Context: an optimization exercise on an open-source flow, tuned for small area, a short achievable clock period and few clock cycles per item. The choices shown serve that exercise and are no tape-out recipe.
Function was checked by simulation only, so behaviour that the tests miss may differ from the original.
Some runs may be left out. An edit can pass the tests and still lose a function that they never use.

### flow/design.v
module datapath_decode (
    input  wire [2:0] op,
    output reg        w_en,
    output reg  [1:0] w_data_sel,
    output reg  [1:0] alu_op
);
    always_comb begin
        w_en = (op != 3'b000);
        case (op)
            3'b010:  w_data_sel = 2'b00;
            3'b011:  w_data_sel = 2'b01;
            default: w_data_sel = 2'b10;
        endcase
        case (op)
            3'b100:  alu_op = 2'b01;
            3'b101:  alu_op = 2'b10;
            3'b110:  alu_op = 2'b11;
            default: alu_op = 2'b00;
        endcase
    end
endmodule
module alu (
    input  wire [16:0] src1_data,
    input  wire [16:0] src2_data,
    input  wire [1:0]  alu_op,
    output reg  [16:0] result,
    output reg         overflow
);
    reg [31:0] full_mult;
    reg [17:0] large_sum;
    reg [17:0] large_dif;
    always_comb begin
        full_mult = src1_data[15:0] * src2_data[15:0];
        large_sum = {src1_data[16], src1_data} + {src2_data[16], src2_data};
        large_dif = {src1_data[16], src1_data} - {src2_data[16], src2_data};
        case (alu_op)
            2'b00: begin
                result   = src1_data;
                overflow = 1'b0;
            end
            2'b01: begin
                result   = large_sum[16:0];
                overflow = large_sum[17] ^ large_sum[16];
            end
            2'b10: begin
                result   = large_dif[16:0];
                overflow = large_dif[17] ^ large_dif[16];
            end
            default: begin
                result   = {1'b0, full_mult[30:15]};
                overflow = full_mult[31];
            end
        endcase
    end
endmodule
module flex_sreg #(parameter NUM_BITS = 17) (
    input  wire                clk,
    input  wire                n_reset,
    input  wire                write_enable,
    input  wire [NUM_BITS-1:0] new_value,
    output reg  [NUM_BITS-1:0] current_value
);
    always_ff @(posedge clk, negedge n_reset) begin
        if (n_reset == 1'b0)
            current_value <= '0;
        else if (write_enable)
            current_value <= new_value;
    end
endmodule
module register_file (
    input  wire        clk,
    input  wire        n_reset,
    input  wire        w_en,
    input  wire [3:0]  r1_sel,
    input  wire [3:0]  r2_sel,
    input  wire [3:0]  w_sel,
    input  wire [16:0] w_data,
    output reg  [16:0] r1_data,
    output reg  [16:0] r2_data,
    output reg  [16:0] outreg_data
);
    wire [16:0] regs_matrix [15:0];
    genvar i;
    generate
        for (i = 0; i < 16; i = i + 1) begin : genblk1
            flex_sreg #(.NUM_BITS(17)) REGX (
                .clk(clk), .n_reset(n_reset),
                .write_enable(w_en && (w_sel == i)),
                .new_value(w_data),
                .current_value(regs_matrix[i])
            );
        end
    endgenerate
    always_comb begin
        r1_data     = regs_matrix[r1_sel];
        r2_data     = regs_matrix[r2_sel];
        outreg_data = regs_matrix[0];
    end
endmodule
module datapath (
    input  wire        clk,
    input  wire        n_reset,
    input  wire [2:0]  op,
    input  wire [3:0]  src1,
    input  wire [3:0]  src2,
    input  wire [3:0]  dest,
    input  wire [15:0] ext_data1,
    input  wire [15:0] ext_data2,
    output wire [16:0] outreg_data,
    output wire        overflow
);
    wire        w_en;
    wire [1:0]  w_data_sel;
    wire [1:0]  alu_op;
    wire [16:0] src1_data;
    wire [16:0] src2_data;
    wire [16:0] alu_result;
    reg  [16:0] dest_data;
    datapath_decode DEC (.op(op), .w_en(w_en), .w_data_sel(w_data_sel), .alu_op(alu_op));
    alu CORE (.src1_data(src1_data), .src2_data(src2_data), .alu_op(alu_op),
              .result(alu_result), .overflow(overflow));
    always_comb begin
        case (w_data_sel)
            2'b00:   dest_data = {1'b0, ext_data1};
            2'b01:   dest_data = {1'b0, ext_data2};
            default: dest_data = alu_result;
        endcase
    end
    register_file RF (.clk(clk), .n_reset(n_reset), .w_en(w_en), .r1_sel(src1),
                      .r2_sel(src2), .w_sel(dest), .w_data(dest_data),
                      .r1_data(src1_data), .r2_data(src2_data),
                      .outreg_data(outreg_data));
endmodule
module flex_counter #(parameter NUM_CNT_BITS = 4)(input wire clk, input wire n_rst, input wire clear, input wire count_enable, input wire [NUM_CNT_BITS-1:0]rollover_val, output reg [NUM_CNT_BITS-1:0]count_out, output reg rollover_flag);
reg [NUM_CNT_BITS-1:0]next_count;
reg next_rollover_flag;
always_ff @ (posedge clk, negedge n_rst) begin
    if(1'b0 == n_rst) begin
        count_out <= '0;
        rollover_flag <= '0;
    end
    else begin
        rollover_flag <= next_rollover_flag;
        count_out <=next_count;
    end
end
always_comb begin
    next_count = '0;
    next_rollover_flag = '0;
    if (clear == 1'b1)begin
        next_count = '0;
        next_rollover_flag = 1'b0;
    end
    else if(count_enable == 1'b1) begin
        if (rollover_val == count_out+1)begin
            next_count = count_out+1;
            next_rollover_flag = '1;
        end
        else if (rollover_val == count_out) begin
            next_count = 10'd1;
            next_rollover_flag = 1'b0;
        end
        else begin
            next_count = count_out+1;
            next_rollover_flag = '0;
        end
    end
    else begin 
        next_count = count_out;
       next_rollover_flag = rollover_flag; 
    end
end
endmodule
module counter(
    input wire clk,
    input wire n_rst,
    input wire cnt_up,
    input wire clear,
    output reg one_k_samples
);
reg [9:0] count_out;
    flex_counter #(.NUM_CNT_BITS(10)) 
    flex_counter1(
        .clk(clk),
        .n_rst(n_rst),
        .clear(clear),
        .count_enable(cnt_up),
        .rollover_val(10'd1000),
        .count_out(count_out),
        .rollover_flag(one_k_samples)
    );
endmodule
module magnitude (input wire[16:0] in, output reg[15:0] out);
    always_comb begin
        out = '0;
        if (in[16] == 1'b1) begin
            out = ~in[15:0] + 1;
        end
        else if (in[16] == 1'b0) begin
            out = in[15:0];
        end
    end
endmodule
module controller (input wire clk, input wire n_rst, input wire dr, input wire lc, input wire overflow,
                   output reg cnt_up, output reg clear, output reg modwait, output reg[2:0] op,
                   output reg[3:0] src1, output reg[3:0] src2, output reg[3:0] dest, output reg err,
                   output reg ff_done
                  );
typedef enum bit [4:0] {
    IDLE, LOAD1, WAIT1, LOAD2,
    WAIT2, LOAD3, WAIT3, LOAD4,
    STORE, ZERO, SORT1, SORT2, SORT3,
    SORT4, MUL1, MUL2, MUL3, MUL4, 
    ADD1, SUB1, ADD2, SUB2, EIDLE} stateType;
    stateType next_state;
    stateType state;
    reg next_clear;
    reg next_cnt_up;
    reg next_modwait;
    reg [2:0]next_op;
    reg [3:0]next_src1;
    reg [3:0]next_src2;
    reg [3:0]next_dest;
    reg next_err;
    reg next_ff_done;
    always_ff @(posedge clk, negedge n_rst) begin
        if(1'b0 == n_rst) begin
            state <= IDLE;
            clear <= '0;
            cnt_up <= '0;
            modwait <= '0;
            op <= '0;
            src1 <= '0;
            src2 <= '0;
            dest <= '0;
            err <= '0;
        end
        else begin
            state <= next_state;
            clear <= next_clear;
            cnt_up <= next_cnt_up;
            modwait <= next_modwait;
            op <= next_op; 
            src1 <= next_src1;
            src2 <= next_src2;
            dest <= next_dest;
            err <= next_err;
        end
    end
    always_comb begin
        next_state = state;
        next_clear = clear;
        next_cnt_up = cnt_up;
        next_modwait = modwait;
        next_op = op;
        next_src1 = src1;
        next_src2 = src2;
        next_dest = dest;
        next_err = err;
        ff_done = '0;
        case(state)
            IDLE: begin
                if (lc == 1'b1) begin
                    next_state = LOAD1;
                    next_clear = '1;
                    next_cnt_up = '0;
                    next_modwait = '1;
                    next_op = 3'b011;
                    next_src1 = '0;
                    next_src2 = '0;
                    next_dest = 4'd10;
                    next_err = '0;
                end
                else if (dr ==1'b1) begin
                    next_state = STORE;
                    next_clear = '0;
                    next_cnt_up = '0;
                    next_modwait = '1;
                    next_op = 3'b010;
                    next_src1 = '0;
                    next_src2 = '0;
                    next_dest = 4'd5;
                    next_err = '0; 
                    ff_done = 1'b0;
                end
                else begin
                    next_state = IDLE;
                    next_clear = '0;
                    next_cnt_up = '0;
                    next_modwait = '0;
                    next_op = '0;
                    next_src1 = '0;
                    next_src2 = '0;
                    next_dest = '0;
                    next_err = '0;  
                    ff_done = 1'b0;
                end
            end
            LOAD1: begin
                    next_state = WAIT1;
                    next_clear = '0;
                    next_cnt_up = '0;
                    next_modwait = '0;
                    next_op = '0;
                    next_src1 = '0;
                    next_src2 = '0;
                    next_dest = '0;
                    next_err = '0;
            end
            WAIT1: begin
                if (lc == 1'b1) begin
                    next_state = LOAD2;
                    next_clear = '0;
                    next_cnt_up = '0;
                    next_modwait = '1;
                    next_op = 3'b011;
                    next_src1 = '0;
                    next_src2 = '0;
                    next_dest = 4'd9;
                    next_err = '0;
                end
                else begin
                    next_state = WAIT1;
                    next_clear = '0;
                    next_cnt_up = '0;
                    next_modwait = '0;
                    next_op = '0;
                    next_src1 = '0;
                    next_src2 = '0;
                    next_dest = '0;
                    next_err = '0;               
                end
            end
            LOAD2: begin
                    next_state = WAIT2;
                    next_clear = '0;
                    next_cnt_up = '0;
                    next_modwait = '0;
                    next_op = '0;
                    next_src1 = '0;
                    next_src2 = '0;
                    next_dest = '0;
                    next_err = '0;
            end
            WAIT2:begin
                if (lc == 1'b1) begin
                    next_state = LOAD3;
                    next_clear = '0;
                    next_cnt_up = '0;
                    next_modwait = '1;
                    next_op = 3'b011;
                    next_src1 = '0;
                    next_src2 = '0;
                    next_dest = 4'd8;
                    next_err = '0;
                end
                else begin
                    next_state = WAIT2;
                    next_clear = '0;
                    next_cnt_up = '0;
                    next_modwait = '0;
                    next_op = '0;
                    next_src1 = '0;
                    next_src2 = '0;
                    next_dest = '0;
                    next_err = '0;               
                end
            end
            LOAD3: begin
                next_state = WAIT3;
                next_clear = '0;
                next_cnt_up = '0;
                next_modwait = '0;
                next_op = '0;
                next_src1 = '0;
                next_src2 = '0;
                next_dest = '0;
                next_err = '0;     
            end
            WAIT3: begin
                if (lc == 1'b1) begin
                    next_state = LOAD4;
                    next_clear = '0;
                    next_cnt_up = '0;
                    next_modwait = '1;
                    next_op = 3'b011;
                    next_src1 = '0;
                    next_src2 = '0;
                    next_dest = 4'd7;
                    next_err = '0;
                end
                else begin
                    next_state = WAIT3;
                    next_clear = '0;
                    next_cnt_up = '0;
                    next_modwait = '0;
                    next_op = '0;
                    next_src1 = '0;
                    next_src2 = '0;
                    next_dest = '0;
                    next_err = '0;               
                end
            end
            LOAD4: begin
                next_state = IDLE;
                next_clear = '0;
                next_cnt_up = '0;
                next_modwait = '0;
                next_op = '0;
                next_src1 = '0;
                next_src2 = '0;
                next_dest = '0;
                next_err = '0;     
            end
            STORE: begin
                if (dr == 1'b1) begin
                    next_state = ZERO;
                    next_clear = '0;
                    next_cnt_up = '1;
                    next_modwait = '1;
                    next_op = 3'b101;
                    next_src1 = 4'd11;
                    next_src2 = 4'd11;
                    next_dest = 4'd0;
                    next_err = '0;
                end
                else if (dr ==1'b0) begin
                    next_state = EIDLE;
                    next_clear = '0;
                    next_cnt_up = '0;
                    next_modwait = '0;
                    next_op = '0;
                    next_src1 = '0;
                    next_src2 = '0;
                    next_dest = '0;
                    next_err = '1;               
                end
            end
            ZERO: begin
                next_state = SORT1;
                next_clear = '0;
                next_cnt_up = '0;
                next_op = 3'b001;
                next_src1 = 4'd2;
                next_src2 = '0;
                next_dest = 4'd1;
                next_err = '0;     
            end
            SORT1: begin
                next_state = SORT2;
                next_clear = '0;
                next_cnt_up = '0;
                next_op = 3'b001;
                next_src1 = 4'd3;
                next_src2 = '0;
                next_dest = 4'd2;
                next_err = '0; 
                ff_done = 1'b1;
            end
            SORT2: begin
                next_state = SORT3;
                next_clear = '0;
                next_cnt_up = '0;
                next_op = 3'b001;
                next_src1 = 4'd4;
                next_src2 = '0;
                next_dest = 4'd3;
                next_err = '0;     
            end
            SORT3: begin
                next_state = SORT4;
                next_clear = '0;
                next_cnt_up = '0;
                next_op = 3'b001;
                next_src1 = 4'd5;
                next_src2 = '0;
                next_dest = 4'd4;
                next_err = '0;     
            end
            SORT4: begin
             next_state = MUL1;
                next_clear = '0;
                next_cnt_up = '0;
                next_op = 3'b110;
                next_src1 = 4'd1;
                next_src2 = 4'd7;
                next_dest = 4'd6;
                next_err = '0;     
            end
            MUL1: begin
             next_state = ADD1;
                next_clear = '0;
                next_cnt_up = '0;
                next_op = 3'b100;
                next_src1 = 4'd0;
                next_src2 = 4'd6;
                next_dest = 4'd0;
                next_err = '0;     
            end
            MUL2: begin
             next_state = SUB1;
                next_clear = '0;
                next_cnt_up = '0;
                next_op = 3'b101;
                next_src1 = 4'd0;
                next_src2 = 4'd6;
                next_dest = 4'd0;
                next_err = '0;     
            end
            MUL3: begin
             next_state = ADD2;
                next_clear = '0;
                next_cnt_up = '0;
                next_op = 3'b100;
                next_src1 = 4'd0;
                next_src2 = 4'd6;
                next_dest = 4'd0;
                next_err = '0;     
            end
            MUL4: begin
             next_state = SUB2;
                next_clear = '0;
                next_cnt_up = '0;
                next_op = 3'b101;
                next_src1 = 4'd0;
                next_src2 = 4'd6;
                next_dest = 4'd0;
                next_err = '0;     
            end
            ADD1: begin
                 if (overflow == 1'b1) begin
                    next_state = EIDLE;
                    next_clear = '0;
                    next_cnt_up = '0;
                    next_modwait = '0;
                    next_op = '0;
                    next_src1 = '0;
                    next_src2 = '0;
                    next_dest = '0;
                    next_err = '1;
                end
                else if (overflow ==1'b0) begin
                    next_state = MUL2;
                    next_clear = '0;
                    next_cnt_up = '0;
                    next_op = 3'b110;
                    next_src1 = 4'd2;
                    next_src2 = 4'd8;
                    next_dest = 4'd6;
                    next_err = '0;               
                end   
            end
            SUB1: begin
                 if (overflow == 1'b1) begin
                    next_state = EIDLE;
                    next_clear = '0;
                    next_cnt_up = '0;
                    next_modwait = '0;
                    next_op = '0;
                    next_src1 = '0;
                    next_src2 = '0;
                    next_dest = '0;
                    next_err = '1;
                end
                else if (overflow == 1'b0) begin
                    next_state = MUL3;
                    next_clear = '0;
                    next_cnt_up = '0;
                    next_op = 3'b110;
                    next_src1 = 4'd3;
                    next_src2 = 4'd9;
                    next_dest = 4'd6;
                    next_err = '0;               
                end   
            end
            ADD2: begin
                 if (overflow == 1'b1) begin
                    next_state = EIDLE;
                    next_clear = '0;
                    next_cnt_up = '0;
                    next_modwait = '0;
                    next_op = '0;
                    next_src1 = '0;
                    next_src2 = '0;
                    next_dest = '0;
                    next_err = '1;
                end
                else if (overflow ==1'b0) begin
                    next_state = MUL4;
                    next_clear = '0;
                    next_cnt_up = '0;
                    next_op = 3'b110;
                    next_src1 = 4'd4;
                    next_src2 = 4'd10;
                    next_dest = 4'd6;
                    next_err = '0;               
                end  
            end
            SUB2: begin
                if (overflow == 1'b1) begin
                    next_state = EIDLE;
                    next_clear = '0;
                    next_cnt_up = '0;
                    next_modwait = '0;
                    next_op = '0;
                    next_src1 = '0;
                    next_src2 = '0;
                    next_dest = '0;
                    next_err = '1;
                end
                else if (overflow == 1'b0) begin
                    next_state = IDLE;
                    next_clear = '0;
                    next_cnt_up = '0;
                    next_modwait = '0;
                    next_op = '0;
                    next_src1 = '0;
                    next_src2 = '0;
                    next_dest = '0;
                    next_err = '0; 
                end
            end
            EIDLE: begin
                if (lc == 1'b1) begin
                    next_state = LOAD1;
                    next_clear = '1;
                    next_cnt_up = '0;
                    next_modwait = '1;
                    next_op = 3'b011;
                    next_src1 = '0;
                    next_src2 = '0;
                    next_dest = 4'd10;
                    next_err = '0;
                end
                else if (dr == 1'b1) begin
                    next_state = STORE;
                    next_clear = '0;
                    next_cnt_up = '0;
                    next_modwait = '1;
                    next_op = 3'b010;
                    next_src1 = '0;
                    next_src2 = '0;
                    next_dest = 4'd5;
                    next_err = '0;
                end
                else if (dr ==1'b0) begin
                    next_state = EIDLE;
                    next_clear = '0;
                    next_cnt_up = '0;
                    next_modwait = '0;
                    next_op = '0;
                    next_src1 = '0;
                    next_src2 = '0;
                    next_dest = '0;
                    next_err = '1;               
                end    
            end 
        endcase
    end
endmodule
module fir_filter (input wire clk, input wire n_reset, input wire[15:0] sample_data,
                   input wire[15:0] fir_coefficient, input wire load_coeff, input wire data_ready,
                   output reg one_k_samples, output reg modwait, output reg[15:0] fir_out, output reg err,
                   output reg ff_done
                  );
logic [16:0] outreg_data;
logic [2:0]op;
logic [3:0]src1;
logic [3:0]src2;
logic [3:0]dest;
logic overflow;
logic clear;
logic cnt_up;
controller control(
    .clk(clk),
    .n_rst(n_reset),
    .dr(data_ready),
    .lc(load_coeff),
    .overflow(overflow),
    .cnt_up(cnt_up),
    .clear(clear),
    .modwait(modwait),
    .op(op),
    .src1(src1),
    .src2(src2),
    .dest(dest),
    .err(err),
    .ff_done(ff_done)
);
counter count(
    .clk(clk),
    .n_rst(n_reset),
    .cnt_up(cnt_up),
    .clear(clear),
    .one_k_samples(one_k_samples)
);
datapath dat(
    .clk(clk),
    .n_reset(n_reset),
    .op(op),
    .src1(src1),
    .src2(src2),
    .dest(dest),
    .ext_data1(sample_data),
    .ext_data2(fir_coefficient),
    .outreg_data(outreg_data),
    .overflow(overflow)
);
magnitude mag(
    .in(outreg_data),
    .out(fir_out)
);
endmodule
module coefficient_loader(
    input wire clk, input wire n_reset,
    input wire new_coefficient_set,
    input wire modwait,
    output reg load_coeff,
    output reg [1:0] coefficient_num,
    output reg cl_done, output reg cl_busy
);
typedef enum bit [3:0] {
    IDLE, LOAD1, WAIT1, LOAD2,
    WAIT2, LOAD3, WAIT3, LOAD4, WAIT4} stateType;
    stateType next_state;
    stateType state;
    reg [1:0] next_coff_num;
    reg next_load_coeff;
    reg next_cl_done;
    reg next_cl_busy;
always_ff @ (posedge clk, negedge n_reset) begin
    if (n_reset == 1'b0) begin
        state <= IDLE;
        coefficient_num <= '0;
        load_coeff <= '0;
        cl_busy <= '0;
    end
    else begin
        state <= next_state;
        coefficient_num <= next_coff_num;
        load_coeff <= next_load_coeff;
        cl_busy <= next_cl_busy;
    end
end
always_comb begin
    next_state = state;
    next_coff_num = coefficient_num;
    next_load_coeff = load_coeff;
    cl_done = 1'b0;
    next_cl_busy = cl_busy;
    case(state)
        IDLE: begin
            if (new_coefficient_set == 1'b1) begin
                next_state = LOAD1;
                next_coff_num = '0;
                next_load_coeff = 1'b1;
                cl_done = '0;
                next_cl_busy = 1'b1;
            end
            else begin
                next_state = IDLE;
                next_coff_num = '0;
                next_load_coeff = '0;
                cl_done = '0;
                next_cl_busy = 1'b0;
            end
        end
        LOAD1: begin
            next_state = WAIT1;
            next_load_coeff = 1'b0;
            next_cl_busy = 1'b1;
        end
        WAIT1: begin
            if(modwait == 1'b1) begin
                next_state = WAIT1;
                next_load_coeff = 1'b0;
                next_cl_busy = 1'b1;
            end
            else if(modwait == 1'b0) begin
                next_state = LOAD2;
                next_coff_num = 2'b01;
                next_load_coeff = 1'b1;
                next_cl_busy = 1'b1;
            end
        end
        LOAD2: begin
            next_state = WAIT2;
            next_load_coeff = 1'b0;
            next_cl_busy = 1'b1;
        end
        WAIT2: begin
            if(modwait == 1'b1) begin
                next_state = WAIT2;
                next_load_coeff = 1'b0;
                next_cl_busy = 1'b1;
            end
            else if(modwait == 1'b0) begin
                next_state = LOAD3;
                next_coff_num = 2'b10;
                next_load_coeff = 1'b1;
                next_cl_busy = 1'b1;
            end
        end
        LOAD3: begin
            next_state = WAIT3;
            next_load_coeff = 1'b0;
            next_cl_busy = 1'b1;
        end
        WAIT3: begin
            if(modwait == 1'b1) begin
                next_state = WAIT3;
                next_load_coeff = 1'b0;
                next_cl_busy = 1'b1;
            end
            else if(modwait == 1'b0) begin
                next_state = LOAD4;
                next_coff_num = 2'b11;
                next_load_coeff = 1'b1; 
                next_cl_busy = 1'b1;
            end
        end
        LOAD4: begin
            next_state = WAIT4;
            next_load_coeff = 1'b0;
            next_cl_busy = 1'b1;
        end
        WAIT4: begin
            next_state = IDLE;
            cl_done = 1'b1;
            next_cl_busy = 1'b0;
        end
    endcase
end
endmodule
module ahb_lite_slave (
    input wire clk, input wire n_rst,
    input wire [1:0] coefficient_num, input wire modwait,
    input wire [15:0] fir_out, input wire err, input wire hsel,
    input wire [3:0] haddr, input wire hsize, input wire cl_done, input wire cl_busy,
    input wire ff_done,
    input wire [1:0] htrans, input wire hwrite, input wire [15:0] hwdata,
    output reg [15:0] sample_data, output reg data_ready, 
    output reg new_coefficient_set, output reg [15:0] fir_coefficient,
    output reg [15:0] hrdata, output reg hresp
    );
    reg [4:0] read_select;
    reg [4:0] write_select;
    reg [4:0] next_write_select;
    reg [4:0] next_read_select;
    reg [15:0] f_zero;
    reg [15:0] next_f_zero;
    reg [15:0] f_one;
    reg [15:0] next_f_one;   
    reg [15:0] f_two;
    reg [15:0] next_f_two;  
    reg [15:0] f_three;
    reg [15:0] next_f_three; 
    reg [15:0] sample_data_temp;
    reg [15:0] next_sample_data_temp;
    reg new_coff_set_temp;
    reg next_new_coff_set_temp;
    reg next_data_ready;
    reg busy;
    always_ff @ (posedge clk, negedge n_rst) begin
        if (n_rst == 1'b0) begin
            f_zero <= '0;
            f_one <= '0;
            f_two <= '0;
            f_three <= '0;
            sample_data_temp <= '0;
            new_coff_set_temp <= '0;
            write_select <= '0;
            read_select <= '0;
            data_ready <= '0;
        end
        else begin
            f_zero <= next_f_zero;
            f_one <= next_f_one;
            f_two <= next_f_two;
            f_three <= next_f_three;
            write_select <= next_write_select;
            read_select <= next_read_select;
            sample_data_temp <= next_sample_data_temp;
            new_coff_set_temp <= next_new_coff_set_temp;
            data_ready <= next_data_ready;
        end
    end
    always_comb begin : SET_OUTPUTS
        fir_coefficient = '0;
        if(new_coff_set_temp == 1'b1) begin
            if (coefficient_num == 2'd0) begin
                fir_coefficient = f_zero;
            end
            else if (coefficient_num == 2'd1) begin
                fir_coefficient = f_one;
            end
             else if (coefficient_num == 2'd2) begin
                fir_coefficient = f_two;
            end 
             else if (coefficient_num == 2'd3) begin
                fir_coefficient = f_three;
            end
        end
        sample_data = sample_data_temp;
        new_coefficient_set = new_coff_set_temp;
    end 
    always_comb begin: ADDRESS_MAPPING
        hresp = 1'b0;
        next_write_select = '0;
        next_read_select = '0;
        if(hsel && (htrans != 1'b0)) begin
            if (hwrite == 1'b1) begin
                if(haddr == 4'd4) begin
                    if (hsize == 1'b1) begin
                        next_write_select = 5'd1;
                    end
                    else if(hsize == 1'b0) begin
                        next_write_select = 5'd2;
                    end
                end
                else if(haddr == 4'd5) begin
                     if (hsize == 1'b1) begin
                        next_write_select = 5'd3;
                    end
                    else if(hsize == 1'b0) begin
                        next_write_select = 5'd4;
                    end                  
                end
                else if(haddr == 4'd6) begin
                     if (hsize == 1'b1) begin
                        next_write_select = 5'd5;
                    end
                    else if(hsize == 1'b0) begin
                        next_write_select = 5'd6;
                    end                  
                end
                else if(haddr == 4'd7) begin
                     if (hsize == 1'b1) begin
                        next_write_select = 5'd7;
                    end
                    else if(hsize == 1'b0) begin
                        next_write_select = 5'd8;
                    end                  
                end
                else if(haddr == 4'd8) begin
                     if (hsize == 1'b1) begin
                        next_write_select = 5'd9;
                    end
                    else if(hsize == 1'b0) begin
                        next_write_select = 5'd10;
                    end                 
                end
                else if(haddr == 4'd9) begin
                     if (hsize == 1'b1) begin
                        next_write_select = 5'd11;
                    end
                    else if(hsize == 1'b0) begin
                        next_write_select = 5'd12;
                    end                 
                end
                else if(haddr == 4'd10) begin
                     if (hsize == 1'b1) begin
                        next_write_select = 5'd13;
                    end
                    else if(hsize == 1'b0) begin
                        next_write_select = 5'd14;
                    end                  
                end
                else if(haddr == 4'd11) begin
                     if (hsize == 1'b1) begin
                        next_write_select = 5'd15;
                    end
                    else if(hsize == 1'b0) begin
                        next_write_select = 5'd16;
                    end                
                end
                else if(haddr == 4'd12) begin
                     if (hsize == 1'b1) begin
                        next_write_select = 5'd17;
                    end
                    else if(hsize == 1'b0) begin
                        next_write_select = 5'd18;
                    end                
                end
                else if(haddr == 4'd13) begin
                     if (hsize == 1'b1) begin
                        next_write_select = 5'd19;
                    end
                    else if(hsize == 1'b0) begin
                        next_write_select = 5'd20;
                    end            
                end
                else if(haddr == 4'd14) begin
                    next_write_select = 5'd21;                
                end
                else begin
                    hresp = 1'b1;
                end
            end
            else if(hwrite == 1'b0) begin
                 if(haddr == 4'd0) begin
                    if (hsize == 1'b1) begin
                        next_read_select = 5'd1;     
                    end
                    else if(hsize == 1'b0) begin
                        next_read_select = 5'd2;
                    end
                end
                else if(haddr == 4'd1) begin
                     if (hsize == 1'b1) begin
                        next_read_select = 5'd3;     
                    end
                    else if(hsize == 1'b0) begin
                        next_read_select = 5'd4;
                    end              
                end
                else if(haddr == 4'd2) begin
                     if (hsize == 1'b1) begin
                        next_read_select = 5'd5;     
                    end
                    else if(hsize == 1'b0) begin
                        next_read_select = 5'd6;
                    end                  
                end
                else if(haddr == 4'd3) begin
                     if (hsize == 1'b1) begin
                        next_read_select = 5'd7;     
                    end
                    else if(hsize == 1'b0) begin
                        next_read_select = 5'd8;
                    end                 
                end
                else if(haddr == 4'd4) begin
                     if (hsize == 1'b1) begin
                        next_read_select = 5'd9;     
                    end
                    else if(hsize == 1'b0) begin
                        next_read_select = 5'd10;
                    end           
                end
                else if(haddr == 4'd5) begin
                     if (hsize == 1'b1) begin
                        next_read_select = 5'd11;     
                    end
                    else if(hsize == 1'b0) begin
                        next_read_select = 5'd12;
                    end                 
                end
                else if(haddr == 4'd6) begin
                     if (hsize == 1'b1) begin
                        next_read_select = 5'd13;     
                    end
                    else if(hsize == 1'b0) begin
                        next_read_select = 5'd14;
                    end                 
                end
                else if(haddr == 4'd7) begin
                     if (hsize == 1'b1) begin
                        next_read_select = 5'd15;     
                    end
                    else if(hsize == 1'b0) begin
                        next_read_select = 5'd16;
                    end            
                end
                else if(haddr == 4'd8) begin
                     if (hsize == 1'b1) begin
                        next_read_select = 5'd17;     
                    end
                    else if(hsize == 1'b0) begin
                        next_read_select = 5'd18;
                    end                
                end
                else if(haddr == 4'd9) begin
                     if (hsize == 1'b1) begin
                        next_read_select = 5'd19;     
                    end
                    else if(hsize == 1'b0) begin
                        next_read_select = 5'd20;
                    end                  
                end
                else if(haddr == 4'd10) begin
                     if (hsize == 1'b1) begin
                        next_read_select = 5'd21;     
                    end
                    else if(hsize == 1'b0) begin
                        next_read_select = 5'd22;
                    end                  
                end
                else if(haddr == 4'd11) begin
                     if (hsize == 1'b1) begin
                        next_read_select = 5'd23;     
                    end
                    else if(hsize == 1'b0) begin
                        next_read_select = 5'd24;
                    end                 
                end
                else if(haddr == 4'd12) begin
                     if (hsize == 1'b1) begin
                        next_read_select = 5'd25;     
                    end
                    else if(hsize == 1'b0) begin
                        next_read_select = 5'd26;
                    end               
                end
                else if(haddr == 4'd13) begin
                     if (hsize == 1'b1) begin
                        next_read_select = 5'd27;     
                    end
                    else if(hsize == 1'b0) begin
                        next_read_select = 5'd28;
                    end                  
                end
                else if(haddr == 4'd14) begin
                    next_read_select = 5'd29;                 
                end
                else begin
                    hresp = 1'b1;
                end
            end
        end
    end
    always_comb begin: HRDATA
        hrdata = '0;
        if(read_select == 5'd1) begin
            hrdata = {7'd0, err, 7'd0, busy};
        end
        else if (read_select == 5'd2) begin
            hrdata = {15'd0, busy};
        end
        else if(read_select == 5'd3) begin
            hrdata = {7'd0, err, 7'd0, busy};
        end
        else if (read_select == 5'd4) begin
            hrdata = {7'd0, err, 8'd0};
        end
        else if(read_select == 5'd5) begin
            hrdata = fir_out;
        end
        else if (read_select ==5'd6) begin
            hrdata = {8'd0,fir_out[7:0]};
        end
        else if(read_select == 5'd7) begin
            hrdata = fir_out;
        end
        else if (read_select == 5'd8) begin
            hrdata = {fir_out[15:8], 8'd0};
        end
        else if(read_select == 5'd9) begin
            hrdata = sample_data;
        end
        else if (read_select == 5'd10) begin
            hrdata = {8'd0, sample_data[7:0]};
        end
        else if(read_select == 5'd11) begin
            hrdata = sample_data;
        end
        else if (read_select == 5'd12) begin
            hrdata = {sample_data[15:8], 8'd0};
        end
        else if(read_select == 5'd13) begin
            hrdata = f_zero;
        end
        else if (read_select == 5'd14) begin
            hrdata = {8'd0, f_zero[7:0]};
        end
        else if(read_select == 5'd15) begin
            hrdata = f_zero;
        end
        else if (read_select == 5'd16) begin
            hrdata = {f_zero[15:8], 8'd0};
        end
        else if(read_select == 5'd17) begin
            hrdata = f_one;
        end
        else if (read_select == 5'd18) begin
            hrdata = {8'd0, f_one[7:0]};
        end
        else if(read_select == 5'd19) begin
            hrdata = f_one;
        end
        else if (read_select == 5'd20) begin
            hrdata = {f_one[15:8], 8'd0};
        end
        else if(read_select == 5'd21) begin
            hrdata = f_two;
        end
        else if (read_select == 5'd22) begin
            hrdata = {8'd0, f_two[7:0]};
        end
        else if(read_select == 5'd23) begin
            hrdata = f_two;
        end
        else if (read_select == 5'd24) begin
            hrdata = {f_two[15:8], 8'd0};
        end
        else if(read_select == 5'd25) begin
            hrdata = f_three;
        end
        else if (read_select == 5'd26) begin
            hrdata = {8'd0, f_three[7:0]};
        end
        else if(read_select == 5'd27) begin
            hrdata = f_three;
        end
        else if (read_select == 5'd28) begin
            hrdata = {f_three[15:8], 8'd0};
        end
        else if(read_select == 5'd29) begin
            hrdata = {15'd0, new_coefficient_set};
        end
    end
    always_comb begin: HWDATA
        busy = 1'b0;
        next_data_ready = data_ready; 
        next_sample_data_temp = sample_data_temp;
        next_f_zero = f_zero;
        next_f_one = f_one;
        next_f_two = f_two;
        next_f_three = f_three;
        if(write_select == 5'd1) begin
            next_sample_data_temp = hwdata;
            next_data_ready = 1'b1;
        end
        if (write_select == 5'd2) begin
            next_sample_data_temp[7:0] = hwdata[7:0];
            next_data_ready = 1'b1;
        end
        if(write_select == 5'd3) begin
            next_sample_data_temp = hwdata;
            next_data_ready = 1'b1;
        end
        if (write_select == 5'd4) begin
            next_sample_data_temp[15:8] = hwdata[15:8];
            next_data_ready = 1'b1;
        end
        if(write_select == 5'd5) begin
            next_f_zero = hwdata;
        end
        if (write_select == 5'd6) begin
            next_f_zero[7:0] = hwdata[7:0];
        end
        if(write_select == 5'd7) begin
            next_f_zero = hwdata;
        end
        if (write_select == 5'd8) begin
            next_f_zero[15:8] = hwdata[15:8];
        end
        if(write_select == 5'd9) begin
            next_f_one = hwdata;
        end
        if (write_select == 5'd10) begin
            next_f_one[7:0] = hwdata[7:0];
        end
        if(write_select == 5'd11) begin
            next_f_one = hwdata;
        end
        if (write_select == 5'd12) begin
            next_f_one[15:8] = hwdata[15:8];
        end
        if(write_select == 5'd13) begin
            next_f_two = hwdata;
        end
        if (write_select == 5'd14) begin
            next_f_two[7:0] = hwdata[7:0];
        end
        if(write_select == 5'd15) begin
            next_f_two = hwdata;
        end
        if (write_select == 5'd16) begin
            next_f_two[15:8] = hwdata[15:8];
        end
        if(write_select == 5'd17) begin
            next_f_three = hwdata;
        end
        if (write_select == 5'd18) begin
            next_f_three[7:0] = hwdata[7:0];
        end
        if(write_select == 5'd19) begin
            next_f_three = hwdata;
        end
        if (write_select == 5'd20) begin
            next_f_three[15:8] = hwdata[15:8];
        end
        if(write_select == 5'd21) begin
            next_new_coff_set_temp = hwdata[0];
        end
        else begin
            next_new_coff_set_temp = new_coff_set_temp;;
        end
        if(cl_done == 1'b1) begin
            next_new_coff_set_temp = 1'b0;
        end
        if(ff_done == 1'b1) begin
            next_data_ready = 1'b0;
        end
        busy = modwait | data_ready | new_coff_set_temp | cl_busy;
    end
endmodule
module ahb_lite_fir_filter (
    input wire clk, input wire n_rst, input wire hsel,
    input wire [3:0] haddr, input wire hsize, 
    input wire [1:0] htrans, input wire hwrite,
    input wire [15:0] hwdata, output reg [15:0] hrdata,
    output reg hresp
    );
    reg [15:0] sample_data;
    reg data_ready;
    reg new_coefficient_set;
    reg [1:0] coefficient_num;
    reg [15:0] fir_coefficient;
    reg modwait;
    reg [15:0] fir_out;
    reg err;
    reg load_coeff;
    reg one_k_samples;
    reg ff_done;
    reg cl_done;
    reg cl_busy;
    ahb_lite_slave als(
        .clk(clk), .n_rst(n_rst),
        .sample_data(sample_data), .data_ready(data_ready),
        .new_coefficient_set(new_coefficient_set),
        .coefficient_num(coefficient_num),
        .fir_coefficient(fir_coefficient), .modwait(modwait),
        .fir_out(fir_out), .err(err), .hsel(hsel),
        .haddr(haddr), .hsize(hsize), .htrans(htrans),
        .hwrite(hwrite), .hwdata(hwdata), .hrdata(hrdata),
        .hresp(hresp), .cl_done(cl_done), .cl_busy(cl_busy),
        .ff_done(ff_done)
    );
    fir_filter ff(
        .clk(clk), .n_reset(n_rst), .sample_data(sample_data),
        .data_ready(data_ready), .fir_coefficient(fir_coefficient),
        .load_coeff(load_coeff), .one_k_samples(one_k_samples), 
        .modwait(modwait), .fir_out(fir_out), .err(err),
        .ff_done(ff_done)
    );
    coefficient_loader cl (
        .clk(clk), .n_reset(n_rst),
        .new_coefficient_set(new_coefficient_set),
        .modwait(modwait), .load_coeff(load_coeff),
        .coefficient_num(coefficient_num),
        .cl_done(cl_done), .cl_busy(cl_busy)
    );
endmodule
### flow/run.sh
#!/bin/bash
# synth_recipe.tcl (not shown) runs the flow's synth.tcl, then flattens the netlist and writes it again
# the make line also repeats each setting of config.mk as NAME=value (left out here)
make -C /OpenROAD-flow-scripts/flow DESIGN_CONFIG=/design/flow/config.mk WORK_HOME=/design/flow/orfs CLKGATE_MAP_FILE= SYNTH_SCRIPT=/design/flow/synth_recipe.tcl finish
### flow/config.mk
export PLATFORM = sky130hd
export DESIGN_NAME = ahb_lite_fir_filter
export DESIGN_NICKNAME = ahb_lite_fir_filter
export VERILOG_FILES = /design/flow/design.v
export SDC_FILE = /design/flow/constraint.sdc
export NUM_CORES = 4
export LEC_CHECK = 0
export CAP_MARGIN = 20
export CORE_MARGIN = 2
export CORE_UTILIZATION = 40
export SLEW_MARGIN = 20
### flow/constraint.sdc
create_clock -name core_clock -period 11.0 [get_ports {clk}]
set_input_delay 2.2000 -clock core_clock [delete_from_list [all_inputs] [get_ports {clk}]]
set_output_delay 2.2000 -clock core_clock [all_outputs]
set_load 0.01 [all_outputs]
==> run_1/floorplan.png <==
Drawn at 1.5 px/µm. Pins as bars on the die edge.
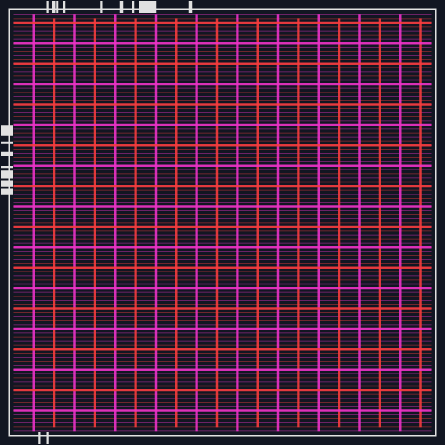
net	colour
VSS	magenta
VDD	red
signal pins	44
rows	102
met1 rails	103
core area: 77300 µm²
chip width: 283 µm
Die Ht: 283 µm

==> run_1/class_map.png <==
Drawn at 1.5 px/µm.
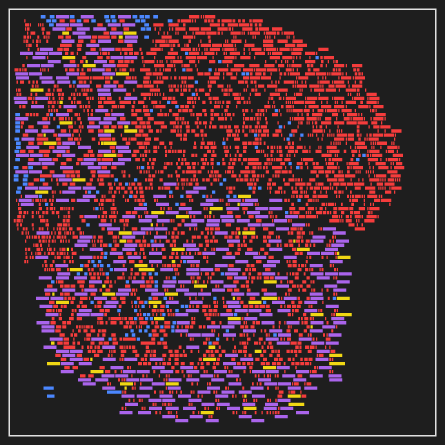
class	colour	cells
remaining buffers and delay cells	blue	162
registers	purple	394
remaining logic cells	red	2760
clock drivers and dummy loads	yellow	79

==> key figures, run 1 <==
Yosys
  • #FFs+latches synth: 394
  • Most common cell in the netlist: dfrtp_1
  • Post-synth top flop: dfrtp_1
  • Gate Count Post-Synth: 3373
  • Top-area cell type share of the netlist area: 0.316
  • Top post-synthesis cells by area: dfrtp_1 (32%), fa_1 (13%), mux2_2 (6.3%)
  • Synthesized net count: 3731
  • Post-Syn Area: between 30000 and 40000 µm²
  • Average cell area after synthesis: approximately 9.3 µm²
  • Area leader, netlist: dfrtp_1
  • Largest family of logic cells by synthesized area: compound AO/OA/AOI/OAI gates
  • Synth Area in Compound Gates: 0.193
  • Yosys warns: 10
  • Most frequent cells after synthesis: dfrtp_1 (394), nand2_1 (307), nor2_1 (297)
  • Post-synthesis sequential area ratio: 0.316
  • Xor/xnor share of the synthesized area: 0.0123
  • Mux cell area share after synthesis: 0.0858
  • Adder-Cell Fraction of Synth Area: 0.180
  • Post-synth ARST share: 1.00
  • Post-synth EDFFs: 0
  • Simple-gate share of the synthesized area: 0.148
  • Post-synthesis cell type count: 95

Final layout
  • N_diodes: 0
  • Post-route cell area: 34600 µm²
  • Most frequent cells in the layout: dfrtp_1 (394), nand2_1 (307), inv_1 (293), nor2_1 (286), a21oi_1 (251)
  • Core Util, Final: 0.448
  • Commonest non-fill, non-tap cell in the layout: dfrtp_1
  • Layout cells sized above 1: 0.134
  • # nets final: 3719
  • Non-filler cells, final: 4435
  • Area growth, synth to finish: 10.9%

Setup path
  • R2R depth: 28
  • FF-to-FF End: ff.dat.RF.genblk1[3].REGX.current_value[10]$_DFFE_PN0P_
  • Setup slack, reg-to-reg: roughly 0.63 ns
  • Crit path top cell by count: fa_1
  • Worst EP arrival: 10.83 ns
  • Startpoint Class: flop
  • Crit path to: ff.dat.RF.genblk1[3].REGX.current_value[10]$_DFFE_PN0P_
  • CP Capture Type: flop
  • Crit path kind: reg -> reg
  • Max incr delay on CP: just over 0.8 ns
  • CP max stage cell: dfrtp_1
  • Crit path from: ff.control.src2[0]$_DFFE_PN0P_
  • RR Startpoint: ff.control.src2[0]$_DFFE_PN0P_
  • CP max FO: 24
  • CP required: 11.45 ns

Floorplanning
  • Initial Util: 0.403
  • Die area: 80300 µm²
  • Row count: around 100
  • IO Pins: 44

STA
  • Min Tclk post-route: 10.37 ns
  • Final TNS setup: 0 ns
  • Final Cycle Share: 0.943
  • Max-slew headroom: 0.201
  • RSZ-0062 raised after global routing: no
  • Fmax: 96.4 MHz
  • Worst hold margin: about 0.52 ns
  • Setup-failing EPs final: 0
  • Worst-Margin Slew: 1.20 ns
  • Final hold violations: 0
  • Final Max Tran Viols: 0
  • Final setup margin: ~0.63 ns

Place
  • Port Buffers: 43
  • DP Worst Slack: 0.889 ns
  • RePlAce Congestion: 0.969
  • Post-DP Area: 33100 µm²
  • Placed Cells: 4355
  • Post-DP HPWL: 80300 µm

Clock network
  • CTS Buf Count: 43
  • Sink Count: slightly below 400
  • CTS H-tree lvls: 2
  • Cts hold-fix bufs: 0
  • Max clock buf depth: 3
  • CTS tree: yes
  • Root Buffer: clkbuf_16
  • Postcts setup bufs: 0
  • Clock-pin slew on the worst setup and hold paths: about 0.06 ns
  • Post-CTS Resized: 0

Global routing
  • Busiest layer in global routing: met2
  • Routing usage on met2: 0.426
  • Met3 GRT Util: 0.0425
  • Initial antenna violation count: 3
  • Total track usage: 0.277
  • First-pass GRT wire length: 171000 µm
  • Global routing usage on met1: 0.385
  • Largest net degree at the start of global routing: ~180
  • Vias in the first global route: 26.7k
  • GR Overflow Total: 0

Worst hold path
  • Hold Path Depth: 2
  • Hold_sp: ff.dat.RF.genblk1[15].REGX.current_value[5]$_DFFE_PN0P_
  • Hold path endpoint: ff.dat.RF.genblk1[15].REGX.current_value[5]$_DFFE_PN0P_
  • Hold Path Class: reg -> reg

Route
  • Wire per inst: 25.3 µm
  • DR WL met2: 49700 µm
  • Routed WL: 112000 µm
  • Wire length on met3: 9960 µm
  • Pre-Repair DR Iteration Count: 8
  • DR iter-0 viols: between 3k and 4k
  • Vias: 27.2k
  • DR vias/cell: 6.13
  • # DRC: 0
  • Antenna-violating nets left: 0
  • Max Used Layer: met5
  • WL met1: 46900 µm

Status
  • Status: complete, no violations

Run
  • Max Cap Viol: 0
Testbench counts for the RTL of run 1, summed over its fixed seeds: cycles 28,952, samples 1,600.
==> run_1/clock_wires.png <==
Drawn at 2 px/µm.
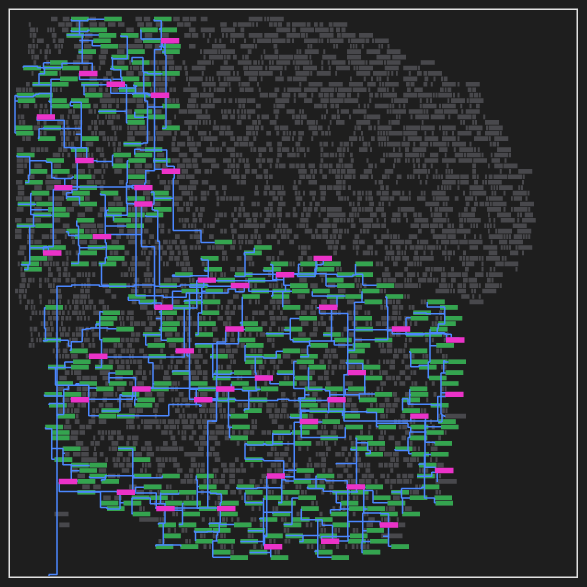
[clock-net drivers] magenta | count: 43
[flip-flops] green | count: 394
[clock wires] blue | length: 5700 µm
routed clock nets	44
Layout Skew: 0.0508 ns
Skew-Pair Late Insertion Delay: 0.62 ns

==> run 1: worst max-delay path, delay by kind of cell, from the launching register on <==
| family | cells | cell delay (ns) |
|---|---|---|
| AO/OA/AOI/OAI | 7 | 2.15 |
| buffers and inverters | 5 | 0.57 |
| flip-flops | 1 | 0.82 |
| AND/OR/NAND/NOR | 7 | 2.56 |
| adder cells (fa/ha/maj) | 8 | 3.59 |
| multiplexers | 1 | 0.50 |
==> run 1: cell type report <==
cell class / count / area, µm²
sequential: 394 / 9860
fill: 7538 / 42700
inverter: 296 / 1110
multi-input combinational: 2464 / 19500
tap: 1040 / 1300
timing repair buffer: 162 / 1360
clock buffer: 55 / 1160
clock inverter: 24 / 297
==> run 1: registers in the layout, summed over array words and instances (netlist names) <==
signal / cells
ff.control.dest: 4
ff.control.state: 5
als.f_zero: 16
als.f_three: 16
cl.load_coeff: 1
ff.control.src1: 4
als.data_ready: 1
als.write_select: 5
als.read_select: 5
cl.cl_busy: 1
cl.state: 4
ff.control.op: 3
als.sample_data_temp: 16
ff.control.err: 1
ff.dat.RF.genblk1.REGX.current_value: 272
ff.control.src2: 4
als.f_two: 16
als.f_one: 16
cl.coefficient_num: 2
als.new_coff_set_temp: 1
ff.control.modwait: 1
## Run 2: files that changed since run 1, shown whole
==> flow/design.v <==
module mul_csa (
  input  wire [15:0] x,
  input  wire [8:0]  one,
  input  wire [8:0]  two,
  input  wire [7:0]  neg,
  output wire [30:0] a,
  output wire [30:0] b
);
  wire pp0_0 = ((one[0] & x[0])) ^ neg[0];
  wire pp0_1 = ((one[0] & x[1]) | (two[0] & x[0])) ^ neg[0];
  wire pp0_2 = ((one[0] & x[2]) | (two[0] & x[1])) ^ neg[0];
  wire pp0_3 = ((one[0] & x[3]) | (two[0] & x[2])) ^ neg[0];
  wire pp0_4 = ((one[0] & x[4]) | (two[0] & x[3])) ^ neg[0];
  wire pp0_5 = ((one[0] & x[5]) | (two[0] & x[4])) ^ neg[0];
  wire pp0_6 = ((one[0] & x[6]) | (two[0] & x[5])) ^ neg[0];
  wire pp0_7 = ((one[0] & x[7]) | (two[0] & x[6])) ^ neg[0];
  wire pp0_8 = ((one[0] & x[8]) | (two[0] & x[7])) ^ neg[0];
  wire pp0_9 = ((one[0] & x[9]) | (two[0] & x[8])) ^ neg[0];
  wire pp0_10 = ((one[0] & x[10]) | (two[0] & x[9])) ^ neg[0];
  wire pp0_11 = ((one[0] & x[11]) | (two[0] & x[10])) ^ neg[0];
  wire pp0_12 = ((one[0] & x[12]) | (two[0] & x[11])) ^ neg[0];
  wire pp0_13 = ((one[0] & x[13]) | (two[0] & x[12])) ^ neg[0];
  wire pp0_14 = ((one[0] & x[14]) | (two[0] & x[13])) ^ neg[0];
  wire pp0_15 = ((one[0] & x[15]) | (two[0] & x[14])) ^ neg[0];
  wire pp0_16 = ((two[0] & x[15])) ^ neg[0];
  wire ns0 = ~neg[0];
  wire pp1_0 = ((one[1] & x[0])) ^ neg[1];
  wire pp1_1 = ((one[1] & x[1]) | (two[1] & x[0])) ^ neg[1];
  wire pp1_2 = ((one[1] & x[2]) | (two[1] & x[1])) ^ neg[1];
  wire pp1_3 = ((one[1] & x[3]) | (two[1] & x[2])) ^ neg[1];
  wire pp1_4 = ((one[1] & x[4]) | (two[1] & x[3])) ^ neg[1];
  wire pp1_5 = ((one[1] & x[5]) | (two[1] & x[4])) ^ neg[1];
  wire pp1_6 = ((one[1] & x[6]) | (two[1] & x[5])) ^ neg[1];
  wire pp1_7 = ((one[1] & x[7]) | (two[1] & x[6])) ^ neg[1];
  wire pp1_8 = ((one[1] & x[8]) | (two[1] & x[7])) ^ neg[1];
  wire pp1_9 = ((one[1] & x[9]) | (two[1] & x[8])) ^ neg[1];
  wire pp1_10 = ((one[1] & x[10]) | (two[1] & x[9])) ^ neg[1];
  wire pp1_11 = ((one[1] & x[11]) | (two[1] & x[10])) ^ neg[1];
  wire pp1_12 = ((one[1] & x[12]) | (two[1] & x[11])) ^ neg[1];
  wire pp1_13 = ((one[1] & x[13]) | (two[1] & x[12])) ^ neg[1];
  wire pp1_14 = ((one[1] & x[14]) | (two[1] & x[13])) ^ neg[1];
  wire pp1_15 = ((one[1] & x[15]) | (two[1] & x[14])) ^ neg[1];
  wire pp1_16 = ((two[1] & x[15])) ^ neg[1];
  wire ns1 = ~neg[1];
  wire pp2_0 = ((one[2] & x[0])) ^ neg[2];
  wire pp2_1 = ((one[2] & x[1]) | (two[2] & x[0])) ^ neg[2];
  wire pp2_2 = ((one[2] & x[2]) | (two[2] & x[1])) ^ neg[2];
  wire pp2_3 = ((one[2] & x[3]) | (two[2] & x[2])) ^ neg[2];
  wire pp2_4 = ((one[2] & x[4]) | (two[2] & x[3])) ^ neg[2];
  wire pp2_5 = ((one[2] & x[5]) | (two[2] & x[4])) ^ neg[2];
  wire pp2_6 = ((one[2] & x[6]) | (two[2] & x[5])) ^ neg[2];
  wire pp2_7 = ((one[2] & x[7]) | (two[2] & x[6])) ^ neg[2];
  wire pp2_8 = ((one[2] & x[8]) | (two[2] & x[7])) ^ neg[2];
  wire pp2_9 = ((one[2] & x[9]) | (two[2] & x[8])) ^ neg[2];
  wire pp2_10 = ((one[2] & x[10]) | (two[2] & x[9])) ^ neg[2];
  wire pp2_11 = ((one[2] & x[11]) | (two[2] & x[10])) ^ neg[2];
  wire pp2_12 = ((one[2] & x[12]) | (two[2] & x[11])) ^ neg[2];
  wire pp2_13 = ((one[2] & x[13]) | (two[2] & x[12])) ^ neg[2];
  wire pp2_14 = ((one[2] & x[14]) | (two[2] & x[13])) ^ neg[2];
  wire pp2_15 = ((one[2] & x[15]) | (two[2] & x[14])) ^ neg[2];
  wire pp2_16 = ((two[2] & x[15])) ^ neg[2];
  wire ns2 = ~neg[2];
  wire pp3_0 = ((one[3] & x[0])) ^ neg[3];
  wire pp3_1 = ((one[3] & x[1]) | (two[3] & x[0])) ^ neg[3];
  wire pp3_2 = ((one[3] & x[2]) | (two[3] & x[1])) ^ neg[3];
  wire pp3_3 = ((one[3] & x[3]) | (two[3] & x[2])) ^ neg[3];
  wire pp3_4 = ((one[3] & x[4]) | (two[3] & x[3])) ^ neg[3];
  wire pp3_5 = ((one[3] & x[5]) | (two[3] & x[4])) ^ neg[3];
  wire pp3_6 = ((one[3] & x[6]) | (two[3] & x[5])) ^ neg[3];
  wire pp3_7 = ((one[3] & x[7]) | (two[3] & x[6])) ^ neg[3];
  wire pp3_8 = ((one[3] & x[8]) | (two[3] & x[7])) ^ neg[3];
  wire pp3_9 = ((one[3] & x[9]) | (two[3] & x[8])) ^ neg[3];
  wire pp3_10 = ((one[3] & x[10]) | (two[3] & x[9])) ^ neg[3];
  wire pp3_11 = ((one[3] & x[11]) | (two[3] & x[10])) ^ neg[3];
  wire pp3_12 = ((one[3] & x[12]) | (two[3] & x[11])) ^ neg[3];
  wire pp3_13 = ((one[3] & x[13]) | (two[3] & x[12])) ^ neg[3];
  wire pp3_14 = ((one[3] & x[14]) | (two[3] & x[13])) ^ neg[3];
  wire pp3_15 = ((one[3] & x[15]) | (two[3] & x[14])) ^ neg[3];
  wire pp3_16 = ((two[3] & x[15])) ^ neg[3];
  wire ns3 = ~neg[3];
  wire pp4_0 = ((one[4] & x[0])) ^ neg[4];
  wire pp4_1 = ((one[4] & x[1]) | (two[4] & x[0])) ^ neg[4];
  wire pp4_2 = ((one[4] & x[2]) | (two[4] & x[1])) ^ neg[4];
  wire pp4_3 = ((one[4] & x[3]) | (two[4] & x[2])) ^ neg[4];
  wire pp4_4 = ((one[4] & x[4]) | (two[4] & x[3])) ^ neg[4];
  wire pp4_5 = ((one[4] & x[5]) | (two[4] & x[4])) ^ neg[4];
  wire pp4_6 = ((one[4] & x[6]) | (two[4] & x[5])) ^ neg[4];
  wire pp4_7 = ((one[4] & x[7]) | (two[4] & x[6])) ^ neg[4];
  wire pp4_8 = ((one[4] & x[8]) | (two[4] & x[7])) ^ neg[4];
  wire pp4_9 = ((one[4] & x[9]) | (two[4] & x[8])) ^ neg[4];
  wire pp4_10 = ((one[4] & x[10]) | (two[4] & x[9])) ^ neg[4];
  wire pp4_11 = ((one[4] & x[11]) | (two[4] & x[10])) ^ neg[4];
  wire pp4_12 = ((one[4] & x[12]) | (two[4] & x[11])) ^ neg[4];
  wire pp4_13 = ((one[4] & x[13]) | (two[4] & x[12])) ^ neg[4];
  wire pp4_14 = ((one[4] & x[14]) | (two[4] & x[13])) ^ neg[4];
  wire pp4_15 = ((one[4] & x[15]) | (two[4] & x[14])) ^ neg[4];
  wire pp4_16 = ((two[4] & x[15])) ^ neg[4];
  wire ns4 = ~neg[4];
  wire pp5_0 = ((one[5] & x[0])) ^ neg[5];
  wire pp5_1 = ((one[5] & x[1]) | (two[5] & x[0])) ^ neg[5];
  wire pp5_2 = ((one[5] & x[2]) | (two[5] & x[1])) ^ neg[5];
  wire pp5_3 = ((one[5] & x[3]) | (two[5] & x[2])) ^ neg[5];
  wire pp5_4 = ((one[5] & x[4]) | (two[5] & x[3])) ^ neg[5];
  wire pp5_5 = ((one[5] & x[5]) | (two[5] & x[4])) ^ neg[5];
  wire pp5_6 = ((one[5] & x[6]) | (two[5] & x[5])) ^ neg[5];
  wire pp5_7 = ((one[5] & x[7]) | (two[5] & x[6])) ^ neg[5];
  wire pp5_8 = ((one[5] & x[8]) | (two[5] & x[7])) ^ neg[5];
  wire pp5_9 = ((one[5] & x[9]) | (two[5] & x[8])) ^ neg[5];
  wire pp5_10 = ((one[5] & x[10]) | (two[5] & x[9])) ^ neg[5];
  wire pp5_11 = ((one[5] & x[11]) | (two[5] & x[10])) ^ neg[5];
  wire pp5_12 = ((one[5] & x[12]) | (two[5] & x[11])) ^ neg[5];
  wire pp5_13 = ((one[5] & x[13]) | (two[5] & x[12])) ^ neg[5];
  wire pp5_14 = ((one[5] & x[14]) | (two[5] & x[13])) ^ neg[5];
  wire pp5_15 = ((one[5] & x[15]) | (two[5] & x[14])) ^ neg[5];
  wire pp5_16 = ((two[5] & x[15])) ^ neg[5];
  wire ns5 = ~neg[5];
  wire pp6_0 = ((one[6] & x[0])) ^ neg[6];
  wire pp6_1 = ((one[6] & x[1]) | (two[6] & x[0])) ^ neg[6];
  wire pp6_2 = ((one[6] & x[2]) | (two[6] & x[1])) ^ neg[6];
  wire pp6_3 = ((one[6] & x[3]) | (two[6] & x[2])) ^ neg[6];
  wire pp6_4 = ((one[6] & x[4]) | (two[6] & x[3])) ^ neg[6];
  wire pp6_5 = ((one[6] & x[5]) | (two[6] & x[4])) ^ neg[6];
  wire pp6_6 = ((one[6] & x[6]) | (two[6] & x[5])) ^ neg[6];
  wire pp6_7 = ((one[6] & x[7]) | (two[6] & x[6])) ^ neg[6];
  wire pp6_8 = ((one[6] & x[8]) | (two[6] & x[7])) ^ neg[6];
  wire pp6_9 = ((one[6] & x[9]) | (two[6] & x[8])) ^ neg[6];
  wire pp6_10 = ((one[6] & x[10]) | (two[6] & x[9])) ^ neg[6];
  wire pp6_11 = ((one[6] & x[11]) | (two[6] & x[10])) ^ neg[6];
  wire pp6_12 = ((one[6] & x[12]) | (two[6] & x[11])) ^ neg[6];
  wire pp6_13 = ((one[6] & x[13]) | (two[6] & x[12])) ^ neg[6];
  wire pp6_14 = ((one[6] & x[14]) | (two[6] & x[13])) ^ neg[6];
  wire pp6_15 = ((one[6] & x[15]) | (two[6] & x[14])) ^ neg[6];
  wire pp6_16 = ((two[6] & x[15])) ^ neg[6];
  wire ns6 = ~neg[6];
  wire pp7_0 = ((one[7] & x[0])) ^ neg[7];
  wire pp7_1 = ((one[7] & x[1]) | (two[7] & x[0])) ^ neg[7];
  wire pp7_2 = ((one[7] & x[2]) | (two[7] & x[1])) ^ neg[7];
  wire pp7_3 = ((one[7] & x[3]) | (two[7] & x[2])) ^ neg[7];
  wire pp7_4 = ((one[7] & x[4]) | (two[7] & x[3])) ^ neg[7];
  wire pp7_5 = ((one[7] & x[5]) | (two[7] & x[4])) ^ neg[7];
  wire pp7_6 = ((one[7] & x[6]) | (two[7] & x[5])) ^ neg[7];
  wire pp7_7 = ((one[7] & x[7]) | (two[7] & x[6])) ^ neg[7];
  wire pp7_8 = ((one[7] & x[8]) | (two[7] & x[7])) ^ neg[7];
  wire pp7_9 = ((one[7] & x[9]) | (two[7] & x[8])) ^ neg[7];
  wire pp7_10 = ((one[7] & x[10]) | (two[7] & x[9])) ^ neg[7];
  wire pp7_11 = ((one[7] & x[11]) | (two[7] & x[10])) ^ neg[7];
  wire pp7_12 = ((one[7] & x[12]) | (two[7] & x[11])) ^ neg[7];
  wire pp7_13 = ((one[7] & x[13]) | (two[7] & x[12])) ^ neg[7];
  wire pp7_14 = ((one[7] & x[14]) | (two[7] & x[13])) ^ neg[7];
  wire pp7_15 = ((one[7] & x[15]) | (two[7] & x[14])) ^ neg[7];
  wire pp7_16 = ((two[7] & x[15])) ^ neg[7];
  wire ns7 = ~neg[7];
  wire pp8_0 = one[8] & x[0];
  wire pp8_1 = one[8] & x[1];
  wire pp8_2 = one[8] & x[2];
  wire pp8_3 = one[8] & x[3];
  wire pp8_4 = one[8] & x[4];
  wire pp8_5 = one[8] & x[5];
  wire pp8_6 = one[8] & x[6];
  wire pp8_7 = one[8] & x[7];
  wire pp8_8 = one[8] & x[8];
  wire pp8_9 = one[8] & x[9];
  wire pp8_10 = one[8] & x[10];
  wire pp8_11 = one[8] & x[11];
  wire pp8_12 = one[8] & x[12];
  wire pp8_13 = one[8] & x[13];
  wire pp8_14 = one[8] & x[14];
  wire pp8_15 = one[8] & x[15];
  wire s1 = pp0_10 ^ pp1_8;
  wire c2 = pp0_10 & pp1_8;
  wire s3 = pp0_11 ^ pp1_9;
  wire c4 = pp0_11 & pp1_9;
  wire s5 = pp0_12 ^ pp1_10 ^ pp2_8;
  wire c6 = (pp0_12 & pp1_10) | (pp2_8 & (pp0_12 ^ pp1_10));
  wire s7 = pp3_6 ^ pp4_4;
  wire c8 = pp3_6 & pp4_4;
  wire s9 = pp0_13 ^ pp1_11 ^ pp2_9;
  wire c10 = (pp0_13 & pp1_11) | (pp2_9 & (pp0_13 ^ pp1_11));
  wire s11 = pp3_7 ^ pp4_5;
  wire c12 = pp3_7 & pp4_5;
  wire s13 = pp0_14 ^ pp1_12 ^ pp2_10;
  wire c14 = (pp0_14 & pp1_12) | (pp2_10 & (pp0_14 ^ pp1_12));
  wire s15 = pp3_8 ^ pp4_6 ^ pp5_4;
  wire c16 = (pp3_8 & pp4_6) | (pp5_4 & (pp3_8 ^ pp4_6));
  wire s17 = pp6_2 ^ pp7_0;
  wire c18 = pp6_2 & pp7_0;
  wire s19 = pp0_15 ^ pp1_13 ^ pp2_11;
  wire c20 = (pp0_15 & pp1_13) | (pp2_11 & (pp0_15 ^ pp1_13));
  wire s21 = pp3_9 ^ pp4_7 ^ pp5_5;
  wire c22 = (pp3_9 & pp4_7) | (pp5_5 & (pp3_9 ^ pp4_7));
  wire s23 = pp6_3 ^ pp7_1;
  wire c24 = pp6_3 & pp7_1;
  wire s25 = pp0_16 ^ pp1_14 ^ pp2_12;
  wire c26 = (pp0_16 & pp1_14) | (pp2_12 & (pp0_16 ^ pp1_14));
  wire s27 = pp3_10 ^ pp4_8 ^ pp5_6;
  wire c28 = (pp3_10 & pp4_8) | (pp5_6 & (pp3_10 ^ pp4_8));
  wire s29 = pp6_4 ^ pp7_2 ^ pp8_0;
  wire c30 = (pp6_4 & pp7_2) | (pp8_0 & (pp6_4 ^ pp7_2));
  wire s31 = neg[0] ^ pp1_15 ^ pp2_13;
  wire c32 = (neg[0] & pp1_15) | (pp2_13 & (neg[0] ^ pp1_15));
  wire s33 = pp3_11 ^ pp4_9 ^ pp5_7;
  wire c34 = (pp3_11 & pp4_9) | (pp5_7 & (pp3_11 ^ pp4_9));
  wire s35 = pp6_5 ^ pp7_3 ^ pp8_1;
  wire c36 = (pp6_5 & pp7_3) | (pp8_1 & (pp6_5 ^ pp7_3));
  wire s37 = neg[0] ^ pp1_16 ^ pp2_14;
  wire c38 = (neg[0] & pp1_16) | (pp2_14 & (neg[0] ^ pp1_16));
  wire s39 = pp3_12 ^ pp4_10 ^ pp5_8;
  wire c40 = (pp3_12 & pp4_10) | (pp5_8 & (pp3_12 ^ pp4_10));
  wire s41 = pp6_6 ^ pp7_4 ^ pp8_2;
  wire c42 = (pp6_6 & pp7_4) | (pp8_2 & (pp6_6 ^ pp7_4));
  wire s43 = ns0 ^ ns1 ^ pp2_15;
  wire c44 = (ns0 & ns1) | (pp2_15 & (ns0 ^ ns1));
  wire s45 = pp3_13 ^ pp4_11 ^ pp5_9;
  wire c46 = (pp3_13 & pp4_11) | (pp5_9 & (pp3_13 ^ pp4_11));
  wire s47 = pp6_7 ^ pp7_5 ^ pp8_3;
  wire c48 = (pp6_7 & pp7_5) | (pp8_3 & (pp6_7 ^ pp7_5));
  wire s49 = 1'b1 ^ pp2_16 ^ pp3_14;
  wire c50 = (1'b1 & pp2_16) | (pp3_14 & (1'b1 ^ pp2_16));
  wire s51 = pp4_12 ^ pp5_10 ^ pp6_8;
  wire c52 = (pp4_12 & pp5_10) | (pp6_8 & (pp4_12 ^ pp5_10));
  wire s53 = pp7_6 ^ pp8_4;
  wire c54 = pp7_6 & pp8_4;
  wire s55 = ns2 ^ pp3_15 ^ pp4_13;
  wire c56 = (ns2 & pp3_15) | (pp4_13 & (ns2 ^ pp3_15));
  wire s57 = pp5_11 ^ pp6_9 ^ pp7_7;
  wire c58 = (pp5_11 & pp6_9) | (pp7_7 & (pp5_11 ^ pp6_9));
  wire s59 = 1'b1 ^ pp3_16 ^ pp4_14;
  wire c60 = (1'b1 & pp3_16) | (pp4_14 & (1'b1 ^ pp3_16));
  wire s61 = pp5_12 ^ pp6_10;
  wire c62 = pp5_12 & pp6_10;
  wire s63 = ns3 ^ pp4_15 ^ pp5_13;
  wire c64 = (ns3 & pp4_15) | (pp5_13 & (ns3 ^ pp4_15));
  wire s65 = 1'b1 ^ pp4_16;
  wire c66 = 1'b1 & pp4_16;
  wire s67 = pp0_6 ^ pp1_4;
  wire c68 = pp0_6 & pp1_4;
  wire s69 = pp0_7 ^ pp1_5;
  wire c70 = pp0_7 & pp1_5;
  wire s71 = pp0_8 ^ pp1_6 ^ pp2_4;
  wire c72 = (pp0_8 & pp1_6) | (pp2_4 & (pp0_8 ^ pp1_6));
  wire s73 = pp3_2 ^ pp4_0;
  wire c74 = pp3_2 & pp4_0;
  wire s75 = pp0_9 ^ pp1_7 ^ pp2_5;
  wire c76 = (pp0_9 & pp1_7) | (pp2_5 & (pp0_9 ^ pp1_7));
  wire s77 = pp3_3 ^ pp4_1;
  wire c78 = pp3_3 & pp4_1;
  wire s79 = pp2_6 ^ pp3_4 ^ pp4_2;
  wire c80 = (pp2_6 & pp3_4) | (pp4_2 & (pp2_6 ^ pp3_4));
  wire s81 = pp5_0 ^ neg[5] ^ s1;
  wire c82 = (pp5_0 & neg[5]) | (s1 & (pp5_0 ^ neg[5]));
  wire s83 = pp2_7 ^ pp3_5 ^ pp4_3;
  wire c84 = (pp2_7 & pp3_5) | (pp4_3 & (pp2_7 ^ pp3_5));
  wire s85 = pp5_1 ^ c2 ^ s3;
  wire c86 = (pp5_1 & c2) | (s3 & (pp5_1 ^ c2));
  wire s87 = pp5_2 ^ pp6_0 ^ neg[6];
  wire c88 = (pp5_2 & pp6_0) | (neg[6] & (pp5_2 ^ pp6_0));
  wire s89 = c4 ^ s5 ^ s7;
  wire c90 = (c4 & s5) | (s7 & (c4 ^ s5));
  wire s91 = pp5_3 ^ pp6_1 ^ c6;
  wire c92 = (pp5_3 & pp6_1) | (c6 & (pp5_3 ^ pp6_1));
  wire s93 = c8 ^ s9 ^ s11;
  wire c94 = (c8 & s9) | (s11 & (c8 ^ s9));
  wire s95 = neg[7] ^ c10 ^ c12;
  wire c96 = (neg[7] & c10) | (c12 & (neg[7] ^ c10));
  wire s97 = s13 ^ s15 ^ s17;
  wire c98 = (s13 & s15) | (s17 & (s13 ^ s15));
  wire s99 = c14 ^ c16 ^ c18;
  wire c100 = (c14 & c16) | (c18 & (c14 ^ c16));
  wire s101 = s19 ^ s21 ^ s23;
  wire c102 = (s19 & s21) | (s23 & (s19 ^ s21));
  wire s103 = c20 ^ c22 ^ c24;
  wire c104 = (c20 & c22) | (c24 & (c20 ^ c22));
  wire s105 = s25 ^ s27 ^ s29;
  wire c106 = (s25 & s27) | (s29 & (s25 ^ s27));
  wire s107 = c26 ^ c28 ^ c30;
  wire c108 = (c26 & c28) | (c30 & (c26 ^ c28));
  wire s109 = s31 ^ s33 ^ s35;
  wire c110 = (s31 & s33) | (s35 & (s31 ^ s33));
  wire s111 = c32 ^ c34 ^ c36;
  wire c112 = (c32 & c34) | (c36 & (c32 ^ c34));
  wire s113 = s37 ^ s39 ^ s41;
  wire c114 = (s37 & s39) | (s41 & (s37 ^ s39));
  wire s115 = c38 ^ c40 ^ c42;
  wire c116 = (c38 & c40) | (c42 & (c38 ^ c40));
  wire s117 = s43 ^ s45 ^ s47;
  wire c118 = (s43 & s45) | (s47 & (s43 ^ s45));
  wire s119 = c44 ^ c46 ^ c48;
  wire c120 = (c44 & c46) | (c48 & (c44 ^ c46));
  wire s121 = s49 ^ s51 ^ s53;
  wire c122 = (s49 & s51) | (s53 & (s49 ^ s51));
  wire s123 = pp8_5 ^ c50 ^ c52;
  wire c124 = (pp8_5 & c50) | (c52 & (pp8_5 ^ c50));
  wire s125 = c54 ^ s55 ^ s57;
  wire c126 = (c54 & s55) | (s57 & (c54 ^ s55));
  wire s127 = pp7_8 ^ pp8_6 ^ c56;
  wire c128 = (pp7_8 & pp8_6) | (c56 & (pp7_8 ^ pp8_6));
  wire s129 = c58 ^ s59 ^ s61;
  wire c130 = (c58 & s59) | (s61 & (c58 ^ s59));
  wire s131 = pp6_11 ^ pp7_9 ^ pp8_7;
  wire c132 = (pp6_11 & pp7_9) | (pp8_7 & (pp6_11 ^ pp7_9));
  wire s133 = c60 ^ c62 ^ s63;
  wire c134 = (c60 & c62) | (s63 & (c60 ^ c62));
  wire s135 = pp5_14 ^ pp6_12 ^ pp7_10;
  wire c136 = (pp5_14 & pp6_12) | (pp7_10 & (pp5_14 ^ pp6_12));
  wire s137 = pp8_8 ^ c64 ^ s65;
  wire c138 = (pp8_8 & c64) | (s65 & (pp8_8 ^ c64));
  wire s139 = ns4 ^ pp5_15 ^ pp6_13;
  wire c140 = (ns4 & pp5_15) | (pp6_13 & (ns4 ^ pp5_15));
  wire s141 = pp7_11 ^ pp8_9 ^ c66;
  wire c142 = (pp7_11 & pp8_9) | (c66 & (pp7_11 ^ pp8_9));
  wire s143 = 1'b1 ^ pp5_16 ^ pp6_14;
  wire c144 = (1'b1 & pp5_16) | (pp6_14 & (1'b1 ^ pp5_16));
  wire s145 = pp7_12 ^ pp8_10;
  wire c146 = pp7_12 & pp8_10;
  wire s147 = ns5 ^ pp6_15 ^ pp7_13;
  wire c148 = (ns5 & pp6_15) | (pp7_13 & (ns5 ^ pp6_15));
  wire s149 = 1'b1 ^ pp6_16;
  wire c150 = 1'b1 & pp6_16;
  wire s151 = pp0_4 ^ pp1_2;
  wire c152 = pp0_4 & pp1_2;
  wire s153 = pp0_5 ^ pp1_3;
  wire c154 = pp0_5 & pp1_3;
  wire s155 = pp2_2 ^ pp3_0 ^ neg[3];
  wire c156 = (pp2_2 & pp3_0) | (neg[3] & (pp2_2 ^ pp3_0));
  wire s157 = pp2_3 ^ pp3_1 ^ c68;
  wire c158 = (pp2_3 & pp3_1) | (c68 & (pp2_3 ^ pp3_1));
  wire s159 = neg[4] ^ c70 ^ s71;
  wire c160 = (neg[4] & c70) | (s71 & (neg[4] ^ c70));
  wire s161 = c72 ^ c74 ^ s75;
  wire c162 = (c72 & c74) | (s75 & (c72 ^ c74));
  wire s163 = c76 ^ c78 ^ s79;
  wire c164 = (c76 & c78) | (s79 & (c76 ^ c78));
  wire s165 = c80 ^ c82 ^ s83;
  wire c166 = (c80 & c82) | (s83 & (c80 ^ c82));
  wire s167 = c84 ^ c86 ^ s87;
  wire c168 = (c84 & c86) | (s87 & (c84 ^ c86));
  wire s169 = c88 ^ c90 ^ s91;
  wire c170 = (c88 & c90) | (s91 & (c88 ^ c90));
  wire s171 = c92 ^ c94 ^ s95;
  wire c172 = (c92 & c94) | (s95 & (c92 ^ c94));
  wire s173 = c96 ^ c98 ^ s99;
  wire c174 = (c96 & c98) | (s99 & (c96 ^ c98));
  wire s175 = c100 ^ c102 ^ s103;
  wire c176 = (c100 & c102) | (s103 & (c100 ^ c102));
  wire s177 = c104 ^ c106 ^ s107;
  wire c178 = (c104 & c106) | (s107 & (c104 ^ c106));
  wire s179 = c108 ^ c110 ^ s111;
  wire c180 = (c108 & c110) | (s111 & (c108 ^ c110));
  wire s181 = c112 ^ c114 ^ s115;
  wire c182 = (c112 & c114) | (s115 & (c112 ^ c114));
  wire s183 = c116 ^ c118 ^ s119;
  wire c184 = (c116 & c118) | (s119 & (c116 ^ c118));
  wire s185 = c120 ^ c122 ^ s123;
  wire c186 = (c120 & c122) | (s123 & (c120 ^ c122));
  wire s187 = c124 ^ c126 ^ s127;
  wire c188 = (c124 & c126) | (s127 & (c124 ^ c126));
  wire s189 = c128 ^ c130 ^ s131;
  wire c190 = (c128 & c130) | (s131 & (c128 ^ c130));
  wire s191 = c132 ^ c134 ^ s135;
  wire c192 = (c132 & c134) | (s135 & (c132 ^ c134));
  wire s193 = c136 ^ c138 ^ s139;
  wire c194 = (c136 & c138) | (s139 & (c136 ^ c138));
  wire s195 = c140 ^ c142 ^ s143;
  wire c196 = (c140 & c142) | (s143 & (c140 ^ c142));
  wire s197 = pp8_11 ^ c144 ^ c146;
  wire c198 = (pp8_11 & c144) | (c146 & (pp8_11 ^ c144));
  wire s199 = pp7_14 ^ pp8_12 ^ c148;
  wire c200 = (pp7_14 & pp8_12) | (c148 & (pp7_14 ^ pp8_12));
  wire s201 = ns6 ^ pp7_15 ^ pp8_13;
  wire c202 = (ns6 & pp7_15) | (pp8_13 & (ns6 ^ pp7_15));
  wire s203 = 1'b1 ^ pp7_16;
  wire c204 = 1'b1 & pp7_16;
  wire s205 = pp0_2 ^ pp1_0;
  wire c206 = pp0_2 & pp1_0;
  wire s207 = pp0_3 ^ pp1_1;
  wire c208 = pp0_3 & pp1_1;
  wire s209 = pp2_0 ^ neg[2] ^ s151;
  wire c210 = (pp2_0 & neg[2]) | (s151 & (pp2_0 ^ neg[2]));
  wire s211 = pp2_1 ^ c152 ^ s153;
  wire c212 = (pp2_1 & c152) | (s153 & (pp2_1 ^ c152));
  wire s213 = s67 ^ c154 ^ s155;
  wire c214 = (s67 & c154) | (s155 & (s67 ^ c154));
  wire s215 = s69 ^ c156 ^ s157;
  wire c216 = (s69 & c156) | (s157 & (s69 ^ c156));
  wire s217 = s73 ^ c158 ^ s159;
  wire c218 = (s73 & c158) | (s159 & (s73 ^ c158));
  wire s219 = s77 ^ c160 ^ s161;
  wire c220 = (s77 & c160) | (s161 & (s77 ^ c160));
  wire s221 = s81 ^ c162 ^ s163;
  wire c222 = (s81 & c162) | (s163 & (s81 ^ c162));
  wire s223 = s85 ^ c164 ^ s165;
  wire c224 = (s85 & c164) | (s165 & (s85 ^ c164));
  wire s225 = s89 ^ c166 ^ s167;
  wire c226 = (s89 & c166) | (s167 & (s89 ^ c166));
  wire s227 = s93 ^ c168 ^ s169;
  wire c228 = (s93 & c168) | (s169 & (s93 ^ c168));
  wire s229 = s97 ^ c170 ^ s171;
  wire c230 = (s97 & c170) | (s171 & (s97 ^ c170));
  wire s231 = s101 ^ c172 ^ s173;
  wire c232 = (s101 & c172) | (s173 & (s101 ^ c172));
  wire s233 = s105 ^ c174 ^ s175;
  wire c234 = (s105 & c174) | (s175 & (s105 ^ c174));
  wire s235 = s109 ^ c176 ^ s177;
  wire c236 = (s109 & c176) | (s177 & (s109 ^ c176));
  wire s237 = s113 ^ c178 ^ s179;
  wire c238 = (s113 & c178) | (s179 & (s113 ^ c178));
  wire s239 = s117 ^ c180 ^ s181;
  wire c240 = (s117 & c180) | (s181 & (s117 ^ c180));
  wire s241 = s121 ^ c182 ^ s183;
  wire c242 = (s121 & c182) | (s183 & (s121 ^ c182));
  wire s243 = s125 ^ c184 ^ s185;
  wire c244 = (s125 & c184) | (s185 & (s125 ^ c184));
  wire s245 = s129 ^ c186 ^ s187;
  wire c246 = (s129 & c186) | (s187 & (s129 ^ c186));
  wire s247 = s133 ^ c188 ^ s189;
  wire c248 = (s133 & c188) | (s189 & (s133 ^ c188));
  wire s249 = s137 ^ c190 ^ s191;
  wire c250 = (s137 & c190) | (s191 & (s137 ^ c190));
  wire s251 = s141 ^ c192 ^ s193;
  wire c252 = (s141 & c192) | (s193 & (s141 ^ c192));
  wire s253 = s145 ^ c194 ^ s195;
  wire c254 = (s145 & c194) | (s195 & (s145 ^ c194));
  wire s255 = s147 ^ c196 ^ s197;
  wire c256 = (s147 & c196) | (s197 & (s147 ^ c196));
  wire s257 = s149 ^ c198 ^ s199;
  wire c258 = (s149 & c198) | (s199 & (s149 ^ c198));
  wire s259 = c150 ^ c200 ^ s201;
  wire c260 = (c150 & c200) | (s201 & (c150 ^ c200));
  wire s261 = pp8_14 ^ c202 ^ s203;
  wire c262 = (pp8_14 & c202) | (s203 & (pp8_14 ^ c202));
  assign a[0] = pp0_0;
  assign b[0] = neg[0];
  assign a[1] = pp0_1;
  assign b[1] = 1'b0;
  assign a[2] = neg[1];
  assign b[2] = s205;
  assign a[3] = c206;
  assign b[3] = s207;
  assign a[4] = c208;
  assign b[4] = s209;
  assign a[5] = c210;
  assign b[5] = s211;
  assign a[6] = c212;
  assign b[6] = s213;
  assign a[7] = c214;
  assign b[7] = s215;
  assign a[8] = c216;
  assign b[8] = s217;
  assign a[9] = c218;
  assign b[9] = s219;
  assign a[10] = c220;
  assign b[10] = s221;
  assign a[11] = c222;
  assign b[11] = s223;
  assign a[12] = c224;
  assign b[12] = s225;
  assign a[13] = c226;
  assign b[13] = s227;
  assign a[14] = c228;
  assign b[14] = s229;
  assign a[15] = c230;
  assign b[15] = s231;
  assign a[16] = c232;
  assign b[16] = s233;
  assign a[17] = c234;
  assign b[17] = s235;
  assign a[18] = c236;
  assign b[18] = s237;
  assign a[19] = c238;
  assign b[19] = s239;
  assign a[20] = c240;
  assign b[20] = s241;
  assign a[21] = c242;
  assign b[21] = s243;
  assign a[22] = c244;
  assign b[22] = s245;
  assign a[23] = c246;
  assign b[23] = s247;
  assign a[24] = c248;
  assign b[24] = s249;
  assign a[25] = c250;
  assign b[25] = s251;
  assign a[26] = c252;
  assign b[26] = s253;
  assign a[27] = c254;
  assign b[27] = s255;
  assign a[28] = c256;
  assign b[28] = s257;
  assign a[29] = c258;
  assign b[29] = s259;
  assign a[30] = c260;
  assign b[30] = s261;
endmodule
module booth_enc (
    input  wire [15:0] c,
    output wire [8:0]  one,
    output wire [8:0]  two,
    output wire [7:0]  neg
);
    wire [18:0] ce = {2'b00, c, 1'b0};
    genvar j;
    generate
        for (j = 0; j < 9; j = j + 1) begin : g
            wire b2 = ce[2*j+2];
            wire b1 = ce[2*j+1];
            wire b0 = ce[2*j];
            assign one[j] = b1 ^ b0;
            assign two[j] = (b2 & ~b1 & ~b0) | (~b2 & b1 & b0);
            if (j < 8) begin : gn
                assign neg[j] = b2;
            end
        end
    endgenerate
endmodule
module ahb_lite_fir_filter (
    input  wire        clk,
    input  wire        n_rst,
    input  wire        hsel,
    input  wire [3:0]  haddr,
    input  wire        hsize,
    input  wire [1:0]  htrans,
    input  wire        hwrite,
    input  wire [15:0] hwdata,
    output reg  [15:0] hrdata,
    output reg         hresp
);
    wire xfer = hsel & (htrans != 2'b00);
    always @(*) begin
        hresp = 1'b0;
        if (xfer) begin
            if (hwrite) hresp = (haddr[3:2] == 2'b00) | (haddr == 4'd15);
            else        hresp = (haddr == 4'd15);
        end
    end
    wire wr_ok = xfer & hwrite & (haddr[3:2] != 2'b00) & (haddr != 4'd15);
    reg        wv;           
    reg [3:0]  wa;
    reg        ws;
    reg [3:0]  ra;           
    reg        rs;
    always @(posedge clk, negedge n_rst) begin
        if (!n_rst) wv <= 1'b0;
        else        wv <= wr_ok;
    end
    always @(posedge clk) begin
        wa <= haddr;
        ws <= hsize;
        ra <= haddr;
        rs <= hsize;
    end
    wire w_lo  = ws | ~wa[0];
    wire w_hi  = ws | wa[0];
    wire s_wr  = wv & (wa[3:1] == 3'd2);               
    wire ld    = wv & (wa == 4'd14) & hwdata[0];       
    wire [3:0] f_wr;
    assign f_wr[0] = wv & (wa[3:1] == 3'd3);
    assign f_wr[1] = wv & (wa[3:1] == 3'd4);
    assign f_wr[2] = wv & (wa[3:1] == 3'd5);
    assign f_wr[3] = wv & (wa[3:1] == 3'd6);
    reg [15:0] F0, F1, F2, F3;       
    reg [15:0] C0, C1, C2, C3;       
    reg [15:0] S, H1, H2;            
    reg [15:0] result;
    reg        err;
    wire hw_lo = s_wr & w_lo;
    wire hw_hi = s_wr & w_hi;
    always @(posedge clk, negedge n_rst) begin
        if (!n_rst) begin
            F0 <= 16'd0; F1 <= 16'd0; F2 <= 16'd0; F3 <= 16'd0;
        end else begin
            if (f_wr[0] & w_lo) F0[7:0]  <= hwdata[7:0];
            if (f_wr[0] & w_hi) F0[15:8] <= hwdata[15:8];
            if (f_wr[1] & w_lo) F1[7:0]  <= hwdata[7:0];
            if (f_wr[1] & w_hi) F1[15:8] <= hwdata[15:8];
            if (f_wr[2] & w_lo) F2[7:0]  <= hwdata[7:0];
            if (f_wr[2] & w_hi) F2[15:8] <= hwdata[15:8];
            if (f_wr[3] & w_lo) F3[7:0]  <= hwdata[7:0];
            if (f_wr[3] & w_hi) F3[15:8] <= hwdata[15:8];
        end
    end
    always @(posedge clk, negedge n_rst) begin
        if (!n_rst) begin
            C0 <= 16'd0; C1 <= 16'd0; C2 <= 16'd0; C3 <= 16'd0;
        end else if (ld) begin
            C0 <= F0; C1 <= F1; C2 <= F2; C3 <= F3;
        end
    end
    localparam J_IDLE = 3'd0, J_L3 = 3'd1, J_L2 = 3'd2, J_W2 = 3'd3, J_T1 = 3'd4;
    localparam T_NONE = 3'd0, T_P0 = 3'd1, T_L3 = 3'd2, T_L2 = 3'd3, T_W2 = 3'd4, T_T1 = 3'd5;
    reg        pend;         
    reg        acc_ok;       
    reg [2:0]  jq;           
    reg        shifted;      
    reg        msh;          
    reg [1:0]  mbk;          
    reg [2:0]  tag;          
    reg [17:0] ACC;          
    reg [15:0] M3;           
    wire complete_now = pend & acc_ok & (tag == T_P0);
    wire sh    = shifted & ~complete_now;
    wire [2:0] jq_eff = complete_now ? J_W2 : jq;
    wire step  = ~s_wr & (jq_eff != J_IDLE);
    wire [15:0] age0 = sh ? H1 : S;
    wire [15:0] age1 = sh ? H2 : H1;
    reg  [15:0] xo;          
    reg  [15:0] ca;
    reg  [2:0]  tag_n;
    always @(*) begin
        xo = S; ca = C0; tag_n = T_P0;
        if (step) begin
            case (jq_eff)
                J_L3:    begin xo = H2;   ca = C3; tag_n = T_L3; end
                J_L2:    begin xo = age1; ca = C2; tag_n = T_L2; end
                J_W2:    begin xo = age1; ca = C2; tag_n = T_W2; end
                default: begin xo = age0; ca = C1; tag_n = T_T1; end
            endcase
        end
        if (ld) tag_n = T_NONE;
    end
    wire [15:0] xa = {hw_hi ? hwdata[15:8] : xo[15:8], hw_lo ? hwdata[7:0] : xo[7:0]};
    wire [8:0] a_one, a_two;
    wire [7:0] a_neg;
    booth_enc ENCA (.c(ca), .one(a_one), .two(a_two), .neg(a_neg));
    wire [30:0] ma_a, ma_b;
    mul_csa MA (.x(xa), .one(a_one), .two(a_two), .neg(a_neg), .a(ma_a), .b(ma_b));
    reg [30:0] pa, pb;
    always @(posedge clk) begin
        pa <= ma_a;
        pb <= ma_b;
    end
    wire [31:0] U   = {1'b0, pa} + {1'b0, pb};
    wire [15:0] T   = U[30:15];
    wire        w   = U[31];
    wire [15:0] lo  = {1'b0, pa[14:0]} + {1'b0, pb[14:0]};
    wire        cin = lo[15];
    wire [15:0] ph  = pa[30:15];
    wire [15:0] qh  = pb[30:15];
    wire [15:0] nk  = ~ACC[15:0];
    wire [16:0] sv  = {1'b0, ph ^ qh ^ nk};
    wire [16:0] cv  = {(ph & qh) | (ph & nk) | (qh & nk), 1'b0};
    wire [18:0] R2  = {1'b0, sv, cin} + {1'b0, cv, 1'b1};
    wire [17:0] R   = R2[18:1];
    wire ovf3  = ~ACC[17] & ACC[16];
    wire err4  = ACC[17] & (w ? R[17] : (R[17] | R[16]));
    wire err_n = ovf3 | err4;
    wire [17:0] acc4 = ACC - {2'b00, T};
    wire [15:0] res_n = acc4[17] ? (~acc4[15:0] + 16'd1) : acc4[15:0];
    wire        mb_act = (mbk != 2'd3);
    wire [1:0]  mb_c   = mbk;
    wire [18:0] c3e    = {2'b00, C3, 1'b0};
    reg  [6:0]  cw;
    always @(*) begin
        case (mb_c)
            2'd0:    cw = c3e[6:0];
            2'd1:    cw = c3e[12:6];
            default: cw = c3e[18:12];
        endcase
    end
    wire [15:0] xm = msh ? H2 : H1;
    reg  [2:0]  mneg, mone, mtwo;
    integer q;
    always @(*) begin
        for (q = 0; q < 3; q = q + 1) begin
            mone[q] = cw[2*q+1] ^ cw[2*q];
            mtwo[q] = (cw[2*q+2] & ~cw[2*q+1] & ~cw[2*q]) | (~cw[2*q+2] & cw[2*q+1] & cw[2*q]);
            mneg[q] = cw[2*q+2];
        end
    end
    wire [16:0] mg0 = ({17{mone[0]}} & {1'b0, xm}) | ({17{mtwo[0]}} & {xm, 1'b0});
    wire [16:0] mg1 = ({17{mone[1]}} & {1'b0, xm}) | ({17{mtwo[1]}} & {xm, 1'b0});
    wire [16:0] mg2 = ({17{mone[2]}} & {1'b0, xm}) | ({17{mtwo[2]}} & {xm, 1'b0});
    reg         mbp;                 
    reg  [20:0] mbacc;
    wire [26:0] r0 = {{8{mneg[0]}}, mg0 ^ {17{mneg[0]}}, 1'b0, (mb_c != 2'd0) & mbp};
    wire [26:0] r1 = {{6{mneg[1]}}, mg1 ^ {17{mneg[1]}}, 1'b0, mneg[0], 2'b00};
    wire [26:0] r2 = {{4{mneg[2]}}, mg2 ^ {17{mneg[2]}}, 1'b0, mneg[1], 4'b0000};
    wire [26:0] r3 = (mb_c == 2'd0) ? 27'd0 : {{6{mbacc[20]}}, mbacc};
    wire [26:0] k1s = r0 ^ r1 ^ r2;
    wire [26:0] k1c = {((r0 & r1) | (r0 & r2) | (r1 & r2)), 1'b0};
    wire [26:0] k2s = k1s ^ k1c ^ r3;
    wire [26:0] k2c = {((k1s & k1c) | (k1s & r3) | (k1c & r3)), 1'b0};
    wire [26:0] mbsum = k2s + k2c;
    always @(posedge clk) begin
        if (mb_act) begin
            mbacc <= mbsum[26:6];
            mbp   <= mneg[2];
        end
    end
    reg [2:0] jq_n;
    always @(*) begin
        if (step) begin
            case (jq_eff)
                J_L3:    jq_n = J_L2;
                J_L2:    jq_n = J_T1;
                J_W2:    jq_n = J_T1;
                default: jq_n = J_IDLE;
            endcase
        end else begin
            jq_n = jq_eff;
        end
    end
    always @(posedge clk) begin
        if (tag == T_L3)      ACC <= {2'b00, T};
        else if (tag == T_L2) ACC <= ACC - {2'b00, T};
        else if (tag == T_W2) ACC <= {2'b00, M3} - {2'b00, T};
        else if (tag == T_T1) ACC <= ACC + {2'b00, T};
        if (mb_act && mb_c == 2'd2) M3 <= mbsum[20:5];
    end
    always @(posedge clk, negedge n_rst) begin
        if (!n_rst) begin
            S <= 16'd0; H1 <= 16'd0; H2 <= 16'd0;
            result <= 16'd0; err <= 1'b0;
            pend <= 1'b0; acc_ok <= 1'b0;
            jq <= J_L3; shifted <= 1'b0; msh <= 1'b0; mbk <= 2'd0; tag <= T_NONE;
        end else begin
            tag <= tag_n;
            if (s_wr) begin
                S  <= xa;
                H1 <= S;
                H2 <= H1;
                pend <= 1'b1;
            end
            if (complete_now) begin
                err <= err_n;
                result <= res_n;
                pend <= 1'b0;
            end
            if (complete_now) acc_ok <= 1'b0;
            else if (tag == T_T1) acc_ok <= 1'b1;
            jq <= jq_n;
            if (complete_now)  shifted <= 1'b0;
            else if (s_wr)     shifted <= 1'b1;
            if (complete_now)  msh <= 1'b0;
            else if (s_wr)     msh <= 1'b1;
            if (complete_now) mbk <= 2'd0;
            else if (mb_act)  mbk <= (mb_c == 2'd2) ? 2'd3 : mb_c + 2'd1;
            if (ld) begin
                err <= 1'b0;
                acc_ok <= 1'b0;
                jq <= J_L3;
                shifted <= 1'b0;
                msh <= 1'b0;
                mbk <= 2'd0;
            end
        end
    end
    wire busy_o = pend & ~complete_now;
    wire err_o  = complete_now ? err_n : err;
    reg [15:0] rv;
    always @(*) begin
        case (ra[3:1])
            3'd0:    rv = {7'd0, err_o, 7'd0, busy_o};
            3'd1:    rv = result;
            3'd2:    rv = S;
            3'd3:    rv = F0;
            3'd4:    rv = F1;
            3'd5:    rv = F2;
            3'd6:    rv = F3;
            default: rv = 16'd0;
        endcase
        hrdata[15:8] = (rs | ra[0])  ? rv[15:8] : 8'd0;
        hrdata[7:0]  = (rs | ~ra[0]) ? rv[7:0]  : 8'd0;
    end
endmodule
==> flow/config.mk <==
export PLATFORM = sky130hd
export DESIGN_NAME = ahb_lite_fir_filter
export DESIGN_NICKNAME = ahb_lite_fir_filter
export VERILOG_FILES = /design/flow/design.v
export SDC_FILE = /design/flow/constraint.sdc
export NUM_CORES = 4
export LEC_CHECK = 0
export CAP_MARGIN = 20
export CORE_MARGIN = 2
export CORE_UTILIZATION = 40
export SETUP_SLACK_MARGIN = 4.5
export SLEW_MARGIN = 20
==> run_2/clock_wires.png <==
Drawn at 2 px/µm.
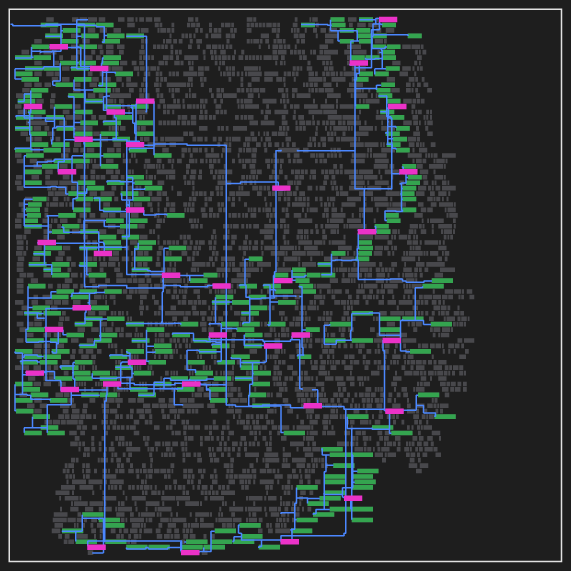
[clock-net drivers] magenta | count: 37
[flip-flops] green | count: 327
[clock wires] blue | length: 4840 µm
flops lie	all over the die
routed clock nets	38

==> run_2/routed.png <==
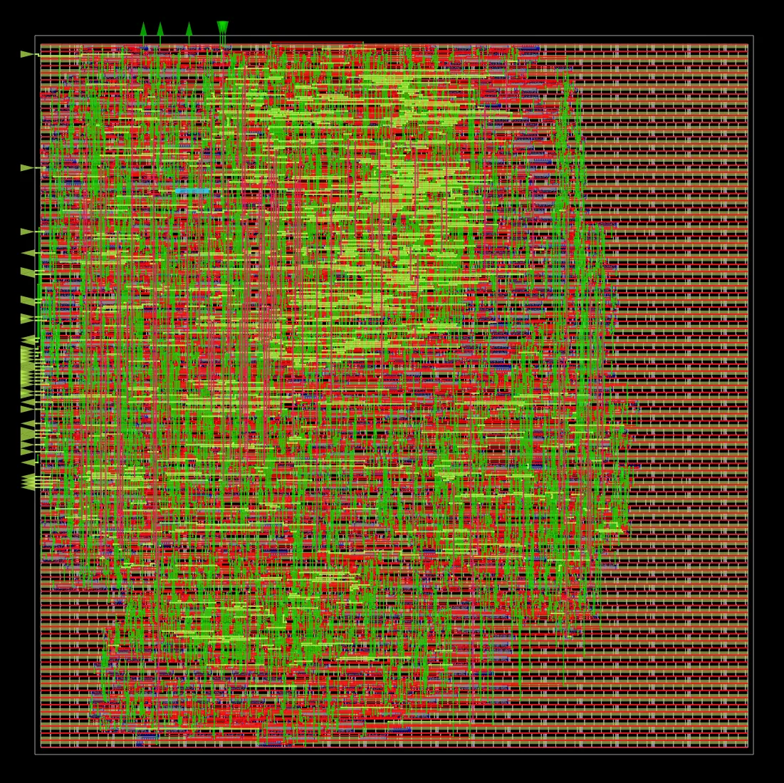
vias: 26.6k
DR WL met2: 43000 µm
Max Used Layer: met5

==> key figures, run 2 <==
Status
  • Status: complete, no violations

Worst hold path
  • Hold Path Depth: 1
  • Hold path endpoint: C1[15]$_DFFE_PN0P_
  • Hold Path Class: reg -> reg
  • Hold_sp: C1[15]$_DFFE_PN0P_

Final layout
  • N_diodes: 0
  • Area growth, synth to finish: 9.50%
  • Layout cells sized above 1: 0.110
  • Most frequent cells in the layout: o21ai_0 (324), a21oi_1 (295), nand2_1 (292), inv_1 (277), dfrtp_1 (204)
  • Non-filler cells, final: 4327
  • Max FFs per register: 31
  • Top flop regs: pa x31, pb x30, mbacc x21
  • Core Util, Final: 0.442
  • # nets final: roughly 3.7k
  • Top reg by flops: pa
  • Post-route cell area: 32300 µm²
  • Commonest non-fill, non-tap cell in the layout: o21ai_0

Yosys
  • Post-synth ARST share: 0.627
  • Synth Area in Compound Gates: 0.266
  • Most common cell in the netlist: o21ai_0
  • Yosys warns: 1
  • Top post-synthesis cells by area: dfrtp_1 (17%), fa_1 (11%), ha_1 (6.2%)
  • Most frequent cells after synthesis: o21ai_0 (328), a21oi_1 (300), nand2_1 (297)
  • Mux cell area share after synthesis: 0.0655
  • Largest family of logic cells by synthesized area: compound AO/OA/AOI/OAI gates
  • #FFs+latches synth: 327
  • Adder-Cell Fraction of Synth Area: 0.171
  • Average cell area after synthesis: 8.53 µm²
  • Post-synthesis sequential area ratio: 0.275
  • Post-synth top flop: dfrtp_1
  • Post-synth EDFFs: 54
  • Top-area cell type share of the netlist area: 0.173
  • Post-synthesis cell type count: 87
  • Post-Syn Area: between 20000 and 30000 µm²
  • Synthesized net count: 3787
  • Gate Count Post-Synth: 3454
  • Area leader, netlist: dfrtp_1
  • Simple-gate share of the synthesized area: 0.118
  • Xor/xnor share of the synthesized area: 0.0297

Setup path
  • Worst EP arrival: 6.74 ns
  • Crit path kind: reg -> reg
  • CP max stage cell: o21a_1
  • Startpoint Class: flop
  • CP Capture Type: flop
  • Crit path top cell by count: fa_1
  • Crit path to: pb[18]$_DFF_P_
  • CP required: between 10 and 15 ns
  • Setup slack, reg-to-reg: about 4.7 ns
  • CP Cell Sequence: buf_4 -> nor4bb_1 -> buf_4 -> a21oi_2 -> buf_4 -> a21oi_2 -> mux2i_1 -> o21a_1 -> a31oi_1 -> o21ai_0 -> fa_1 -> fa_1 -> inv_1 -> fa_1 -> inv_1 -> fa_1
  • RR Startpoint: tag[0]$_DFF_PN0_
  • Crit path from: tag[0]$_DFF_PN0_
  • FF-to-FF End: pb[18]$_DFF_P_
  • Max incr delay on CP: 0.80 ns
  • CP max FO: 33
  • R2R depth: 16

Clock network
  • Cts hold-fix bufs: 0
  • CTS H-tree lvls: 2
  • Post-CTS Resized: 15
  • Clock-pin slew on the worst setup and hold paths: 0.07 ns
  • Sink Count: 327
  • Postcts setup bufs: 6
  • Root Buffer: clkbuf_16
  • CTS Buf Count: 37
  • Max clock buf depth: 3
  • Skew-Pair Late Insertion Delay: between 0.5 and 0.6 ns
  • CTS tree: yes

STA
  • Final setup margin: 4.71 ns
  • Final hold violations: 0
  • Worst hold margin: 0.509 ns
  • Final TNS setup: 0 ns
  • Max-slew headroom: 0.192
  • Fmax: 159 MHz
  • Final Cycle Share: 0.572
  • Min Tclk post-route: 6.29 ns
  • Worst-Margin Slew: around 1.2 ns
  • Setup-failing EPs final: 0
  • Final Max Tran Viols: 0
  • RSZ-0062 raised after global routing: yes
  • Layout Skew: 0.0261 ns

Floorplanning
  • IO Pins: 44
  • Core area: 73000 µm²
  • Initial Util: 0.404
  • Die Ht: 275 µm
  • Chip width: 275 µm
  • Row count: 99
  • Die area: 75800 µm²

Route
  • Routed WL: 98800 µm
  • DR vias/cell: slightly above 6
  • # DRC: 0
  • Pre-Repair DR Iteration Count: 7
  • DR iter-0 viols: 3212
  • Wire length on met3: about 8500 µm
  • WL met1: about 42000 µm
  • Antenna-violating nets left: 0
  • Wire per inst: about 23 µm

Run
  • Max Cap Viol: 0

Global routing
  • Busiest layer in global routing: met2
  • Largest net degree at the start of global routing: between 80 and 90
  • First-pass GRT wire length: 151000 µm
  • GR Overflow Total: 0
  • Initial antenna violation count: 2
  • Met3 GRT Util: 0.0467
  • Vias in the first global route: about 24k
  • Routing usage on met2: 0.384
  • Global routing usage on met1: 0.356
  • Total track usage: 0.255

Place
  • DP Worst Slack: 4.01 ns
  • Post-DP Area: 30600 µm²
  • RePlAce Congestion: 0.908
  • Port Buffers: 43
  • Placed Cells: roughly 4.3k
  • Post-DP HPWL: 71100 µm
Testbench counts for the RTL of run 2, summed over its fixed seeds: cycles 4,880, samples 1,600.
==> run_2/layers.png <==
Drawn at 1.5 px/µm.
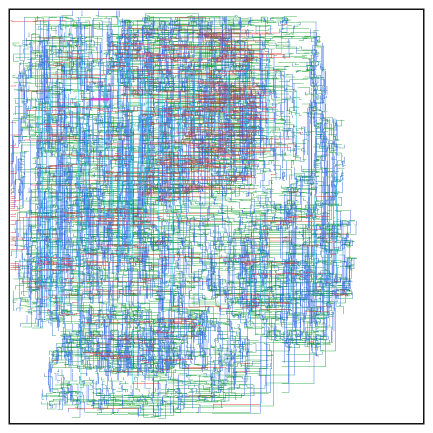
layer	colour	wire length
M5	magenta	11.0 µm
M3	red	8460 µm
M1	green	42.4 mm
M4	cyan	4980 µm
M2	blue	43.0 mm

==> run_2/floorplan.png <==
Drawn at 1.5 px/µm. Pins as bars on the die edge.
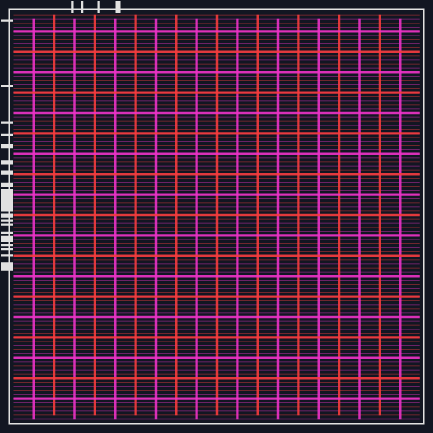
net	colour
VDD	red
VSS	magenta
met5 straps	19
rows	99
met4 straps	19

==> run 2: worst max-delay path: cells and delay by family (launching register included) <==
kind	cells	cell delay (ns)
AOI/OAI and AO/OA	5	2.32
and+or+nand+nor	1	0.35
buffers and inverters	5	0.98
DFF	1	0.32
adders and majority gates	4	1.83
muxes	1	0.31
==> run 2: area by class of cell <==
cell class | count | area [µm²]
Clock buffer | 45 | 1030
Clock inverter | 22 | 342
Fill cell | 7045 | 40700
Inverter | 285 | 1080
Multi-Input combinational cell | 2575 | 19500
Sequential cell | 327 | 8110
Tap cell | 959 | 1200
Timing Repair Buffer | 113 | 1020
Timing Repair inverter | 1 | 5.00
==> run 2: cells by family after synthesis <==
family	Yosys count
AND/OR/NAND/NOR	761
flip-flops	327
multiplexers	174
XOR/XNOR	100
AO/OA/AOI/OAI	1231
buffers and inverters	553
adder cells (fa/ha/maj)	308
--- run 3 (diff from run 2) ---
--- a/flow/config.mk
+++ b/flow/config.mk
@@ -9,4 +9,3 @@
 export CORE_MARGIN = 2
 export CORE_UTILIZATION = 40
-export SETUP_SLACK_MARGIN = 4.5
 export SLEW_MARGIN = 20
==> run_3/clock_wires.png <==
Drawn at 2 px/µm.
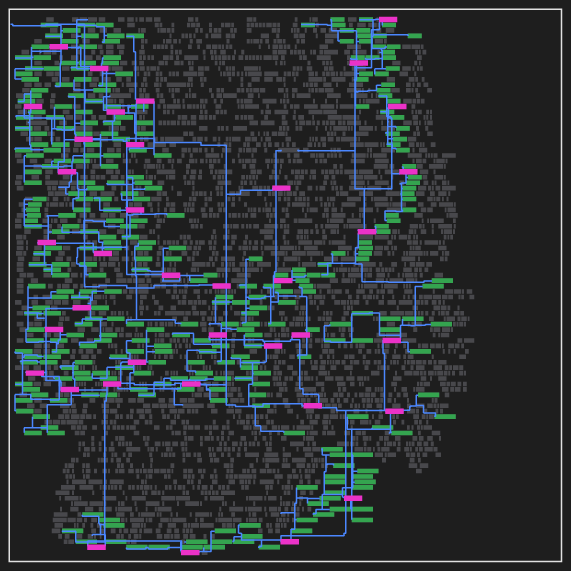
[clock wires] blue | length: 4830 µm
[flip-flops] green | count: 327
[clock-net drivers] magenta | count: 37
flops lie	all over the die

==> run_3/routed.png <==
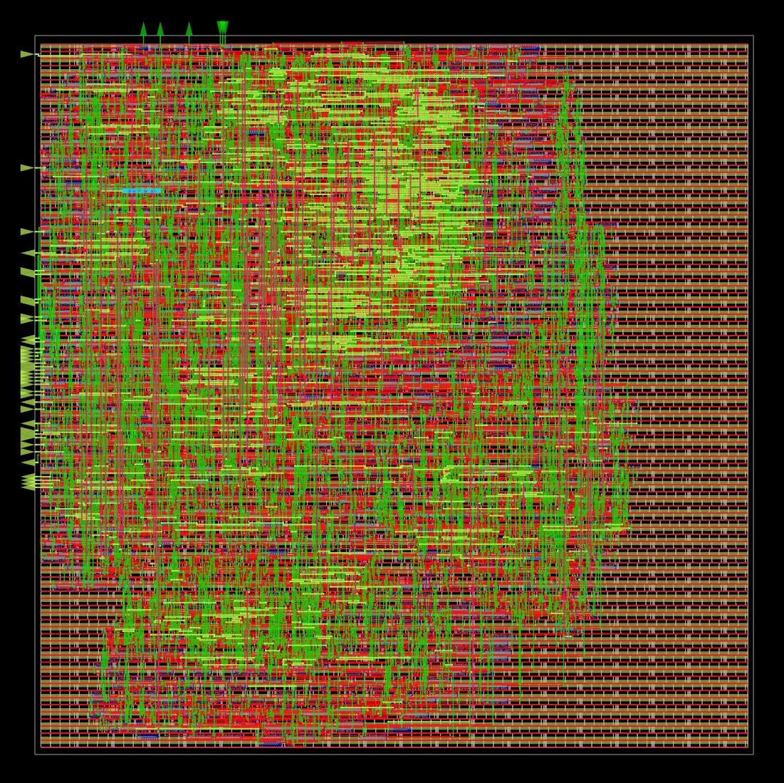
wire per inst: 22.8 µm
WL met1: 42100 µm

==> key figures, run 3 <==
STA
  • Worst-Margin Slew: 1.20 ns
  • Final TNS setup: 0 ns
  • Final Cycle Share: 0.663
  • Layout Skew: 0.0261 ns
  • Worst hold margin: approximately 0.51 ns
  • Min Tclk post-route: 7.29 ns
  • Final setup margin: 3.71 ns
  • Setup-failing EPs final: 0
  • RSZ-0062 raised after global routing: no
  • Max-slew headroom: 0.197
  • Fmax: 137 MHz
  • Final Max Tran Viols: 0
  • Final hold violations: 0

Yosys
  • Top-area cell type share of the netlist area: 0.173
  • Post-synthesis cell type count: 87
  • Synthesized net count: 3787
  • Most frequent cells after synthesis: o21ai_0 (328), a21oi_1 (300), nand2_1 (297)
  • Post-synth top flop: dfrtp_1
  • Top post-synthesis cells by area: dfrtp_1 (17%), fa_1 (11%), ha_1 (6.2%)
  • Post-synthesis sequential area ratio: 0.275
  • Post-synth EDFFs: 54
  • Post-synth ARST share: 0.627
  • Post-Syn Area: 29500 µm²
  • Area leader, netlist: dfrtp_1
  • Gate Count Post-Synth: approximately 3.5k
  • Most common cell in the netlist: o21ai_0
  • Average cell area after synthesis: 8.53 µm²
  • Yosys warns: 1
  • #FFs+latches synth: 327

Setup path
  • CP Capture Type: primary output
  • R2R depth: 18
  • Crit path to: hrdata[8]
  • Crit path kind: reg -> out
  • RR Startpoint: tag[0]$_DFF_PN0_
  • Levels on crit path: 12
  • Crit path from: ACC[15]$_DFFE_PP_
  • CP Buf/Inv Count: 2
  • CP max stage cell: fa_1
  • Worst EP arrival: roughly 5 ns
  • Startpoint Class: flop
  • CP max FO: 4
  • CP required: 8.80 ns
  • CP Cell Sequence: fa_1 -> inv_1 -> ha_1 -> nand3_1 -> nor4_1 -> nand4_1 -> o2111ai_1 -> a31oi_1 -> o21ai_0 -> o21ai_0 -> a21oi_1 -> clkdlybuf4s50_1
  • FF-to-FF End: pb[21]$_DFF_P_
  • Setup slack, reg-to-reg: around 3.8 ns
  • Top cell family by delay on the critical path: compound AO/OA/AOI/OAI gates
  • Crit path top cell by count: o21ai_0
  • Max incr delay on CP: 0.58 ns

Clock network
  • Postcts setup bufs: 0
  • CTS H-tree lvls: 2
  • Cts hold-fix bufs: 0
  • Max clock buf depth: 3
  • CTS Buf Count: 37
  • CTS tree: yes
  • Clock-pin slew on the worst setup and hold paths: 0.07 ns
  • Post-CTS Resized: 0
  • Skew-Pair Late Insertion Delay: 0.59 ns
  • Root Buffer: clkbuf_16
  • Sink Count: roughly 330

Final layout
  • Commonest non-fill, non-tap cell in the layout: o21ai_0
  • # fillers: 7058
  • # nets final: around 3.7k
  • Area growth, synth to finish: 8.78%
  • Layout cells sized above 1: 0.101
  • Most frequent cells in the layout: o21ai_0 (326), a21oi_1 (296), nand2_1 (296), inv_1 (278), dfrtp_1 (204)
  • Top flop regs: pa x31, pb x30, mbacc x21
  • N_diodes: 0
  • Core Util, Final: 0.439
  • Max FFs per register: 31
  • Top reg by flops: pa

Global routing
  • Global routing usage on met1: 0.358
  • First-pass GRT wire length: 150000 µm
  • GR Overflow Total: 0
  • Met3 GRT Util: 0.0433
  • Largest net degree at the start of global routing: between 80 and 90
  • Initial antenna violation count: 2
  • Total track usage: 0.255
  • Routing usage on met2: 0.386
  • Vias in the first global route: between 20k and 25k
  • Busiest layer in global routing: met2

Place
  • Post-DP HPWL: 71100 µm
  • DP Worst Slack: 4.01 ns
  • Port Buffers: between 40 and 50
  • RePlAce Congestion: 0.908

Route
  • Routed WL: between 90000 and 100000 µm
  • # DRC: 0
  • DR iter-0 viols: 3154
  • Pre-Repair DR Iteration Count: 6
  • DR vias/cell: 6.19
  • Antenna-violating nets left: 0
  • Vias: 26.7k

Floorplanning
  • Core area: 73000 µm²
  • Die Ht: 275 µm
  • Row count: roughly 100
  • IO Pins: 44
  • Die area: 75800 µm²
  • Chip width: 275 µm
  • Initial Util: 0.404

Run
  • Max Cap Viol: 0

Status
  • Status: complete, no violations

Worst hold path
  • Hold path endpoint: C2[5]$_DFFE_PN0P_
  • Hold Path Depth: 1
  • Hold_sp: C2[5]$_DFFE_PN0P_
  • Hold Path Class: reg -> reg
==> run_3/layers.png <==
Drawn at 1.5 px/µm.
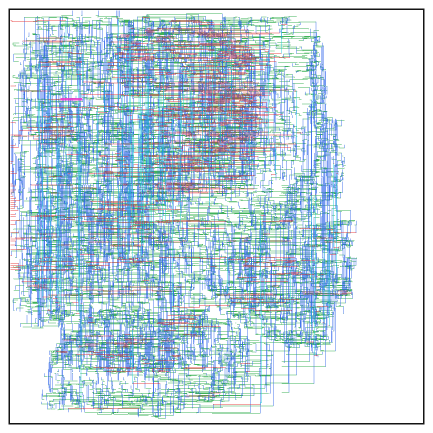
layer	colour	wire length
M2	blue	43.0 mm
M5	magenta	12.9 µm
M3	red	8640 µm
M4	cyan	4710 µm
M1	green	42.1 mm

==> run_3/class_map.png <==
Drawn at 1.5 px/µm.
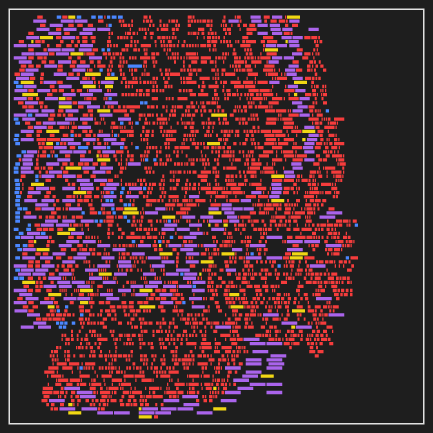
class	colour	cells
remaining logic cells	red	2859
remaining buffers and delay cells	blue	107
clock drivers and dummy loads	yellow	67
registers	purple	327

-- run 3: logic make-up after synthesis --
logic type / count (synthesis) / share of synthesized area
AND/OR/NAND/NOR: 761 / 0.118
adder cells (fa/ha/maj): 308 / 0.171
XOR/XNOR: 100 / 0.0297
multiplexers: 174 / 0.0655
buffers and inverters: 553 / 0.0739
AO/OA/AOI/OAI: 1231 / 0.266
flip-flops: 327 / 0.275
-- run 3: cell type report --
cell class / instances / area, µm² / area share
tap: 959 / 1200 / 0.0374
timing repair buffer: 107 / 947 / 0.0296
clock inverter: 22 / 342 / 0.0107
multi-input combinational: 2574 / 19300 / 0.604
inverter: 285 / 1070 / 0.0334
clock buffer: 45 / 1030 / 0.0321
sequential: 327 / 8110 / 0.253
-- run 3: per-layer routing --
layer,share of wire,up-vias
met5,0.00012,-
met4,0.048,2
met3,0.088,218
met2,0.44,1325
met1,0.43,12900
li1,-,12300
-- run 3: metrics by stage --
step	cell area, µm²	instances
after floorplan	29500	3454
after global placement	30600	4250
after detailed placement	30600	4250
after CTS	32000	4317
after global routing	32000	4319
final	32000	4319
--- run 4 (diff from run 3) ---
--- a/flow/design.v
+++ b/flow/design.v
@@ -533,6 +533,9 @@
         end
     end
-    wire wr_ok = xfer & hwrite & (haddr[3:2] != 2'b00) & (haddr != 4'd15);
+    wire wr_ok    = xfer & hwrite & (haddr[3:2] != 2'b00) & (haddr != 4'd15);
+    wire s_wr_nx  = wr_ok & (haddr[3:1] == 3'd2);
     reg        wv;           
+    reg        hw_lo;        
+    reg        hw_hi;
     reg [3:0]  wa;
     reg        ws;
@@ -540,6 +543,11 @@
     reg        rs;
     always @(posedge clk, negedge n_rst) begin
-        if (!n_rst) wv <= 1'b0;
-        else        wv <= wr_ok;
+        if (!n_rst) begin
+            wv <= 1'b0; hw_lo <= 1'b0; hw_hi <= 1'b0;
+        end else begin
+            wv    <= wr_ok;
+            hw_lo <= s_wr_nx & (hsize | ~haddr[0]);
+            hw_hi <= s_wr_nx & (hsize | haddr[0]);
+        end
     end
     always @(posedge clk) begin
@@ -551,5 +559,5 @@
     wire w_lo  = ws | ~wa[0];
     wire w_hi  = ws | wa[0];
-    wire s_wr  = wv & (wa[3:1] == 3'd2);               
+    wire s_wr  = hw_lo | hw_hi;                        
     wire ld    = wv & (wa == 4'd14) & hwdata[0];       
     wire [3:0] f_wr;
@@ -563,6 +571,4 @@
     reg [15:0] result;
     reg        err;
-    wire hw_lo = s_wr & w_lo;
-    wire hw_hi = s_wr & w_hi;
     always @(posedge clk, negedge n_rst) begin
         if (!n_rst) begin
@@ -587,5 +593,5 @@
     end
     localparam J_IDLE = 3'd0, J_L3 = 3'd1, J_L2 = 3'd2, J_W2 = 3'd3, J_T1 = 3'd4;
-    localparam T_NONE = 3'd0, T_P0 = 3'd1, T_L3 = 3'd2, T_L2 = 3'd3, T_W2 = 3'd4, T_T1 = 3'd5;
+    localparam T_NONE = 3'd0, T_P0 = 3'd5, T_L3 = 3'd1, T_L2 = 3'd2, T_W2 = 3'd3, T_T1 = 3'd4;
     reg        pend;         
     reg        acc_ok;       
@@ -595,27 +601,13 @@
     reg [1:0]  mbk;          
     reg [2:0]  tag;          
+    reg [2:0]  mop;          
+    reg        sx_s, sx_h1, sx_h2;           
+    reg        sc0, sc1, sc2, sc3;           
     reg [17:0] ACC;          
     reg [15:0] M3;           
     wire complete_now = pend & acc_ok & (tag == T_P0);
-    wire sh    = shifted & ~complete_now;
-    wire [2:0] jq_eff = complete_now ? J_W2 : jq;
-    wire step  = ~s_wr & (jq_eff != J_IDLE);
-    wire [15:0] age0 = sh ? H1 : S;
-    wire [15:0] age1 = sh ? H2 : H1;
-    reg  [15:0] xo;          
-    reg  [15:0] ca;
-    reg  [2:0]  tag_n;
-    always @(*) begin
-        xo = S; ca = C0; tag_n = T_P0;
-        if (step) begin
-            case (jq_eff)
-                J_L3:    begin xo = H2;   ca = C3; tag_n = T_L3; end
-                J_L2:    begin xo = age1; ca = C2; tag_n = T_L2; end
-                J_W2:    begin xo = age1; ca = C2; tag_n = T_W2; end
-                default: begin xo = age0; ca = C1; tag_n = T_T1; end
-            endcase
-        end
-        if (ld) tag_n = T_NONE;
-    end
+    wire step = (mop != T_P0);
+    wire [15:0] xo = ({16{sx_s}} & S) | ({16{sx_h1}} & H1) | ({16{sx_h2}} & H2);
+    wire [15:0] ca = ({16{sc0}} & C0) | ({16{sc1}} & C1) | ({16{sc2}} & C2) | ({16{sc3}} & C3);
     wire [15:0] xa = {hw_hi ? hwdata[15:8] : xo[15:8], hw_lo ? hwdata[7:0] : xo[7:0]};
     wire [8:0] a_one, a_two;
@@ -644,27 +636,13 @@
     wire err4  = ACC[17] & (w ? R[17] : (R[17] | R[16]));
     wire err_n = ovf3 | err4;
-    wire [17:0] acc4 = ACC - {2'b00, T};
-    wire [15:0] res_n = acc4[17] ? (~acc4[15:0] + 16'd1) : acc4[15:0];
+    wire        a_sub = (tag == T_P0) | (tag == T_L2) | (tag == T_W2);
+    wire [17:0] a_op  = (tag == T_W2) ? {2'b00, M3} : (tag == T_L3) ? 18'd0 : ACC;
+    wire [18:0] a_s2  = {a_op, 1'b1} + {{2'b00, T} ^ {18{a_sub}}, a_sub};
+    wire [17:0] a_sum = a_s2[18:1];
+    wire [17:0] nacc4 = {2'b00, T} - ACC;
+    wire [15:0] res_n = a_sum[17] ? nacc4[15:0] : a_sum[15:0];
     wire        mb_act = (mbk != 2'd3);
-    wire [1:0]  mb_c   = mbk;
-    wire [18:0] c3e    = {2'b00, C3, 1'b0};
-    reg  [6:0]  cw;
-    always @(*) begin
-        case (mb_c)
-            2'd0:    cw = c3e[6:0];
-            2'd1:    cw = c3e[12:6];
-            default: cw = c3e[18:12];
-        endcase
-    end
     wire [15:0] xm = msh ? H2 : H1;
-    reg  [2:0]  mneg, mone, mtwo;
-    integer q;
-    always @(*) begin
-        for (q = 0; q < 3; q = q + 1) begin
-            mone[q] = cw[2*q+1] ^ cw[2*q];
-            mtwo[q] = (cw[2*q+2] & ~cw[2*q+1] & ~cw[2*q]) | (~cw[2*q+2] & cw[2*q+1] & cw[2*q]);
-            mneg[q] = cw[2*q+2];
-        end
-    end
+    reg  [2:0]  mneg, mone, mtwo;    
     wire [16:0] mg0 = ({17{mone[0]}} & {1'b0, xm}) | ({17{mtwo[0]}} & {xm, 1'b0});
     wire [16:0] mg1 = ({17{mone[1]}} & {1'b0, xm}) | ({17{mtwo[1]}} & {xm, 1'b0});
@@ -672,8 +650,8 @@
     reg         mbp;                 
     reg  [20:0] mbacc;
-    wire [26:0] r0 = {{8{mneg[0]}}, mg0 ^ {17{mneg[0]}}, 1'b0, (mb_c != 2'd0) & mbp};
+    wire [26:0] r0 = {{8{mneg[0]}}, mg0 ^ {17{mneg[0]}}, 1'b0, (mbk != 2'd0) & mbp};
     wire [26:0] r1 = {{6{mneg[1]}}, mg1 ^ {17{mneg[1]}}, 1'b0, mneg[0], 2'b00};
     wire [26:0] r2 = {{4{mneg[2]}}, mg2 ^ {17{mneg[2]}}, 1'b0, mneg[1], 4'b0000};
-    wire [26:0] r3 = (mb_c == 2'd0) ? 27'd0 : {{6{mbacc[20]}}, mbacc};
+    wire [26:0] r3 = (mbk == 2'd0) ? 27'd0 : {{6{mbacc[20]}}, mbacc};
     wire [26:0] k1s = r0 ^ r1 ^ r2;
     wire [26:0] k1c = {((r0 & r1) | (r0 & r2) | (r1 & r2)), 1'b0};
@@ -686,24 +664,57 @@
             mbp   <= mneg[2];
         end
+        if (mb_act && mbk == 2'd2) M3 <= mbsum[20:5];
+        if (tag == T_L3 || tag == T_L2 || tag == T_W2 || tag == T_T1) ACC <= a_sum;
     end
     reg [2:0] jq_n;
     always @(*) begin
-        if (step) begin
-            case (jq_eff)
-                J_L3:    jq_n = J_L2;
-                J_L2:    jq_n = J_T1;
-                J_W2:    jq_n = J_T1;
-                default: jq_n = J_IDLE;
-            endcase
-        end else begin
-            jq_n = jq_eff;
+        if (ld)        jq_n = J_L3;
+        else if (step) jq_n = (mop == T_L3) ? J_L2 : (mop == T_T1) ? J_IDLE : J_T1;
+        else           jq_n = complete_now ? J_W2 : jq;
+    end
+    wire [2:0] tag_n    = ld ? T_NONE : mop;
+    wire       pend_n   = s_wr | (pend & ~complete_now);
+    wire       acc_ok_n = ~ld & ~complete_now & (acc_ok | (tag == T_T1));
+    wire       shift_n  = ~ld & ~complete_now & (shifted | s_wr);
+    wire [1:0] mbk_n    = (ld | complete_now) ? 2'd0 : (mbk == 2'd3) ? 2'd3 : mbk + 2'd1;
+    wire       cpl_nx = pend_n & acc_ok_n & (tag_n == T_P0);
+    wire [2:0] jq_nx  = cpl_nx ? J_W2 : jq_n;
+    wire       sh_nx  = shift_n & ~cpl_nx;
+    reg  [2:0] mop_n;
+    always @(*) begin
+        if (s_wr_nx) mop_n = T_P0;
+        else case (jq_nx)
+            J_L3:    mop_n = T_L3;
+            J_L2:    mop_n = T_L2;
+            J_W2:    mop_n = T_W2;
+            J_T1:    mop_n = T_T1;
+            default: mop_n = T_P0;
+        endcase
+    end
+    wire [15:0] c3_n = ld ? F3 : C3;
+    wire [18:0] c3e  = {2'b00, c3_n, 1'b0};
+    reg  [6:0]  cw;
+    always @(*) begin
+        case (mbk_n)
+            2'd0:    cw = c3e[6:0];
+            2'd1:    cw = c3e[12:6];
+            default: cw = c3e[18:12];
+        endcase
+    end
+    reg [2:0] mneg_n, mone_n, mtwo_n;
+    integer q;
+    always @(*) begin
+        for (q = 0; q < 3; q = q + 1) begin
+            mone_n[q] = cw[2*q+1] ^ cw[2*q];
+            mtwo_n[q] = (cw[2*q+2] & ~cw[2*q+1] & ~cw[2*q]) | (~cw[2*q+2] & cw[2*q+1] & cw[2*q]);
+            mneg_n[q] = cw[2*q+2];
         end
     end
-    always @(posedge clk) begin
-        if (tag == T_L3)      ACC <= {2'b00, T};
-        else if (tag == T_L2) ACC <= ACC - {2'b00, T};
-        else if (tag == T_W2) ACC <= {2'b00, M3} - {2'b00, T};
-        else if (tag == T_T1) ACC <= ACC + {2'b00, T};
-        if (mb_act && mb_c == 2'd2) M3 <= mbsum[20:5];
+    always @(posedge clk, negedge n_rst) begin
+        if (!n_rst) begin
+            mone <= 3'd0; mtwo <= 3'd0; mneg <= 3'd0;
+        end else begin
+            mone <= mone_n; mtwo <= mtwo_n; mneg <= mneg_n;
+        end
     end
     always @(posedge clk, negedge n_rst) begin
@@ -713,34 +724,33 @@
             pend <= 1'b0; acc_ok <= 1'b0;
             jq <= J_L3; shifted <= 1'b0; msh <= 1'b0; mbk <= 2'd0; tag <= T_NONE;
+            mop <= T_L3;
+            sx_s <= 1'b0; sx_h1 <= 1'b0; sx_h2 <= 1'b1;
+            sc0 <= 1'b0; sc1 <= 1'b0; sc2 <= 1'b0; sc3 <= 1'b1;
         end else begin
-            tag <= tag_n;
             if (s_wr) begin
                 S  <= xa;
                 H1 <= S;
                 H2 <= H1;
-                pend <= 1'b1;
             end
             if (complete_now) begin
                 err <= err_n;
                 result <= res_n;
-                pend <= 1'b0;
-            end
-            if (complete_now) acc_ok <= 1'b0;
-            else if (tag == T_T1) acc_ok <= 1'b1;
-            jq <= jq_n;
-            if (complete_now)  shifted <= 1'b0;
-            else if (s_wr)     shifted <= 1'b1;
-            if (complete_now)  msh <= 1'b0;
-            else if (s_wr)     msh <= 1'b1;
-            if (complete_now) mbk <= 2'd0;
-            else if (mb_act)  mbk <= (mb_c == 2'd2) ? 2'd3 : mb_c + 2'd1;
-            if (ld) begin
-                err <= 1'b0;
-                acc_ok <= 1'b0;
-                jq <= J_L3;
-                shifted <= 1'b0;
-                msh <= 1'b0;
-                mbk <= 2'd0;
             end
+            if (ld) err <= 1'b0;
+            pend    <= pend_n;
+            acc_ok  <= acc_ok_n;
+            jq      <= jq_n;
+            shifted <= shift_n;
+            msh     <= ~ld & ~complete_now & (msh | s_wr);
+            mbk     <= mbk_n;
+            tag     <= tag_n;
+            mop     <= mop_n;
+            sx_s    <= (mop_n == T_P0) | ((mop_n == T_T1) & ~sh_nx);
+            sx_h1   <= ((mop_n == T_T1) & sh_nx) | (((mop_n == T_L2) | (mop_n == T_W2)) & ~sh_nx);
+            sx_h2   <= (mop_n == T_L3) | (((mop_n == T_L2) | (mop_n == T_W2)) & sh_nx);
+            sc0     <= (mop_n == T_P0);
+            sc1     <= (mop_n == T_T1);
+            sc2     <= (mop_n == T_L2) | (mop_n == T_W2);
+            sc3     <= (mop_n == T_L3);
         end
     end
--- a/flow/config.mk
+++ b/flow/config.mk
@@ -9,3 +9,4 @@
 export CORE_MARGIN = 2
 export CORE_UTILIZATION = 40
+export SETUP_SLACK_MARGIN = 5
 export SLEW_MARGIN = 20
==> run_4/floorplan.png <==
Drawn at 2 px/µm. Pins as bars on the die edge.
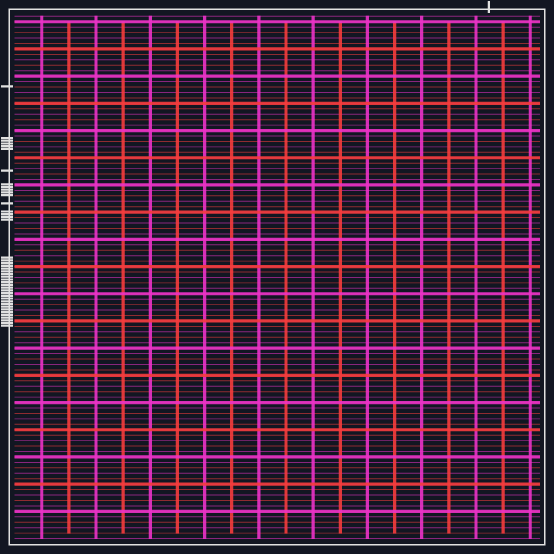
net	colour
VSS	magenta
VDD	red
signal pins	44
met5 straps	19
rows	96
met4 straps	19
met1 rails	97

==> run_4/clock_wires.png <==
Drawn at 2 px/µm.
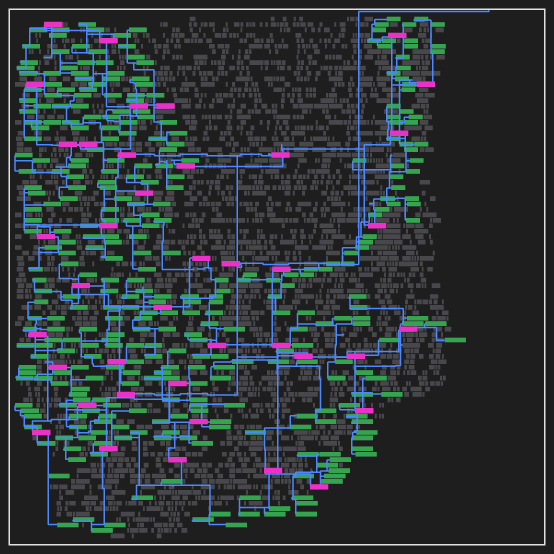
[clock wires] blue | length: 5090 µm
[flip-flops] green | count: 349
[clock-net drivers] magenta | count: 40
routed clock nets	41

==> key figures, run 4 <==
Status
  • Status: complete, no violations

Route
  • Antenna-violating nets left: 0
  • Pre-Repair DR Iteration Count: 8
  • Vias: 23.3k
  • Routed WL: 87700 µm
  • DR vias/cell: a little under 6
  • DR iter-0 viols: approximately 2.4k
  • # DRC: 0

Setup path
  • Levels on crit path: 14
  • Startpoint Class: flop
  • R2R depth: 14
  • CP max FO: 2
  • Crit path kind: reg -> out
  • CP required: 8.80 ns
  • Setup slack, reg-to-reg: 5.24 ns
  • Top cell family by delay on the critical path: compound AO/OA/AOI/OAI gates
  • Crit path to: hrdata[8]
  • CP Buf/Inv Count: 3
  • Crit path from: pa[5]$_DFF_P_
  • RR Startpoint: sc3$_DFF_PN1_
  • Max incr delay on CP: 0.44 ns
  • CP max stage cell: a2111o_1
  • CP Capture Type: primary output
  • Crit path top cell by count: buf_4
  • FF-to-FF End: pb[17]$_DFF_P_
  • CP Cell Sequence: ha_1 -> and4_4 -> a2111oi_4 -> buf_4 -> nor4_2 -> o41ai_2 -> buf_4 -> nand3_1 -> o211ai_1 -> nand2b_4 -> o2111ai_4 -> a2111o_1 -> a21oi_2 -> buf_2
  • Worst EP arrival: 3.83 ns

Yosys
  • Xor/xnor share of the synthesized area: 0.0454
  • Synthesized net count: 3437
  • Post-Syn Area: 27700 µm²
  • Adder-Cell Fraction of Synth Area: 0.171
  • Most frequent cells after synthesis: nand2_1 (435), inv_1 (293), dfrtp_1 (223)
  • Top-area cell type share of the netlist area: 0.202
  • #FFs+latches synth: 349
  • Mux cell area share after synthesis: 0.0742
  • Post-synthesis cell type count: 89
  • Synth Area in Compound Gates: 0.206
  • Area leader, netlist: dfrtp_1
  • Post-synthesis sequential area ratio: 0.314
  • Gate Count Post-Synth: 3127
  • Post-synth EDFFs: 56
  • Post-synth ARST share: 0.650
  • Yosys warns: 1
  • Largest family of logic cells by synthesized area: compound AO/OA/AOI/OAI gates
  • Post-synth top flop: dfrtp_1
  • Most common cell in the netlist: nand2_1
  • Top post-synthesis cells by area: dfrtp_1 (20%), fa_1 (12%), edfxtp_1 (6.1%)
  • Simple-gate share of the synthesized area: 0.117
  • Average cell area after synthesis: 8.85 µm²

Worst hold path
  • Hold path endpoint: C2[5]$_DFFE_PN0P_
  • Hold Path Class: reg -> reg
  • Hold_sp: C2[5]$_DFFE_PN0P_
  • Hold Path Depth: 2

STA
  • Max-slew headroom: 0.274
  • Final hold violations: 0
  • Final Cycle Share: 0.549
  • Fmax: 166 MHz
  • Final Max Tran Viols: 0
  • Layout Skew: 0.0452 ns
  • Worst-Margin Slew: about 1.1 ns
  • Setup-failing EPs final: 0
  • RSZ-0062 raised after global routing: yes
  • Min Tclk post-route: ~6 ns
  • Final TNS setup: 0 ns
  • Final setup margin: around 5.0 ns
  • Worst hold margin: 0.476 ns

Run
  • Max Cap Viol: 0

Place
  • RePlAce Congestion: 0.935
  • Port Buffers: 43
  • Placed Cells: 3928
  • Post-DP HPWL: 63900 µm
  • Post-DP Area: 28900 µm²
  • DP Worst Slack: 4.32 ns

Final layout
  • Commonest non-fill, non-tap cell in the layout: nand2_1
  • Most frequent cells in the layout: nand2_1 (433), inv_1 (292), dfrtp_1 (222), a21oi_1 (200), o21ai_0 (182)
  • Layout cells sized above 1: 0.112
  • Top flop regs: pa x31, pb x30, mbacc x21
  • Multi-input logic area: 17400 µm²
  • Non-filler cells, final: around 4k
  • # nets final: 3362
  • Top reg by flops: pa
  • Post-route cell area: 30600 µm²
  • # fillers: between 6k and 7k
  • Max FFs per register: 31
  • Sequential cell area: 8690 µm²
  • Area growth, synth to finish: 10.7%

Clock network
  • CTS H-tree lvls: 2
  • CTS Buf Count: 40
  • CTS tree: yes
  • Max clock buf depth: 3
  • Clock-pin slew on the worst setup and hold paths: ~0.060 ns
  • Sink Count: approximately 350
  • Skew-Pair Late Insertion Delay: 0.60 ns
  • Root Buffer: clkbuf_16

Global routing
  • Met3 GRT Util: 0.0447
  • Total track usage: 0.244
  • Global routing usage on met1: 0.332
  • Initial antenna violation count: 1
  • First-pass GRT wire length: 133000 µm
  • Busiest layer in global routing: met2
  • GR Overflow Total: 0
  • Vias in the first global route: between 20k and 25k
  • Largest net degree at the start of global routing: 86
  • Routing usage on met2: 0.371

Floorplanning
  • Chip width: 267 µm
  • IO Pins: between 40 and 50
  • Initial Util: 0.403
  • Die Ht: 267 µm
  • Core area: 68600 µm²
  • Die area: 71300 µm²
Testbench counts for the RTL of run 4, summed over its fixed seeds: cycles 4,880, samples 1,600.
==> run_4/class_map.png <==
Drawn at 1.5 px/µm.
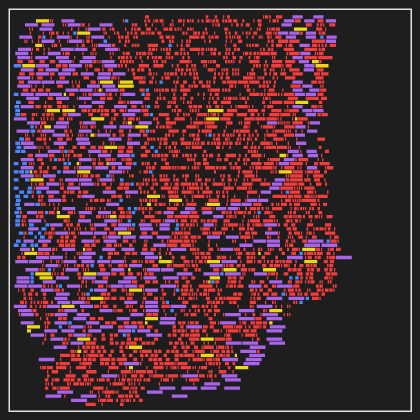
class	colour	cells
remaining logic cells	red	2551
remaining buffers and delay cells	blue	110
clock drivers and dummy loads	yellow	73
registers	purple	349
sequential cell area share: 0.284
Core Util, Final: 0.447
row count: 96

==> run_4/routed.png <==
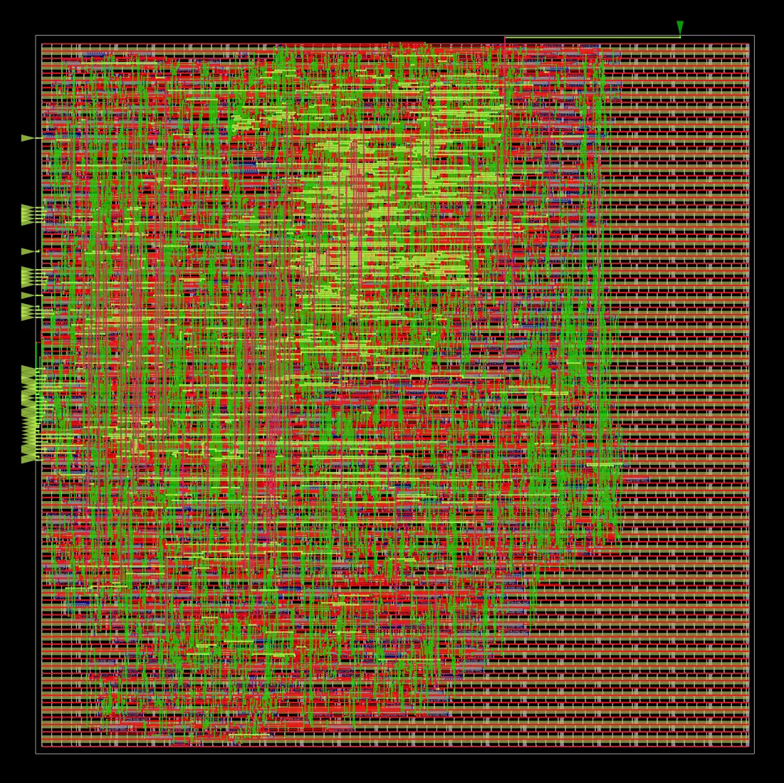
WL met1: 37200 µm
wire per inst: 21.8 µm
wire length on met3: 6760 µm

run 4: per-layer routing:
layer  vias to the layer above  part of all wire
li1                      10800                 -
met1                     11200              0.42
met4                         0             0.055
met2                      1063              0.44
met3                       211             0.077
met5                         -                 0
run 4: cells by family after synthesis:
kind of cell | count (synthesis)
and+or+nand+nor | 753
buffers and inverters | 525
adders and majority gates | 283
DFF | 349
xor gates and xnor gates | 142
muxes | 188
AOI/OAI and AO/OA | 887
run 4: layout make-up:
| cell class | instances | area share |
|---|---|---|
| Antenna cell | 1 | 0.0000817 |
| Clock buffer | 57 | 0.0379 |
| Clock inverter | 16 | 0.00641 |
| Inverter | 298 | 0.0365 |
| Multi-Input combinational cell | 2253 | 0.567 |
| Sequential cell | 349 | 0.284 |
| Tap cell | 931 | 0.0380 |
| Timing Repair Buffer | 110 | 0.0305 |
run 4: what timing repair did:
item / 4_1_cts / 5_1_grt
pin swaps: 23 / 14
hold buffers: 0 / 0
setup buffers: 11 / 2
endpoints found under the setup margin: 17 / 9
resized for setup: 42 / 18
--- run 5 (diff from run 4) ---
--- a/flow/design.v
+++ b/flow/design.v
@@ -571,8 +571,27 @@
     reg [15:0] result;
     reg        err;
+    reg [1:0] zf0, zf1, zf2, zf3;    
+    reg [1:0] zc0, zc1, zc2, zc3;    
+    reg       zs, zh1, zh2, zr;      
     always @(posedge clk, negedge n_rst) begin
         if (!n_rst) begin
-            F0 <= 16'd0; F1 <= 16'd0; F2 <= 16'd0; F3 <= 16'd0;
+            zf0 <= 2'b11; zf1 <= 2'b11; zf2 <= 2'b11; zf3 <= 2'b11;
+            zc0 <= 2'b11; zc1 <= 2'b11; zc2 <= 2'b11; zc3 <= 2'b11;
         end else begin
+            if (f_wr[0] & w_lo) zf0[0] <= 1'b0;
+            if (f_wr[0] & w_hi) zf0[1] <= 1'b0;
+            if (f_wr[1] & w_lo) zf1[0] <= 1'b0;
+            if (f_wr[1] & w_hi) zf1[1] <= 1'b0;
+            if (f_wr[2] & w_lo) zf2[0] <= 1'b0;
+            if (f_wr[2] & w_hi) zf2[1] <= 1'b0;
+            if (f_wr[3] & w_lo) zf3[0] <= 1'b0;
+            if (f_wr[3] & w_hi) zf3[1] <= 1'b0;
+            if (ld) begin
+                zc0 <= zf0; zc1 <= zf1; zc2 <= zf2; zc3 <= zf3;
+            end
+        end
+    end
+    always @(posedge clk) begin
+        begin
             if (f_wr[0] & w_lo) F0[7:0]  <= hwdata[7:0];
             if (f_wr[0] & w_hi) F0[15:8] <= hwdata[15:8];
@@ -585,11 +604,14 @@
         end
     end
-    always @(posedge clk, negedge n_rst) begin
-        if (!n_rst) begin
-            C0 <= 16'd0; C1 <= 16'd0; C2 <= 16'd0; C3 <= 16'd0;
-        end else if (ld) begin
+    always @(posedge clk) begin
+        if (ld) begin
             C0 <= F0; C1 <= F1; C2 <= F2; C3 <= F3;
         end
     end
+    wire [15:0] F0v = {zf0[1] ? 8'd0 : F0[15:8], zf0[0] ? 8'd0 : F0[7:0]};
+    wire [15:0] F1v = {zf1[1] ? 8'd0 : F1[15:8], zf1[0] ? 8'd0 : F1[7:0]};
+    wire [15:0] F2v = {zf2[1] ? 8'd0 : F2[15:8], zf2[0] ? 8'd0 : F2[7:0]};
+    wire [15:0] F3v = {zf3[1] ? 8'd0 : F3[15:8], zf3[0] ? 8'd0 : F3[7:0]};
+    wire [15:0] C3v = {zc3[1] ? 8'd0 : C3[15:8], zc3[0] ? 8'd0 : C3[7:0]};
     localparam J_IDLE = 3'd0, J_L3 = 3'd1, J_L2 = 3'd2, J_W2 = 3'd3, J_T1 = 3'd4;
     localparam T_NONE = 3'd0, T_P0 = 3'd5, T_L3 = 3'd1, T_L2 = 3'd2, T_W2 = 3'd3, T_T1 = 3'd4;
@@ -605,9 +627,15 @@
     reg        sc0, sc1, sc2, sc3;           
     reg [17:0] ACC;          
-    reg [15:0] M3;           
     wire complete_now = pend & acc_ok & (tag == T_P0);
     wire step = (mop != T_P0);
-    wire [15:0] xo = ({16{sx_s}} & S) | ({16{sx_h1}} & H1) | ({16{sx_h2}} & H2);
-    wire [15:0] ca = ({16{sc0}} & C0) | ({16{sc1}} & C1) | ({16{sc2}} & C2) | ({16{sc3}} & C3);
+    wire gs  = sx_s  & ~zs;
+    wire gh1 = sx_h1 & ~zh1;
+    wire gh2 = sx_h2 & ~zh2;
+    wire [15:0] xo = ({16{gs}} & S) | ({16{gh1}} & H1) | ({16{gh2}} & H2);
+    wire [7:0] ca_lo = ({8{sc0 & ~zc0[0]}} & C0[7:0]) | ({8{sc1 & ~zc1[0]}} & C1[7:0])
+                     | ({8{sc2 & ~zc2[0]}} & C2[7:0]) | ({8{sc3 & ~zc3[0]}} & C3[7:0]);
+    wire [7:0] ca_hi = ({8{sc0 & ~zc0[1]}} & C0[15:8]) | ({8{sc1 & ~zc1[1]}} & C1[15:8])
+                     | ({8{sc2 & ~zc2[1]}} & C2[15:8]) | ({8{sc3 & ~zc3[1]}} & C3[15:8]);
+    wire [15:0] ca = {ca_hi, ca_lo};
     wire [15:0] xa = {hw_hi ? hwdata[15:8] : xo[15:8], hw_lo ? hwdata[7:0] : xo[7:0]};
     wire [8:0] a_one, a_two;
@@ -624,6 +652,5 @@
     wire [15:0] T   = U[30:15];
     wire        w   = U[31];
-    wire [15:0] lo  = {1'b0, pa[14:0]} + {1'b0, pb[14:0]};
-    wire        cin = lo[15];
+    wire        cin = U[15] ^ pa[15] ^ pb[15];
     wire [15:0] ph  = pa[30:15];
     wire [15:0] qh  = pb[30:15];
@@ -643,5 +670,5 @@
     wire [15:0] res_n = a_sum[17] ? nacc4[15:0] : a_sum[15:0];
     wire        mb_act = (mbk != 2'd3);
-    wire [15:0] xm = msh ? H2 : H1;
+    wire [15:0] xm = ({16{~msh & ~zh1}} & H1) | ({16{msh & ~zh2}} & H2);
     reg  [2:0]  mneg, mone, mtwo;    
     wire [16:0] mg0 = ({17{mone[0]}} & {1'b0, xm}) | ({17{mtwo[0]}} & {xm, 1'b0});
@@ -649,9 +676,10 @@
     wire [16:0] mg2 = ({17{mone[2]}} & {1'b0, xm}) | ({17{mtwo[2]}} & {xm, 1'b0});
     reg         mbp;                 
-    reg  [20:0] mbacc;
+    reg  [21:0] mbacc;
+    wire [15:0] M3 = mbacc[15:0];
     wire [26:0] r0 = {{8{mneg[0]}}, mg0 ^ {17{mneg[0]}}, 1'b0, (mbk != 2'd0) & mbp};
     wire [26:0] r1 = {{6{mneg[1]}}, mg1 ^ {17{mneg[1]}}, 1'b0, mneg[0], 2'b00};
     wire [26:0] r2 = {{4{mneg[2]}}, mg2 ^ {17{mneg[2]}}, 1'b0, mneg[1], 4'b0000};
-    wire [26:0] r3 = (mbk == 2'd0) ? 27'd0 : {{6{mbacc[20]}}, mbacc};
+    wire [26:0] r3 = (mbk == 2'd0) ? 27'd0 : {{6{mbacc[21]}}, mbacc[21:1]};
     wire [26:0] k1s = r0 ^ r1 ^ r2;
     wire [26:0] k1c = {((r0 & r1) | (r0 & r2) | (r1 & r2)), 1'b0};
@@ -661,8 +689,7 @@
     always @(posedge clk) begin
         if (mb_act) begin
-            mbacc <= mbsum[26:6];
+            mbacc <= mbsum[26:5];
             mbp   <= mneg[2];
         end
-        if (mb_act && mbk == 2'd2) M3 <= mbsum[20:5];
         if (tag == T_L3 || tag == T_L2 || tag == T_W2 || tag == T_T1) ACC <= a_sum;
     end
@@ -692,5 +719,5 @@
         endcase
     end
-    wire [15:0] c3_n = ld ? F3 : C3;
+    wire [15:0] c3_n = ld ? F3v : C3v;
     wire [18:0] c3e  = {2'b00, c3_n, 1'b0};
     reg  [6:0]  cw;
@@ -720,6 +747,6 @@
     always @(posedge clk, negedge n_rst) begin
         if (!n_rst) begin
-            S <= 16'd0; H1 <= 16'd0; H2 <= 16'd0;
-            result <= 16'd0; err <= 1'b0;
+            zs <= 1'b1; zh1 <= 1'b1; zh2 <= 1'b1; zr <= 1'b1;
+            err <= 1'b0;
             pend <= 1'b0; acc_ok <= 1'b0;
             jq <= J_L3; shifted <= 1'b0; msh <= 1'b0; mbk <= 2'd0; tag <= T_NONE;
@@ -729,11 +756,11 @@
         end else begin
             if (s_wr) begin
-                S  <= xa;
-                H1 <= S;
-                H2 <= H1;
+                zs  <= 1'b0;
+                zh1 <= zs;
+                zh2 <= zh1;
             end
             if (complete_now) begin
                 err <= err_n;
-                result <= res_n;
+                zr  <= 1'b0;
             end
             if (ld) err <= 1'b0;
@@ -755,4 +782,12 @@
         end
     end
+    always @(posedge clk) begin
+        if (s_wr) begin
+            S  <= xa;
+            H1 <= S;
+            H2 <= H1;
+        end
+        if (complete_now) result <= res_n;
+    end
     wire busy_o = pend & ~complete_now;
     wire err_o  = complete_now ? err_n : err;
@@ -761,10 +796,10 @@
         case (ra[3:1])
             3'd0:    rv = {7'd0, err_o, 7'd0, busy_o};
-            3'd1:    rv = result;
-            3'd2:    rv = S;
-            3'd3:    rv = F0;
-            3'd4:    rv = F1;
-            3'd5:    rv = F2;
-            3'd6:    rv = F3;
+            3'd1:    rv = zr ? 16'd0 : result;
+            3'd2:    rv = zs ? 16'd0 : S;
+            3'd3:    rv = F0v;
+            3'd4:    rv = F1v;
+            3'd5:    rv = F2v;
+            3'd6:    rv = F3v;
             default: rv = 16'd0;
         endcase
==> run_5/floorplan.png <==
Drawn at 2 px/µm. Pins as bars on the die edge.
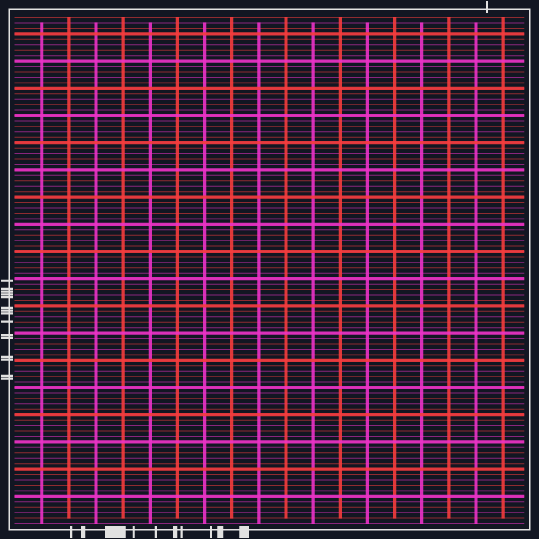
net	colour
VSS	magenta
VDD	red
met1 rails	94
rows	93
met5 straps	18
met4 straps	18
chip width: 259 µm
Die Ht: 259 µm
core area: 64500 µm²

==> run_5/clock_wires.png <==
Drawn at 2 px/µm.
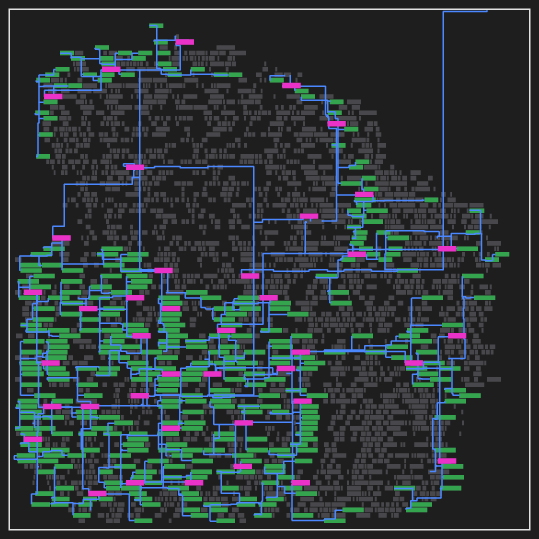
[clock-net drivers] magenta | count: 40
[clock wires] blue | length: 5060 µm
[flip-flops] green | count: 354
flops lie	all over the die
routed clock nets	41

==> key figures, run 5 <==
Place
  • DP Worst Slack: 4.35 ns
  • Placed Cells: 3413
  • Post-DP HPWL: 61100 µm
  • RePlAce Congestion: 0.943
  • Port Buffers: 43
  • Post-DP Area: 27400 µm²

Yosys
  • Post-synth EDFFs: 233
  • Post-synthesis cell type count: between 80 and 90
  • Gate Count Post-Synth: 2643
  • Most common cell in the netlist: inv_1
  • Top post-synthesis cells by area: edfxtp_1 (27%), fa_1 (12%), ha_1 (5.9%)
  • Post-synthesis sequential area ratio: 0.372
  • Synthesized net count: between 2k and 3k
  • Area leader, netlist: edfxtp_1
  • Top-area cell type share of the netlist area: 0.268
  • Yosys warns: 1
  • #FFs+latches synth: 354
  • Post-synth ARST share: 0.155
  • Post-synth top flop: edfxtp_1
  • Post-Syn Area: 26100 µm²
  • Average cell area after synthesis: 9.88 µm²

Floorplanning
  • Initial Util: 0.405
  • IO Pins: 44
  • Die area: 67300 µm²
  • Row count: 93

Setup path
  • Crit path kind: reg -> out
  • Crit path from: ACC[6]$_DFFE_PP_
  • Startpoint Class: flop
  • Crit path top cell by count: a21o_1
  • Max incr delay on CP: 0.52 ns
  • RR Startpoint: pa[15]$_DFF_P_
  • CP Buf/Inv Count: 2
  • CP max stage cell: fa_1
  • Worst EP arrival: 3.82 ns
  • FF-to-FF End: result[5]$_DFFE_PP_
  • Crit path to: hrdata[8]
  • R2R depth: 21
  • CP Capture Type: primary output
  • CP max FO: 2
  • CP required: 8.80 ns
  • Top cell family by delay on the critical path: compound AO/OA/AOI/OAI gates
  • CP Cell Sequence: fa_1 -> inv_2 -> ha_4 -> a21o_1 -> a211oi_4 -> o221ai_2 -> a21oi_2 -> nor3_2 -> a2bb2oi_2 -> o22ai_2 -> nor3b_4 -> o31ai_4 -> a21o_1 -> buf_2
  • Levels on crit path: 14

Final layout
  • Area growth, synth to finish: 12.1%
  • Non-filler cells, final: 3511
  • Top reg by flops: pa
  • # fillers: 6098
  • Layout cells sized above 1: 0.105
  • Top flop regs: pa x31, pb x30, mbacc x22
  • Most frequent cells in the layout: inv_1 (274), edfxtp_1 (233), nand2_1 (211), o21ai_0 (189), a21oi_1 (178)
  • # nets final: 2934
  • Max FFs per register: 31
  • Commonest non-fill, non-tap cell in the layout: inv_1
  • N_diodes: 0

STA
  • Final setup margin: 4.98 ns
  • Layout Skew: 0.0383 ns
  • Fmax: 166 MHz
  • Worst hold margin: around 0.45 ns
  • Setup-failing EPs final: 0
  • RSZ-0062 raised after global routing: yes
  • Final TNS setup: 0 ns
  • Final Cycle Share: 0.547
  • Final hold violations: 0
  • Worst-Margin Slew: 1.12 ns
  • Min Tclk post-route: between 6 and 7 ns
  • Final Max Tran Viols: 0

Worst hold path
  • Hold Path Depth: 0
  • Hold Path Class: reg -> reg
  • Hold path endpoint: C0[14]$_DFFE_PP_
  • Hold_sp: F0[14]$_DFFE_PP_

Route
  • Wire per inst: approximately 24 µm
  • # DRC: 0
  • Pre-Repair DR Iteration Count: 6
  • DR vias/cell: 6.07
  • Antenna-violating nets left: 0
  • DR iter-0 viols: 2963

Global routing
  • Vias in the first global route: 20.7k
  • Largest net degree at the start of global routing: 57
  • GR Overflow Total: 0
  • First-pass GRT wire length: 127000 µm
  • Total track usage: 0.246

Clock network
  • CTS H-tree lvls: 2
  • Skew-Pair Late Insertion Delay: ~0.6 ns
  • Max clock buf depth: 3
  • Clock-pin slew on the worst setup and hold paths: 0.06 ns
  • Postcts setup bufs: 9
  • Sink Count: 354
  • Post-CTS Resized: 32
  • Root Buffer: clkbuf_16
  • CTS Buf Count: 40
  • CTS tree: yes
  • Cts hold-fix bufs: 0

Run
  • Max Cap Viol: 0

Status
  • Status: complete, no violations
Testbench counts for the RTL of run 5, summed over its fixed seeds: cycles 4,880, samples 1,600.
==> run_5/class_map.png <==
Drawn at 1.5 px/µm.
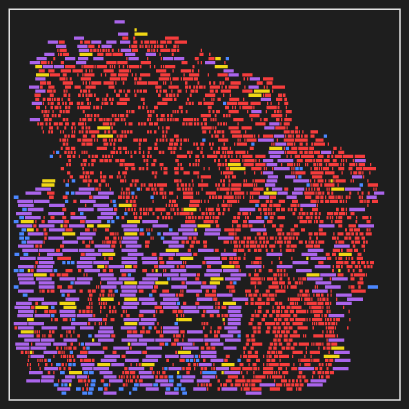
class	colour	cells
clock drivers and dummy loads	yellow	74
registers	purple	354
remaining logic cells	red	2115
remaining buffers and delay cells	blue	113
Core Util, Final: 0.454
sequential cell area share: 0.333
post-route cell area: 29300 µm²

==> run_5/routed.png <==
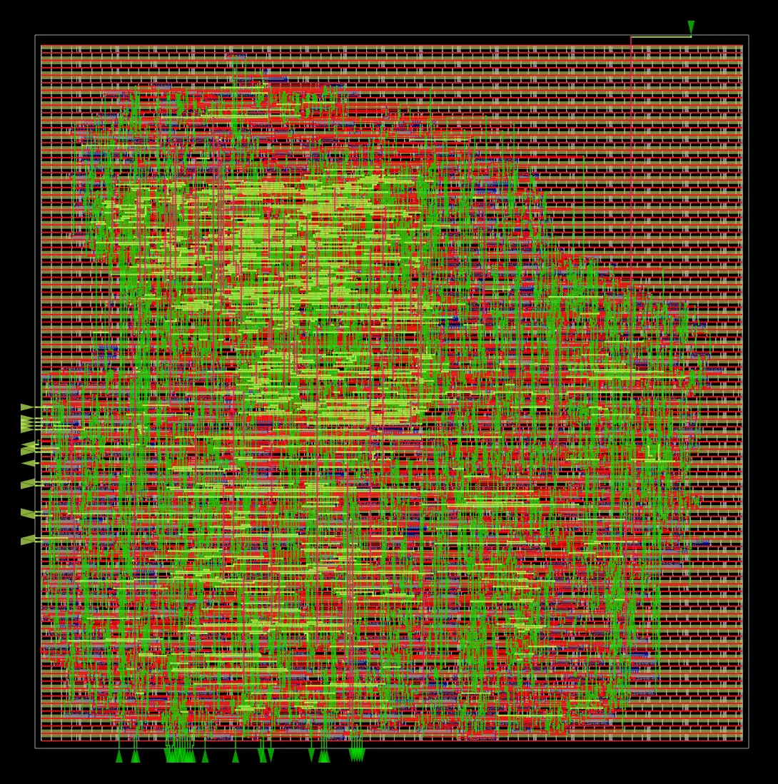
Routed WL: 84900 µm
vias: 21.3k

## run 5: cell types whose count changed after synthesis, moves of 38 or more
cell / previous run / this run
nand2_1: 435 / 213
dfrtp_1: 223 / 31
edfxtp_1: 56 / 233
mux2_2: 133 / 12
clkbuf_1: 204 / 166
nor2_1: 142 / 104
## run 5: area by class of cell
cell class | count | area [µm²] | area share
inverters | 299 | 1170 | 0.0400
repair inverters | 7 | 40.0 | 0.00137
well taps | 855 | 1070 | 0.0366
repair buffers | 113 | 978 | 0.0334
flip-flops and latches | 354 | 9730 | 0.333
multi-input cells | 1809 | 14800 | 0.507
clock buffers | 55 | 1200 | 0.0411
clock inverters | 19 | 239 | 0.00817
## run 5: kinds of logic after synthesis
kind of cell | synth area share
AOI/OAI and AO/OA | 0.222
adders and majority gates | 0.181
buffers and inverters | 0.0698
xor gates and xnor gates | 0.0510
and+or+nand+nor | 0.0852
muxes | 0.0184
DFF | 0.372
## run 5: routing by layer
metal / part of all wire / up-vias / track usage
li1: - / 9482 / -
met1: 0.42 / 10500 / 0.338
met2: 0.45 / 1168 / 0.391
met3: 0.099 / 180 / 0.0513
met4: 0.030 / 0 / 0.0761
met5: 0 / - / 0
--- run 6 (diff from run 5) ---
--- a/flow/design.v
+++ b/flow/design.v
@@ -4,6 +4,7 @@
   input  wire [8:0]  two,
   input  wire [7:0]  neg,
-  output wire [30:0] a,
-  output wire [30:0] b
+  output wire [22:0] a,
+  output wire [22:0] b,
+  output wire        cl
 );
   wire pp0_0 = ((one[0] & x[0])) ^ neg[0];
@@ -167,22 +168,22 @@
   wire pp8_14 = one[8] & x[14];
   wire pp8_15 = one[8] & x[15];
-  wire s1 = pp0_10 ^ pp1_8;
-  wire c2 = pp0_10 & pp1_8;
+  wire s1 = neg[5] ^ pp0_10;
+  wire c2 = neg[5] & pp0_10;
   wire s3 = pp0_11 ^ pp1_9;
   wire c4 = pp0_11 & pp1_9;
-  wire s5 = pp0_12 ^ pp1_10 ^ pp2_8;
-  wire c6 = (pp0_12 & pp1_10) | (pp2_8 & (pp0_12 ^ pp1_10));
-  wire s7 = pp3_6 ^ pp4_4;
-  wire c8 = pp3_6 & pp4_4;
+  wire s5 = neg[6] ^ pp0_12 ^ pp1_10;
+  wire c6 = (neg[6] & pp0_12) | (pp1_10 & (neg[6] ^ pp0_12));
+  wire s7 = pp2_8 ^ pp3_6;
+  wire c8 = pp2_8 & pp3_6;
   wire s9 = pp0_13 ^ pp1_11 ^ pp2_9;
   wire c10 = (pp0_13 & pp1_11) | (pp2_9 & (pp0_13 ^ pp1_11));
   wire s11 = pp3_7 ^ pp4_5;
   wire c12 = pp3_7 & pp4_5;
-  wire s13 = pp0_14 ^ pp1_12 ^ pp2_10;
-  wire c14 = (pp0_14 & pp1_12) | (pp2_10 & (pp0_14 ^ pp1_12));
-  wire s15 = pp3_8 ^ pp4_6 ^ pp5_4;
-  wire c16 = (pp3_8 & pp4_6) | (pp5_4 & (pp3_8 ^ pp4_6));
-  wire s17 = pp6_2 ^ pp7_0;
-  wire c18 = pp6_2 & pp7_0;
+  wire s13 = neg[7] ^ pp0_14 ^ pp1_12;
+  wire c14 = (neg[7] & pp0_14) | (pp1_12 & (neg[7] ^ pp0_14));
+  wire s15 = pp2_10 ^ pp3_8 ^ pp4_6;
+  wire c16 = (pp2_10 & pp3_8) | (pp4_6 & (pp2_10 ^ pp3_8));
+  wire s17 = pp5_4 ^ pp6_2;
+  wire c18 = pp5_4 & pp6_2;
   wire s19 = pp0_15 ^ pp1_13 ^ pp2_11;
   wire c20 = (pp0_15 & pp1_13) | (pp2_11 & (pp0_15 ^ pp1_13));
@@ -233,26 +234,26 @@
   wire s65 = 1'b1 ^ pp4_16;
   wire c66 = 1'b1 & pp4_16;
-  wire s67 = pp0_6 ^ pp1_4;
-  wire c68 = pp0_6 & pp1_4;
+  wire s67 = neg[3] ^ pp0_6;
+  wire c68 = neg[3] & pp0_6;
   wire s69 = pp0_7 ^ pp1_5;
   wire c70 = pp0_7 & pp1_5;
-  wire s71 = pp0_8 ^ pp1_6 ^ pp2_4;
-  wire c72 = (pp0_8 & pp1_6) | (pp2_4 & (pp0_8 ^ pp1_6));
-  wire s73 = pp3_2 ^ pp4_0;
-  wire c74 = pp3_2 & pp4_0;
+  wire s71 = neg[4] ^ pp0_8 ^ pp1_6;
+  wire c72 = (neg[4] & pp0_8) | (pp1_6 & (neg[4] ^ pp0_8));
+  wire s73 = pp2_4 ^ pp3_2;
+  wire c74 = pp2_4 & pp3_2;
   wire s75 = pp0_9 ^ pp1_7 ^ pp2_5;
   wire c76 = (pp0_9 & pp1_7) | (pp2_5 & (pp0_9 ^ pp1_7));
   wire s77 = pp3_3 ^ pp4_1;
   wire c78 = pp3_3 & pp4_1;
-  wire s79 = pp2_6 ^ pp3_4 ^ pp4_2;
-  wire c80 = (pp2_6 & pp3_4) | (pp4_2 & (pp2_6 ^ pp3_4));
-  wire s81 = pp5_0 ^ neg[5] ^ s1;
-  wire c82 = (pp5_0 & neg[5]) | (s1 & (pp5_0 ^ neg[5]));
+  wire s79 = pp1_8 ^ pp2_6 ^ pp3_4;
+  wire c80 = (pp1_8 & pp2_6) | (pp3_4 & (pp1_8 ^ pp2_6));
+  wire s81 = pp4_2 ^ pp5_0 ^ s1;
+  wire c82 = (pp4_2 & pp5_0) | (s1 & (pp4_2 ^ pp5_0));
   wire s83 = pp2_7 ^ pp3_5 ^ pp4_3;
   wire c84 = (pp2_7 & pp3_5) | (pp4_3 & (pp2_7 ^ pp3_5));
   wire s85 = pp5_1 ^ c2 ^ s3;
   wire c86 = (pp5_1 & c2) | (s3 & (pp5_1 ^ c2));
-  wire s87 = pp5_2 ^ pp6_0 ^ neg[6];
-  wire c88 = (pp5_2 & pp6_0) | (neg[6] & (pp5_2 ^ pp6_0));
+  wire s87 = pp4_4 ^ pp5_2 ^ pp6_0;
+  wire c88 = (pp4_4 & pp5_2) | (pp6_0 & (pp4_4 ^ pp5_2));
   wire s89 = c4 ^ s5 ^ s7;
   wire c90 = (c4 & s5) | (s7 & (c4 ^ s5));
@@ -261,6 +262,6 @@
   wire s93 = c8 ^ s9 ^ s11;
   wire c94 = (c8 & s9) | (s11 & (c8 ^ s9));
-  wire s95 = neg[7] ^ c10 ^ c12;
-  wire c96 = (neg[7] & c10) | (c12 & (neg[7] ^ c10));
+  wire s95 = pp7_0 ^ c10 ^ c12;
+  wire c96 = (pp7_0 & c10) | (c12 & (pp7_0 ^ c10));
   wire s97 = s13 ^ s15 ^ s17;
   wire c98 = (s13 & s15) | (s17 & (s13 ^ s15));
@@ -317,22 +318,22 @@
   wire s149 = 1'b1 ^ pp6_16;
   wire c150 = 1'b1 & pp6_16;
-  wire s151 = pp0_4 ^ pp1_2;
-  wire c152 = pp0_4 & pp1_2;
+  wire s151 = neg[2] ^ pp0_4;
+  wire c152 = neg[2] & pp0_4;
   wire s153 = pp0_5 ^ pp1_3;
   wire c154 = pp0_5 & pp1_3;
-  wire s155 = pp2_2 ^ pp3_0 ^ neg[3];
-  wire c156 = (pp2_2 & pp3_0) | (neg[3] & (pp2_2 ^ pp3_0));
+  wire s155 = pp1_4 ^ pp2_2 ^ pp3_0;
+  wire c156 = (pp1_4 & pp2_2) | (pp3_0 & (pp1_4 ^ pp2_2));
   wire s157 = pp2_3 ^ pp3_1 ^ c68;
   wire c158 = (pp2_3 & pp3_1) | (c68 & (pp2_3 ^ pp3_1));
-  wire s159 = neg[4] ^ c70 ^ s71;
-  wire c160 = (neg[4] & c70) | (s71 & (neg[4] ^ c70));
+  wire s159 = pp4_0 ^ c70 ^ s71;
+  wire c160 = (pp4_0 & c70) | (s71 & (pp4_0 ^ c70));
   wire s161 = c72 ^ c74 ^ s75;
   wire c162 = (c72 & c74) | (s75 & (c72 ^ c74));
   wire s163 = c76 ^ c78 ^ s79;
   wire c164 = (c76 & c78) | (s79 & (c76 ^ c78));
-  wire s165 = c80 ^ c82 ^ s83;
-  wire c166 = (c80 & c82) | (s83 & (c80 ^ c82));
-  wire s167 = c84 ^ c86 ^ s87;
-  wire c168 = (c84 & c86) | (s87 & (c84 ^ c86));
+  wire s165 = c80 ^ s83 ^ c82;
+  wire c166 = (c80 & s83) | (c82 & (c80 ^ s83));
+  wire s167 = c84 ^ s87 ^ c86;
+  wire c168 = (c84 & s87) | (c86 & (c84 ^ s87));
   wire s169 = c88 ^ c90 ^ s91;
   wire c170 = (c88 & c90) | (s91 & (c88 ^ c90));
@@ -355,12 +356,12 @@
   wire s187 = c124 ^ c126 ^ s127;
   wire c188 = (c124 & c126) | (s127 & (c124 ^ c126));
-  wire s189 = c128 ^ c130 ^ s131;
-  wire c190 = (c128 & c130) | (s131 & (c128 ^ c130));
-  wire s191 = c132 ^ c134 ^ s135;
-  wire c192 = (c132 & c134) | (s135 & (c132 ^ c134));
-  wire s193 = c136 ^ c138 ^ s139;
-  wire c194 = (c136 & c138) | (s139 & (c136 ^ c138));
-  wire s195 = c140 ^ c142 ^ s143;
-  wire c196 = (c140 & c142) | (s143 & (c140 ^ c142));
+  wire s189 = s131 ^ c128 ^ c130;
+  wire c190 = (s131 & c128) | (c130 & (s131 ^ c128));
+  wire s191 = c132 ^ s135 ^ c134;
+  wire c192 = (c132 & s135) | (c134 & (c132 ^ s135));
+  wire s193 = c136 ^ s139 ^ c138;
+  wire c194 = (c136 & s139) | (c138 & (c136 ^ s139));
+  wire s195 = c140 ^ s143 ^ s145;
+  wire c196 = (c140 & s143) | (s145 & (c140 ^ s143));
   wire s197 = pp8_11 ^ c144 ^ c146;
   wire c198 = (pp8_11 & c144) | (c146 & (pp8_11 ^ c144));
@@ -371,10 +372,10 @@
   wire s203 = 1'b1 ^ pp7_16;
   wire c204 = 1'b1 & pp7_16;
-  wire s205 = pp0_2 ^ pp1_0;
-  wire c206 = pp0_2 & pp1_0;
+  wire s205 = neg[1] ^ pp0_2;
+  wire c206 = neg[1] & pp0_2;
   wire s207 = pp0_3 ^ pp1_1;
   wire c208 = pp0_3 & pp1_1;
-  wire s209 = pp2_0 ^ neg[2] ^ s151;
-  wire c210 = (pp2_0 & neg[2]) | (s151 & (pp2_0 ^ neg[2]));
+  wire s209 = pp1_2 ^ pp2_0 ^ s151;
+  wire c210 = (pp1_2 & pp2_0) | (s151 & (pp1_2 ^ pp2_0));
   wire s211 = pp2_1 ^ c152 ^ s153;
   wire c212 = (pp2_1 & c152) | (s153 & (pp2_1 ^ c152));
@@ -419,76 +420,64 @@
   wire s251 = s141 ^ c192 ^ s193;
   wire c252 = (s141 & c192) | (s193 & (s141 ^ c192));
-  wire s253 = s145 ^ c194 ^ s195;
-  wire c254 = (s145 & c194) | (s195 & (s145 ^ c194));
+  wire s253 = c142 ^ s195 ^ c194;
+  wire c254 = (c142 & s195) | (c194 & (c142 ^ s195));
   wire s255 = s147 ^ c196 ^ s197;
   wire c256 = (s147 & c196) | (s197 & (s147 ^ c196));
   wire s257 = s149 ^ c198 ^ s199;
   wire c258 = (s149 & c198) | (s199 & (s149 ^ c198));
-  wire s259 = c150 ^ c200 ^ s201;
-  wire c260 = (c150 & c200) | (s201 & (c150 ^ c200));
+  wire s259 = c150 ^ s201 ^ c200;
+  wire c260 = (c150 & s201) | (c200 & (c150 ^ s201));
   wire s261 = pp8_14 ^ c202 ^ s203;
   wire c262 = (pp8_14 & c202) | (s203 & (pp8_14 ^ c202));
-  assign a[0] = pp0_0;
-  assign b[0] = neg[0];
-  assign a[1] = pp0_1;
-  assign b[1] = 1'b0;
-  assign a[2] = neg[1];
-  assign b[2] = s205;
-  assign a[3] = c206;
-  assign b[3] = s207;
-  assign a[4] = c208;
-  assign b[4] = s209;
-  assign a[5] = c210;
-  assign b[5] = s211;
-  assign a[6] = c212;
-  assign b[6] = s213;
-  assign a[7] = c214;
-  assign b[7] = s215;
-  assign a[8] = c216;
-  assign b[8] = s217;
-  assign a[9] = c218;
-  assign b[9] = s219;
-  assign a[10] = c220;
-  assign b[10] = s221;
-  assign a[11] = c222;
-  assign b[11] = s223;
-  assign a[12] = c224;
-  assign b[12] = s225;
-  assign a[13] = c226;
-  assign b[13] = s227;
-  assign a[14] = c228;
-  assign b[14] = s229;
-  assign a[15] = c230;
-  assign b[15] = s231;
-  assign a[16] = c232;
-  assign b[16] = s233;
-  assign a[17] = c234;
-  assign b[17] = s235;
-  assign a[18] = c236;
-  assign b[18] = s237;
-  assign a[19] = c238;
-  assign b[19] = s239;
-  assign a[20] = c240;
-  assign b[20] = s241;
-  assign a[21] = c242;
-  assign b[21] = s243;
-  assign a[22] = c244;
-  assign b[22] = s245;
-  assign a[23] = c246;
-  assign b[23] = s247;
-  assign a[24] = c248;
-  assign b[24] = s249;
-  assign a[25] = c250;
-  assign b[25] = s251;
-  assign a[26] = c252;
-  assign b[26] = s253;
-  assign a[27] = c254;
-  assign b[27] = s255;
-  assign a[28] = c256;
-  assign b[28] = s257;
-  assign a[29] = c258;
-  assign b[29] = s259;
-  assign a[30] = c260;
-  assign b[30] = s261;
+  wire [7:0] la = {c214, c212, c210, c208, c206, pp1_0, pp0_1, neg[0]};
+  wire [7:0] lb = {s215, s213, s211, s209, s207, s205, 1'b0, pp0_0};
+  wire [8:0] ls = {1'b0, la} + {1'b0, lb};
+  assign cl = ls[8];
+  assign a[0] = c216;
+  assign b[0] = s217;
+  assign a[1] = c218;
+  assign b[1] = s219;
+  assign a[2] = c220;
+  assign b[2] = s221;
+  assign a[3] = c222;
+  assign b[3] = s223;
+  assign a[4] = c224;
+  assign b[4] = s225;
+  assign a[5] = c226;
+  assign b[5] = s227;
+  assign a[6] = c228;
+  assign b[6] = s229;
+  assign a[7] = c230;
+  assign b[7] = s231;
+  assign a[8] = c232;
+  assign b[8] = s233;
+  assign a[9] = c234;
+  assign b[9] = s235;
+  assign a[10] = c236;
+  assign b[10] = s237;
+  assign a[11] = c238;
+  assign b[11] = s239;
+  assign a[12] = c240;
+  assign b[12] = s241;
+  assign a[13] = c242;
+  assign b[13] = s243;
+  assign a[14] = c244;
+  assign b[14] = s245;
+  assign a[15] = c246;
+  assign b[15] = s247;
+  assign a[16] = c248;
+  assign b[16] = s249;
+  assign a[17] = c250;
+  assign b[17] = s251;
+  assign a[18] = c252;
+  assign b[18] = s253;
+  assign a[19] = c254;
+  assign b[19] = s255;
+  assign a[20] = c256;
+  assign b[20] = s257;
+  assign a[21] = c258;
+  assign b[21] = s259;
+  assign a[22] = c260;
+  assign b[22] = s261;
 endmodule
 module booth_enc (
@@ -642,17 +631,21 @@
     wire [7:0] a_neg;
     booth_enc ENCA (.c(ca), .one(a_one), .two(a_two), .neg(a_neg));
-    wire [30:0] ma_a, ma_b;
-    mul_csa MA (.x(xa), .one(a_one), .two(a_two), .neg(a_neg), .a(ma_a), .b(ma_b));
-    reg [30:0] pa, pb;
+    wire [22:0] ma_a, ma_b;
+    wire        ma_c;
+    mul_csa MA (.x(xa), .one(a_one), .two(a_two), .neg(a_neg), .a(ma_a), .b(ma_b), .cl(ma_c));
+    reg [22:0] pa, pb;
+    reg        pcl;
     always @(posedge clk) begin
-        pa <= ma_a;
-        pb <= ma_b;
+        pa  <= ma_a;
+        pb  <= ma_b;
+        pcl <= ma_c;
     end
-    wire [31:0] U   = {1'b0, pa} + {1'b0, pb};
-    wire [15:0] T   = U[30:15];
-    wire        w   = U[31];
-    wire        cin = U[15] ^ pa[15] ^ pb[15];
-    wire [15:0] ph  = pa[30:15];
-    wire [15:0] qh  = pb[30:15];
+    wire [24:0] U2  = {1'b0, pa, 1'b1} + {1'b0, pb, pcl};
+    wire [23:0] U   = U2[24:1];
+    wire [15:0] T   = U[22:7];
+    wire        w   = U[23];
+    wire        cin = U[7] ^ pa[7] ^ pb[7];
+    wire [15:0] ph  = pa[22:7];
+    wire [15:0] qh  = pb[22:7];
     wire [15:0] nk  = ~ACC[15:0];
     wire [16:0] sv  = {1'b0, ph ^ qh ^ nk};
==> run_6/routed.png <==
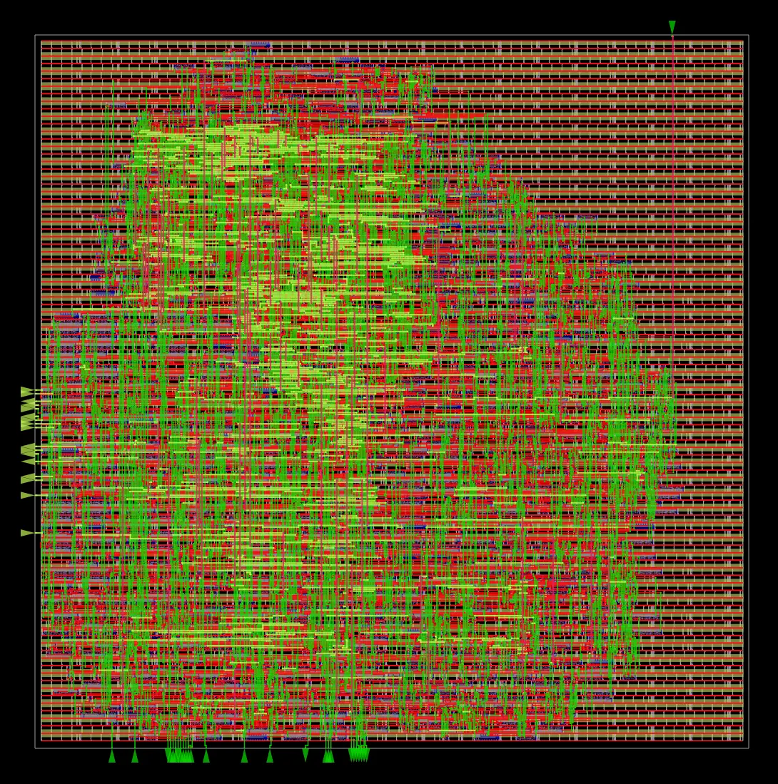
vias: 21.2k
Max Used Layer: met4
total track usage: 0.245

==> run_6/class_map.png <==
Drawn at 1.5 px/µm.
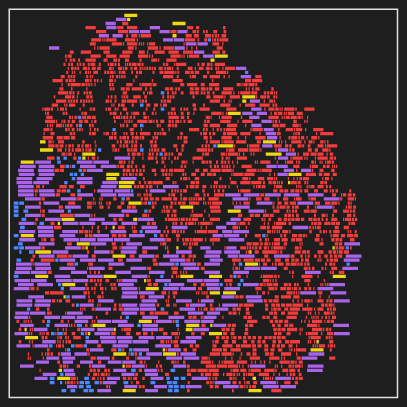
class	colour	cells
clock drivers and dummy loads	yellow	71
remaining logic cells	red	2147
remaining buffers and delay cells	blue	117
registers	purple	340

==> key figures, run 6 <==
Global routing
  • Routing usage on met2: 0.399
  • Largest net degree at the start of global routing: 87
  • GR Overflow Total: 0
  • Vias in the first global route: 20.7k
  • Met3 GRT Util: 0.0391
  • Initial antenna violation count: 0
  • Busiest layer in global routing: met2
  • Global routing usage on met1: 0.335
  • First-pass GRT wire length: ~130000 µm

STA
  • Final Cycle Share: 0.535
  • Layout Skew: 0.0545 ns
  • Min Tclk post-route: 5.89 ns
  • Final hold violations: 0
  • Final TNS setup: 0 ns
  • Final Max Tran Viols: 0
  • Max-slew headroom: 0.159
  • RSZ-0062 raised after global routing: no
  • Worst hold margin: 0.439 ns
  • Worst-Margin Slew: 1.25 ns
  • Setup-failing EPs final: 0
  • Fmax: 170 MHz

Floorplanning
  • N_taps: 855
  • IO Pins: 44
  • Initial Util: 0.402
  • Core area: 64100 µm²
  • Row count: 93
  • Chip width: 258 µm
  • Die area: 66500 µm²
  • Die Ht: 258 µm

Final layout
  • N_diodes: 0
  • Multi-input combinational area share: 0.514
  • # nets final: about 3.0k
  • Largest cell class by area: multi-input combinational cells
  • # fillers: 5982
  • Signal buffers share of area: 0.0341
  • Non-clock buffers: 117
  • Layout cells sized above 1: 0.0935
  • Non-CTS inverters: approximately 300
  • Multi-input gates: 1846
  • Multi-input logic area: around 15000 µm²
  • Area growth, synth to finish: 11.6%
  • Commonest non-fill, non-tap cell in the layout: inv_1
  • Sequential cell area: 9450 µm²
  • Clock buffers: 44
  • Top flop regs: pa x23, pb x23, mbacc x22
  • Seq_cells: 340
  • Most frequent cells in the layout: inv_1 (277), edfxtp_1 (233), nand2_1 (221), a21oi_1 (195), o21ai_0 (178)
  • Sequential cell area share: 0.328
  • Clock-cell share: 0.0451

Yosys
  • Yosys warns: 1
  • Area leader, netlist: edfxtp_1
  • Post-Syn Area: 25800 µm²
  • Post-synthesis sequential area ratio: 0.366
  • Post-synth EDFFs: 233
  • Top-area cell type share of the netlist area: 0.271
  • Most common cell in the netlist: inv_1
  • Post-synth ARST share: 0.162
  • Top post-synthesis cells by area: edfxtp_1 (27%), fa_1 (13%), ha_1 (6.0%)
  • Most frequent cells after synthesis: inv_1 (288), edfxtp_1 (233), nand2_1 (223)
  • Gate Count Post-Synth: 2663
  • Synthesized net count: 2976
  • Post-synth top flop: edfxtp_1
  • #FFs+latches synth: 340
  • Average cell area after synthesis: 9.68 µm²
  • Post-synthesis cell type count: 73

Run
  • Max Cap Viol: 0

Clock network
  • Skew-Pair Late Insertion Delay: 0.60 ns
  • Post-CTS Resized: 15
  • CTS tree: yes
  • Cts hold-fix bufs: 0
  • CTS Buf Count: 39
  • Clock-pin slew on the worst setup and hold paths: about 0.060 ns
  • Root Buffer: clkbuf_16
  • CTS H-tree lvls: 2
  • Sink Count: 340
  • Postcts setup bufs: 4
  • Max clock buf depth: 3

Setup path
  • R2R depth: 13
  • Crit path top cell by count: fa_1
  • Crit path to: pb[14]$_DFF_P_
  • Worst EP arrival: 6.34 ns
  • CP required: 11.45 ns
  • Crit path from: hwdata[8]
  • FF-to-FF End: pb[14]$_DFF_P_
  • CP Capture Type: flop
  • CP Cell Sequence: clkdlybuf4s50_1 -> mux2i_2 -> buf_4 -> clkinvlp_4 -> o221ai_1 -> a21oi_1 -> fa_1 -> inv_1 -> fa_1 -> fa_1 -> inv_1 -> fa_1 -> inv_1
  • Max incr delay on CP: 0.59 ns
  • CP max stage cell: clkdlybuf4s50_1
  • CP max FO: 21
  • Levels on crit path: 13
  • CP Buf/Inv Count: 6
  • Startpoint Class: input port
  • Setup slack, reg-to-reg: roughly 5 ns
  • Top cell family by delay on the critical path: adder cells
  • Crit path kind: in -> reg
  • RR Startpoint: sc3$_DFF_PN1_

Worst hold path
  • Hold path endpoint: C2[0]$_DFFE_PP_
  • Hold Path Class: reg -> reg
  • Hold Path Depth: 0
  • Hold_sp: F2[0]$_DFFE_PP_

Route
  • DR WL met2: 38000 µm
  • # DRC: 0
  • DR iter-0 viols: about 2.9k
  • Wire length on met3: 7640 µm
  • Wire per inst: 23.4 µm
  • Routed WL: roughly 83000 µm
  • DR vias/cell: 6.02
  • Pre-Repair DR Iteration Count: 7
  • WL met1: around 34000 µm
  • Antenna-violating nets left: 0

Place
  • RePlAce Congestion: 0.906
  • Post-DP HPWL: between 50000 and 60000 µm
  • Port Buffers: 43

Status
  • Status: complete, no violations
Testbench counts for the RTL of run 6, summed over its fixed seeds: cycles 4,880, samples 1,600.
==> run_6/layers.png <==
Drawn at 1.5 px/µm.
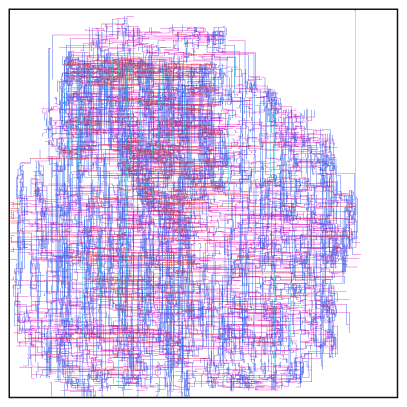
layer	colour	wire length
M1	magenta	34.1 mm
M2	blue	38.0 mm
M3	red	7640 µm
M4	cyan	2890 µm

==> run_6/clock_wires.png <==
Drawn at 2 px/µm.
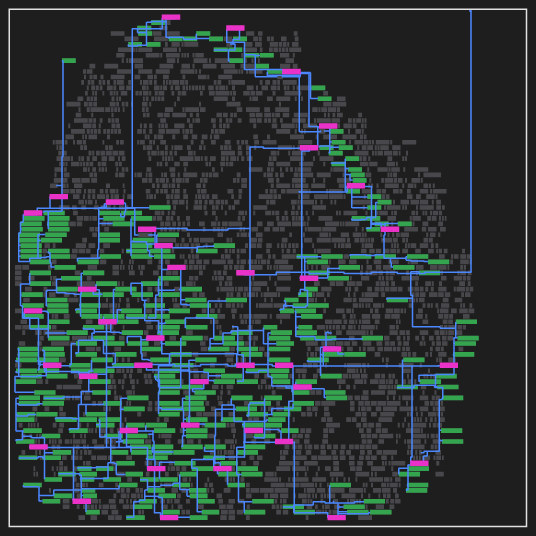
[flip-flops] green | count: 340
[clock wires] blue | length: 4930 µm
[clock-net drivers] magenta | count: 39
routed clock nets	40

-- run 6: cell types whose count changed in the layout (fill, tap and decap cells not counted), sizes merged, moves of 9 or more --
cell,previous run,this run
nor2,104,126
nand3,15,35
o221ai,75,57
a221oi,33,50
a21oi,184,199
dfxtp,66,52
o21ai,196,183
o22ai,72,60
clkbuf,55,44
nand2,213,223
a31oi,23,32
maj3,0,9
-- run 6: stage by stage --
step / instances / util / setup slack, ns / area [µm²]
6_report: 3530 / 0.449 / 5.11 / 28800
5_1_grt: 3530 / 0.449 / 5.00 / 28800
4_1_cts: 3517 / 0.446 / 5.01 / 28600
3_5_place_dp: 3442 / 0.424 / 4.41 / 27200
3_3_place_gp: 3440 / 0.424 / 4.40 / 27200
2_1_floorplan: 2663 / - / 5.52 / 25800
-- run 6: cells by family after synthesis --
group                      Yosys count  synth area share
AOI/OAI and AO/OA                  841             0.216
and+or+nand+nor                    526            0.0928
buffers and inverters              477            0.0696
DFF                                340             0.366
adders and majority gates          295             0.190
xor gates and xnor gates           146            0.0499
muxes                               38            0.0159
--- run 7 (diff from run 6) ---
--- a/flow/design.v
+++ b/flow/design.v
@@ -502,4 +502,31 @@
     endgenerate
 endmodule
+module prefix16 (
+    input  wire [15:0] g,
+    input  wire [15:0] p,
+    output wire        G,
+    output wire        P
+);
+    wire [7:0] ga, pa;
+    wire [3:0] gb, pb;
+    wire [1:0] gc, pc;
+    genvar i;
+    generate
+        for (i = 0; i < 8; i = i + 1) begin : l1
+            assign ga[i] = g[2*i+1] | (p[2*i+1] & g[2*i]);
+            assign pa[i] = p[2*i+1] & p[2*i];
+        end
+        for (i = 0; i < 4; i = i + 1) begin : l2
+            assign gb[i] = ga[2*i+1] | (pa[2*i+1] & ga[2*i]);
+            assign pb[i] = pa[2*i+1] & pa[2*i];
+        end
+        for (i = 0; i < 2; i = i + 1) begin : l3
+            assign gc[i] = gb[2*i+1] | (pb[2*i+1] & gb[2*i]);
+            assign pc[i] = pb[2*i+1] & pb[2*i];
+        end
+    endgenerate
+    assign G = gc[1] | (pc[1] & gc[0]);
+    assign P = pc[1] & pc[0];
+endmodule
 module ahb_lite_fir_filter (
     input  wire        clk,
@@ -644,15 +671,22 @@
     wire [23:0] U   = U2[24:1];
     wire [15:0] T   = U[22:7];
-    wire        w   = U[23];
-    wire        cin = U[7] ^ pa[7] ^ pb[7];
+    wire [7:0]  lo2 = {1'b0, pa[6:0]} + {1'b0, pb[6:0]} + {7'd0, pcl};
+    wire        cin = lo2[7];
     wire [15:0] ph  = pa[22:7];
     wire [15:0] qh  = pb[22:7];
     wire [15:0] nk  = ~ACC[15:0];
-    wire [16:0] sv  = {1'b0, ph ^ qh ^ nk};
-    wire [16:0] cv  = {(ph & qh) | (ph & nk) | (qh & nk), 1'b0};
-    wire [18:0] R2  = {1'b0, sv, cin} + {1'b0, cv, 1'b1};
-    wire [17:0] R   = R2[18:1];
-    wire ovf3  = ~ACC[17] & ACC[16];
-    wire err4  = ACC[17] & (w ? R[17] : (R[17] | R[16]));
+    wire [15:0] sv  = ph ^ qh ^ nk;
+    wire [15:0] cm  = (ph & qh) | (ph & nk) | (qh & nk);
+    wire [15:0] g1 = ph & qh;
+    wire [15:0] p1 = ph | qh;
+    wire [15:0] g2 = sv & {cm[14:0], 1'b0};
+    wire [15:0] p2 = sv | {cm[14:0], 1'b0};
+    wire gw, pw, gr, pr;
+    prefix16 PW (.g(g1), .p(p1), .G(gw), .P(pw));
+    prefix16 PR (.g(g2), .p(p2), .G(gr), .P(pr));
+    wire w    = gw | (pw & cin);
+    wire c16  = gr | (pr & cin);
+    wire ovf3 = ~ACC[17] & ACC[16];
+    wire err4 = ACC[17] & (w ? (cm[15] & c16) : (cm[15] | c16));
     wire err_n = ovf3 | err4;
     wire        a_sub = (tag == T_P0) | (tag == T_L2) | (tag == T_W2);
==> run_7/layers.png <==
Drawn at 1.5 px/µm.
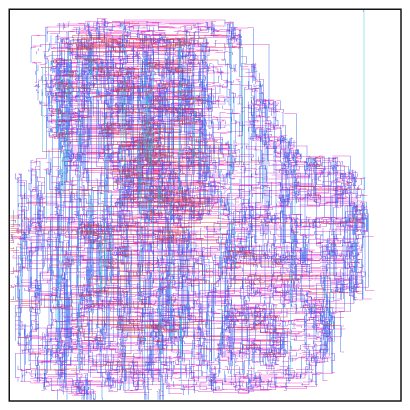
layer	colour	wire length
M1	magenta	36.8 mm
M4	cyan	3470 µm
M2	blue	39.5 mm
M3	red	8840 µm
total track usage: 0.257
vias: 22.0k
Routed WL: 88600 µm

==> run_7/clock_wires.png <==
Drawn at 2 px/µm.
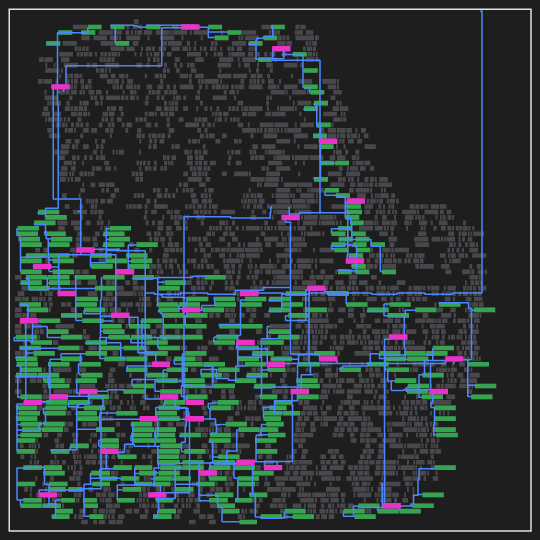
[flip-flops] green | count: 340
[clock-net drivers] magenta | count: 38
[clock wires] blue | length: 4990 µm
routed clock nets	39
Skew-Pair Late Insertion Delay: 0.58 ns
Layout Skew: 0.0153 ns

==> key figures, run 7 <==
Status
  • Status: complete, no violations

Clock network
  • Root Buffer: clkbuf_16
  • Postcts setup bufs: 1
  • Max clock buf depth: 3
  • Cts hold-fix bufs: 0
  • Clock-pin slew on the worst setup and hold paths: roughly 0.060 ns
  • Post-CTS Resized: 9
  • CTS H-tree lvls: 2

Final layout
  • Multi-input logic area: 15200 µm²
  • Area growth, synth to finish: 11.2%
  • Layout cells sized above 1: 0.0930
  • Top flop regs: pa x23, pb x23, mbacc x22
  • # fillers: 6244
  • Sequential cell area: 9440 µm²
  • N_diodes: 0
  • Most frequent cells in the layout: inv_1 (274), edfxtp_1 (233), nand2_1 (233), a21oi_1 (218), o21ai_0 (196)
  • Commonest non-fill, non-tap cell in the layout: inv_1
  • Core Util, Final: 0.451
  • Non-filler cells, final: 3607
  • # nets final: 3036

Run
  • Max Cap Viol: 0

Yosys
  • Post-synth EDFFs: between 200 and 250
  • Most frequent cells after synthesis: inv_1 (283), nand2_1 (235), edfxtp_1 (233)
  • Area leader, netlist: edfxtp_1
  • Post-synth ARST share: 0.162
  • Average cell area after synthesis: 9.58 µm²
  • Gate Count Post-Synth: 2739
  • Top-area cell type share of the netlist area: 0.267
  • Post-synthesis cell type count: 81
  • #FFs+latches synth: 340
  • Yosys warns: 1
  • Synthesized net count: 3053

Route
  • Antenna-violating nets left: 0
  • DR iter-0 viols: just under 3k
  • Wire per inst: 24.6 µm
  • Max Used Layer: met4
  • DR vias/cell: 6.11
  • # DRC: 0

Global routing
  • Routing usage on met2: 0.406
  • Met3 GRT Util: 0.0490
  • Global routing usage on met1: 0.353
  • GR Overflow Total: 0
  • First-pass GRT wire length: 132000 µm
  • Initial antenna violation count: 0
  • Largest net degree at the start of global routing: 77

Setup path
  • Top cell family by delay on the critical path: simple AND/OR/NAND/NOR gates
  • CP required: 8.80 ns
  • CP Capture Type: primary output
  • Startpoint Class: flop
  • CP max stage cell: fa_1
  • Crit path kind: reg -> out
  • RR Startpoint: zc0[1]$_DFFE_PN1P_
  • Crit path from: ACC[11]$_DFFE_PP_
  • Setup slack, reg-to-reg: around 5.2 ns
  • R2R depth: 17
  • Max incr delay on CP: 0.57 ns
  • CP max FO: 3

STA
  • Max-slew headroom: 0.205
  • Worst-Margin Slew: 1.19 ns
  • Final Max Tran Viols: 0
  • Min Tclk post-route: 6.01 ns
  • Fmax: 166 MHz
  • Setup-failing EPs final: 0
  • RSZ-0062 raised after global routing: yes
  • Worst hold margin: 0.450 ns
  • Final hold violations: 0

Floorplanning
  • Core area: 64700 µm²
  • Die Ht: 260 µm
  • IO Pins: 44
  • Row count: between 90 and 100
  • Die area: 67700 µm²
  • Initial Util: 0.406
  • Chip width: about 260 µm

Place
  • RePlAce Congestion: 0.939
  • Post-DP HPWL: about 63000 µm
  • Placed Cells: 3518

Worst hold path
  • Hold path endpoint: C1[13]$_DFFE_PP_
  • Hold Path Class: reg -> reg
  • Hold Path Depth: 0
Testbench counts for the RTL of run 7, summed over its fixed seeds: cycles 4,880, samples 1,600.
==> run_7/class_map.png <==
Drawn at 1.5 px/µm.
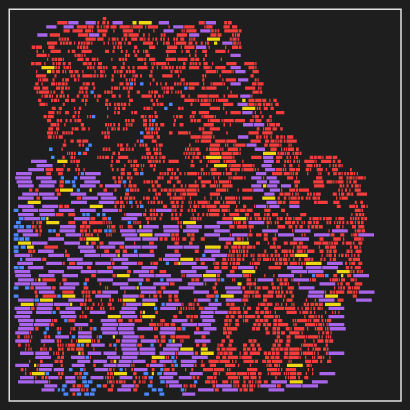
class	colour	cells
registers	purple	340
remaining logic cells	red	2221
remaining buffers and delay cells	blue	121
clock drivers and dummy loads	yellow	70

==> run_7/routed.png <==
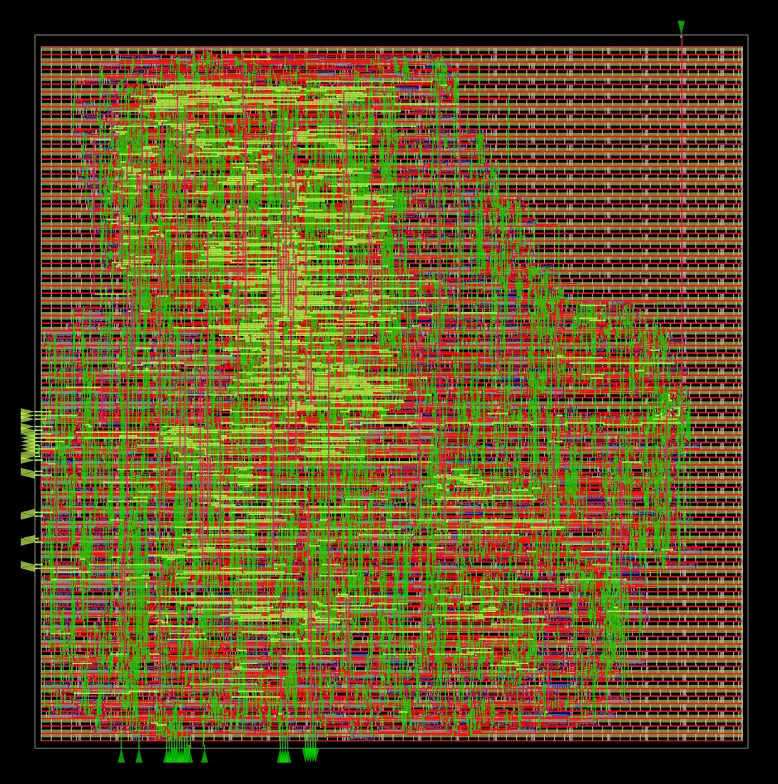
DR WL met2: 39500 µm
wire length on met3: 8840 µm
WL met1: 36800 µm

-- run 7: worst max-delay path by stage --
stage	to	slack, ns	depth (start not counted)
6_report	hrdata[8]	4.99	13
5_1_grt	hrdata[8]	4.90	13
4_1_cts	hrdata[8]	4.89	12
3_5_place_dp	pb[10]$_DFF_P_	4.10	13
3_3_place_gp	pb[10]$_DFF_P_	4.10	13
2_1_floorplan	pb[9]$_DFF_P_	5.51	14
-- run 7: cell families after synthesis --
logic type,count (synthesis),share of synthesized area
compound gates,885,0.223
xor+xnor,142,0.0477
mux,39,0.0172
simple gates,571,0.0999
buf+inv,473,0.0681
fa+ha+maj,289,0.184
flops,340,0.360
-- run 7: area by class of cell --
class	instances	share of cell area
multi-input combinational	1926	0.521
sequential	340	0.324
inverter	289	0.0382
tap	855	0.0367
clock buffer	48	0.0346
timing repair buffer	121	0.0346
clock inverter	22	0.00995
timing repair inverter	6	0.00111
--- run 8 (diff from run 7) ---
==> flow/flow/run.sh (new file) <==
#!/bin/bash
bash standard.sh SETUP_SLACK_MARGIN=6.0 "BUFFER_PORTS_ARGS=-buffer_cell sky130_fd_sc_hd__buf_2" finish > standard.log 2>&1
==> flow/standard.sh (new file) <==
#!/bin/bash
# synth_recipe.tcl (not shown) runs the flow's synth.tcl, then flattens the netlist and writes it again
# the make line also repeats each setting of config.mk as NAME=value (left out here)
make -C /OpenROAD-flow-scripts/flow DESIGN_CONFIG=/design/flow/config.mk WORK_HOME=/design/flow/orfs CLKGATE_MAP_FILE= SYNTH_SCRIPT=/design/flow/synth_recipe.tcl "${@:-finish}"
--- a/flow/config.mk
+++ b/flow/config.mk
@@ -6,7 +6,11 @@
 export NUM_CORES = 4
 export LEC_CHECK = 0
-export CAP_MARGIN = 20
+export ABC_AREA = 1
+export CAP_MARGIN = 10
 export CORE_MARGIN = 2
 export CORE_UTILIZATION = 40
+export CTS_CLUSTER_DIAMETER = 120
+export CTS_CLUSTER_SIZE = 22
+export PLACE_DENSITY = 0.7
 export SETUP_SLACK_MARGIN = 5
-export SLEW_MARGIN = 20
+export SLEW_MARGIN = 10
removed: flow/run.sh
==> run_8/class_map.png <==
Drawn at 1.5 px/µm.
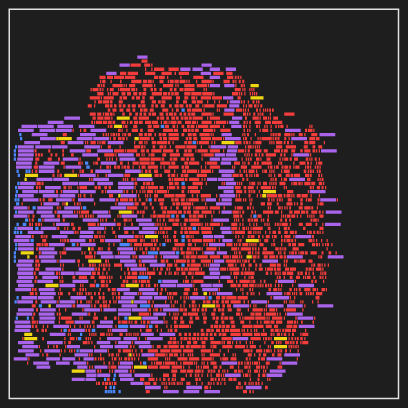
class	colour	cells
registers	purple	340
remaining logic cells	red	2417
clock drivers and dummy loads	yellow	38
remaining buffers and delay cells	blue	83
Core Util, Final: 0.437
core area: 64200 µm²
sequential cell area share: 0.337
row count: 93
post-route cell area: 28100 µm²

==> run_8/layers.png <==
Drawn at 1.5 px/µm.
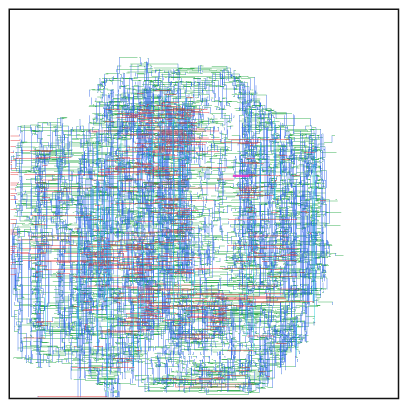
layer	colour	wire length
M2	blue	32.4 mm
M5	magenta	9.20 µm
M4	cyan	2350 µm
M1	green	29.7 mm
M3	red	5750 µm
vias: 20.3k
wire per inst: 18.8 µm
Routed WL: 70200 µm
total track usage: 0.206

==> key figures, run 8 <==
Setup path
  • Startpoint Class: flop
  • FF-to-FF End: mbacc[19]$_DFFE_PP_
  • Crit path kind: reg -> out
  • Crit path to: hrdata[8]
  • RR Startpoint: msh$_DFF_PN0_
  • Crit path from: ACC[15]$_DFFE_PP_
  • Setup slack, reg-to-reg: 6.12 ns
  • CP Capture Type: primary output
  • Worst EP arrival: around 3 ns
  • CP required: 8.80 ns
  • R2R depth: 20
  • CP max FO: 3

Final layout
  • Area growth, synth to finish: 8.33%
  • Layout cells sized above 1: 0.0976
  • Top flop regs: pa x23, pb x23, mbacc x22
  • N_diodes: 0
  • Multi-input combinational area share: 0.509
  • Seq_cells: 340
  • Clock buffers: 32
  • # fillers: 6127
  • Most frequent cells in the layout: inv_1 (492), nand2_1 (382), edfxtp_1 (233), xor2_1 (233), o22ai_1 (207)
  • Multi-input logic area: 14300 µm²
  • Commonest non-fill, non-tap cell in the layout: inv_1
  • Non-CTS inverters: 531
  • Non-filler cells, final: 3733
  • Multi-input gates: ~1.9k
  • Sequential cell area: 9450 µm²
  • Clock-cell share: 0.0239
  • Non-clock buffers: 83
  • Signal buffers share of area: 0.0206
  • Largest cell class by area: multi-input combinational cells
  • # nets final: about 3.2k

Clock network
  • Root Buffer: clkbuf_16
  • Sink Count: between 300 and 400
  • Skew-Pair Late Insertion Delay: between 0.5 and 0.6 ns
  • CTS tree: yes
  • CTS H-tree lvls: 1
  • Cts hold-fix bufs: 0
  • Max clock buf depth: 3
  • CTS Buf Count: 21
  • Clock-pin slew on the worst setup and hold paths: about 0.1 ns

Route
  • Antenna-violating nets left: 0
  • DR iter-0 viols: 1797
  • # DRC: 0
  • DR vias/cell: ~5.4
  • Pre-Repair DR Iteration Count: 7

Yosys
  • Gate Count Post-Synth: around 2.8k
  • Post-Syn Area: 25900 µm²
  • Area leader, netlist: edfxtp_1
  • Mux cell area share after synthesis: 0
  • Synth Area in Compound Gates: 0.134
  • Post-synthesis cell type count: 71
  • Post-synthesis sequential area ratio: 0.365
  • Post-synth ARST share: 0.162
  • Simple-gate share of the synthesized area: 0.134
  • Largest family of logic cells by synthesized area: adder cells
  • Xor/xnor share of the synthesized area: 0.0878
  • Top-area cell type share of the netlist area: 0.270
  • Yosys warns: 1
  • Most frequent cells after synthesis: inv_1 (501), nand2_1 (393), edfxtp_1 (233), xor2_1 (233), o22ai_1 (209)
  • Post-synth EDFFs: around 230
  • Top post-synthesis cells by area: edfxtp_1 (27%), fa_1 (13%), xor2_1 (7.9%)
  • Synthesized net count: 3155
  • Average cell area after synthesis: 9.12 µm²
  • Most common cell in the netlist: inv_1
  • Adder-Cell Fraction of Synth Area: 0.186
  • #FFs+latches synth: 340
  • Post-synth top flop: edfxtp_1

STA
  • Setup-failing EPs final: 0
  • Max-slew headroom: 0.239
  • Final TNS setup: 0 ns
  • Layout Skew: 0.0301 ns
  • Min Tclk post-route: about 5.2 ns
  • Final Cycle Share: 0.471
  • Worst hold margin: around 0.44 ns
  • Worst-Margin Slew: 1.14 ns
  • Final Max Tran Viols: 0
  • Final setup margin: 5.82 ns
  • Final hold violations: 0
  • RSZ-0062 raised after global routing: yes
  • Fmax: 193 MHz

Worst hold path
  • Hold Path Depth: 0
  • Hold path endpoint: C0[12]$_DFFE_PP_
  • Hold_sp: F0[12]$_DFFE_PP_
  • Hold Path Class: reg -> reg

Global routing
  • Largest net degree at the start of global routing: between 60 and 70
  • GR Overflow Total: 0
  • Vias in the first global route: 19.6k
  • First-pass GRT wire length: between 100000 and 150000 µm
  • Initial antenna violation count: 1

Place
  • Post-DP HPWL: 53800 µm
  • Port Buffers: 43
  • RePlAce Congestion: 0.969
  • Post-DP Area: 26900 µm²
  • DP Worst Slack: 5.27 ns
  • Placed Cells: ~3.7k

Floorplanning
  • Chip width: ~260 µm
  • Initial Util: 0.403
  • Die Ht: 258 µm
  • N_taps: 855
  • Die area: between 60000 and 70000 µm²
  • IO Pins: 44

Run
  • Max Cap Viol: 0

Status
  • Status: complete, no violations
==> run_8/clock_wires.png <==
Drawn at 2 px/µm.
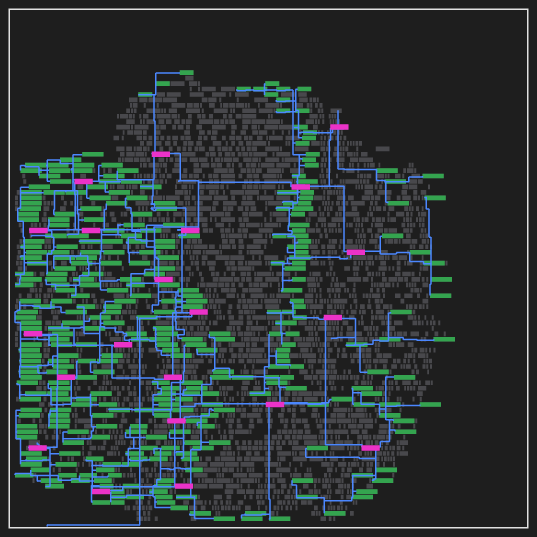
[flip-flops] green | count: 340
[clock wires] blue | length: 4310 µm
[clock-net drivers] magenta | count: 21
routed clock nets	22

==> run_8/routed.png <==
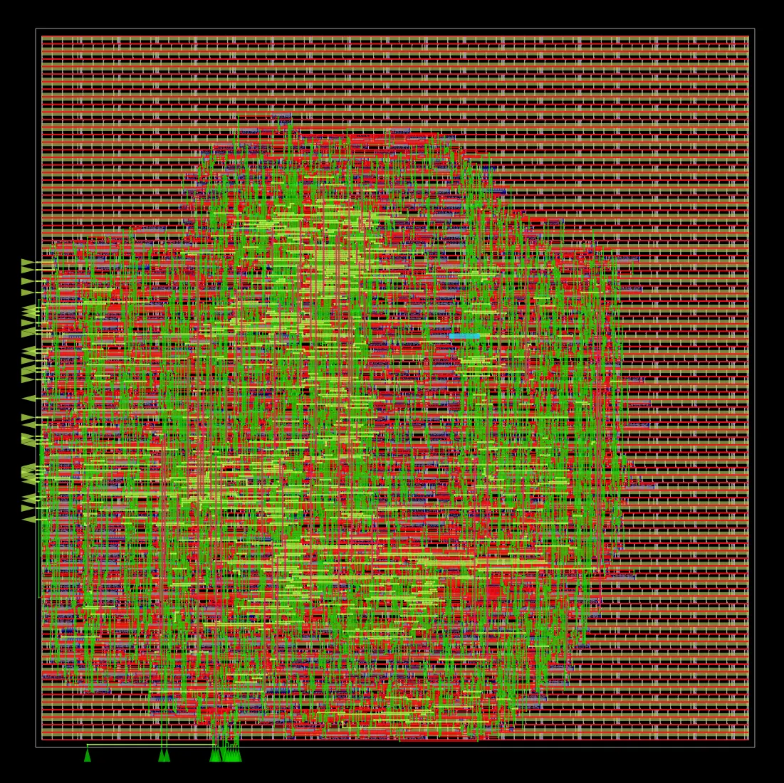
WL met1: 29700 µm
DR WL met2: 32400 µm
Max Used Layer: met5

==> run 8: cell count changes in the layout (fill, tap and decap cells not counted), moves of 86 or more <==
cell     change
nand3_1     +86
xor2_1     +207
o22ai_1    +148
a22oi_1     -97
o21ai_0    -117
xnor2_1     -90
nand2_1    +149
a21oi_1    -125
inv_1      +218
==> run 8: worst max-delay path: stages (launching register included) <==
cell and delay, ns:
edfxtp_1 0.47, fa_1 0.53, nand2_1 0.07, o21a_1 0.13, nand2_2 0.09, inv_1 0.06
a21oi_2 0.16, nand3_2 0.13, a21oi_1 0.15, nand2_1 0.10, nand2_4 0.11, nand2_2 0.07
nand2_2 0.08, a21oi_2 0.06, buf_2 0.18
==> run 8: repair_timing <==
action,CTS,global route
hold endpoints to repair,0,0
endpoints found under the setup margin,30,59
pin swaps,7,8
cloned,0,0
gates resized for setup,43,30
setup buffers,4,16
==> run 8: layer usage <==
| metal | GRT usage | vias to the layer above | wire (µm) |
|---|---|---|---|
| met5 | 0 | - | 9 |
| met4 | 0.0665 | 2 | 2350 |
| met3 | 0.0262 | 157 | 5750 |
| met2 | 0.336 | 942 | 32400 |
| met1 | 0.286 | 9734 | 29700 |
| li1 | - | 9457 | - |
--- run 9 (diff from run 8) ---
--- a/flow/design.v
+++ b/flow/design.v
@@ -585,5 +585,6 @@
     reg [15:0] C0, C1, C2, C3;       
     reg [15:0] S, H1, H2;            
-    reg [15:0] result;
+    reg [15:0] result;               
+    reg        rneg;                 
     reg        err;
     reg [1:0] zf0, zf1, zf2, zf3;    
@@ -694,6 +695,4 @@
     wire [18:0] a_s2  = {a_op, 1'b1} + {{2'b00, T} ^ {18{a_sub}}, a_sub};
     wire [17:0] a_sum = a_s2[18:1];
-    wire [17:0] nacc4 = {2'b00, T} - ACC;
-    wire [15:0] res_n = a_sum[17] ? nacc4[15:0] : a_sum[15:0];
     wire        mb_act = (mbk != 2'd3);
     wire [15:0] xm = ({16{~msh & ~zh1}} & H1) | ({16{msh & ~zh2}} & H2);
@@ -815,13 +814,17 @@
             H2 <= H1;
         end
-        if (complete_now) result <= res_n;
+        if (complete_now) begin
+            result <= a_sum[15:0];
+            rneg   <= a_sum[17];
+        end
     end
     wire busy_o = pend & ~complete_now;
     wire err_o  = complete_now ? err_n : err;
+    wire [15:0] rmag = rneg ? (~result + 16'd1) : result;
     reg [15:0] rv;
     always @(*) begin
         case (ra[3:1])
             3'd0:    rv = {7'd0, err_o, 7'd0, busy_o};
-            3'd1:    rv = zr ? 16'd0 : result;
+            3'd1:    rv = zr ? 16'd0 : rmag;
             3'd2:    rv = zs ? 16'd0 : S;
             3'd3:    rv = F0v;
==> flow/flow/run.sh (replaced) <==
#!/bin/bash
bash standard.sh SETUP_SLACK_MARGIN=6.3 finish > standard.log 2>&1
==> flow/config.mk (replaced) <==
export PLATFORM = sky130hd
export DESIGN_NAME = ahb_lite_fir_filter
export DESIGN_NICKNAME = ahb_lite_fir_filter
export VERILOG_FILES = /design/flow/design.v
export SDC_FILE = /design/flow/constraint.sdc
export NUM_CORES = 4
export LEC_CHECK = 0
export CAP_MARGIN = 20
export CORE_MARGIN = 2
export CORE_UTILIZATION = 40
export SETUP_SLACK_MARGIN = 5
export SLEW_MARGIN = 20
==> run_9/class_map.png <==
Drawn at 1.5 px/µm.
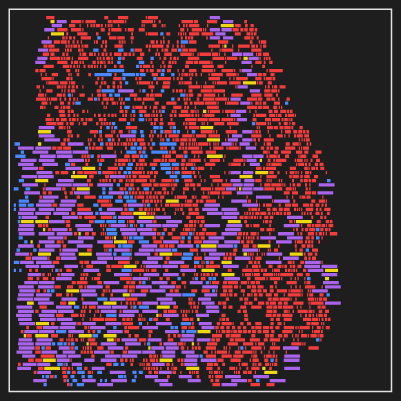
class	colour	cells
remaining buffers and delay cells	blue	231
registers	purple	341
remaining logic cells	red	2045
clock drivers and dummy loads	yellow	70

==> run_9/routed.png <==
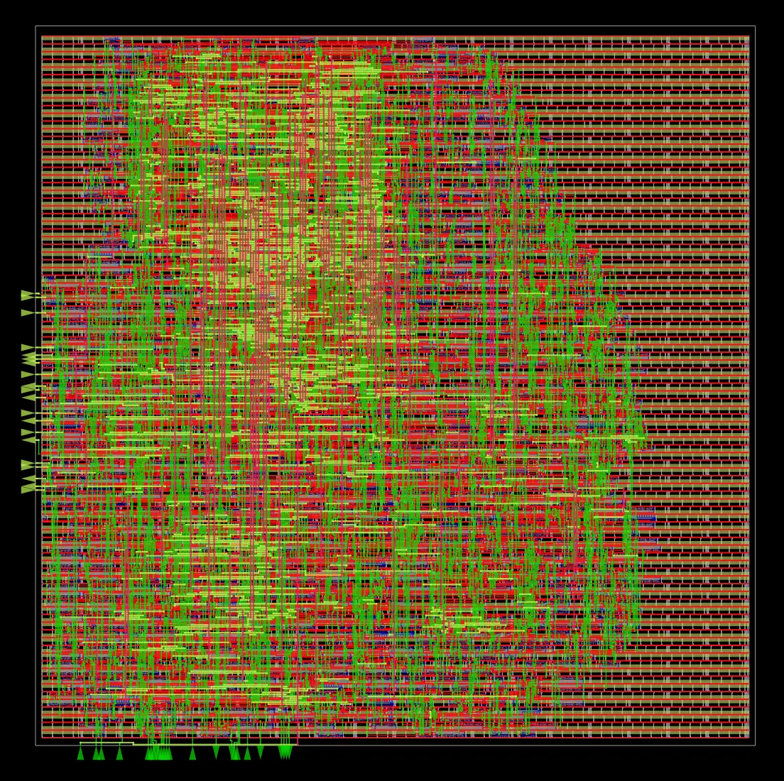
total track usage: 0.269
vias: 21.6k
wire per inst: 25.1 µm

==> key figures, run 9 <==
Global routing
  • Global routing usage on met1: 0.366
  • First-pass GRT wire length: 131000 µm
  • Initial antenna violation count: 0
  • Largest net degree at the start of global routing: 77
  • Routing usage on met2: 0.409
  • Met3 GRT Util: 0.0506
  • Vias in the first global route: 20.9k
  • GR Overflow Total: 0
  • Busiest layer in global routing: met2

STA
  • Worst-Margin Slew: 1.04 ns
  • Fmax: 182 MHz
  • Final Cycle Share: 0.499
  • RSZ-0062 raised after global routing: yes
  • Worst hold margin: about 0.44 ns
  • Final setup margin: ~5.5 ns
  • Final TNS setup: 0 ns
  • Min Tclk post-route: 5.49 ns
  • Layout Skew: 0.0348 ns
  • Final Max Tran Viols: 0
  • Setup-failing EPs final: 0
  • Final hold violations: 0
  • Max-slew headroom: 0.304

Final layout
  • Most frequent cells in the layout: edfxtp_1 (234), inv_1 (208), nand2_1 (169), a21oi_1 (150), buf_4 (127)
  • # fillers: 5596
  • Largest cell class by area: multi-input combinational cells
  • Seq_cells: 341
  • Non-clock buffers: 231
  • Non-filler cells, final: 3524
  • Multi-input logic area: 15500 µm²
  • Signal buffers share of area: 0.0768
  • Top flop regs: pa x23, pb x23, mbacc x22
  • Clock-cell share: 0.0428
  • Area growth, synth to finish: 23.7%
  • Commonest non-fill, non-tap cell in the layout: edfxtp_1
  • Core Util, Final: 0.501
  • # nets final: 2956
  • Clock buffers: 48
  • Multi-input combinational area share: 0.501
  • Sequential cell area share: 0.307
  • Non-CTS inverters: 280
  • N_diodes: 0
  • Post-route cell area: slightly above 30000 µm²
  • Sequential cell area: 9480 µm²
  • Multi-input gates: 1765
  • Layout cells sized above 1: 0.257

Route
  • DR iter-0 viols: 3170
  • Antenna-violating nets left: 0
  • Max Used Layer: met4
  • DR WL met2: 38300 µm
  • Pre-Repair DR Iteration Count: 6
  • WL met1: 35700 µm
  • DR vias/cell: 6.14
  • # DRC: 0
  • Wire length on met3: 8550 µm

Floorplanning
  • Initial Util: 0.405
  • IO Pins: 44
  • Chip width: about 250 µm
  • N_taps: 837
  • Row count: approximately 90
  • Core area: 61700 µm²
  • Die Ht: 254 µm
  • Die area: 64500 µm²

Yosys
  • Most frequent cells after synthesis: inv_1 (258), edfxtp_1 (234), nand2_1 (194)
  • Post-synth ARST share: 0.161
  • Top post-synthesis cells by area: edfxtp_1 (28%), fa_1 (13%), ha_1 (5.5%)
  • Post-synth EDFFs: 234
  • Xor/xnor share of the synthesized area: 0.0512
  • Mux cell area share after synthesis: 0.0118
  • Simple-gate share of the synthesized area: 0.0875
  • Post-Syn Area: 25000 µm²
  • Gate Count Post-Synth: 2544
  • Post-synthesis sequential area ratio: 0.379
  • Synthesized net count: 2843
  • Average cell area after synthesis: 9.82 µm²
  • Area leader, netlist: edfxtp_1
  • Most common cell in the netlist: inv_1
  • Largest family of logic cells by synthesized area: compound AO/OA/AOI/OAI gates
  • Synth Area in Compound Gates: 0.218
  • Adder-Cell Fraction of Synth Area: 0.186
  • Post-synthesis cell type count: 75
  • Yosys warns: 1
  • #FFs+latches synth: 341
  • Post-synth top flop: edfxtp_1
  • Top-area cell type share of the netlist area: 0.281

Setup path
  • Max incr delay on CP: 0.47 ns
  • Crit path kind: reg -> out
  • CP Capture Type: primary output
  • Worst EP arrival: between 3 and 4 ns
  • CP max FO: 3
  • Top cell family by delay on the critical path: simple AND/OR/NAND/NOR gates
  • CP Buf/Inv Count: 1
  • CP required: 8.80 ns
  • Startpoint Class: flop
  • Crit path top cell by count: nand2_1
  • CP max stage cell: or4_4
  • CP Cell Sequence: nor3_2 -> nand2_1 -> or3_4 -> or4_4 -> o31ai_2 -> xnor2_1 -> nand2_1 -> a31oi_1 -> dlygate4sd2_1

Clock network
  • Clock-pin slew on the worst setup and hold paths: 0.06 ns
  • Skew-Pair Late Insertion Delay: ~0.59 ns
  • Sink Count: 341
  • Root Buffer: clkbuf_16
  • CTS H-tree lvls: 2
  • Max clock buf depth: 3
  • Cts hold-fix bufs: 0
  • CTS Buf Count: 38
  • CTS tree: yes

Place
  • Post-DP HPWL: just over 60000 µm
  • Placed Cells: approximately 3.3k
  • Port Buffers: 43
  • Post-DP Area: roughly 27000 µm²
  • DP Worst Slack: about 4.3 ns
  • RePlAce Congestion: 0.944

Status
  • Status: complete, no violations

Worst hold path
  • Hold Path Class: reg -> reg

Run
  • Max Cap Viol: 0
Testbench counts for the RTL of run 9, summed over its fixed seeds: cycles 4,880, samples 1,600.
==> run_9/clock_wires.png <==
Drawn at 2 px/µm.
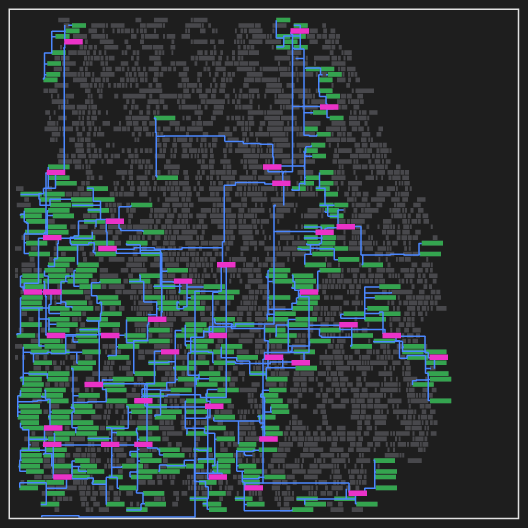
[clock-net drivers] magenta | count: 38
[flip-flops] green | count: 341
[clock wires] blue | length: 4690 µm
routed clock nets	39

==> run_9/layers.png <==
Drawn at 1.5 px/µm.
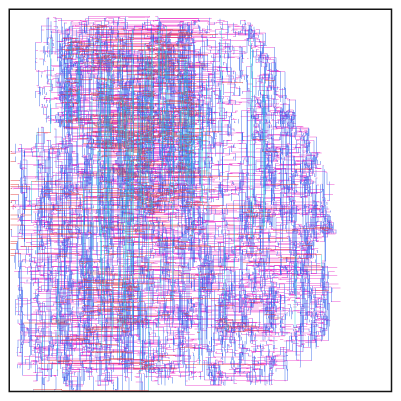
layer	colour	wire length
M1	magenta	35.7 mm
M2	blue	38.3 mm
M4	cyan	5870 µm
M3	red	8550 µm
Routed WL: 88400 µm

==> run 9: changes by cell type after synthesis, sizes merged, moves of 103 or more <==
cell	previous run	this run
o21ai	108	211
inv	520	270
o22ai	228	87
clkbuf	35	151
nand3	133	22
xor2	233	19
nand2	400	194
xnor2	24	127
==> run 9: what timing repair did <==
item | 4_1_cts | 5_1_grt
pin swaps | 106 | 95
gates cloned | 13 | 3
setup endpoints to repair | 87 | 70
buffers inserted | 102 | 37
gates resized for setup | 438 | 180
==> run 9: final timing paths <==
| check | startpoint | endpoint | slack (ns) | cells after the start |
|---|---|---|---|---|
| worst max-delay path | result[4]$_DFFE_PP_ | hrdata[15] | 5.51 | 9 |
| worst min register to register | F1[11]$_DFFE_PP_ | C1[11]$_DFFE_PP_ | 0.44 | 0 |
| worst max register to register | sc0$_DFF_PN0_ | pb[6]$_DFF_P_ | 6.20 | 15 |
| worst min-delay path | F1[11]$_DFFE_PP_ | C1[11]$_DFFE_PP_ | 0.44 | 0 |
| min in group asynchronous | n_rst | sc0$_DFF_PN0_ | 1.76 | 2 |
| max in group asynchronous | n_rst | mneg[0]$_DFF_PN0_ | 8.72 | 2 |
--- run 10 (diff from run 9) ---
--- a/flow/config.mk
+++ b/flow/config.mk
@@ -6,4 +6,5 @@
 export NUM_CORES = 4
 export LEC_CHECK = 0
+export ABC_AREA = 1
 export CAP_MARGIN = 20
 export CORE_MARGIN = 2
==> run_10/floorplan.png <==
Drawn at 2 px/µm. Pins as bars on the die edge.
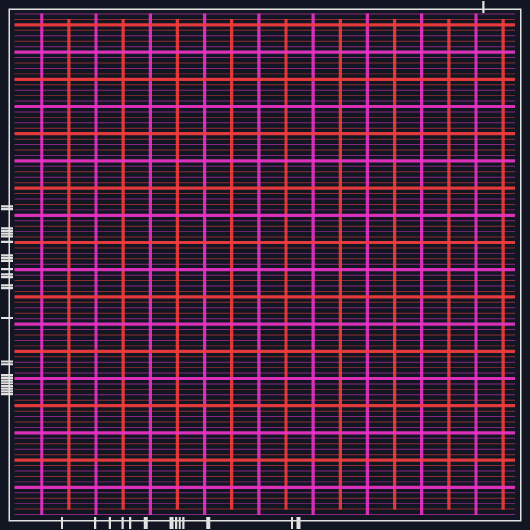
net	colour
VDD	red
VSS	magenta
met5 straps	18
met1 rails	93
signal pins	44
rows	92

==> run_10/layers.png <==
Drawn at 1.5 px/µm.
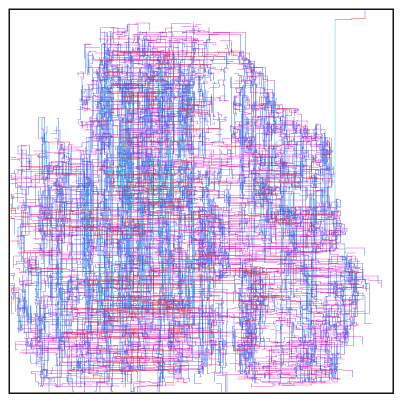
layer	colour	wire length
M2	blue	35.9 mm
M1	magenta	32.7 mm
M4	cyan	3750 µm
M3	red	6540 µm

==> key figures, run 10 <==
Setup path
  • Crit path from: ACC[6]$_DFFE_PP_
  • CP Buf/Inv Count: 4
  • CP Cell Sequence: inv_2 -> fa_1 -> inv_1 -> nand2_1 -> o21ai_2 -> nor2_2 -> inv_1 -> nor2_1 -> nand3_1 -> nand3_2 -> nand2_2 -> nand2_2 -> nand2_2 -> nand2_1 -> nand2_1 -> a21oi_2 -> buf_2
  • Top cell family by delay on the critical path: simple AND/OR/NAND/NOR gates
  • FF-to-FF End: pb[14]$_DFF_P_
  • Crit path kind: reg -> out
  • CP required: 8.80 ns
  • Levels on crit path: 17
  • RR Startpoint: sc3$_DFF_PN1_
  • CP Capture Type: primary output
  • Setup slack, reg-to-reg: 6.45 ns
  • Worst EP arrival: 2.90 ns
  • Crit path to: hrdata[8]
  • R2R depth: 17

Status
  • Status: complete, no violations

Final layout
  • Sequential cell area share: 0.310
  • Commonest non-fill, non-tap cell in the layout: inv_1
  • Multi-input gates: 1794
  • Most frequent cells in the layout: inv_1 (448), nand2_1 (355), edfxtp_1 (234), xor2_1 (212), o22ai_1 (167)
  • Non-CTS inverters: 522
  • # nets final: 3241
  • Clock buffers: 55
  • Largest cell class by area: multi-input combinational cells
  • Clock-cell share: 0.0443
  • Sequential cell area: 9490 µm²
  • Top flop regs: pa x23, pb x23, mbacc x22
  • N_diodes: 0
  • Non-clock buffers: 242
  • Area growth, synth to finish: 21.5%
  • # fillers: 5734
  • Signal buffers share of area: 0.0770
  • Multi-input combinational area share: 0.468
  • Multi-input logic area: between 10000 and 15000 µm²
  • Seq_cells: 341

Clock network
  • Root Buffer: clkbuf_16
  • CTS tree: yes
  • Clock-pin slew on the worst setup and hold paths: 0.06 ns
  • Max clock buf depth: 3
  • Cts hold-fix bufs: 0

Route
  • Routed WL: around 79000 µm
  • Antenna-violating nets left: 0
  • WL met1: 32700 µm
  • Pre-Repair DR Iteration Count: 6
  • DR iter-0 viols: between 1.5k and 2k
  • Wire per inst: approximately 21 µm
  • Vias: 20.6k
  • DR WL met2: 35900 µm
  • DR vias/cell: 5.40
  • Wire length on met3: 6540 µm
  • Max Used Layer: met4

STA
  • Setup-failing EPs final: 0
  • Worst-Margin Slew: 1.14 ns
  • Final Cycle Share: 0.464
  • Min Tclk post-route: slightly above 5 ns
  • Max-slew headroom: 0.236
  • Fmax: 196 MHz
  • Final hold violations: 0
  • Final setup margin: 5.90 ns
  • RSZ-0062 raised after global routing: yes

Place
  • Port Buffers: 43
  • Post-DP HPWL: ~57000 µm
  • DP Worst Slack: between 4 and 5 ns
  • RePlAce Congestion: 0.922

Global routing
  • Routing usage on met2: 0.381
  • Busiest layer in global routing: met2
  • Global routing usage on met1: 0.322
  • Vias in the first global route: a little over 20k
  • GR Overflow Total: 0
  • Met3 GRT Util: 0.0499
  • Initial antenna violation count: 1

Yosys
  • Top-area cell type share of the netlist area: 0.279
  • #FFs+latches synth: between 300 and 400
  • Average cell area after synthesis: 9.21 µm²
  • Most frequent cells after synthesis: inv_1 (498), nand2_1 (373), edfxtp_1 (234)
  • Yosys warns: 1
  • Top post-synthesis cells by area: edfxtp_1 (28%), fa_1 (13%), xor2_1 (7.5%)
  • Post-synth EDFFs: between 200 and 250
  • Most common cell in the netlist: inv_1
  • Gate Count Post-Synth: 2736
  • Area leader, netlist: edfxtp_1
  • Post-synthesis sequential area ratio: 0.376

Floorplanning
  • Core area: ~63000 µm²
  • N_taps: 846
  • Chip width: 255 µm
  • Initial Util: 0.402
  • Die area: 65000 µm²
  • IO Pins: 44

Run
  • Max Cap Viol: 0

Worst hold path
  • Hold path endpoint: C0[0]$_DFFE_PP_
  • Hold Path Depth: 0
  • Hold_sp: F0[0]$_DFFE_PP_
==> run_10/class_map.png <==
Drawn at 1.5 px/µm.
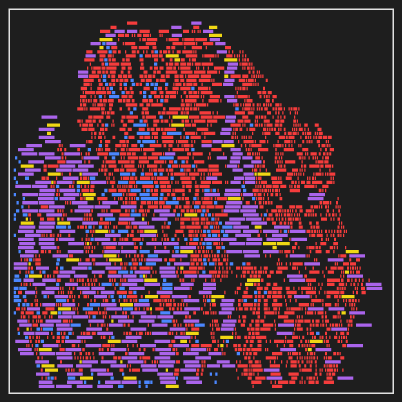
class	colour	cells
remaining logic cells	red	2316
registers	purple	341
remaining buffers and delay cells	blue	242
clock drivers and dummy loads	yellow	76
row count: 92
post-route cell area: 30600 µm²
Core Util, Final: 0.489

==> run_10/clock_wires.png <==
Drawn at 2 px/µm.
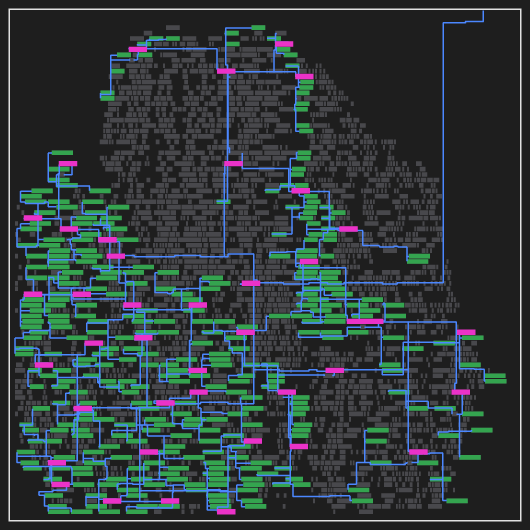
[clock-net drivers] magenta | count: 41
[flip-flops] green | count: 341
[clock wires] blue | length: 4990 µm
routed clock nets	42
Layout Skew: 0.0494 ns
Skew-Pair Late Insertion Delay: 0.61 ns

-- run 10: cell count changes after synthesis, sizes merged, moves of 83 or more --
cell | previous run | this run
inv | 270 | 513
nand2 | 194 | 389
xnor2 | 127 | 33
o21ai | 211 | 112
clkbuf | 151 | 31
o22ai | 87 | 216
xor2 | 19 | 215
o221ai | 86 | 3
a22oi | 86 | 3
nand3 | 22 | 111
-- run 10: stage by stage --
stage          utilization  std cells  hold WS, ns
2_1_floorplan            -       2736        0.426
3_3_place_gp         0.427       3568        0.428
3_5_place_dp         0.427       3568        0.434
4_1_cts              0.476       3773        0.421
5_1_grt              0.489       3821        0.439
6_report             0.489       3821        0.418
-- run 10: repair_timing --
item                                   4_1_cts  5_1_grt
buffers inserted                           125       42
endpoints found under the hold margin        0        0
pin swaps                                   60       67
setup endpoints to repair                   90       64
gates cloned                                 4        5
resized for setup                          237      178
-- run 10: kinds of logic after synthesis --
kind of cell,count (synthesis),share of synthesized area
and+or+nand+nor,752,0.127
xor gates and xnor gates,248,0.0862
DFF,341,0.376
adders and majority gates,272,0.183
buffers and inverters,601,0.0942
AOI/OAI and AO/OA,522,0.133
--- run 11 (diff from run 10) ---
==> flow/flow/run.sh (replaced) <==
#!/bin/bash
bash standard.sh SETUP_SLACK_MARGIN=5.7 CTS_BUF_LIST=sky130_fd_sc_hd__clkbuf_8 finish > standard.log 2>&1
==> run_11/routed.png <==
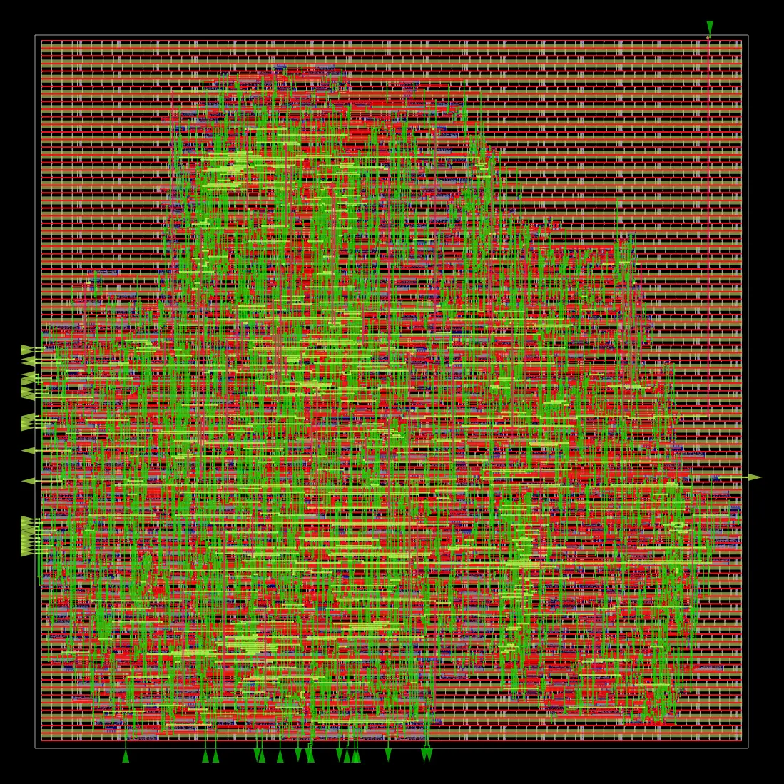
total track usage: 0.233
Max Used Layer: met4

==> run_11/class_map.png <==
Drawn at 1.5 px/µm.
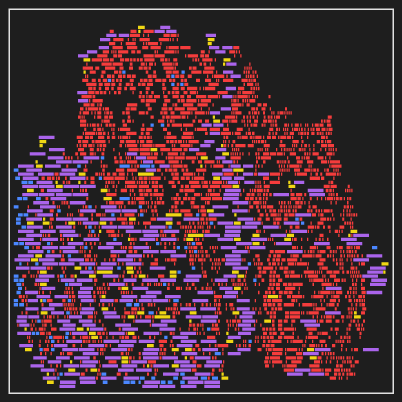
class	colour	cells
clock drivers and dummy loads	yellow	115
remaining logic cells	red	2315
registers	purple	341
remaining buffers and delay cells	blue	110

==> key figures, run 11 <==
Clock network
  • Post-CTS Resized: between 50 and 60
  • Sink Count: approximately 340
  • Postcts setup bufs: 12
  • CTS Buf Count: a little over 60
  • CTS H-tree lvls: 2
  • CTS tree: yes
  • Root Buffer: clkbuf_8
  • Cts hold-fix bufs: 0
  • Max clock buf depth: 3
  • Clock-pin slew on the worst setup and hold paths: 0.06 ns

Place
  • RePlAce Congestion: 0.909
  • DP Worst Slack: 4.78 ns
  • Port Buffers: 43
  • Post-DP HPWL: 56500 µm
  • Placed Cells: 3574

Setup path
  • FF-to-FF End: pb[14]$_DFF_P_
  • R2R depth: 17
  • Top cell family by delay on the critical path: simple AND/OR/NAND/NOR gates
  • CP Capture Type: primary output
  • Worst EP arrival: 3.10 ns
  • CP max stage cell: fa_1
  • CP Buf/Inv Count: 1
  • Startpoint Class: flop
  • Crit path top cell by count: nand2_1
  • Setup slack, reg-to-reg: a little under 6 ns
  • CP max FO: 2
  • CP required: 8.80 ns
  • CP Cell Sequence: fa_1 -> nand2_2 -> o21a_1 -> nand2_2 -> nor2_2 -> nand3_1 -> nand3_1 -> nand2_1 -> nand2_2 -> nand2_1 -> nand2_1 -> nand2_1 -> a21oi_4 -> buf_6
  • Max incr delay on CP: 0.48 ns
  • RR Startpoint: zc2[1]$_DFFE_PN1P_
  • Crit path kind: reg -> out

STA
  • Setup-failing EPs final: 0
  • Min Tclk post-route: 5.30 ns
  • Final Cycle Share: 0.482
  • Max-slew headroom: 0.302
  • Fmax: 189 MHz
  • Final hold violations: 0
  • Worst-Margin Slew: 1.05 ns
  • RSZ-0062 raised after global routing: yes
  • Final Max Tran Viols: 0
  • Final setup margin: 5.70 ns
  • Worst hold margin: 0.415 ns
  • Final TNS setup: 0 ns

Status
  • Status: complete, no violations

Yosys
  • Yosys warns: 1
  • Post-synthesis cell type count: 61
  • Gate Count Post-Synth: around 2.7k
  • Synthesized net count: 3035
  • Post-synth top flop: edfxtp_1
  • Post-synth ARST share: 0.161
  • Most common cell in the netlist: inv_1
  • Most frequent cells after synthesis: inv_1 (498), nand2_1 (373), edfxtp_1 (234)
  • Average cell area after synthesis: 9.21 µm²
  • Area leader, netlist: edfxtp_1
  • Post-synthesis sequential area ratio: 0.376
  • #FFs+latches synth: 341
  • Post-synth EDFFs: roughly 230
  • Top-area cell type share of the netlist area: 0.279
  • Top post-synthesis cells by area: edfxtp_1 (28%), fa_1 (13%), xor2_1 (7.5%)
  • Post-Syn Area: 25200 µm²

Worst hold path
  • Hold_sp: S[13]$_DFFE_PP_
  • Hold Path Depth: 0
  • Hold path endpoint: H1[13]$_DFFE_PP_
  • Hold Path Class: reg -> reg

Floorplanning
  • IO Pins: between 40 and 50
  • Row count: 92
  • Initial Util: 0.402
  • Die area: 65000 µm²

Run
  • Max Cap Viol: 0

Final layout
  • Most frequent cells in the layout: inv_1 (495), nand2_1 (363), edfxtp_1 (234), xor2_1 (214), o22ai_1 (186)
  • # nets final: 3128
  • Area growth, synth to finish: 13.2%
  • Layout cells sized above 1: 0.115
  • Commonest non-fill, non-tap cell in the layout: inv_1
  • Top flop regs: pa x23, pb x23, mbacc x22
  • Non-filler cells, final: approximately 3.7k

Global routing
  • First-pass GRT wire length: 116000 µm
  • Vias in the first global route: 19.7k
  • Met3 GRT Util: 0.0372
  • Busiest layer in global routing: met2
  • GR Overflow Total: 0
  • Global routing usage on met1: 0.331
  • Routing usage on met2: 0.370
  • Initial antenna violation count: 1
  • Largest net degree at the start of global routing: 78

Route
  • Wire per inst: 20.3 µm
  • DR vias/cell: 5.35
  • Routed WL: between 70000 and 80000 µm
  • Antenna-violating nets left: 0
  • DR WL met2: 34200 µm
  • WL met1: 33500 µm
  • Wire length on met3: 6000 µm
  • # DRC: 0
  • DR iter-0 viols: 1877
  • Vias: around 20k
  • Pre-Repair DR Iteration Count: 6
==> run_11/clock_wires.png <==
Drawn at 2 px/µm.
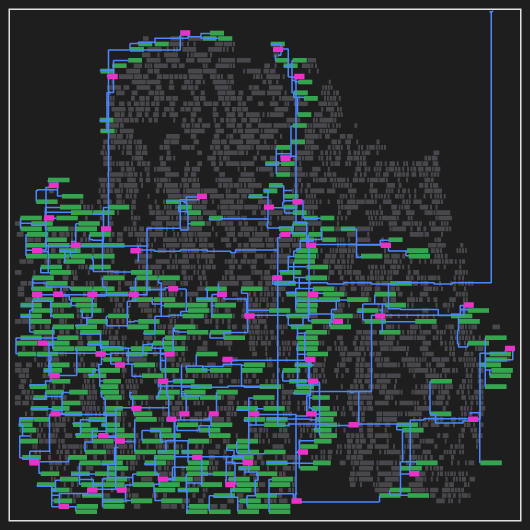
[clock wires] blue | length: 5390 µm
[clock-net drivers] magenta | count: 61
[flip-flops] green | count: 341
routed clock nets	62
Skew-Pair Late Insertion Delay: 0.72 ns
Layout Skew: 0.0686 ns

==> run_11/floorplan.png <==
Drawn at 2 px/µm. Pins as bars on the die edge.
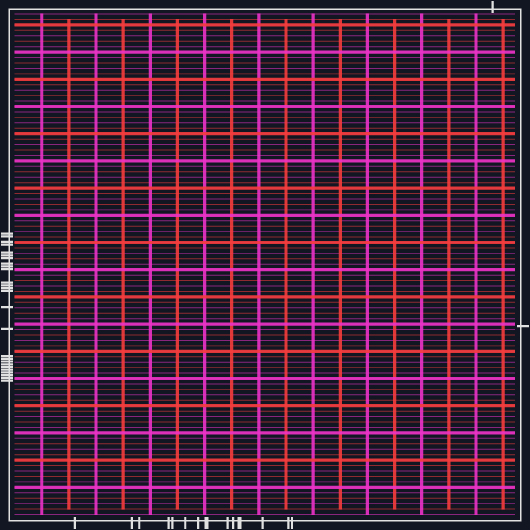
net	colour
VDD	red
VSS	magenta
met1 rails	93
rows	92
met5 straps	18
met4 straps	18
signal pins	44
chip width: 255 µm
core area: 62600 µm²
Die Ht: 255 µm

[run 11: layout make-up]
type                       count  area, µm²
antenna                        1       2.50
clock buffer                  75       1030
clock inverter                40        355
fill                        6008      34100
inverter                     521       1990
multi-input combinational   1794      13600
sequential                   341       9480
tap                          846       1060
timing repair buffer         110        978
[run 11: kinds of logic after synthesis]
kind of cell,synth area share
simple gates,0.127
buf+inv,0.0942
compound gates,0.133
flops,0.376
fa+ha+maj,0.183
xor+xnor,0.0862
[run 11: worst max-delay path by stage]
stage	from	endpoint	slack, ns	cells after the start
2_1_floorplan	hwdata[8]	pb[6]$_DFF_P_	5.79	11
3_3_place_gp	hwdata[7]	pb[14]$_DFF_P_	4.91	11
3_5_place_dp	hwdata[7]	pb[14]$_DFF_P_	4.78	11
4_1_cts	ACC[15]$_DFFE_PP_	hrdata[8]	5.45	14
5_1_grt	ACC[6]$_DFFE_PP_	hrdata[8]	5.52	17
6_report	ACC[15]$_DFFE_PP_	hrdata[8]	5.70	14
[run 11: per-stage QoR]
step	cell area [µm²]	utilization
floorplan	25200	-
global placement	26500	0.423
detailed placement	26500	0.423
CTS	28100	0.449
global route	28500	0.456
finish	28500	0.456
--- run 12 (diff from run 11) ---
==> flow/flow/run.sh (replaced) <==
#!/bin/bash
bash standard.sh SETUP_SLACK_MARGIN=5.5 finish > standard.log 2>&1
==> run_12/class_map.png <==
Drawn at 1.5 px/µm.
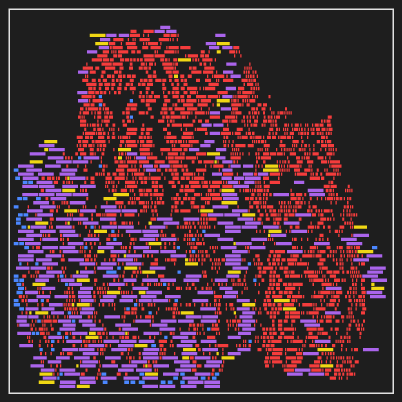
class	colour	cells
registers	purple	341
remaining buffers and delay cells	blue	85
clock drivers and dummy loads	yellow	76
remaining logic cells	red	2315

==> run_12/clock_wires.png <==
Drawn at 2 px/µm.
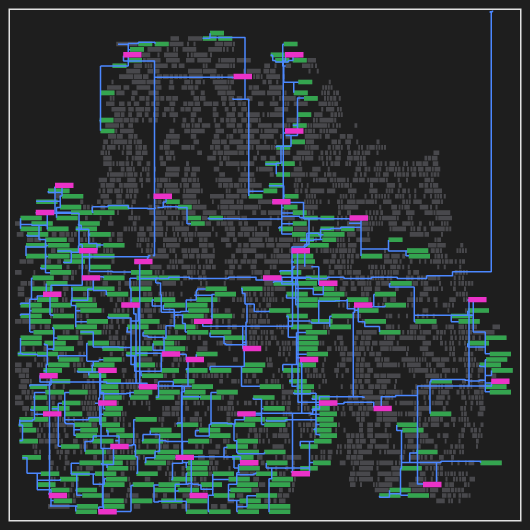
[clock-net drivers] magenta | count: 41
[clock wires] blue | length: 5040 µm
[flip-flops] green | count: 341
routed clock nets	42
Skew-Pair Late Insertion Delay: 0.60 ns

==> key figures, run 12 <==
Status
  • Status: complete, no violations

Clock network
  • CTS Buf Count: 41
  • Root Buffer: clkbuf_16
  • Clock-pin slew on the worst setup and hold paths: 0.06 ns
  • Postcts setup bufs: 0
  • Cts hold-fix bufs: 0
  • Post-CTS Resized: 23
  • CTS tree: yes
  • Sink Count: 341

Final layout
  • Most frequent cells in the layout: inv_1 (492), nand2_1 (371), edfxtp_1 (234), xor2_1 (215), o22ai_1 (186)
  • Commonest non-fill, non-tap cell in the layout: inv_1
  • # nets final: 3083
  • Core Util, Final: 0.450
  • Post-route cell area: 28200 µm²
  • N_diodes: 0
  • # fillers: 6004
  • Top flop regs: pa x23, pb x23, mbacc x22

Floorplanning
  • Chip width: approximately 250 µm
  • Die area: roughly 65000 µm²
  • Die Ht: 255 µm
  • IO Pins: 44
  • Row count: 92
  • Core area: 62600 µm²

Route
  • Pre-Repair DR Iteration Count: 5
  • DR vias/cell: 5.40
  • Antenna-violating nets left: 0
  • DR iter-0 viols: roughly 1.9k

Place
  • Post-DP Area: 26500 µm²
  • DP Worst Slack: 4.78 ns
  • Placed Cells: 3574
  • Post-DP HPWL: ~57000 µm
  • Port Buffers: 43
  • RePlAce Congestion: 0.909

Yosys
  • Post-synth ARST share: 0.161
  • #FFs+latches synth: approximately 340
  • Area leader, netlist: edfxtp_1
  • Gate Count Post-Synth: 2736
  • Top-area cell type share of the netlist area: 0.279
  • Post-Syn Area: 25200 µm²
  • Top post-synthesis cells by area: edfxtp_1 (28%), fa_1 (13%), xor2_1 (7.5%)
  • Most common cell in the netlist: inv_1
  • Post-synthesis cell type count: between 60 and 70
  • Average cell area after synthesis: 9.21 µm²
  • Post-synth top flop: edfxtp_1
  • Most frequent cells after synthesis: inv_1 (498), nand2_1 (373), edfxtp_1 (234)
  • Yosys warns: 1
  • Post-synthesis sequential area ratio: 0.376

Setup path
  • CP required: about 8.8 ns
  • Setup slack, reg-to-reg: 5.74 ns
  • Crit path to: hrdata[14]
  • Startpoint Class: flop
  • RR Startpoint: zh1$_DFFE_PN1P_
  • FF-to-FF End: mbacc[14]$_DFFE_PP_
  • CP max FO: 4

Worst hold path
  • Hold path endpoint: C0[1]$_DFFE_PP_
  • Hold_sp: F0[1]$_DFFE_PP_

STA
  • Min Tclk post-route: 5.41 ns
  • Worst-Margin Slew: 1.06 ns
  • Layout Skew: 0.0374 ns
  • Final Cycle Share: 0.492
  • Final Max Tran Viols: 0
  • Fmax: 185 MHz
  • Final hold violations: 0
  • Final TNS setup: 0 ns

Run
  • Max Cap Viol: 0

Global routing
  • Initial antenna violation count: 0
  • Vias in the first global route: around 19k
  • Largest net degree at the start of global routing: 78
  • First-pass GRT wire length: 115000 µm
==> run_12/routed.png <==
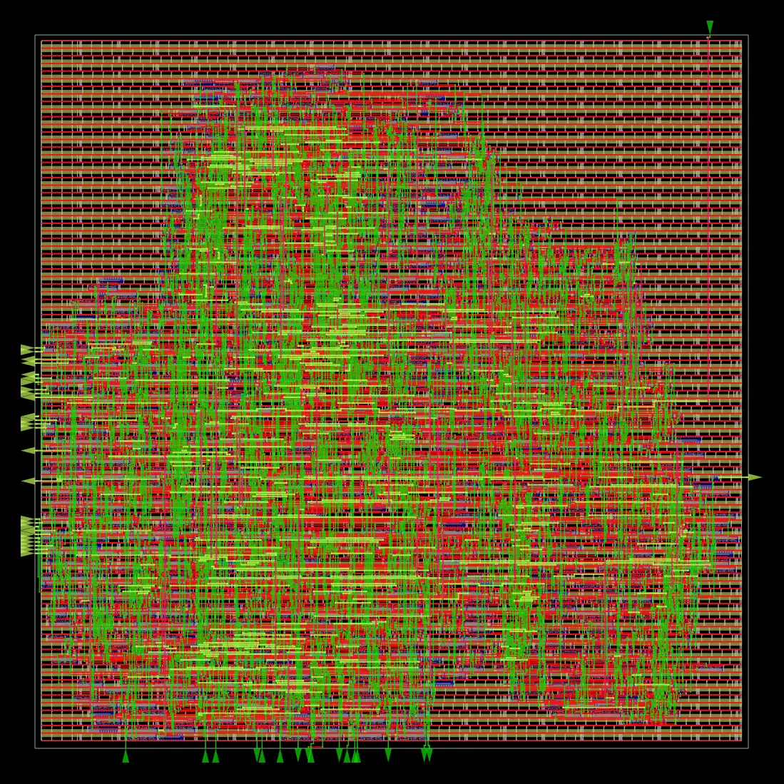
wire length on met3: 5700 µm
total track usage: 0.231
DR WL met2: 33900 µm
wire per inst: 20.3 µm

==> run_12/layers.png <==
Drawn at 1.5 px/µm.
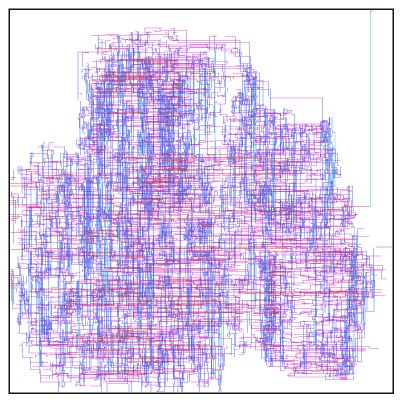
layer	colour	wire length
M1	magenta	33.0 mm
M2	blue	33.9 mm
M3	red	5700 µm
M4	cyan	1910 µm
vias: 19.8k
Routed WL: 74500 µm

run 12: area by class of cell:
cell class | count | area [µm²] | share of cell area
Clock buffer | 54 | 1110 | 0.0396
Tap cell | 846 | 1060 | 0.0376
Inverter | 521 | 1980 | 0.0703
Timing Repair Buffer | 85 | 759 | 0.0270
Multi-Input combinational cell | 1794 | 13500 | 0.478
Sequential cell | 341 | 9470 | 0.336
Clock inverter | 22 | 333 | 0.0118
run 12: per-layer routing:
layer  track usage  part of all wire  vias up
met3        0.0347             0.076      126
met1         0.327              0.44     9656
met5             0                 0        -
met2         0.369              0.45      823
li1              -                 -     9171
met4        0.0660             0.026        0
run 12: worst max-delay path, stage by stage (launching register included):
cell and delay [ns]:
edfxtp_1 0.38, inv_1 0.12, ha_1 0.17, inv_1 0.08
nor3_4 0.16, nand3_1 0.14, o21ai_2 0.20, nand2_1 0.13
o21ai_0 0.18, nand3_1 0.22, a41oi_1 0.24, clkdlybuf4s50_1 0.60
run 12: kinds of logic after synthesis:
kind of cell    after synthesis  share of synthesized area
simple gates                752                      0.127
buf+inv                     601                     0.0942
compound gates              522                      0.133
flops                       341                      0.376
fa+ha+maj                   272                      0.183
xor+xnor                    248                     0.0862
--- run 13 (diff from run 12) ---
==> flow/flow/run.sh (replaced) <==
#!/bin/bash
bash standard.sh SETUP_SLACK_MARGIN=5.9 finish > standard.log 2>&1
==> run_13/class_map.png <==
Drawn at 1.5 px/µm.
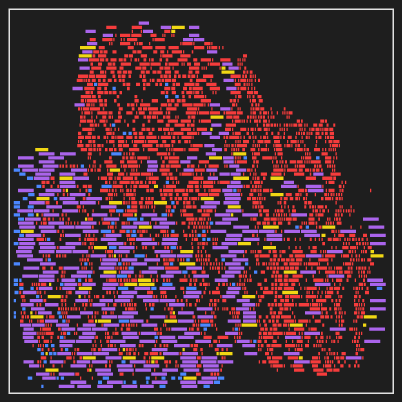
class	colour	cells
remaining logic cells	red	2315
registers	purple	341
remaining buffers and delay cells	blue	127
clock drivers and dummy loads	yellow	74
Core Util, Final: 0.461
post-route cell area: 28900 µm²
sequential cell area share: 0.328

==> run_13/routed.png <==
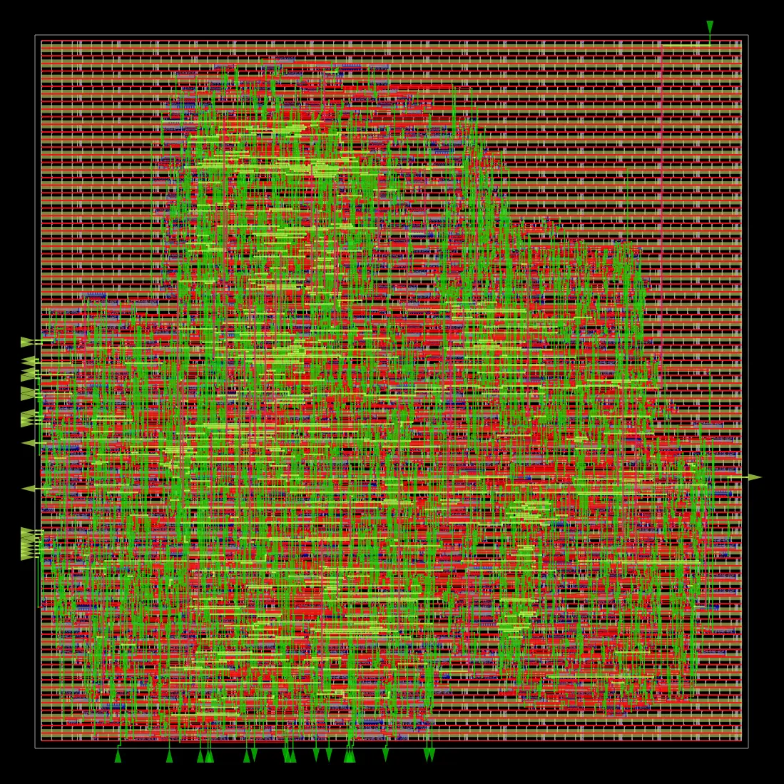
wire per inst: 20.4 µm
Routed WL: 75500 µm

==> key figures, run 13 <==
Setup path
  • Setup slack, reg-to-reg: 6.07 ns
  • Crit path from: result[0]$_DFFE_PP_
  • Crit path top cell by count: inv_1
  • CP max FO: 4
  • Crit path kind: reg -> out
  • CP Capture Type: primary output
  • CP Cell Sequence: inv_1 -> ha_1 -> inv_1 -> nor3_4 -> nand3_1 -> o21ai_2 -> nand2_1 -> nor2_1 -> inv_1 -> a21oi_1 -> o21ai_2 -> a31oi_1 -> dlygate4sd2_1
  • R2R depth: 18
  • Top cell family by delay on the critical path: compound AO/OA/AOI/OAI gates
  • CP max stage cell: edfxtp_1
  • RR Startpoint: zc1[0]$_DFFE_PN1P_
  • CP Buf/Inv Count: 4
  • CP required: 8.80 ns
  • FF-to-FF End: pb[16]$_DFF_P_
  • Worst EP arrival: 2.89 ns

Global routing
  • Vias in the first global route: 19.9k
  • First-pass GRT wire length: 116000 µm
  • Routing usage on met2: 0.380
  • Busiest layer in global routing: met2
  • Initial antenna violation count: 0
  • Met3 GRT Util: 0.0320
  • Largest net degree at the start of global routing: a little under 80
  • Global routing usage on met1: 0.327
  • GR Overflow Total: 0

STA
  • Final Max Tran Viols: 0
  • Final Cycle Share: 0.463
  • Final setup margin: 5.91 ns
  • Setup-failing EPs final: 0
  • RSZ-0062 raised after global routing: yes
  • Min Tclk post-route: 5.09 ns
  • Worst-Margin Slew: just over 1 ns
  • Final TNS setup: 0 ns
  • Fmax: 196 MHz
  • Layout Skew: roughly 0.075 ns

Run
  • Max Cap Viol: 0

Final layout
  • Non-filler cells, final: 3703
  • Most frequent cells in the layout: inv_1 (487), nand2_1 (357), edfxtp_1 (234), xor2_1 (214), o22ai_1 (185)
  • Commonest non-fill, non-tap cell in the layout: inv_1
  • Top flop regs: pa x23, pb x23, mbacc x22
  • Layout cells sized above 1: 0.120
  • Area growth, synth to finish: 14.6%
  • N_diodes: 0

Floorplanning
  • Core area: ~63000 µm²
  • Die area: 65000 µm²
  • Row count: 92
  • Initial Util: 0.402
  • IO Pins: 44
  • Die Ht: 255 µm
  • Chip width: 255 µm

Clock network
  • CTS tree: yes
  • Clock-pin slew on the worst setup and hold paths: 0.06 ns
  • Cts hold-fix bufs: 0
  • Sink Count: around 340
  • Postcts setup bufs: 35
  • CTS Buf Count: 40
  • Post-CTS Resized: 90
  • Root Buffer: clkbuf_16
  • Max clock buf depth: 3
  • Skew-Pair Late Insertion Delay: approximately 0.6 ns

Place
  • DP Worst Slack: a little under 5 ns
  • Post-DP HPWL: 56600 µm
  • Placed Cells: roughly 3.6k
  • RePlAce Congestion: 0.903
  • Post-DP Area: 26500 µm²

Yosys
  • Simple-gate share of the synthesized area: 0.127
  • Gate Count Post-Synth: ~2.7k
  • Most common cell in the netlist: inv_1
  • Post-synth ARST share: 0.161
  • Average cell area after synthesis: slightly above 9 µm²
  • Post-synth top flop: edfxtp_1
  • Largest family of logic cells by synthesized area: adder cells
  • Synth Area in Compound Gates: 0.133
  • Post-Syn Area: between 20000 and 30000 µm²
  • Mux cell area share after synthesis: 0
  • Top-area cell type share of the netlist area: 0.279
  • Most frequent cells after synthesis: inv_1 (498), nand2_1 (373), edfxtp_1 (234)
  • Synthesized net count: 3035
  • Post-synthesis sequential area ratio: 0.376
  • #FFs+latches synth: 341
  • Area leader, netlist: edfxtp_1
  • Post-synthesis cell type count: 61
  • Top post-synthesis cells by area: edfxtp_1 (28%), fa_1 (13%), xor2_1 (7.5%)
  • Yosys warns: 1
  • Adder-Cell Fraction of Synth Area: 0.183

Worst hold path
  • Hold path endpoint: C1[6]$_DFFE_PP_
  • Hold_sp: F1[6]$_DFFE_PP_
  • Hold Path Class: reg -> reg

Route
  • Antenna-violating nets left: 0
  • DR vias/cell: 5.36
  • # DRC: 0
  • DR iter-0 viols: between 1.5k and 2k
  • Pre-Repair DR Iteration Count: 7

Status
  • Status: complete, no violations
==> run_13/clock_wires.png <==
Drawn at 2 px/µm.
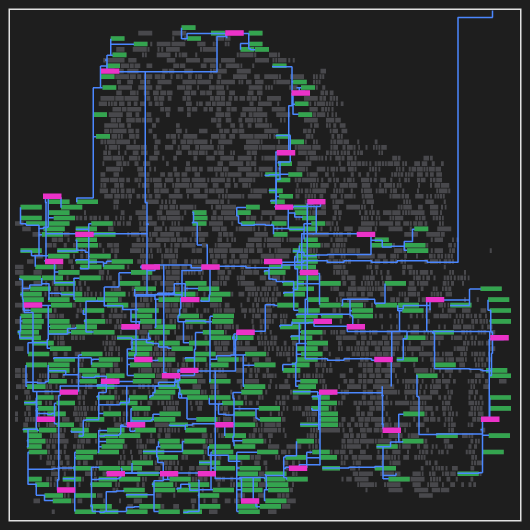
[clock-net drivers] magenta | count: 40
[flip-flops] green | count: 341
[clock wires] blue | length: 4900 µm
routed clock nets	41

==> run_13/layers.png <==
Drawn at 1.5 px/µm.
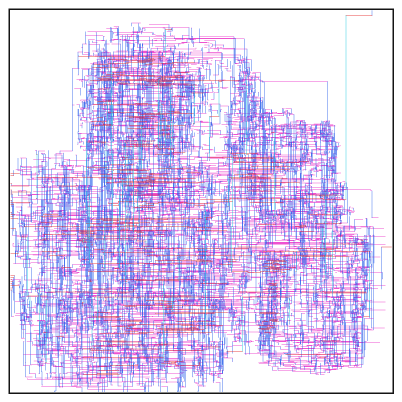
layer	colour	wire length
M2	blue	34.9 mm
M4	cyan	1840 µm
M3	red	5440 µm
M1	magenta	33.3 mm
vias: 19.9k
total track usage: 0.234

==> run 13: cell type report <==
cell class                      count  area, µm²
Sequential cell                   341       9480
Tap cell                          846       1060
Clock inverter                     31        365
Multi-Input combinational cell   1794      13700
Fill cell                        5979      33700
Inverter                          521       1990
Timing Repair Buffer              127       1230
Clock buffer                       43       1030
==> run 13: routing by layer <==
| metal | vias up | share of wire | routed length [µm] |
|---|---|---|---|
| met2 | 767 | 0.46 | 34900 |
| met3 | 125 | 0.072 | 5440 |
| met5 | - | 0 | 0 |
| met4 | 0 | 0.024 | 1840 |
| li1 | 9265 | - | - |
| met1 | 9698 | 0.44 | 33300 |
==> run 13: logic make-up after synthesis <==
group	after synthesis
compound gates	522
simple gates	752
fa+ha+maj	272
xor+xnor	248
buf+inv	601
flops	341
==> run 13: worst max-delay path by stage <==
stage	endpoint	slack, ns	cells past startpoint
6_report	hrdata[12]	5.91	13
5_1_grt	hrdata[12]	5.77	13
4_1_cts	hrdata[8]	5.64	14
3_5_place_dp	pb[6]$_DFF_P_	4.80	11
3_3_place_gp	pb[6]$_DFF_P_	4.78	11
2_1_floorplan	pb[14]$_DFF_P_	5.91	11
--- run 14 (diff from run 13) ---
==> flow/flow/run.sh (replaced) <==
#!/bin/bash
bash standard.sh SETUP_SLACK_MARGIN=5.7 "BUFFER_PORTS_ARGS=-buffer_cell sky130_fd_sc_hd__buf_2" finish > standard.log 2>&1
==> run_14/layers.png <==
Drawn at 1.5 px/µm.
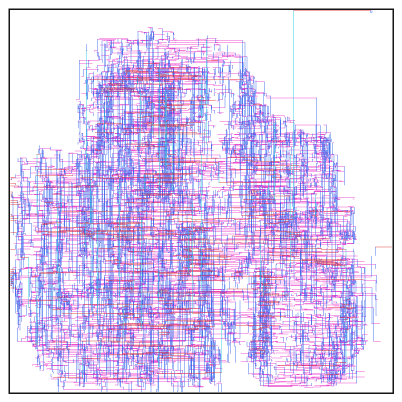
layer	colour	wire length
M1	magenta	32.9 mm
M2	blue	33.3 mm
M4	cyan	1840 µm
M3	red	5630 µm

==> run_14/class_map.png <==
Drawn at 1.5 px/µm.
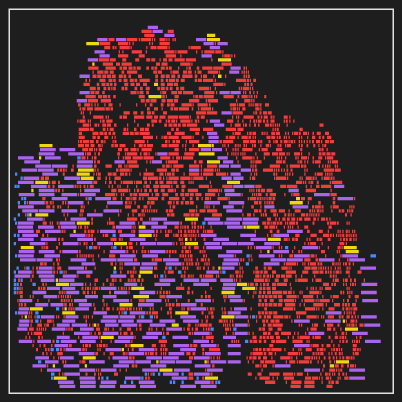
class	colour	cells
remaining buffers and delay cells	blue	77
clock drivers and dummy loads	yellow	74
registers	purple	341
remaining logic cells	red	2315

==> key figures, run 14 <==
Status
  • Status: complete, no violations

Final layout
  • N_diodes: 0
  • Multi-input combinational area share: 0.485
  • Signal buffers share of area: 0.0172
  • Commonest non-fill, non-tap cell in the layout: inv_1
  • Non-clock buffers: 77
  • Non-CTS inverters: 521
  • # nets final: slightly above 3k
  • Multi-input logic area: 13400 µm²
  • Layout cells sized above 1: 0.0955
  • Post-route cell area: 27700 µm²
  • Largest cell class by area: multi-input combinational cells
  • Core Util, Final: 0.443
  • Sequential cell area: 9480 µm²
  • Area growth, synth to finish: 10.1%
  • # fillers: 6012
  • Most frequent cells in the layout: inv_1 (492), nand2_1 (370), edfxtp_1 (234), xor2_1 (215), o22ai_1 (186)
  • Seq_cells: 341
  • Sequential cell area share: 0.341
  • Multi-input gates: 1794
  • Clock buffers: 54
  • Clock-cell share: 0.0472
  • Top flop regs: pa x23, pb x23, mbacc x22
  • Non-filler cells, final: 3653

Setup path
  • Setup slack, reg-to-reg: 5.82 ns
  • CP Cell Sequence: inv_1 -> nor2_1 -> inv_1 -> nor2_1 -> nand2_1 -> o21ai_0 -> a211oi_1 -> o21ai_0 -> inv_1 -> a21oi_4 -> buf_6
  • Worst EP arrival: a little over 3 ns
  • Crit path to: hrdata[8]
  • Crit path kind: reg -> out
  • Crit path top cell by count: inv_1
  • R2R depth: 16
  • RR Startpoint: zc2[1]$_DFFE_PN1P_
  • CP Buf/Inv Count: 4
  • Crit path from: ra[2]$_DFF_P_
  • CP Capture Type: primary output
  • FF-to-FF End: pb[14]$_DFF_P_
  • Levels on crit path: 11
  • Top cell family by delay on the critical path: compound AO/OA/AOI/OAI gates
  • Startpoint Class: flop
  • CP max stage cell: a211oi_1
  • CP required: 8.80 ns
  • Max incr delay on CP: 0.65 ns
  • CP max FO: 9

Yosys
  • Post-synth ARST share: 0.161
  • Synthesized net count: 3035
  • Top post-synthesis cells by area: edfxtp_1 (28%), fa_1 (13%), xor2_1 (7.5%)
  • Gate Count Post-Synth: 2736
  • #FFs+latches synth: 341
  • Average cell area after synthesis: ~9.2 µm²
  • Post-synthesis sequential area ratio: 0.376
  • Post-synth top flop: edfxtp_1
  • Post-synthesis cell type count: slightly above 60
  • Most frequent cells after synthesis: inv_1 (498), nand2_1 (373), edfxtp_1 (234)
  • Most common cell in the netlist: inv_1
  • Post-synth EDFFs: 234
  • Area leader, netlist: edfxtp_1
  • Yosys warns: 1
  • Top-area cell type share of the netlist area: 0.279
  • Post-Syn Area: 25200 µm²

STA
  • Final Max Tran Viols: 0
  • Worst-Margin Slew: 1.04 ns
  • Final Cycle Share: 0.479
  • Max-slew headroom: 0.308
  • Final setup margin: 5.73 ns
  • Fmax: 190 MHz
  • Setup-failing EPs final: 0
  • Layout Skew: 0.0514 ns
  • RSZ-0062 raised after global routing: yes
  • Worst hold margin: 0.438 ns
  • Final hold violations: 0
  • Final TNS setup: 0 ns
  • Min Tclk post-route: 5.27 ns

Global routing
  • Vias in the first global route: 19.6k
  • GR Overflow Total: 0
  • Largest net degree at the start of global routing: 78
  • First-pass GRT wire length: 114000 µm
  • Initial antenna violation count: 2
  • Total track usage: 0.230

Place
  • Placed Cells: 3577
  • RePlAce Congestion: 0.919
  • DP Worst Slack: about 5.2 ns
  • Post-DP Area: about 26000 µm²
  • Port Buffers: 43
  • Post-DP HPWL: 56200 µm

Clock network
  • Clock-pin slew on the worst setup and hold paths: 0.06 ns
  • CTS H-tree lvls: 2
  • Max clock buf depth: 3
  • Root Buffer: clkbuf_16
  • Cts hold-fix bufs: 0
  • Sink Count: 341
  • CTS tree: yes
  • CTS Buf Count: 40

Floorplanning
  • Row count: 92
  • IO Pins: 44
  • Core area: 62600 µm²
  • Chip width: 255 µm
  • Die area: 65000 µm²
  • N_taps: 846
  • Initial Util: 0.402
  • Die Ht: 255 µm

Route
  • DR vias/cell: roughly 5.4
  • Antenna-violating nets left: 0
  • Wire per inst: 20.2 µm
  • Vias: 19.6k
  • DR iter-0 viols: 2027
  • Pre-Repair DR Iteration Count: 6
  • # DRC: 0

Worst hold path
  • Hold path endpoint: H1[1]$_DFFE_PP_
  • Hold Path Class: reg -> reg
  • Hold_sp: S[1]$_DFFE_PP_
  • Hold Path Depth: 0

Run
  • Max Cap Viol: 0
==> run_14/clock_wires.png <==
Drawn at 2 px/µm.
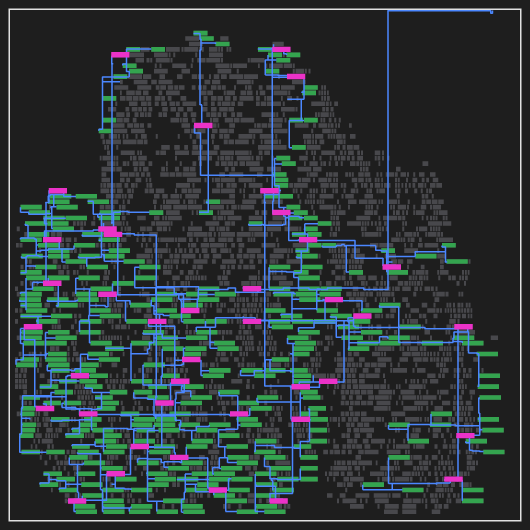
[flip-flops] green | count: 341
[clock-net drivers] magenta | count: 40
[clock wires] blue | length: 4940 µm
routed clock nets	41
Skew-Pair Late Insertion Delay: 0.61 ns

==> run_14/routed.png <==
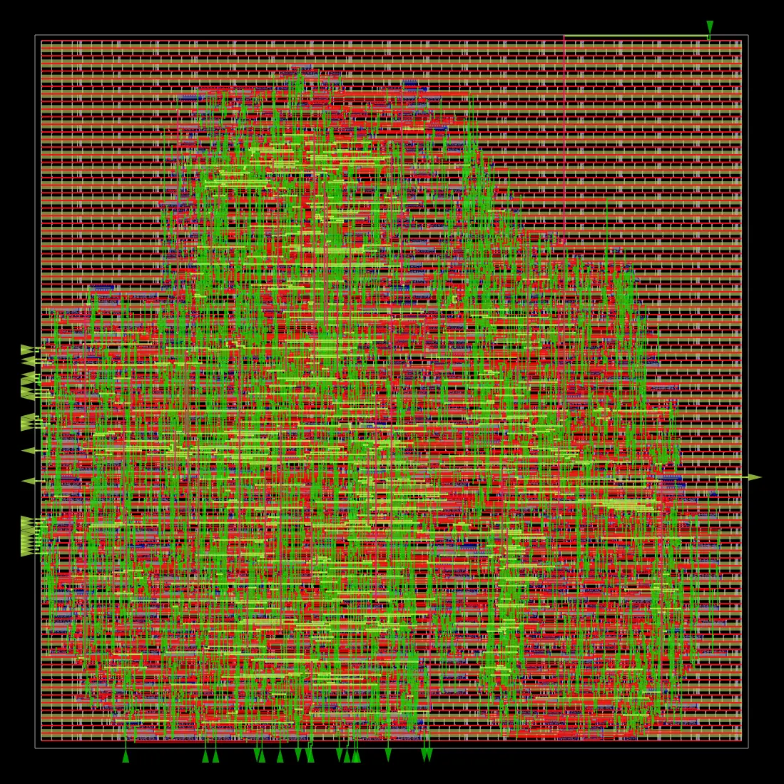
Routed WL: 73700 µm
wire length on met3: 5630 µm

[run 14: cells by family (layout without fill, tap and decap cells)]
kind of cell / Yosys count / after routing / share of synthesized area
AO/OA/AOI/OAI: 522 / 522 / 0.133
XOR/XNOR: 248 / 248 / 0.0862
adder cells (fa/ha/maj): 272 / 272 / 0.183
buffers and inverters: 601 / 672 / 0.0942
flip-flops: 341 / 341 / 0.376
AND/OR/NAND/NOR: 752 / 752 / 0.127
[run 14: layer usage]
metal  up-vias  track usage  share of wire
met1      9499        0.327           0.45
met3       116       0.0304          0.076
li1       9140            -              -
met4         0       0.0685          0.025
met5         -            0              0
met2       833        0.366           0.45
[run 14: repair_timing]
item / 4_1_cts / 5_1_grt
buffers inserted: 0 / 2
resized for setup: 8 / 28
endpoints found under the setup margin: 22 / 25
pin swaps: 0 / 6
--- run 15 (diff from run 14) ---
--- a/flow/config.mk
+++ b/flow/config.mk
@@ -10,4 +10,6 @@
 export CORE_MARGIN = 2
 export CORE_UTILIZATION = 40
+export CTS_CLUSTER_DIAMETER = 120
+export CTS_CLUSTER_SIZE = 22
 export SETUP_SLACK_MARGIN = 5
 export SLEW_MARGIN = 20
==> run_15/layers.png <==
Drawn at 1.5 px/µm.
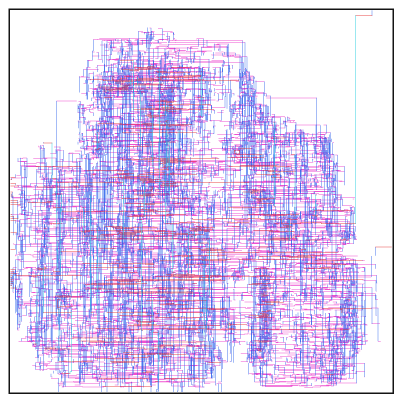
layer	colour	wire length
M2	blue	33.3 mm
M1	magenta	32.6 mm
M4	cyan	1490 µm
M3	red	5640 µm

==> run_15/clock_wires.png <==
Drawn at 2 px/µm.
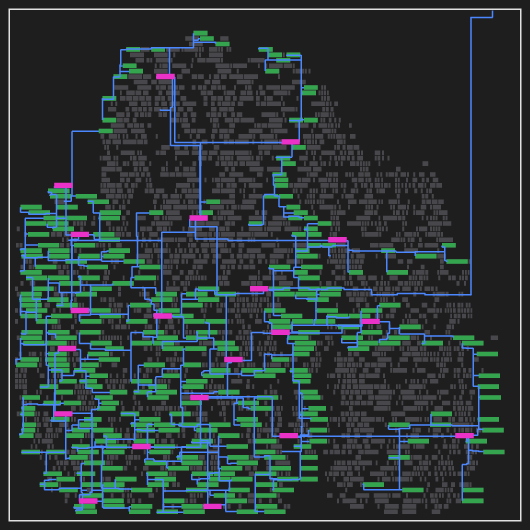
[clock-net drivers] magenta | count: 20
[clock wires] blue | length: 4530 µm
[flip-flops] green | count: 341
routed clock nets	21
Skew-Pair Late Insertion Delay: 0.58 ns

==> key figures, run 15 <==
Place
  • Post-DP Area: 26300 µm²
  • DP Worst Slack: 5.24 ns
  • Port Buffers: 43
  • Placed Cells: around 3.6k
  • RePlAce Congestion: ~0.92
  • Post-DP HPWL: 56200 µm

Clock network
  • Clock-pin slew on the worst setup and hold paths: ~0.090 ns
  • Max clock buf depth: 3
  • CTS Buf Count: 20
  • Root Buffer: clkbuf_16
  • Sink Count: 341
  • CTS tree: yes

Setup path
  • Max incr delay on CP: about 0.63 ns
  • CP max FO: 9
  • CP max stage cell: a211oi_1
  • CP Cell Sequence: inv_1 -> nor2_1 -> inv_1 -> nor2_1 -> nand2_1 -> clkinvlp_4 -> a211oi_1 -> nor2_1 -> buf_2
  • CP required: 8.80 ns
  • R2R depth: 16
  • Startpoint Class: flop
  • Worst EP arrival: approximately 3.1 ns
  • Crit path top cell by count: nor2_1
  • CP Capture Type: primary output
  • Crit path from: ra[2]$_DFF_P_
  • FF-to-FF End: pb[14]$_DFF_P_
  • Crit path to: hrdata[3]
  • Crit path kind: reg -> out
  • RR Startpoint: zc2[1]$_DFFE_PN1P_

Final layout
  • Most frequent cells in the layout: inv_1 (492), nand2_1 (371), edfxtp_1 (234), xor2_1 (215), o22ai_1 (186)
  • # fillers: 6078
  • # nets final: about 3.1k
  • Non-filler cells, final: 3616
  • Sequential cell area: 9470 µm²
  • Commonest non-fill, non-tap cell in the layout: inv_1
  • Area growth, synth to finish: 7.39%
  • Top flop regs: pa x23, pb x23, mbacc x22

Yosys
  • Post-synthesis sequential area ratio: 0.376
  • Post-Syn Area: approximately 25000 µm²
  • Top-area cell type share of the netlist area: 0.279
  • Average cell area after synthesis: just over 9 µm²
  • Post-synth ARST share: 0.161
  • Gate Count Post-Synth: 2736
  • Most frequent cells after synthesis: inv_1 (498), nand2_1 (373), edfxtp_1 (234)
  • Top post-synthesis cells by area: edfxtp_1 (28%), fa_1 (13%), xor2_1 (7.5%)
  • Most common cell in the netlist: inv_1
  • Post-synth top flop: edfxtp_1
  • Post-synthesis cell type count: 61
  • Post-synth EDFFs: 234
  • Synthesized net count: ~3k
  • Area leader, netlist: edfxtp_1
  • #FFs+latches synth: between 300 and 400
  • Yosys warns: 1

Route
  • Wire per inst: 20.2 µm
  • Pre-Repair DR Iteration Count: 5
  • DR vias/cell: 5.40
  • Antenna-violating nets left: 0
  • DR iter-0 viols: between 2k and 2.5k
  • # DRC: 0

Floorplanning
  • Chip width: 255 µm
  • Row count: approximately 90
  • Die area: 65000 µm²
  • Die Ht: 255 µm
  • IO Pins: 44
  • Core area: 62600 µm²

Status
  • Status: complete, no violations

Run
  • Max Cap Viol: 0

STA
  • Final Max Tran Viols: 0
  • RSZ-0062 raised after global routing: yes
  • Final hold violations: 0
  • Worst-Margin Slew: 1.03 ns
  • Setup-failing EPs final: 0
  • Worst hold margin: 0.442 ns
  • Layout Skew: approximately 0.034 ns
  • Final setup margin: about 5.8 ns
  • Max-slew headroom: 0.315

Worst hold path
  • Hold path endpoint: C2[8]$_DFFE_PP_
  • Hold Path Class: reg -> reg
  • Hold_sp: F2[8]$_DFFE_PP_
  • Hold Path Depth: 0

Global routing
  • Vias in the first global route: 19.3k
  • Initial antenna violation count: 1
  • Largest net degree at the start of global routing: 78
  • GR Overflow Total: 0
  • First-pass GRT wire length: ~110000 µm
==> run_15/routed.png <==
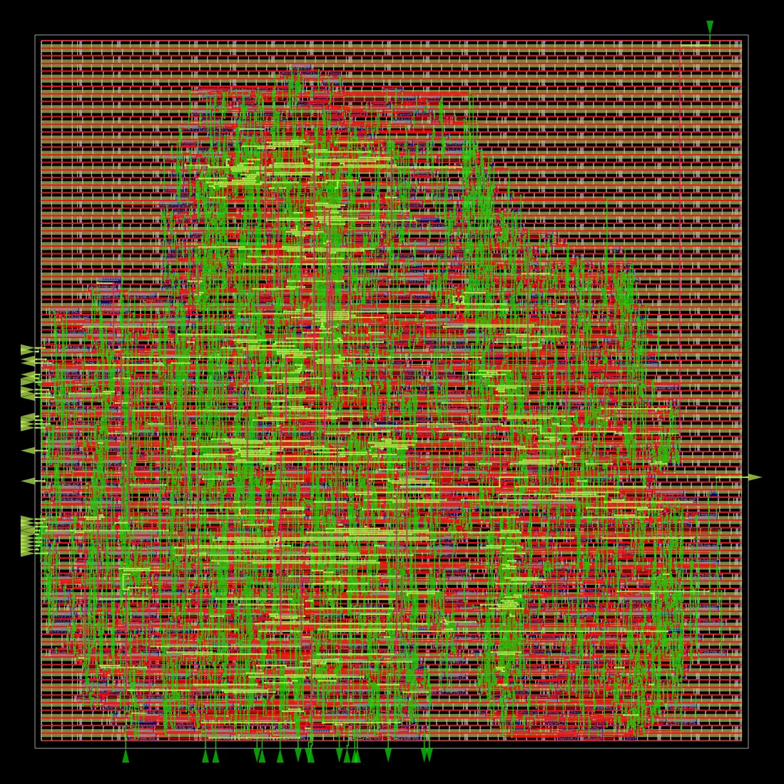
DR WL met2: 33300 µm
wire length on met3: 5640 µm
Routed WL: 73000 µm
total track usage: 0.226

==> run_15/class_map.png <==
Drawn at 1.5 px/µm.
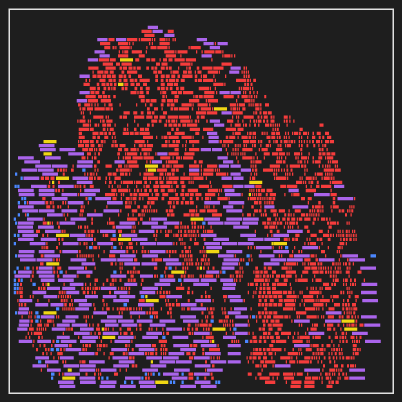
class	colour	cells
remaining logic cells	red	2315
clock drivers and dummy loads	yellow	36
registers	purple	341
remaining buffers and delay cells	blue	77
post-route cell area: 27100 µm²
Core Util, Final: 0.432
sequential cell area share: 0.350

-- run 15: layout make-up --
class | instances | area share
clock buffer | 32 | 0.0209
clock inverter | 4 | 0.00194
sequential | 341 | 0.350
timing repair buffer | 77 | 0.0176
multi-input combinational | 1794 | 0.497
tap | 846 | 0.0391
antenna | 1 | 0.0000925
inverter | 521 | 0.0733
-- run 15: cells by family (layout without fill, tap and decap cells) --
family,after synthesis,in the layout,synth area share
simple gates,752,752,0.127
buf+inv,601,634,0.0942
compound gates,522,522,0.133
flops,341,341,0.376
fa+ha+maj,272,272,0.183
xor+xnor,248,248,0.0862
other cells,0,1,0
-- run 15: what timing repair did --
item	4_1_cts	5_1_grt
setup buffers	0	2
endpoints found under the setup margin	20	24
hold buffers	0	0
gates resized for setup	7	27
pin swaps	0	4
-- run 15: routing by layer --
metal,vias to the layer above,global-route usage,routed length [µm]
li1,9087,-,-
met1,9510,0.327,32600
met2,824,0.365,33300
met3,98,0.0242,5640
met4,0,0.0528,1490
met5,-,0,0
-- run 15: worst max-delay path: cells and delay by family (launching register included) --
family | cells | cell delay, ns
buf+inv | 4 | 0.84
simple gates | 4 | 0.66
compound gates | 1 | 0.63
flops | 1 | 0.33

==> static timing again, ports no longer ideal <==
Ports are ideal in the flow. The routed layouts listed here were re-timed in OpenROAD.
Step 1: set_driving_cell puts a clkbuf_16 on clk and a buf_2 on each other input, an assumption about the parent block.
Step 2 also shifts input and output timing later by t, the mid clock arrival at the registers, as if the neighbouring blocks saw the same clock.
Slacks: ideal / step 1 / step 2; pairs: ideal / step 1.
run	shift t [ns]	slack for setup (ns)	worst setup path at the end	latest minus earliest clock arrival (ns)	worst data-port slew with drivers (ns)
run 1	0.657	0.628 / 0.628 / 0.628	register to register	0.050 / 0.051	0.06
run 2	0.642	4.708 / 4.708 / 4.181	input to register	0.026 / 0.026	0.04
run 3	0.643	3.706 / 3.641 / 3.818	register to register	0.026 / 0.027	0.04
run 4	0.642	4.966 / 4.903 / 4.462	input to register	0.048 / 0.048	0.05
run 5	0.648	4.985 / 4.922 / 4.521	input to register	0.038 / 0.038	0.05
run 6	0.633	5.112 / 5.087 / 4.518	input to register	0.055 / 0.055	0.04
run 7	0.640	4.993 / 4.929 / 4.451	input to register	0.016 / 0.016	0.04
run 8	0.609	5.816 / 5.764 / 5.495	input to register	0.035 / 0.035	0.05
run 9	0.625	5.509 / 5.455 / 5.469	input to register	0.035 / 0.035	0.06
run 10	0.645	5.901 / 5.837 / 5.711	input to register	0.050 / 0.049	0.05
run 11	0.740	5.699 / 5.642 / 5.078	input to register	0.069 / 0.069	0.04
run 12	0.644	5.588 / 5.528 / 4.990	input to register	0.038 / 0.038	0.04
run 13	0.625	5.909 / 5.849 / 5.405	input to register	0.075 / 0.075	0.07
run 14	0.642	5.726 / 5.666 / 5.257	input to register	0.052 / 0.052	0.04
run 15	0.626	5.753 / 5.690 / 5.299	input to register	0.034 / 0.034	0.04
After both steps every run listed still meets setup and hold. The setup slack of run 11, which loses most, moves by -0.057 ns with the drivers and by -0.621 ns with both steps.
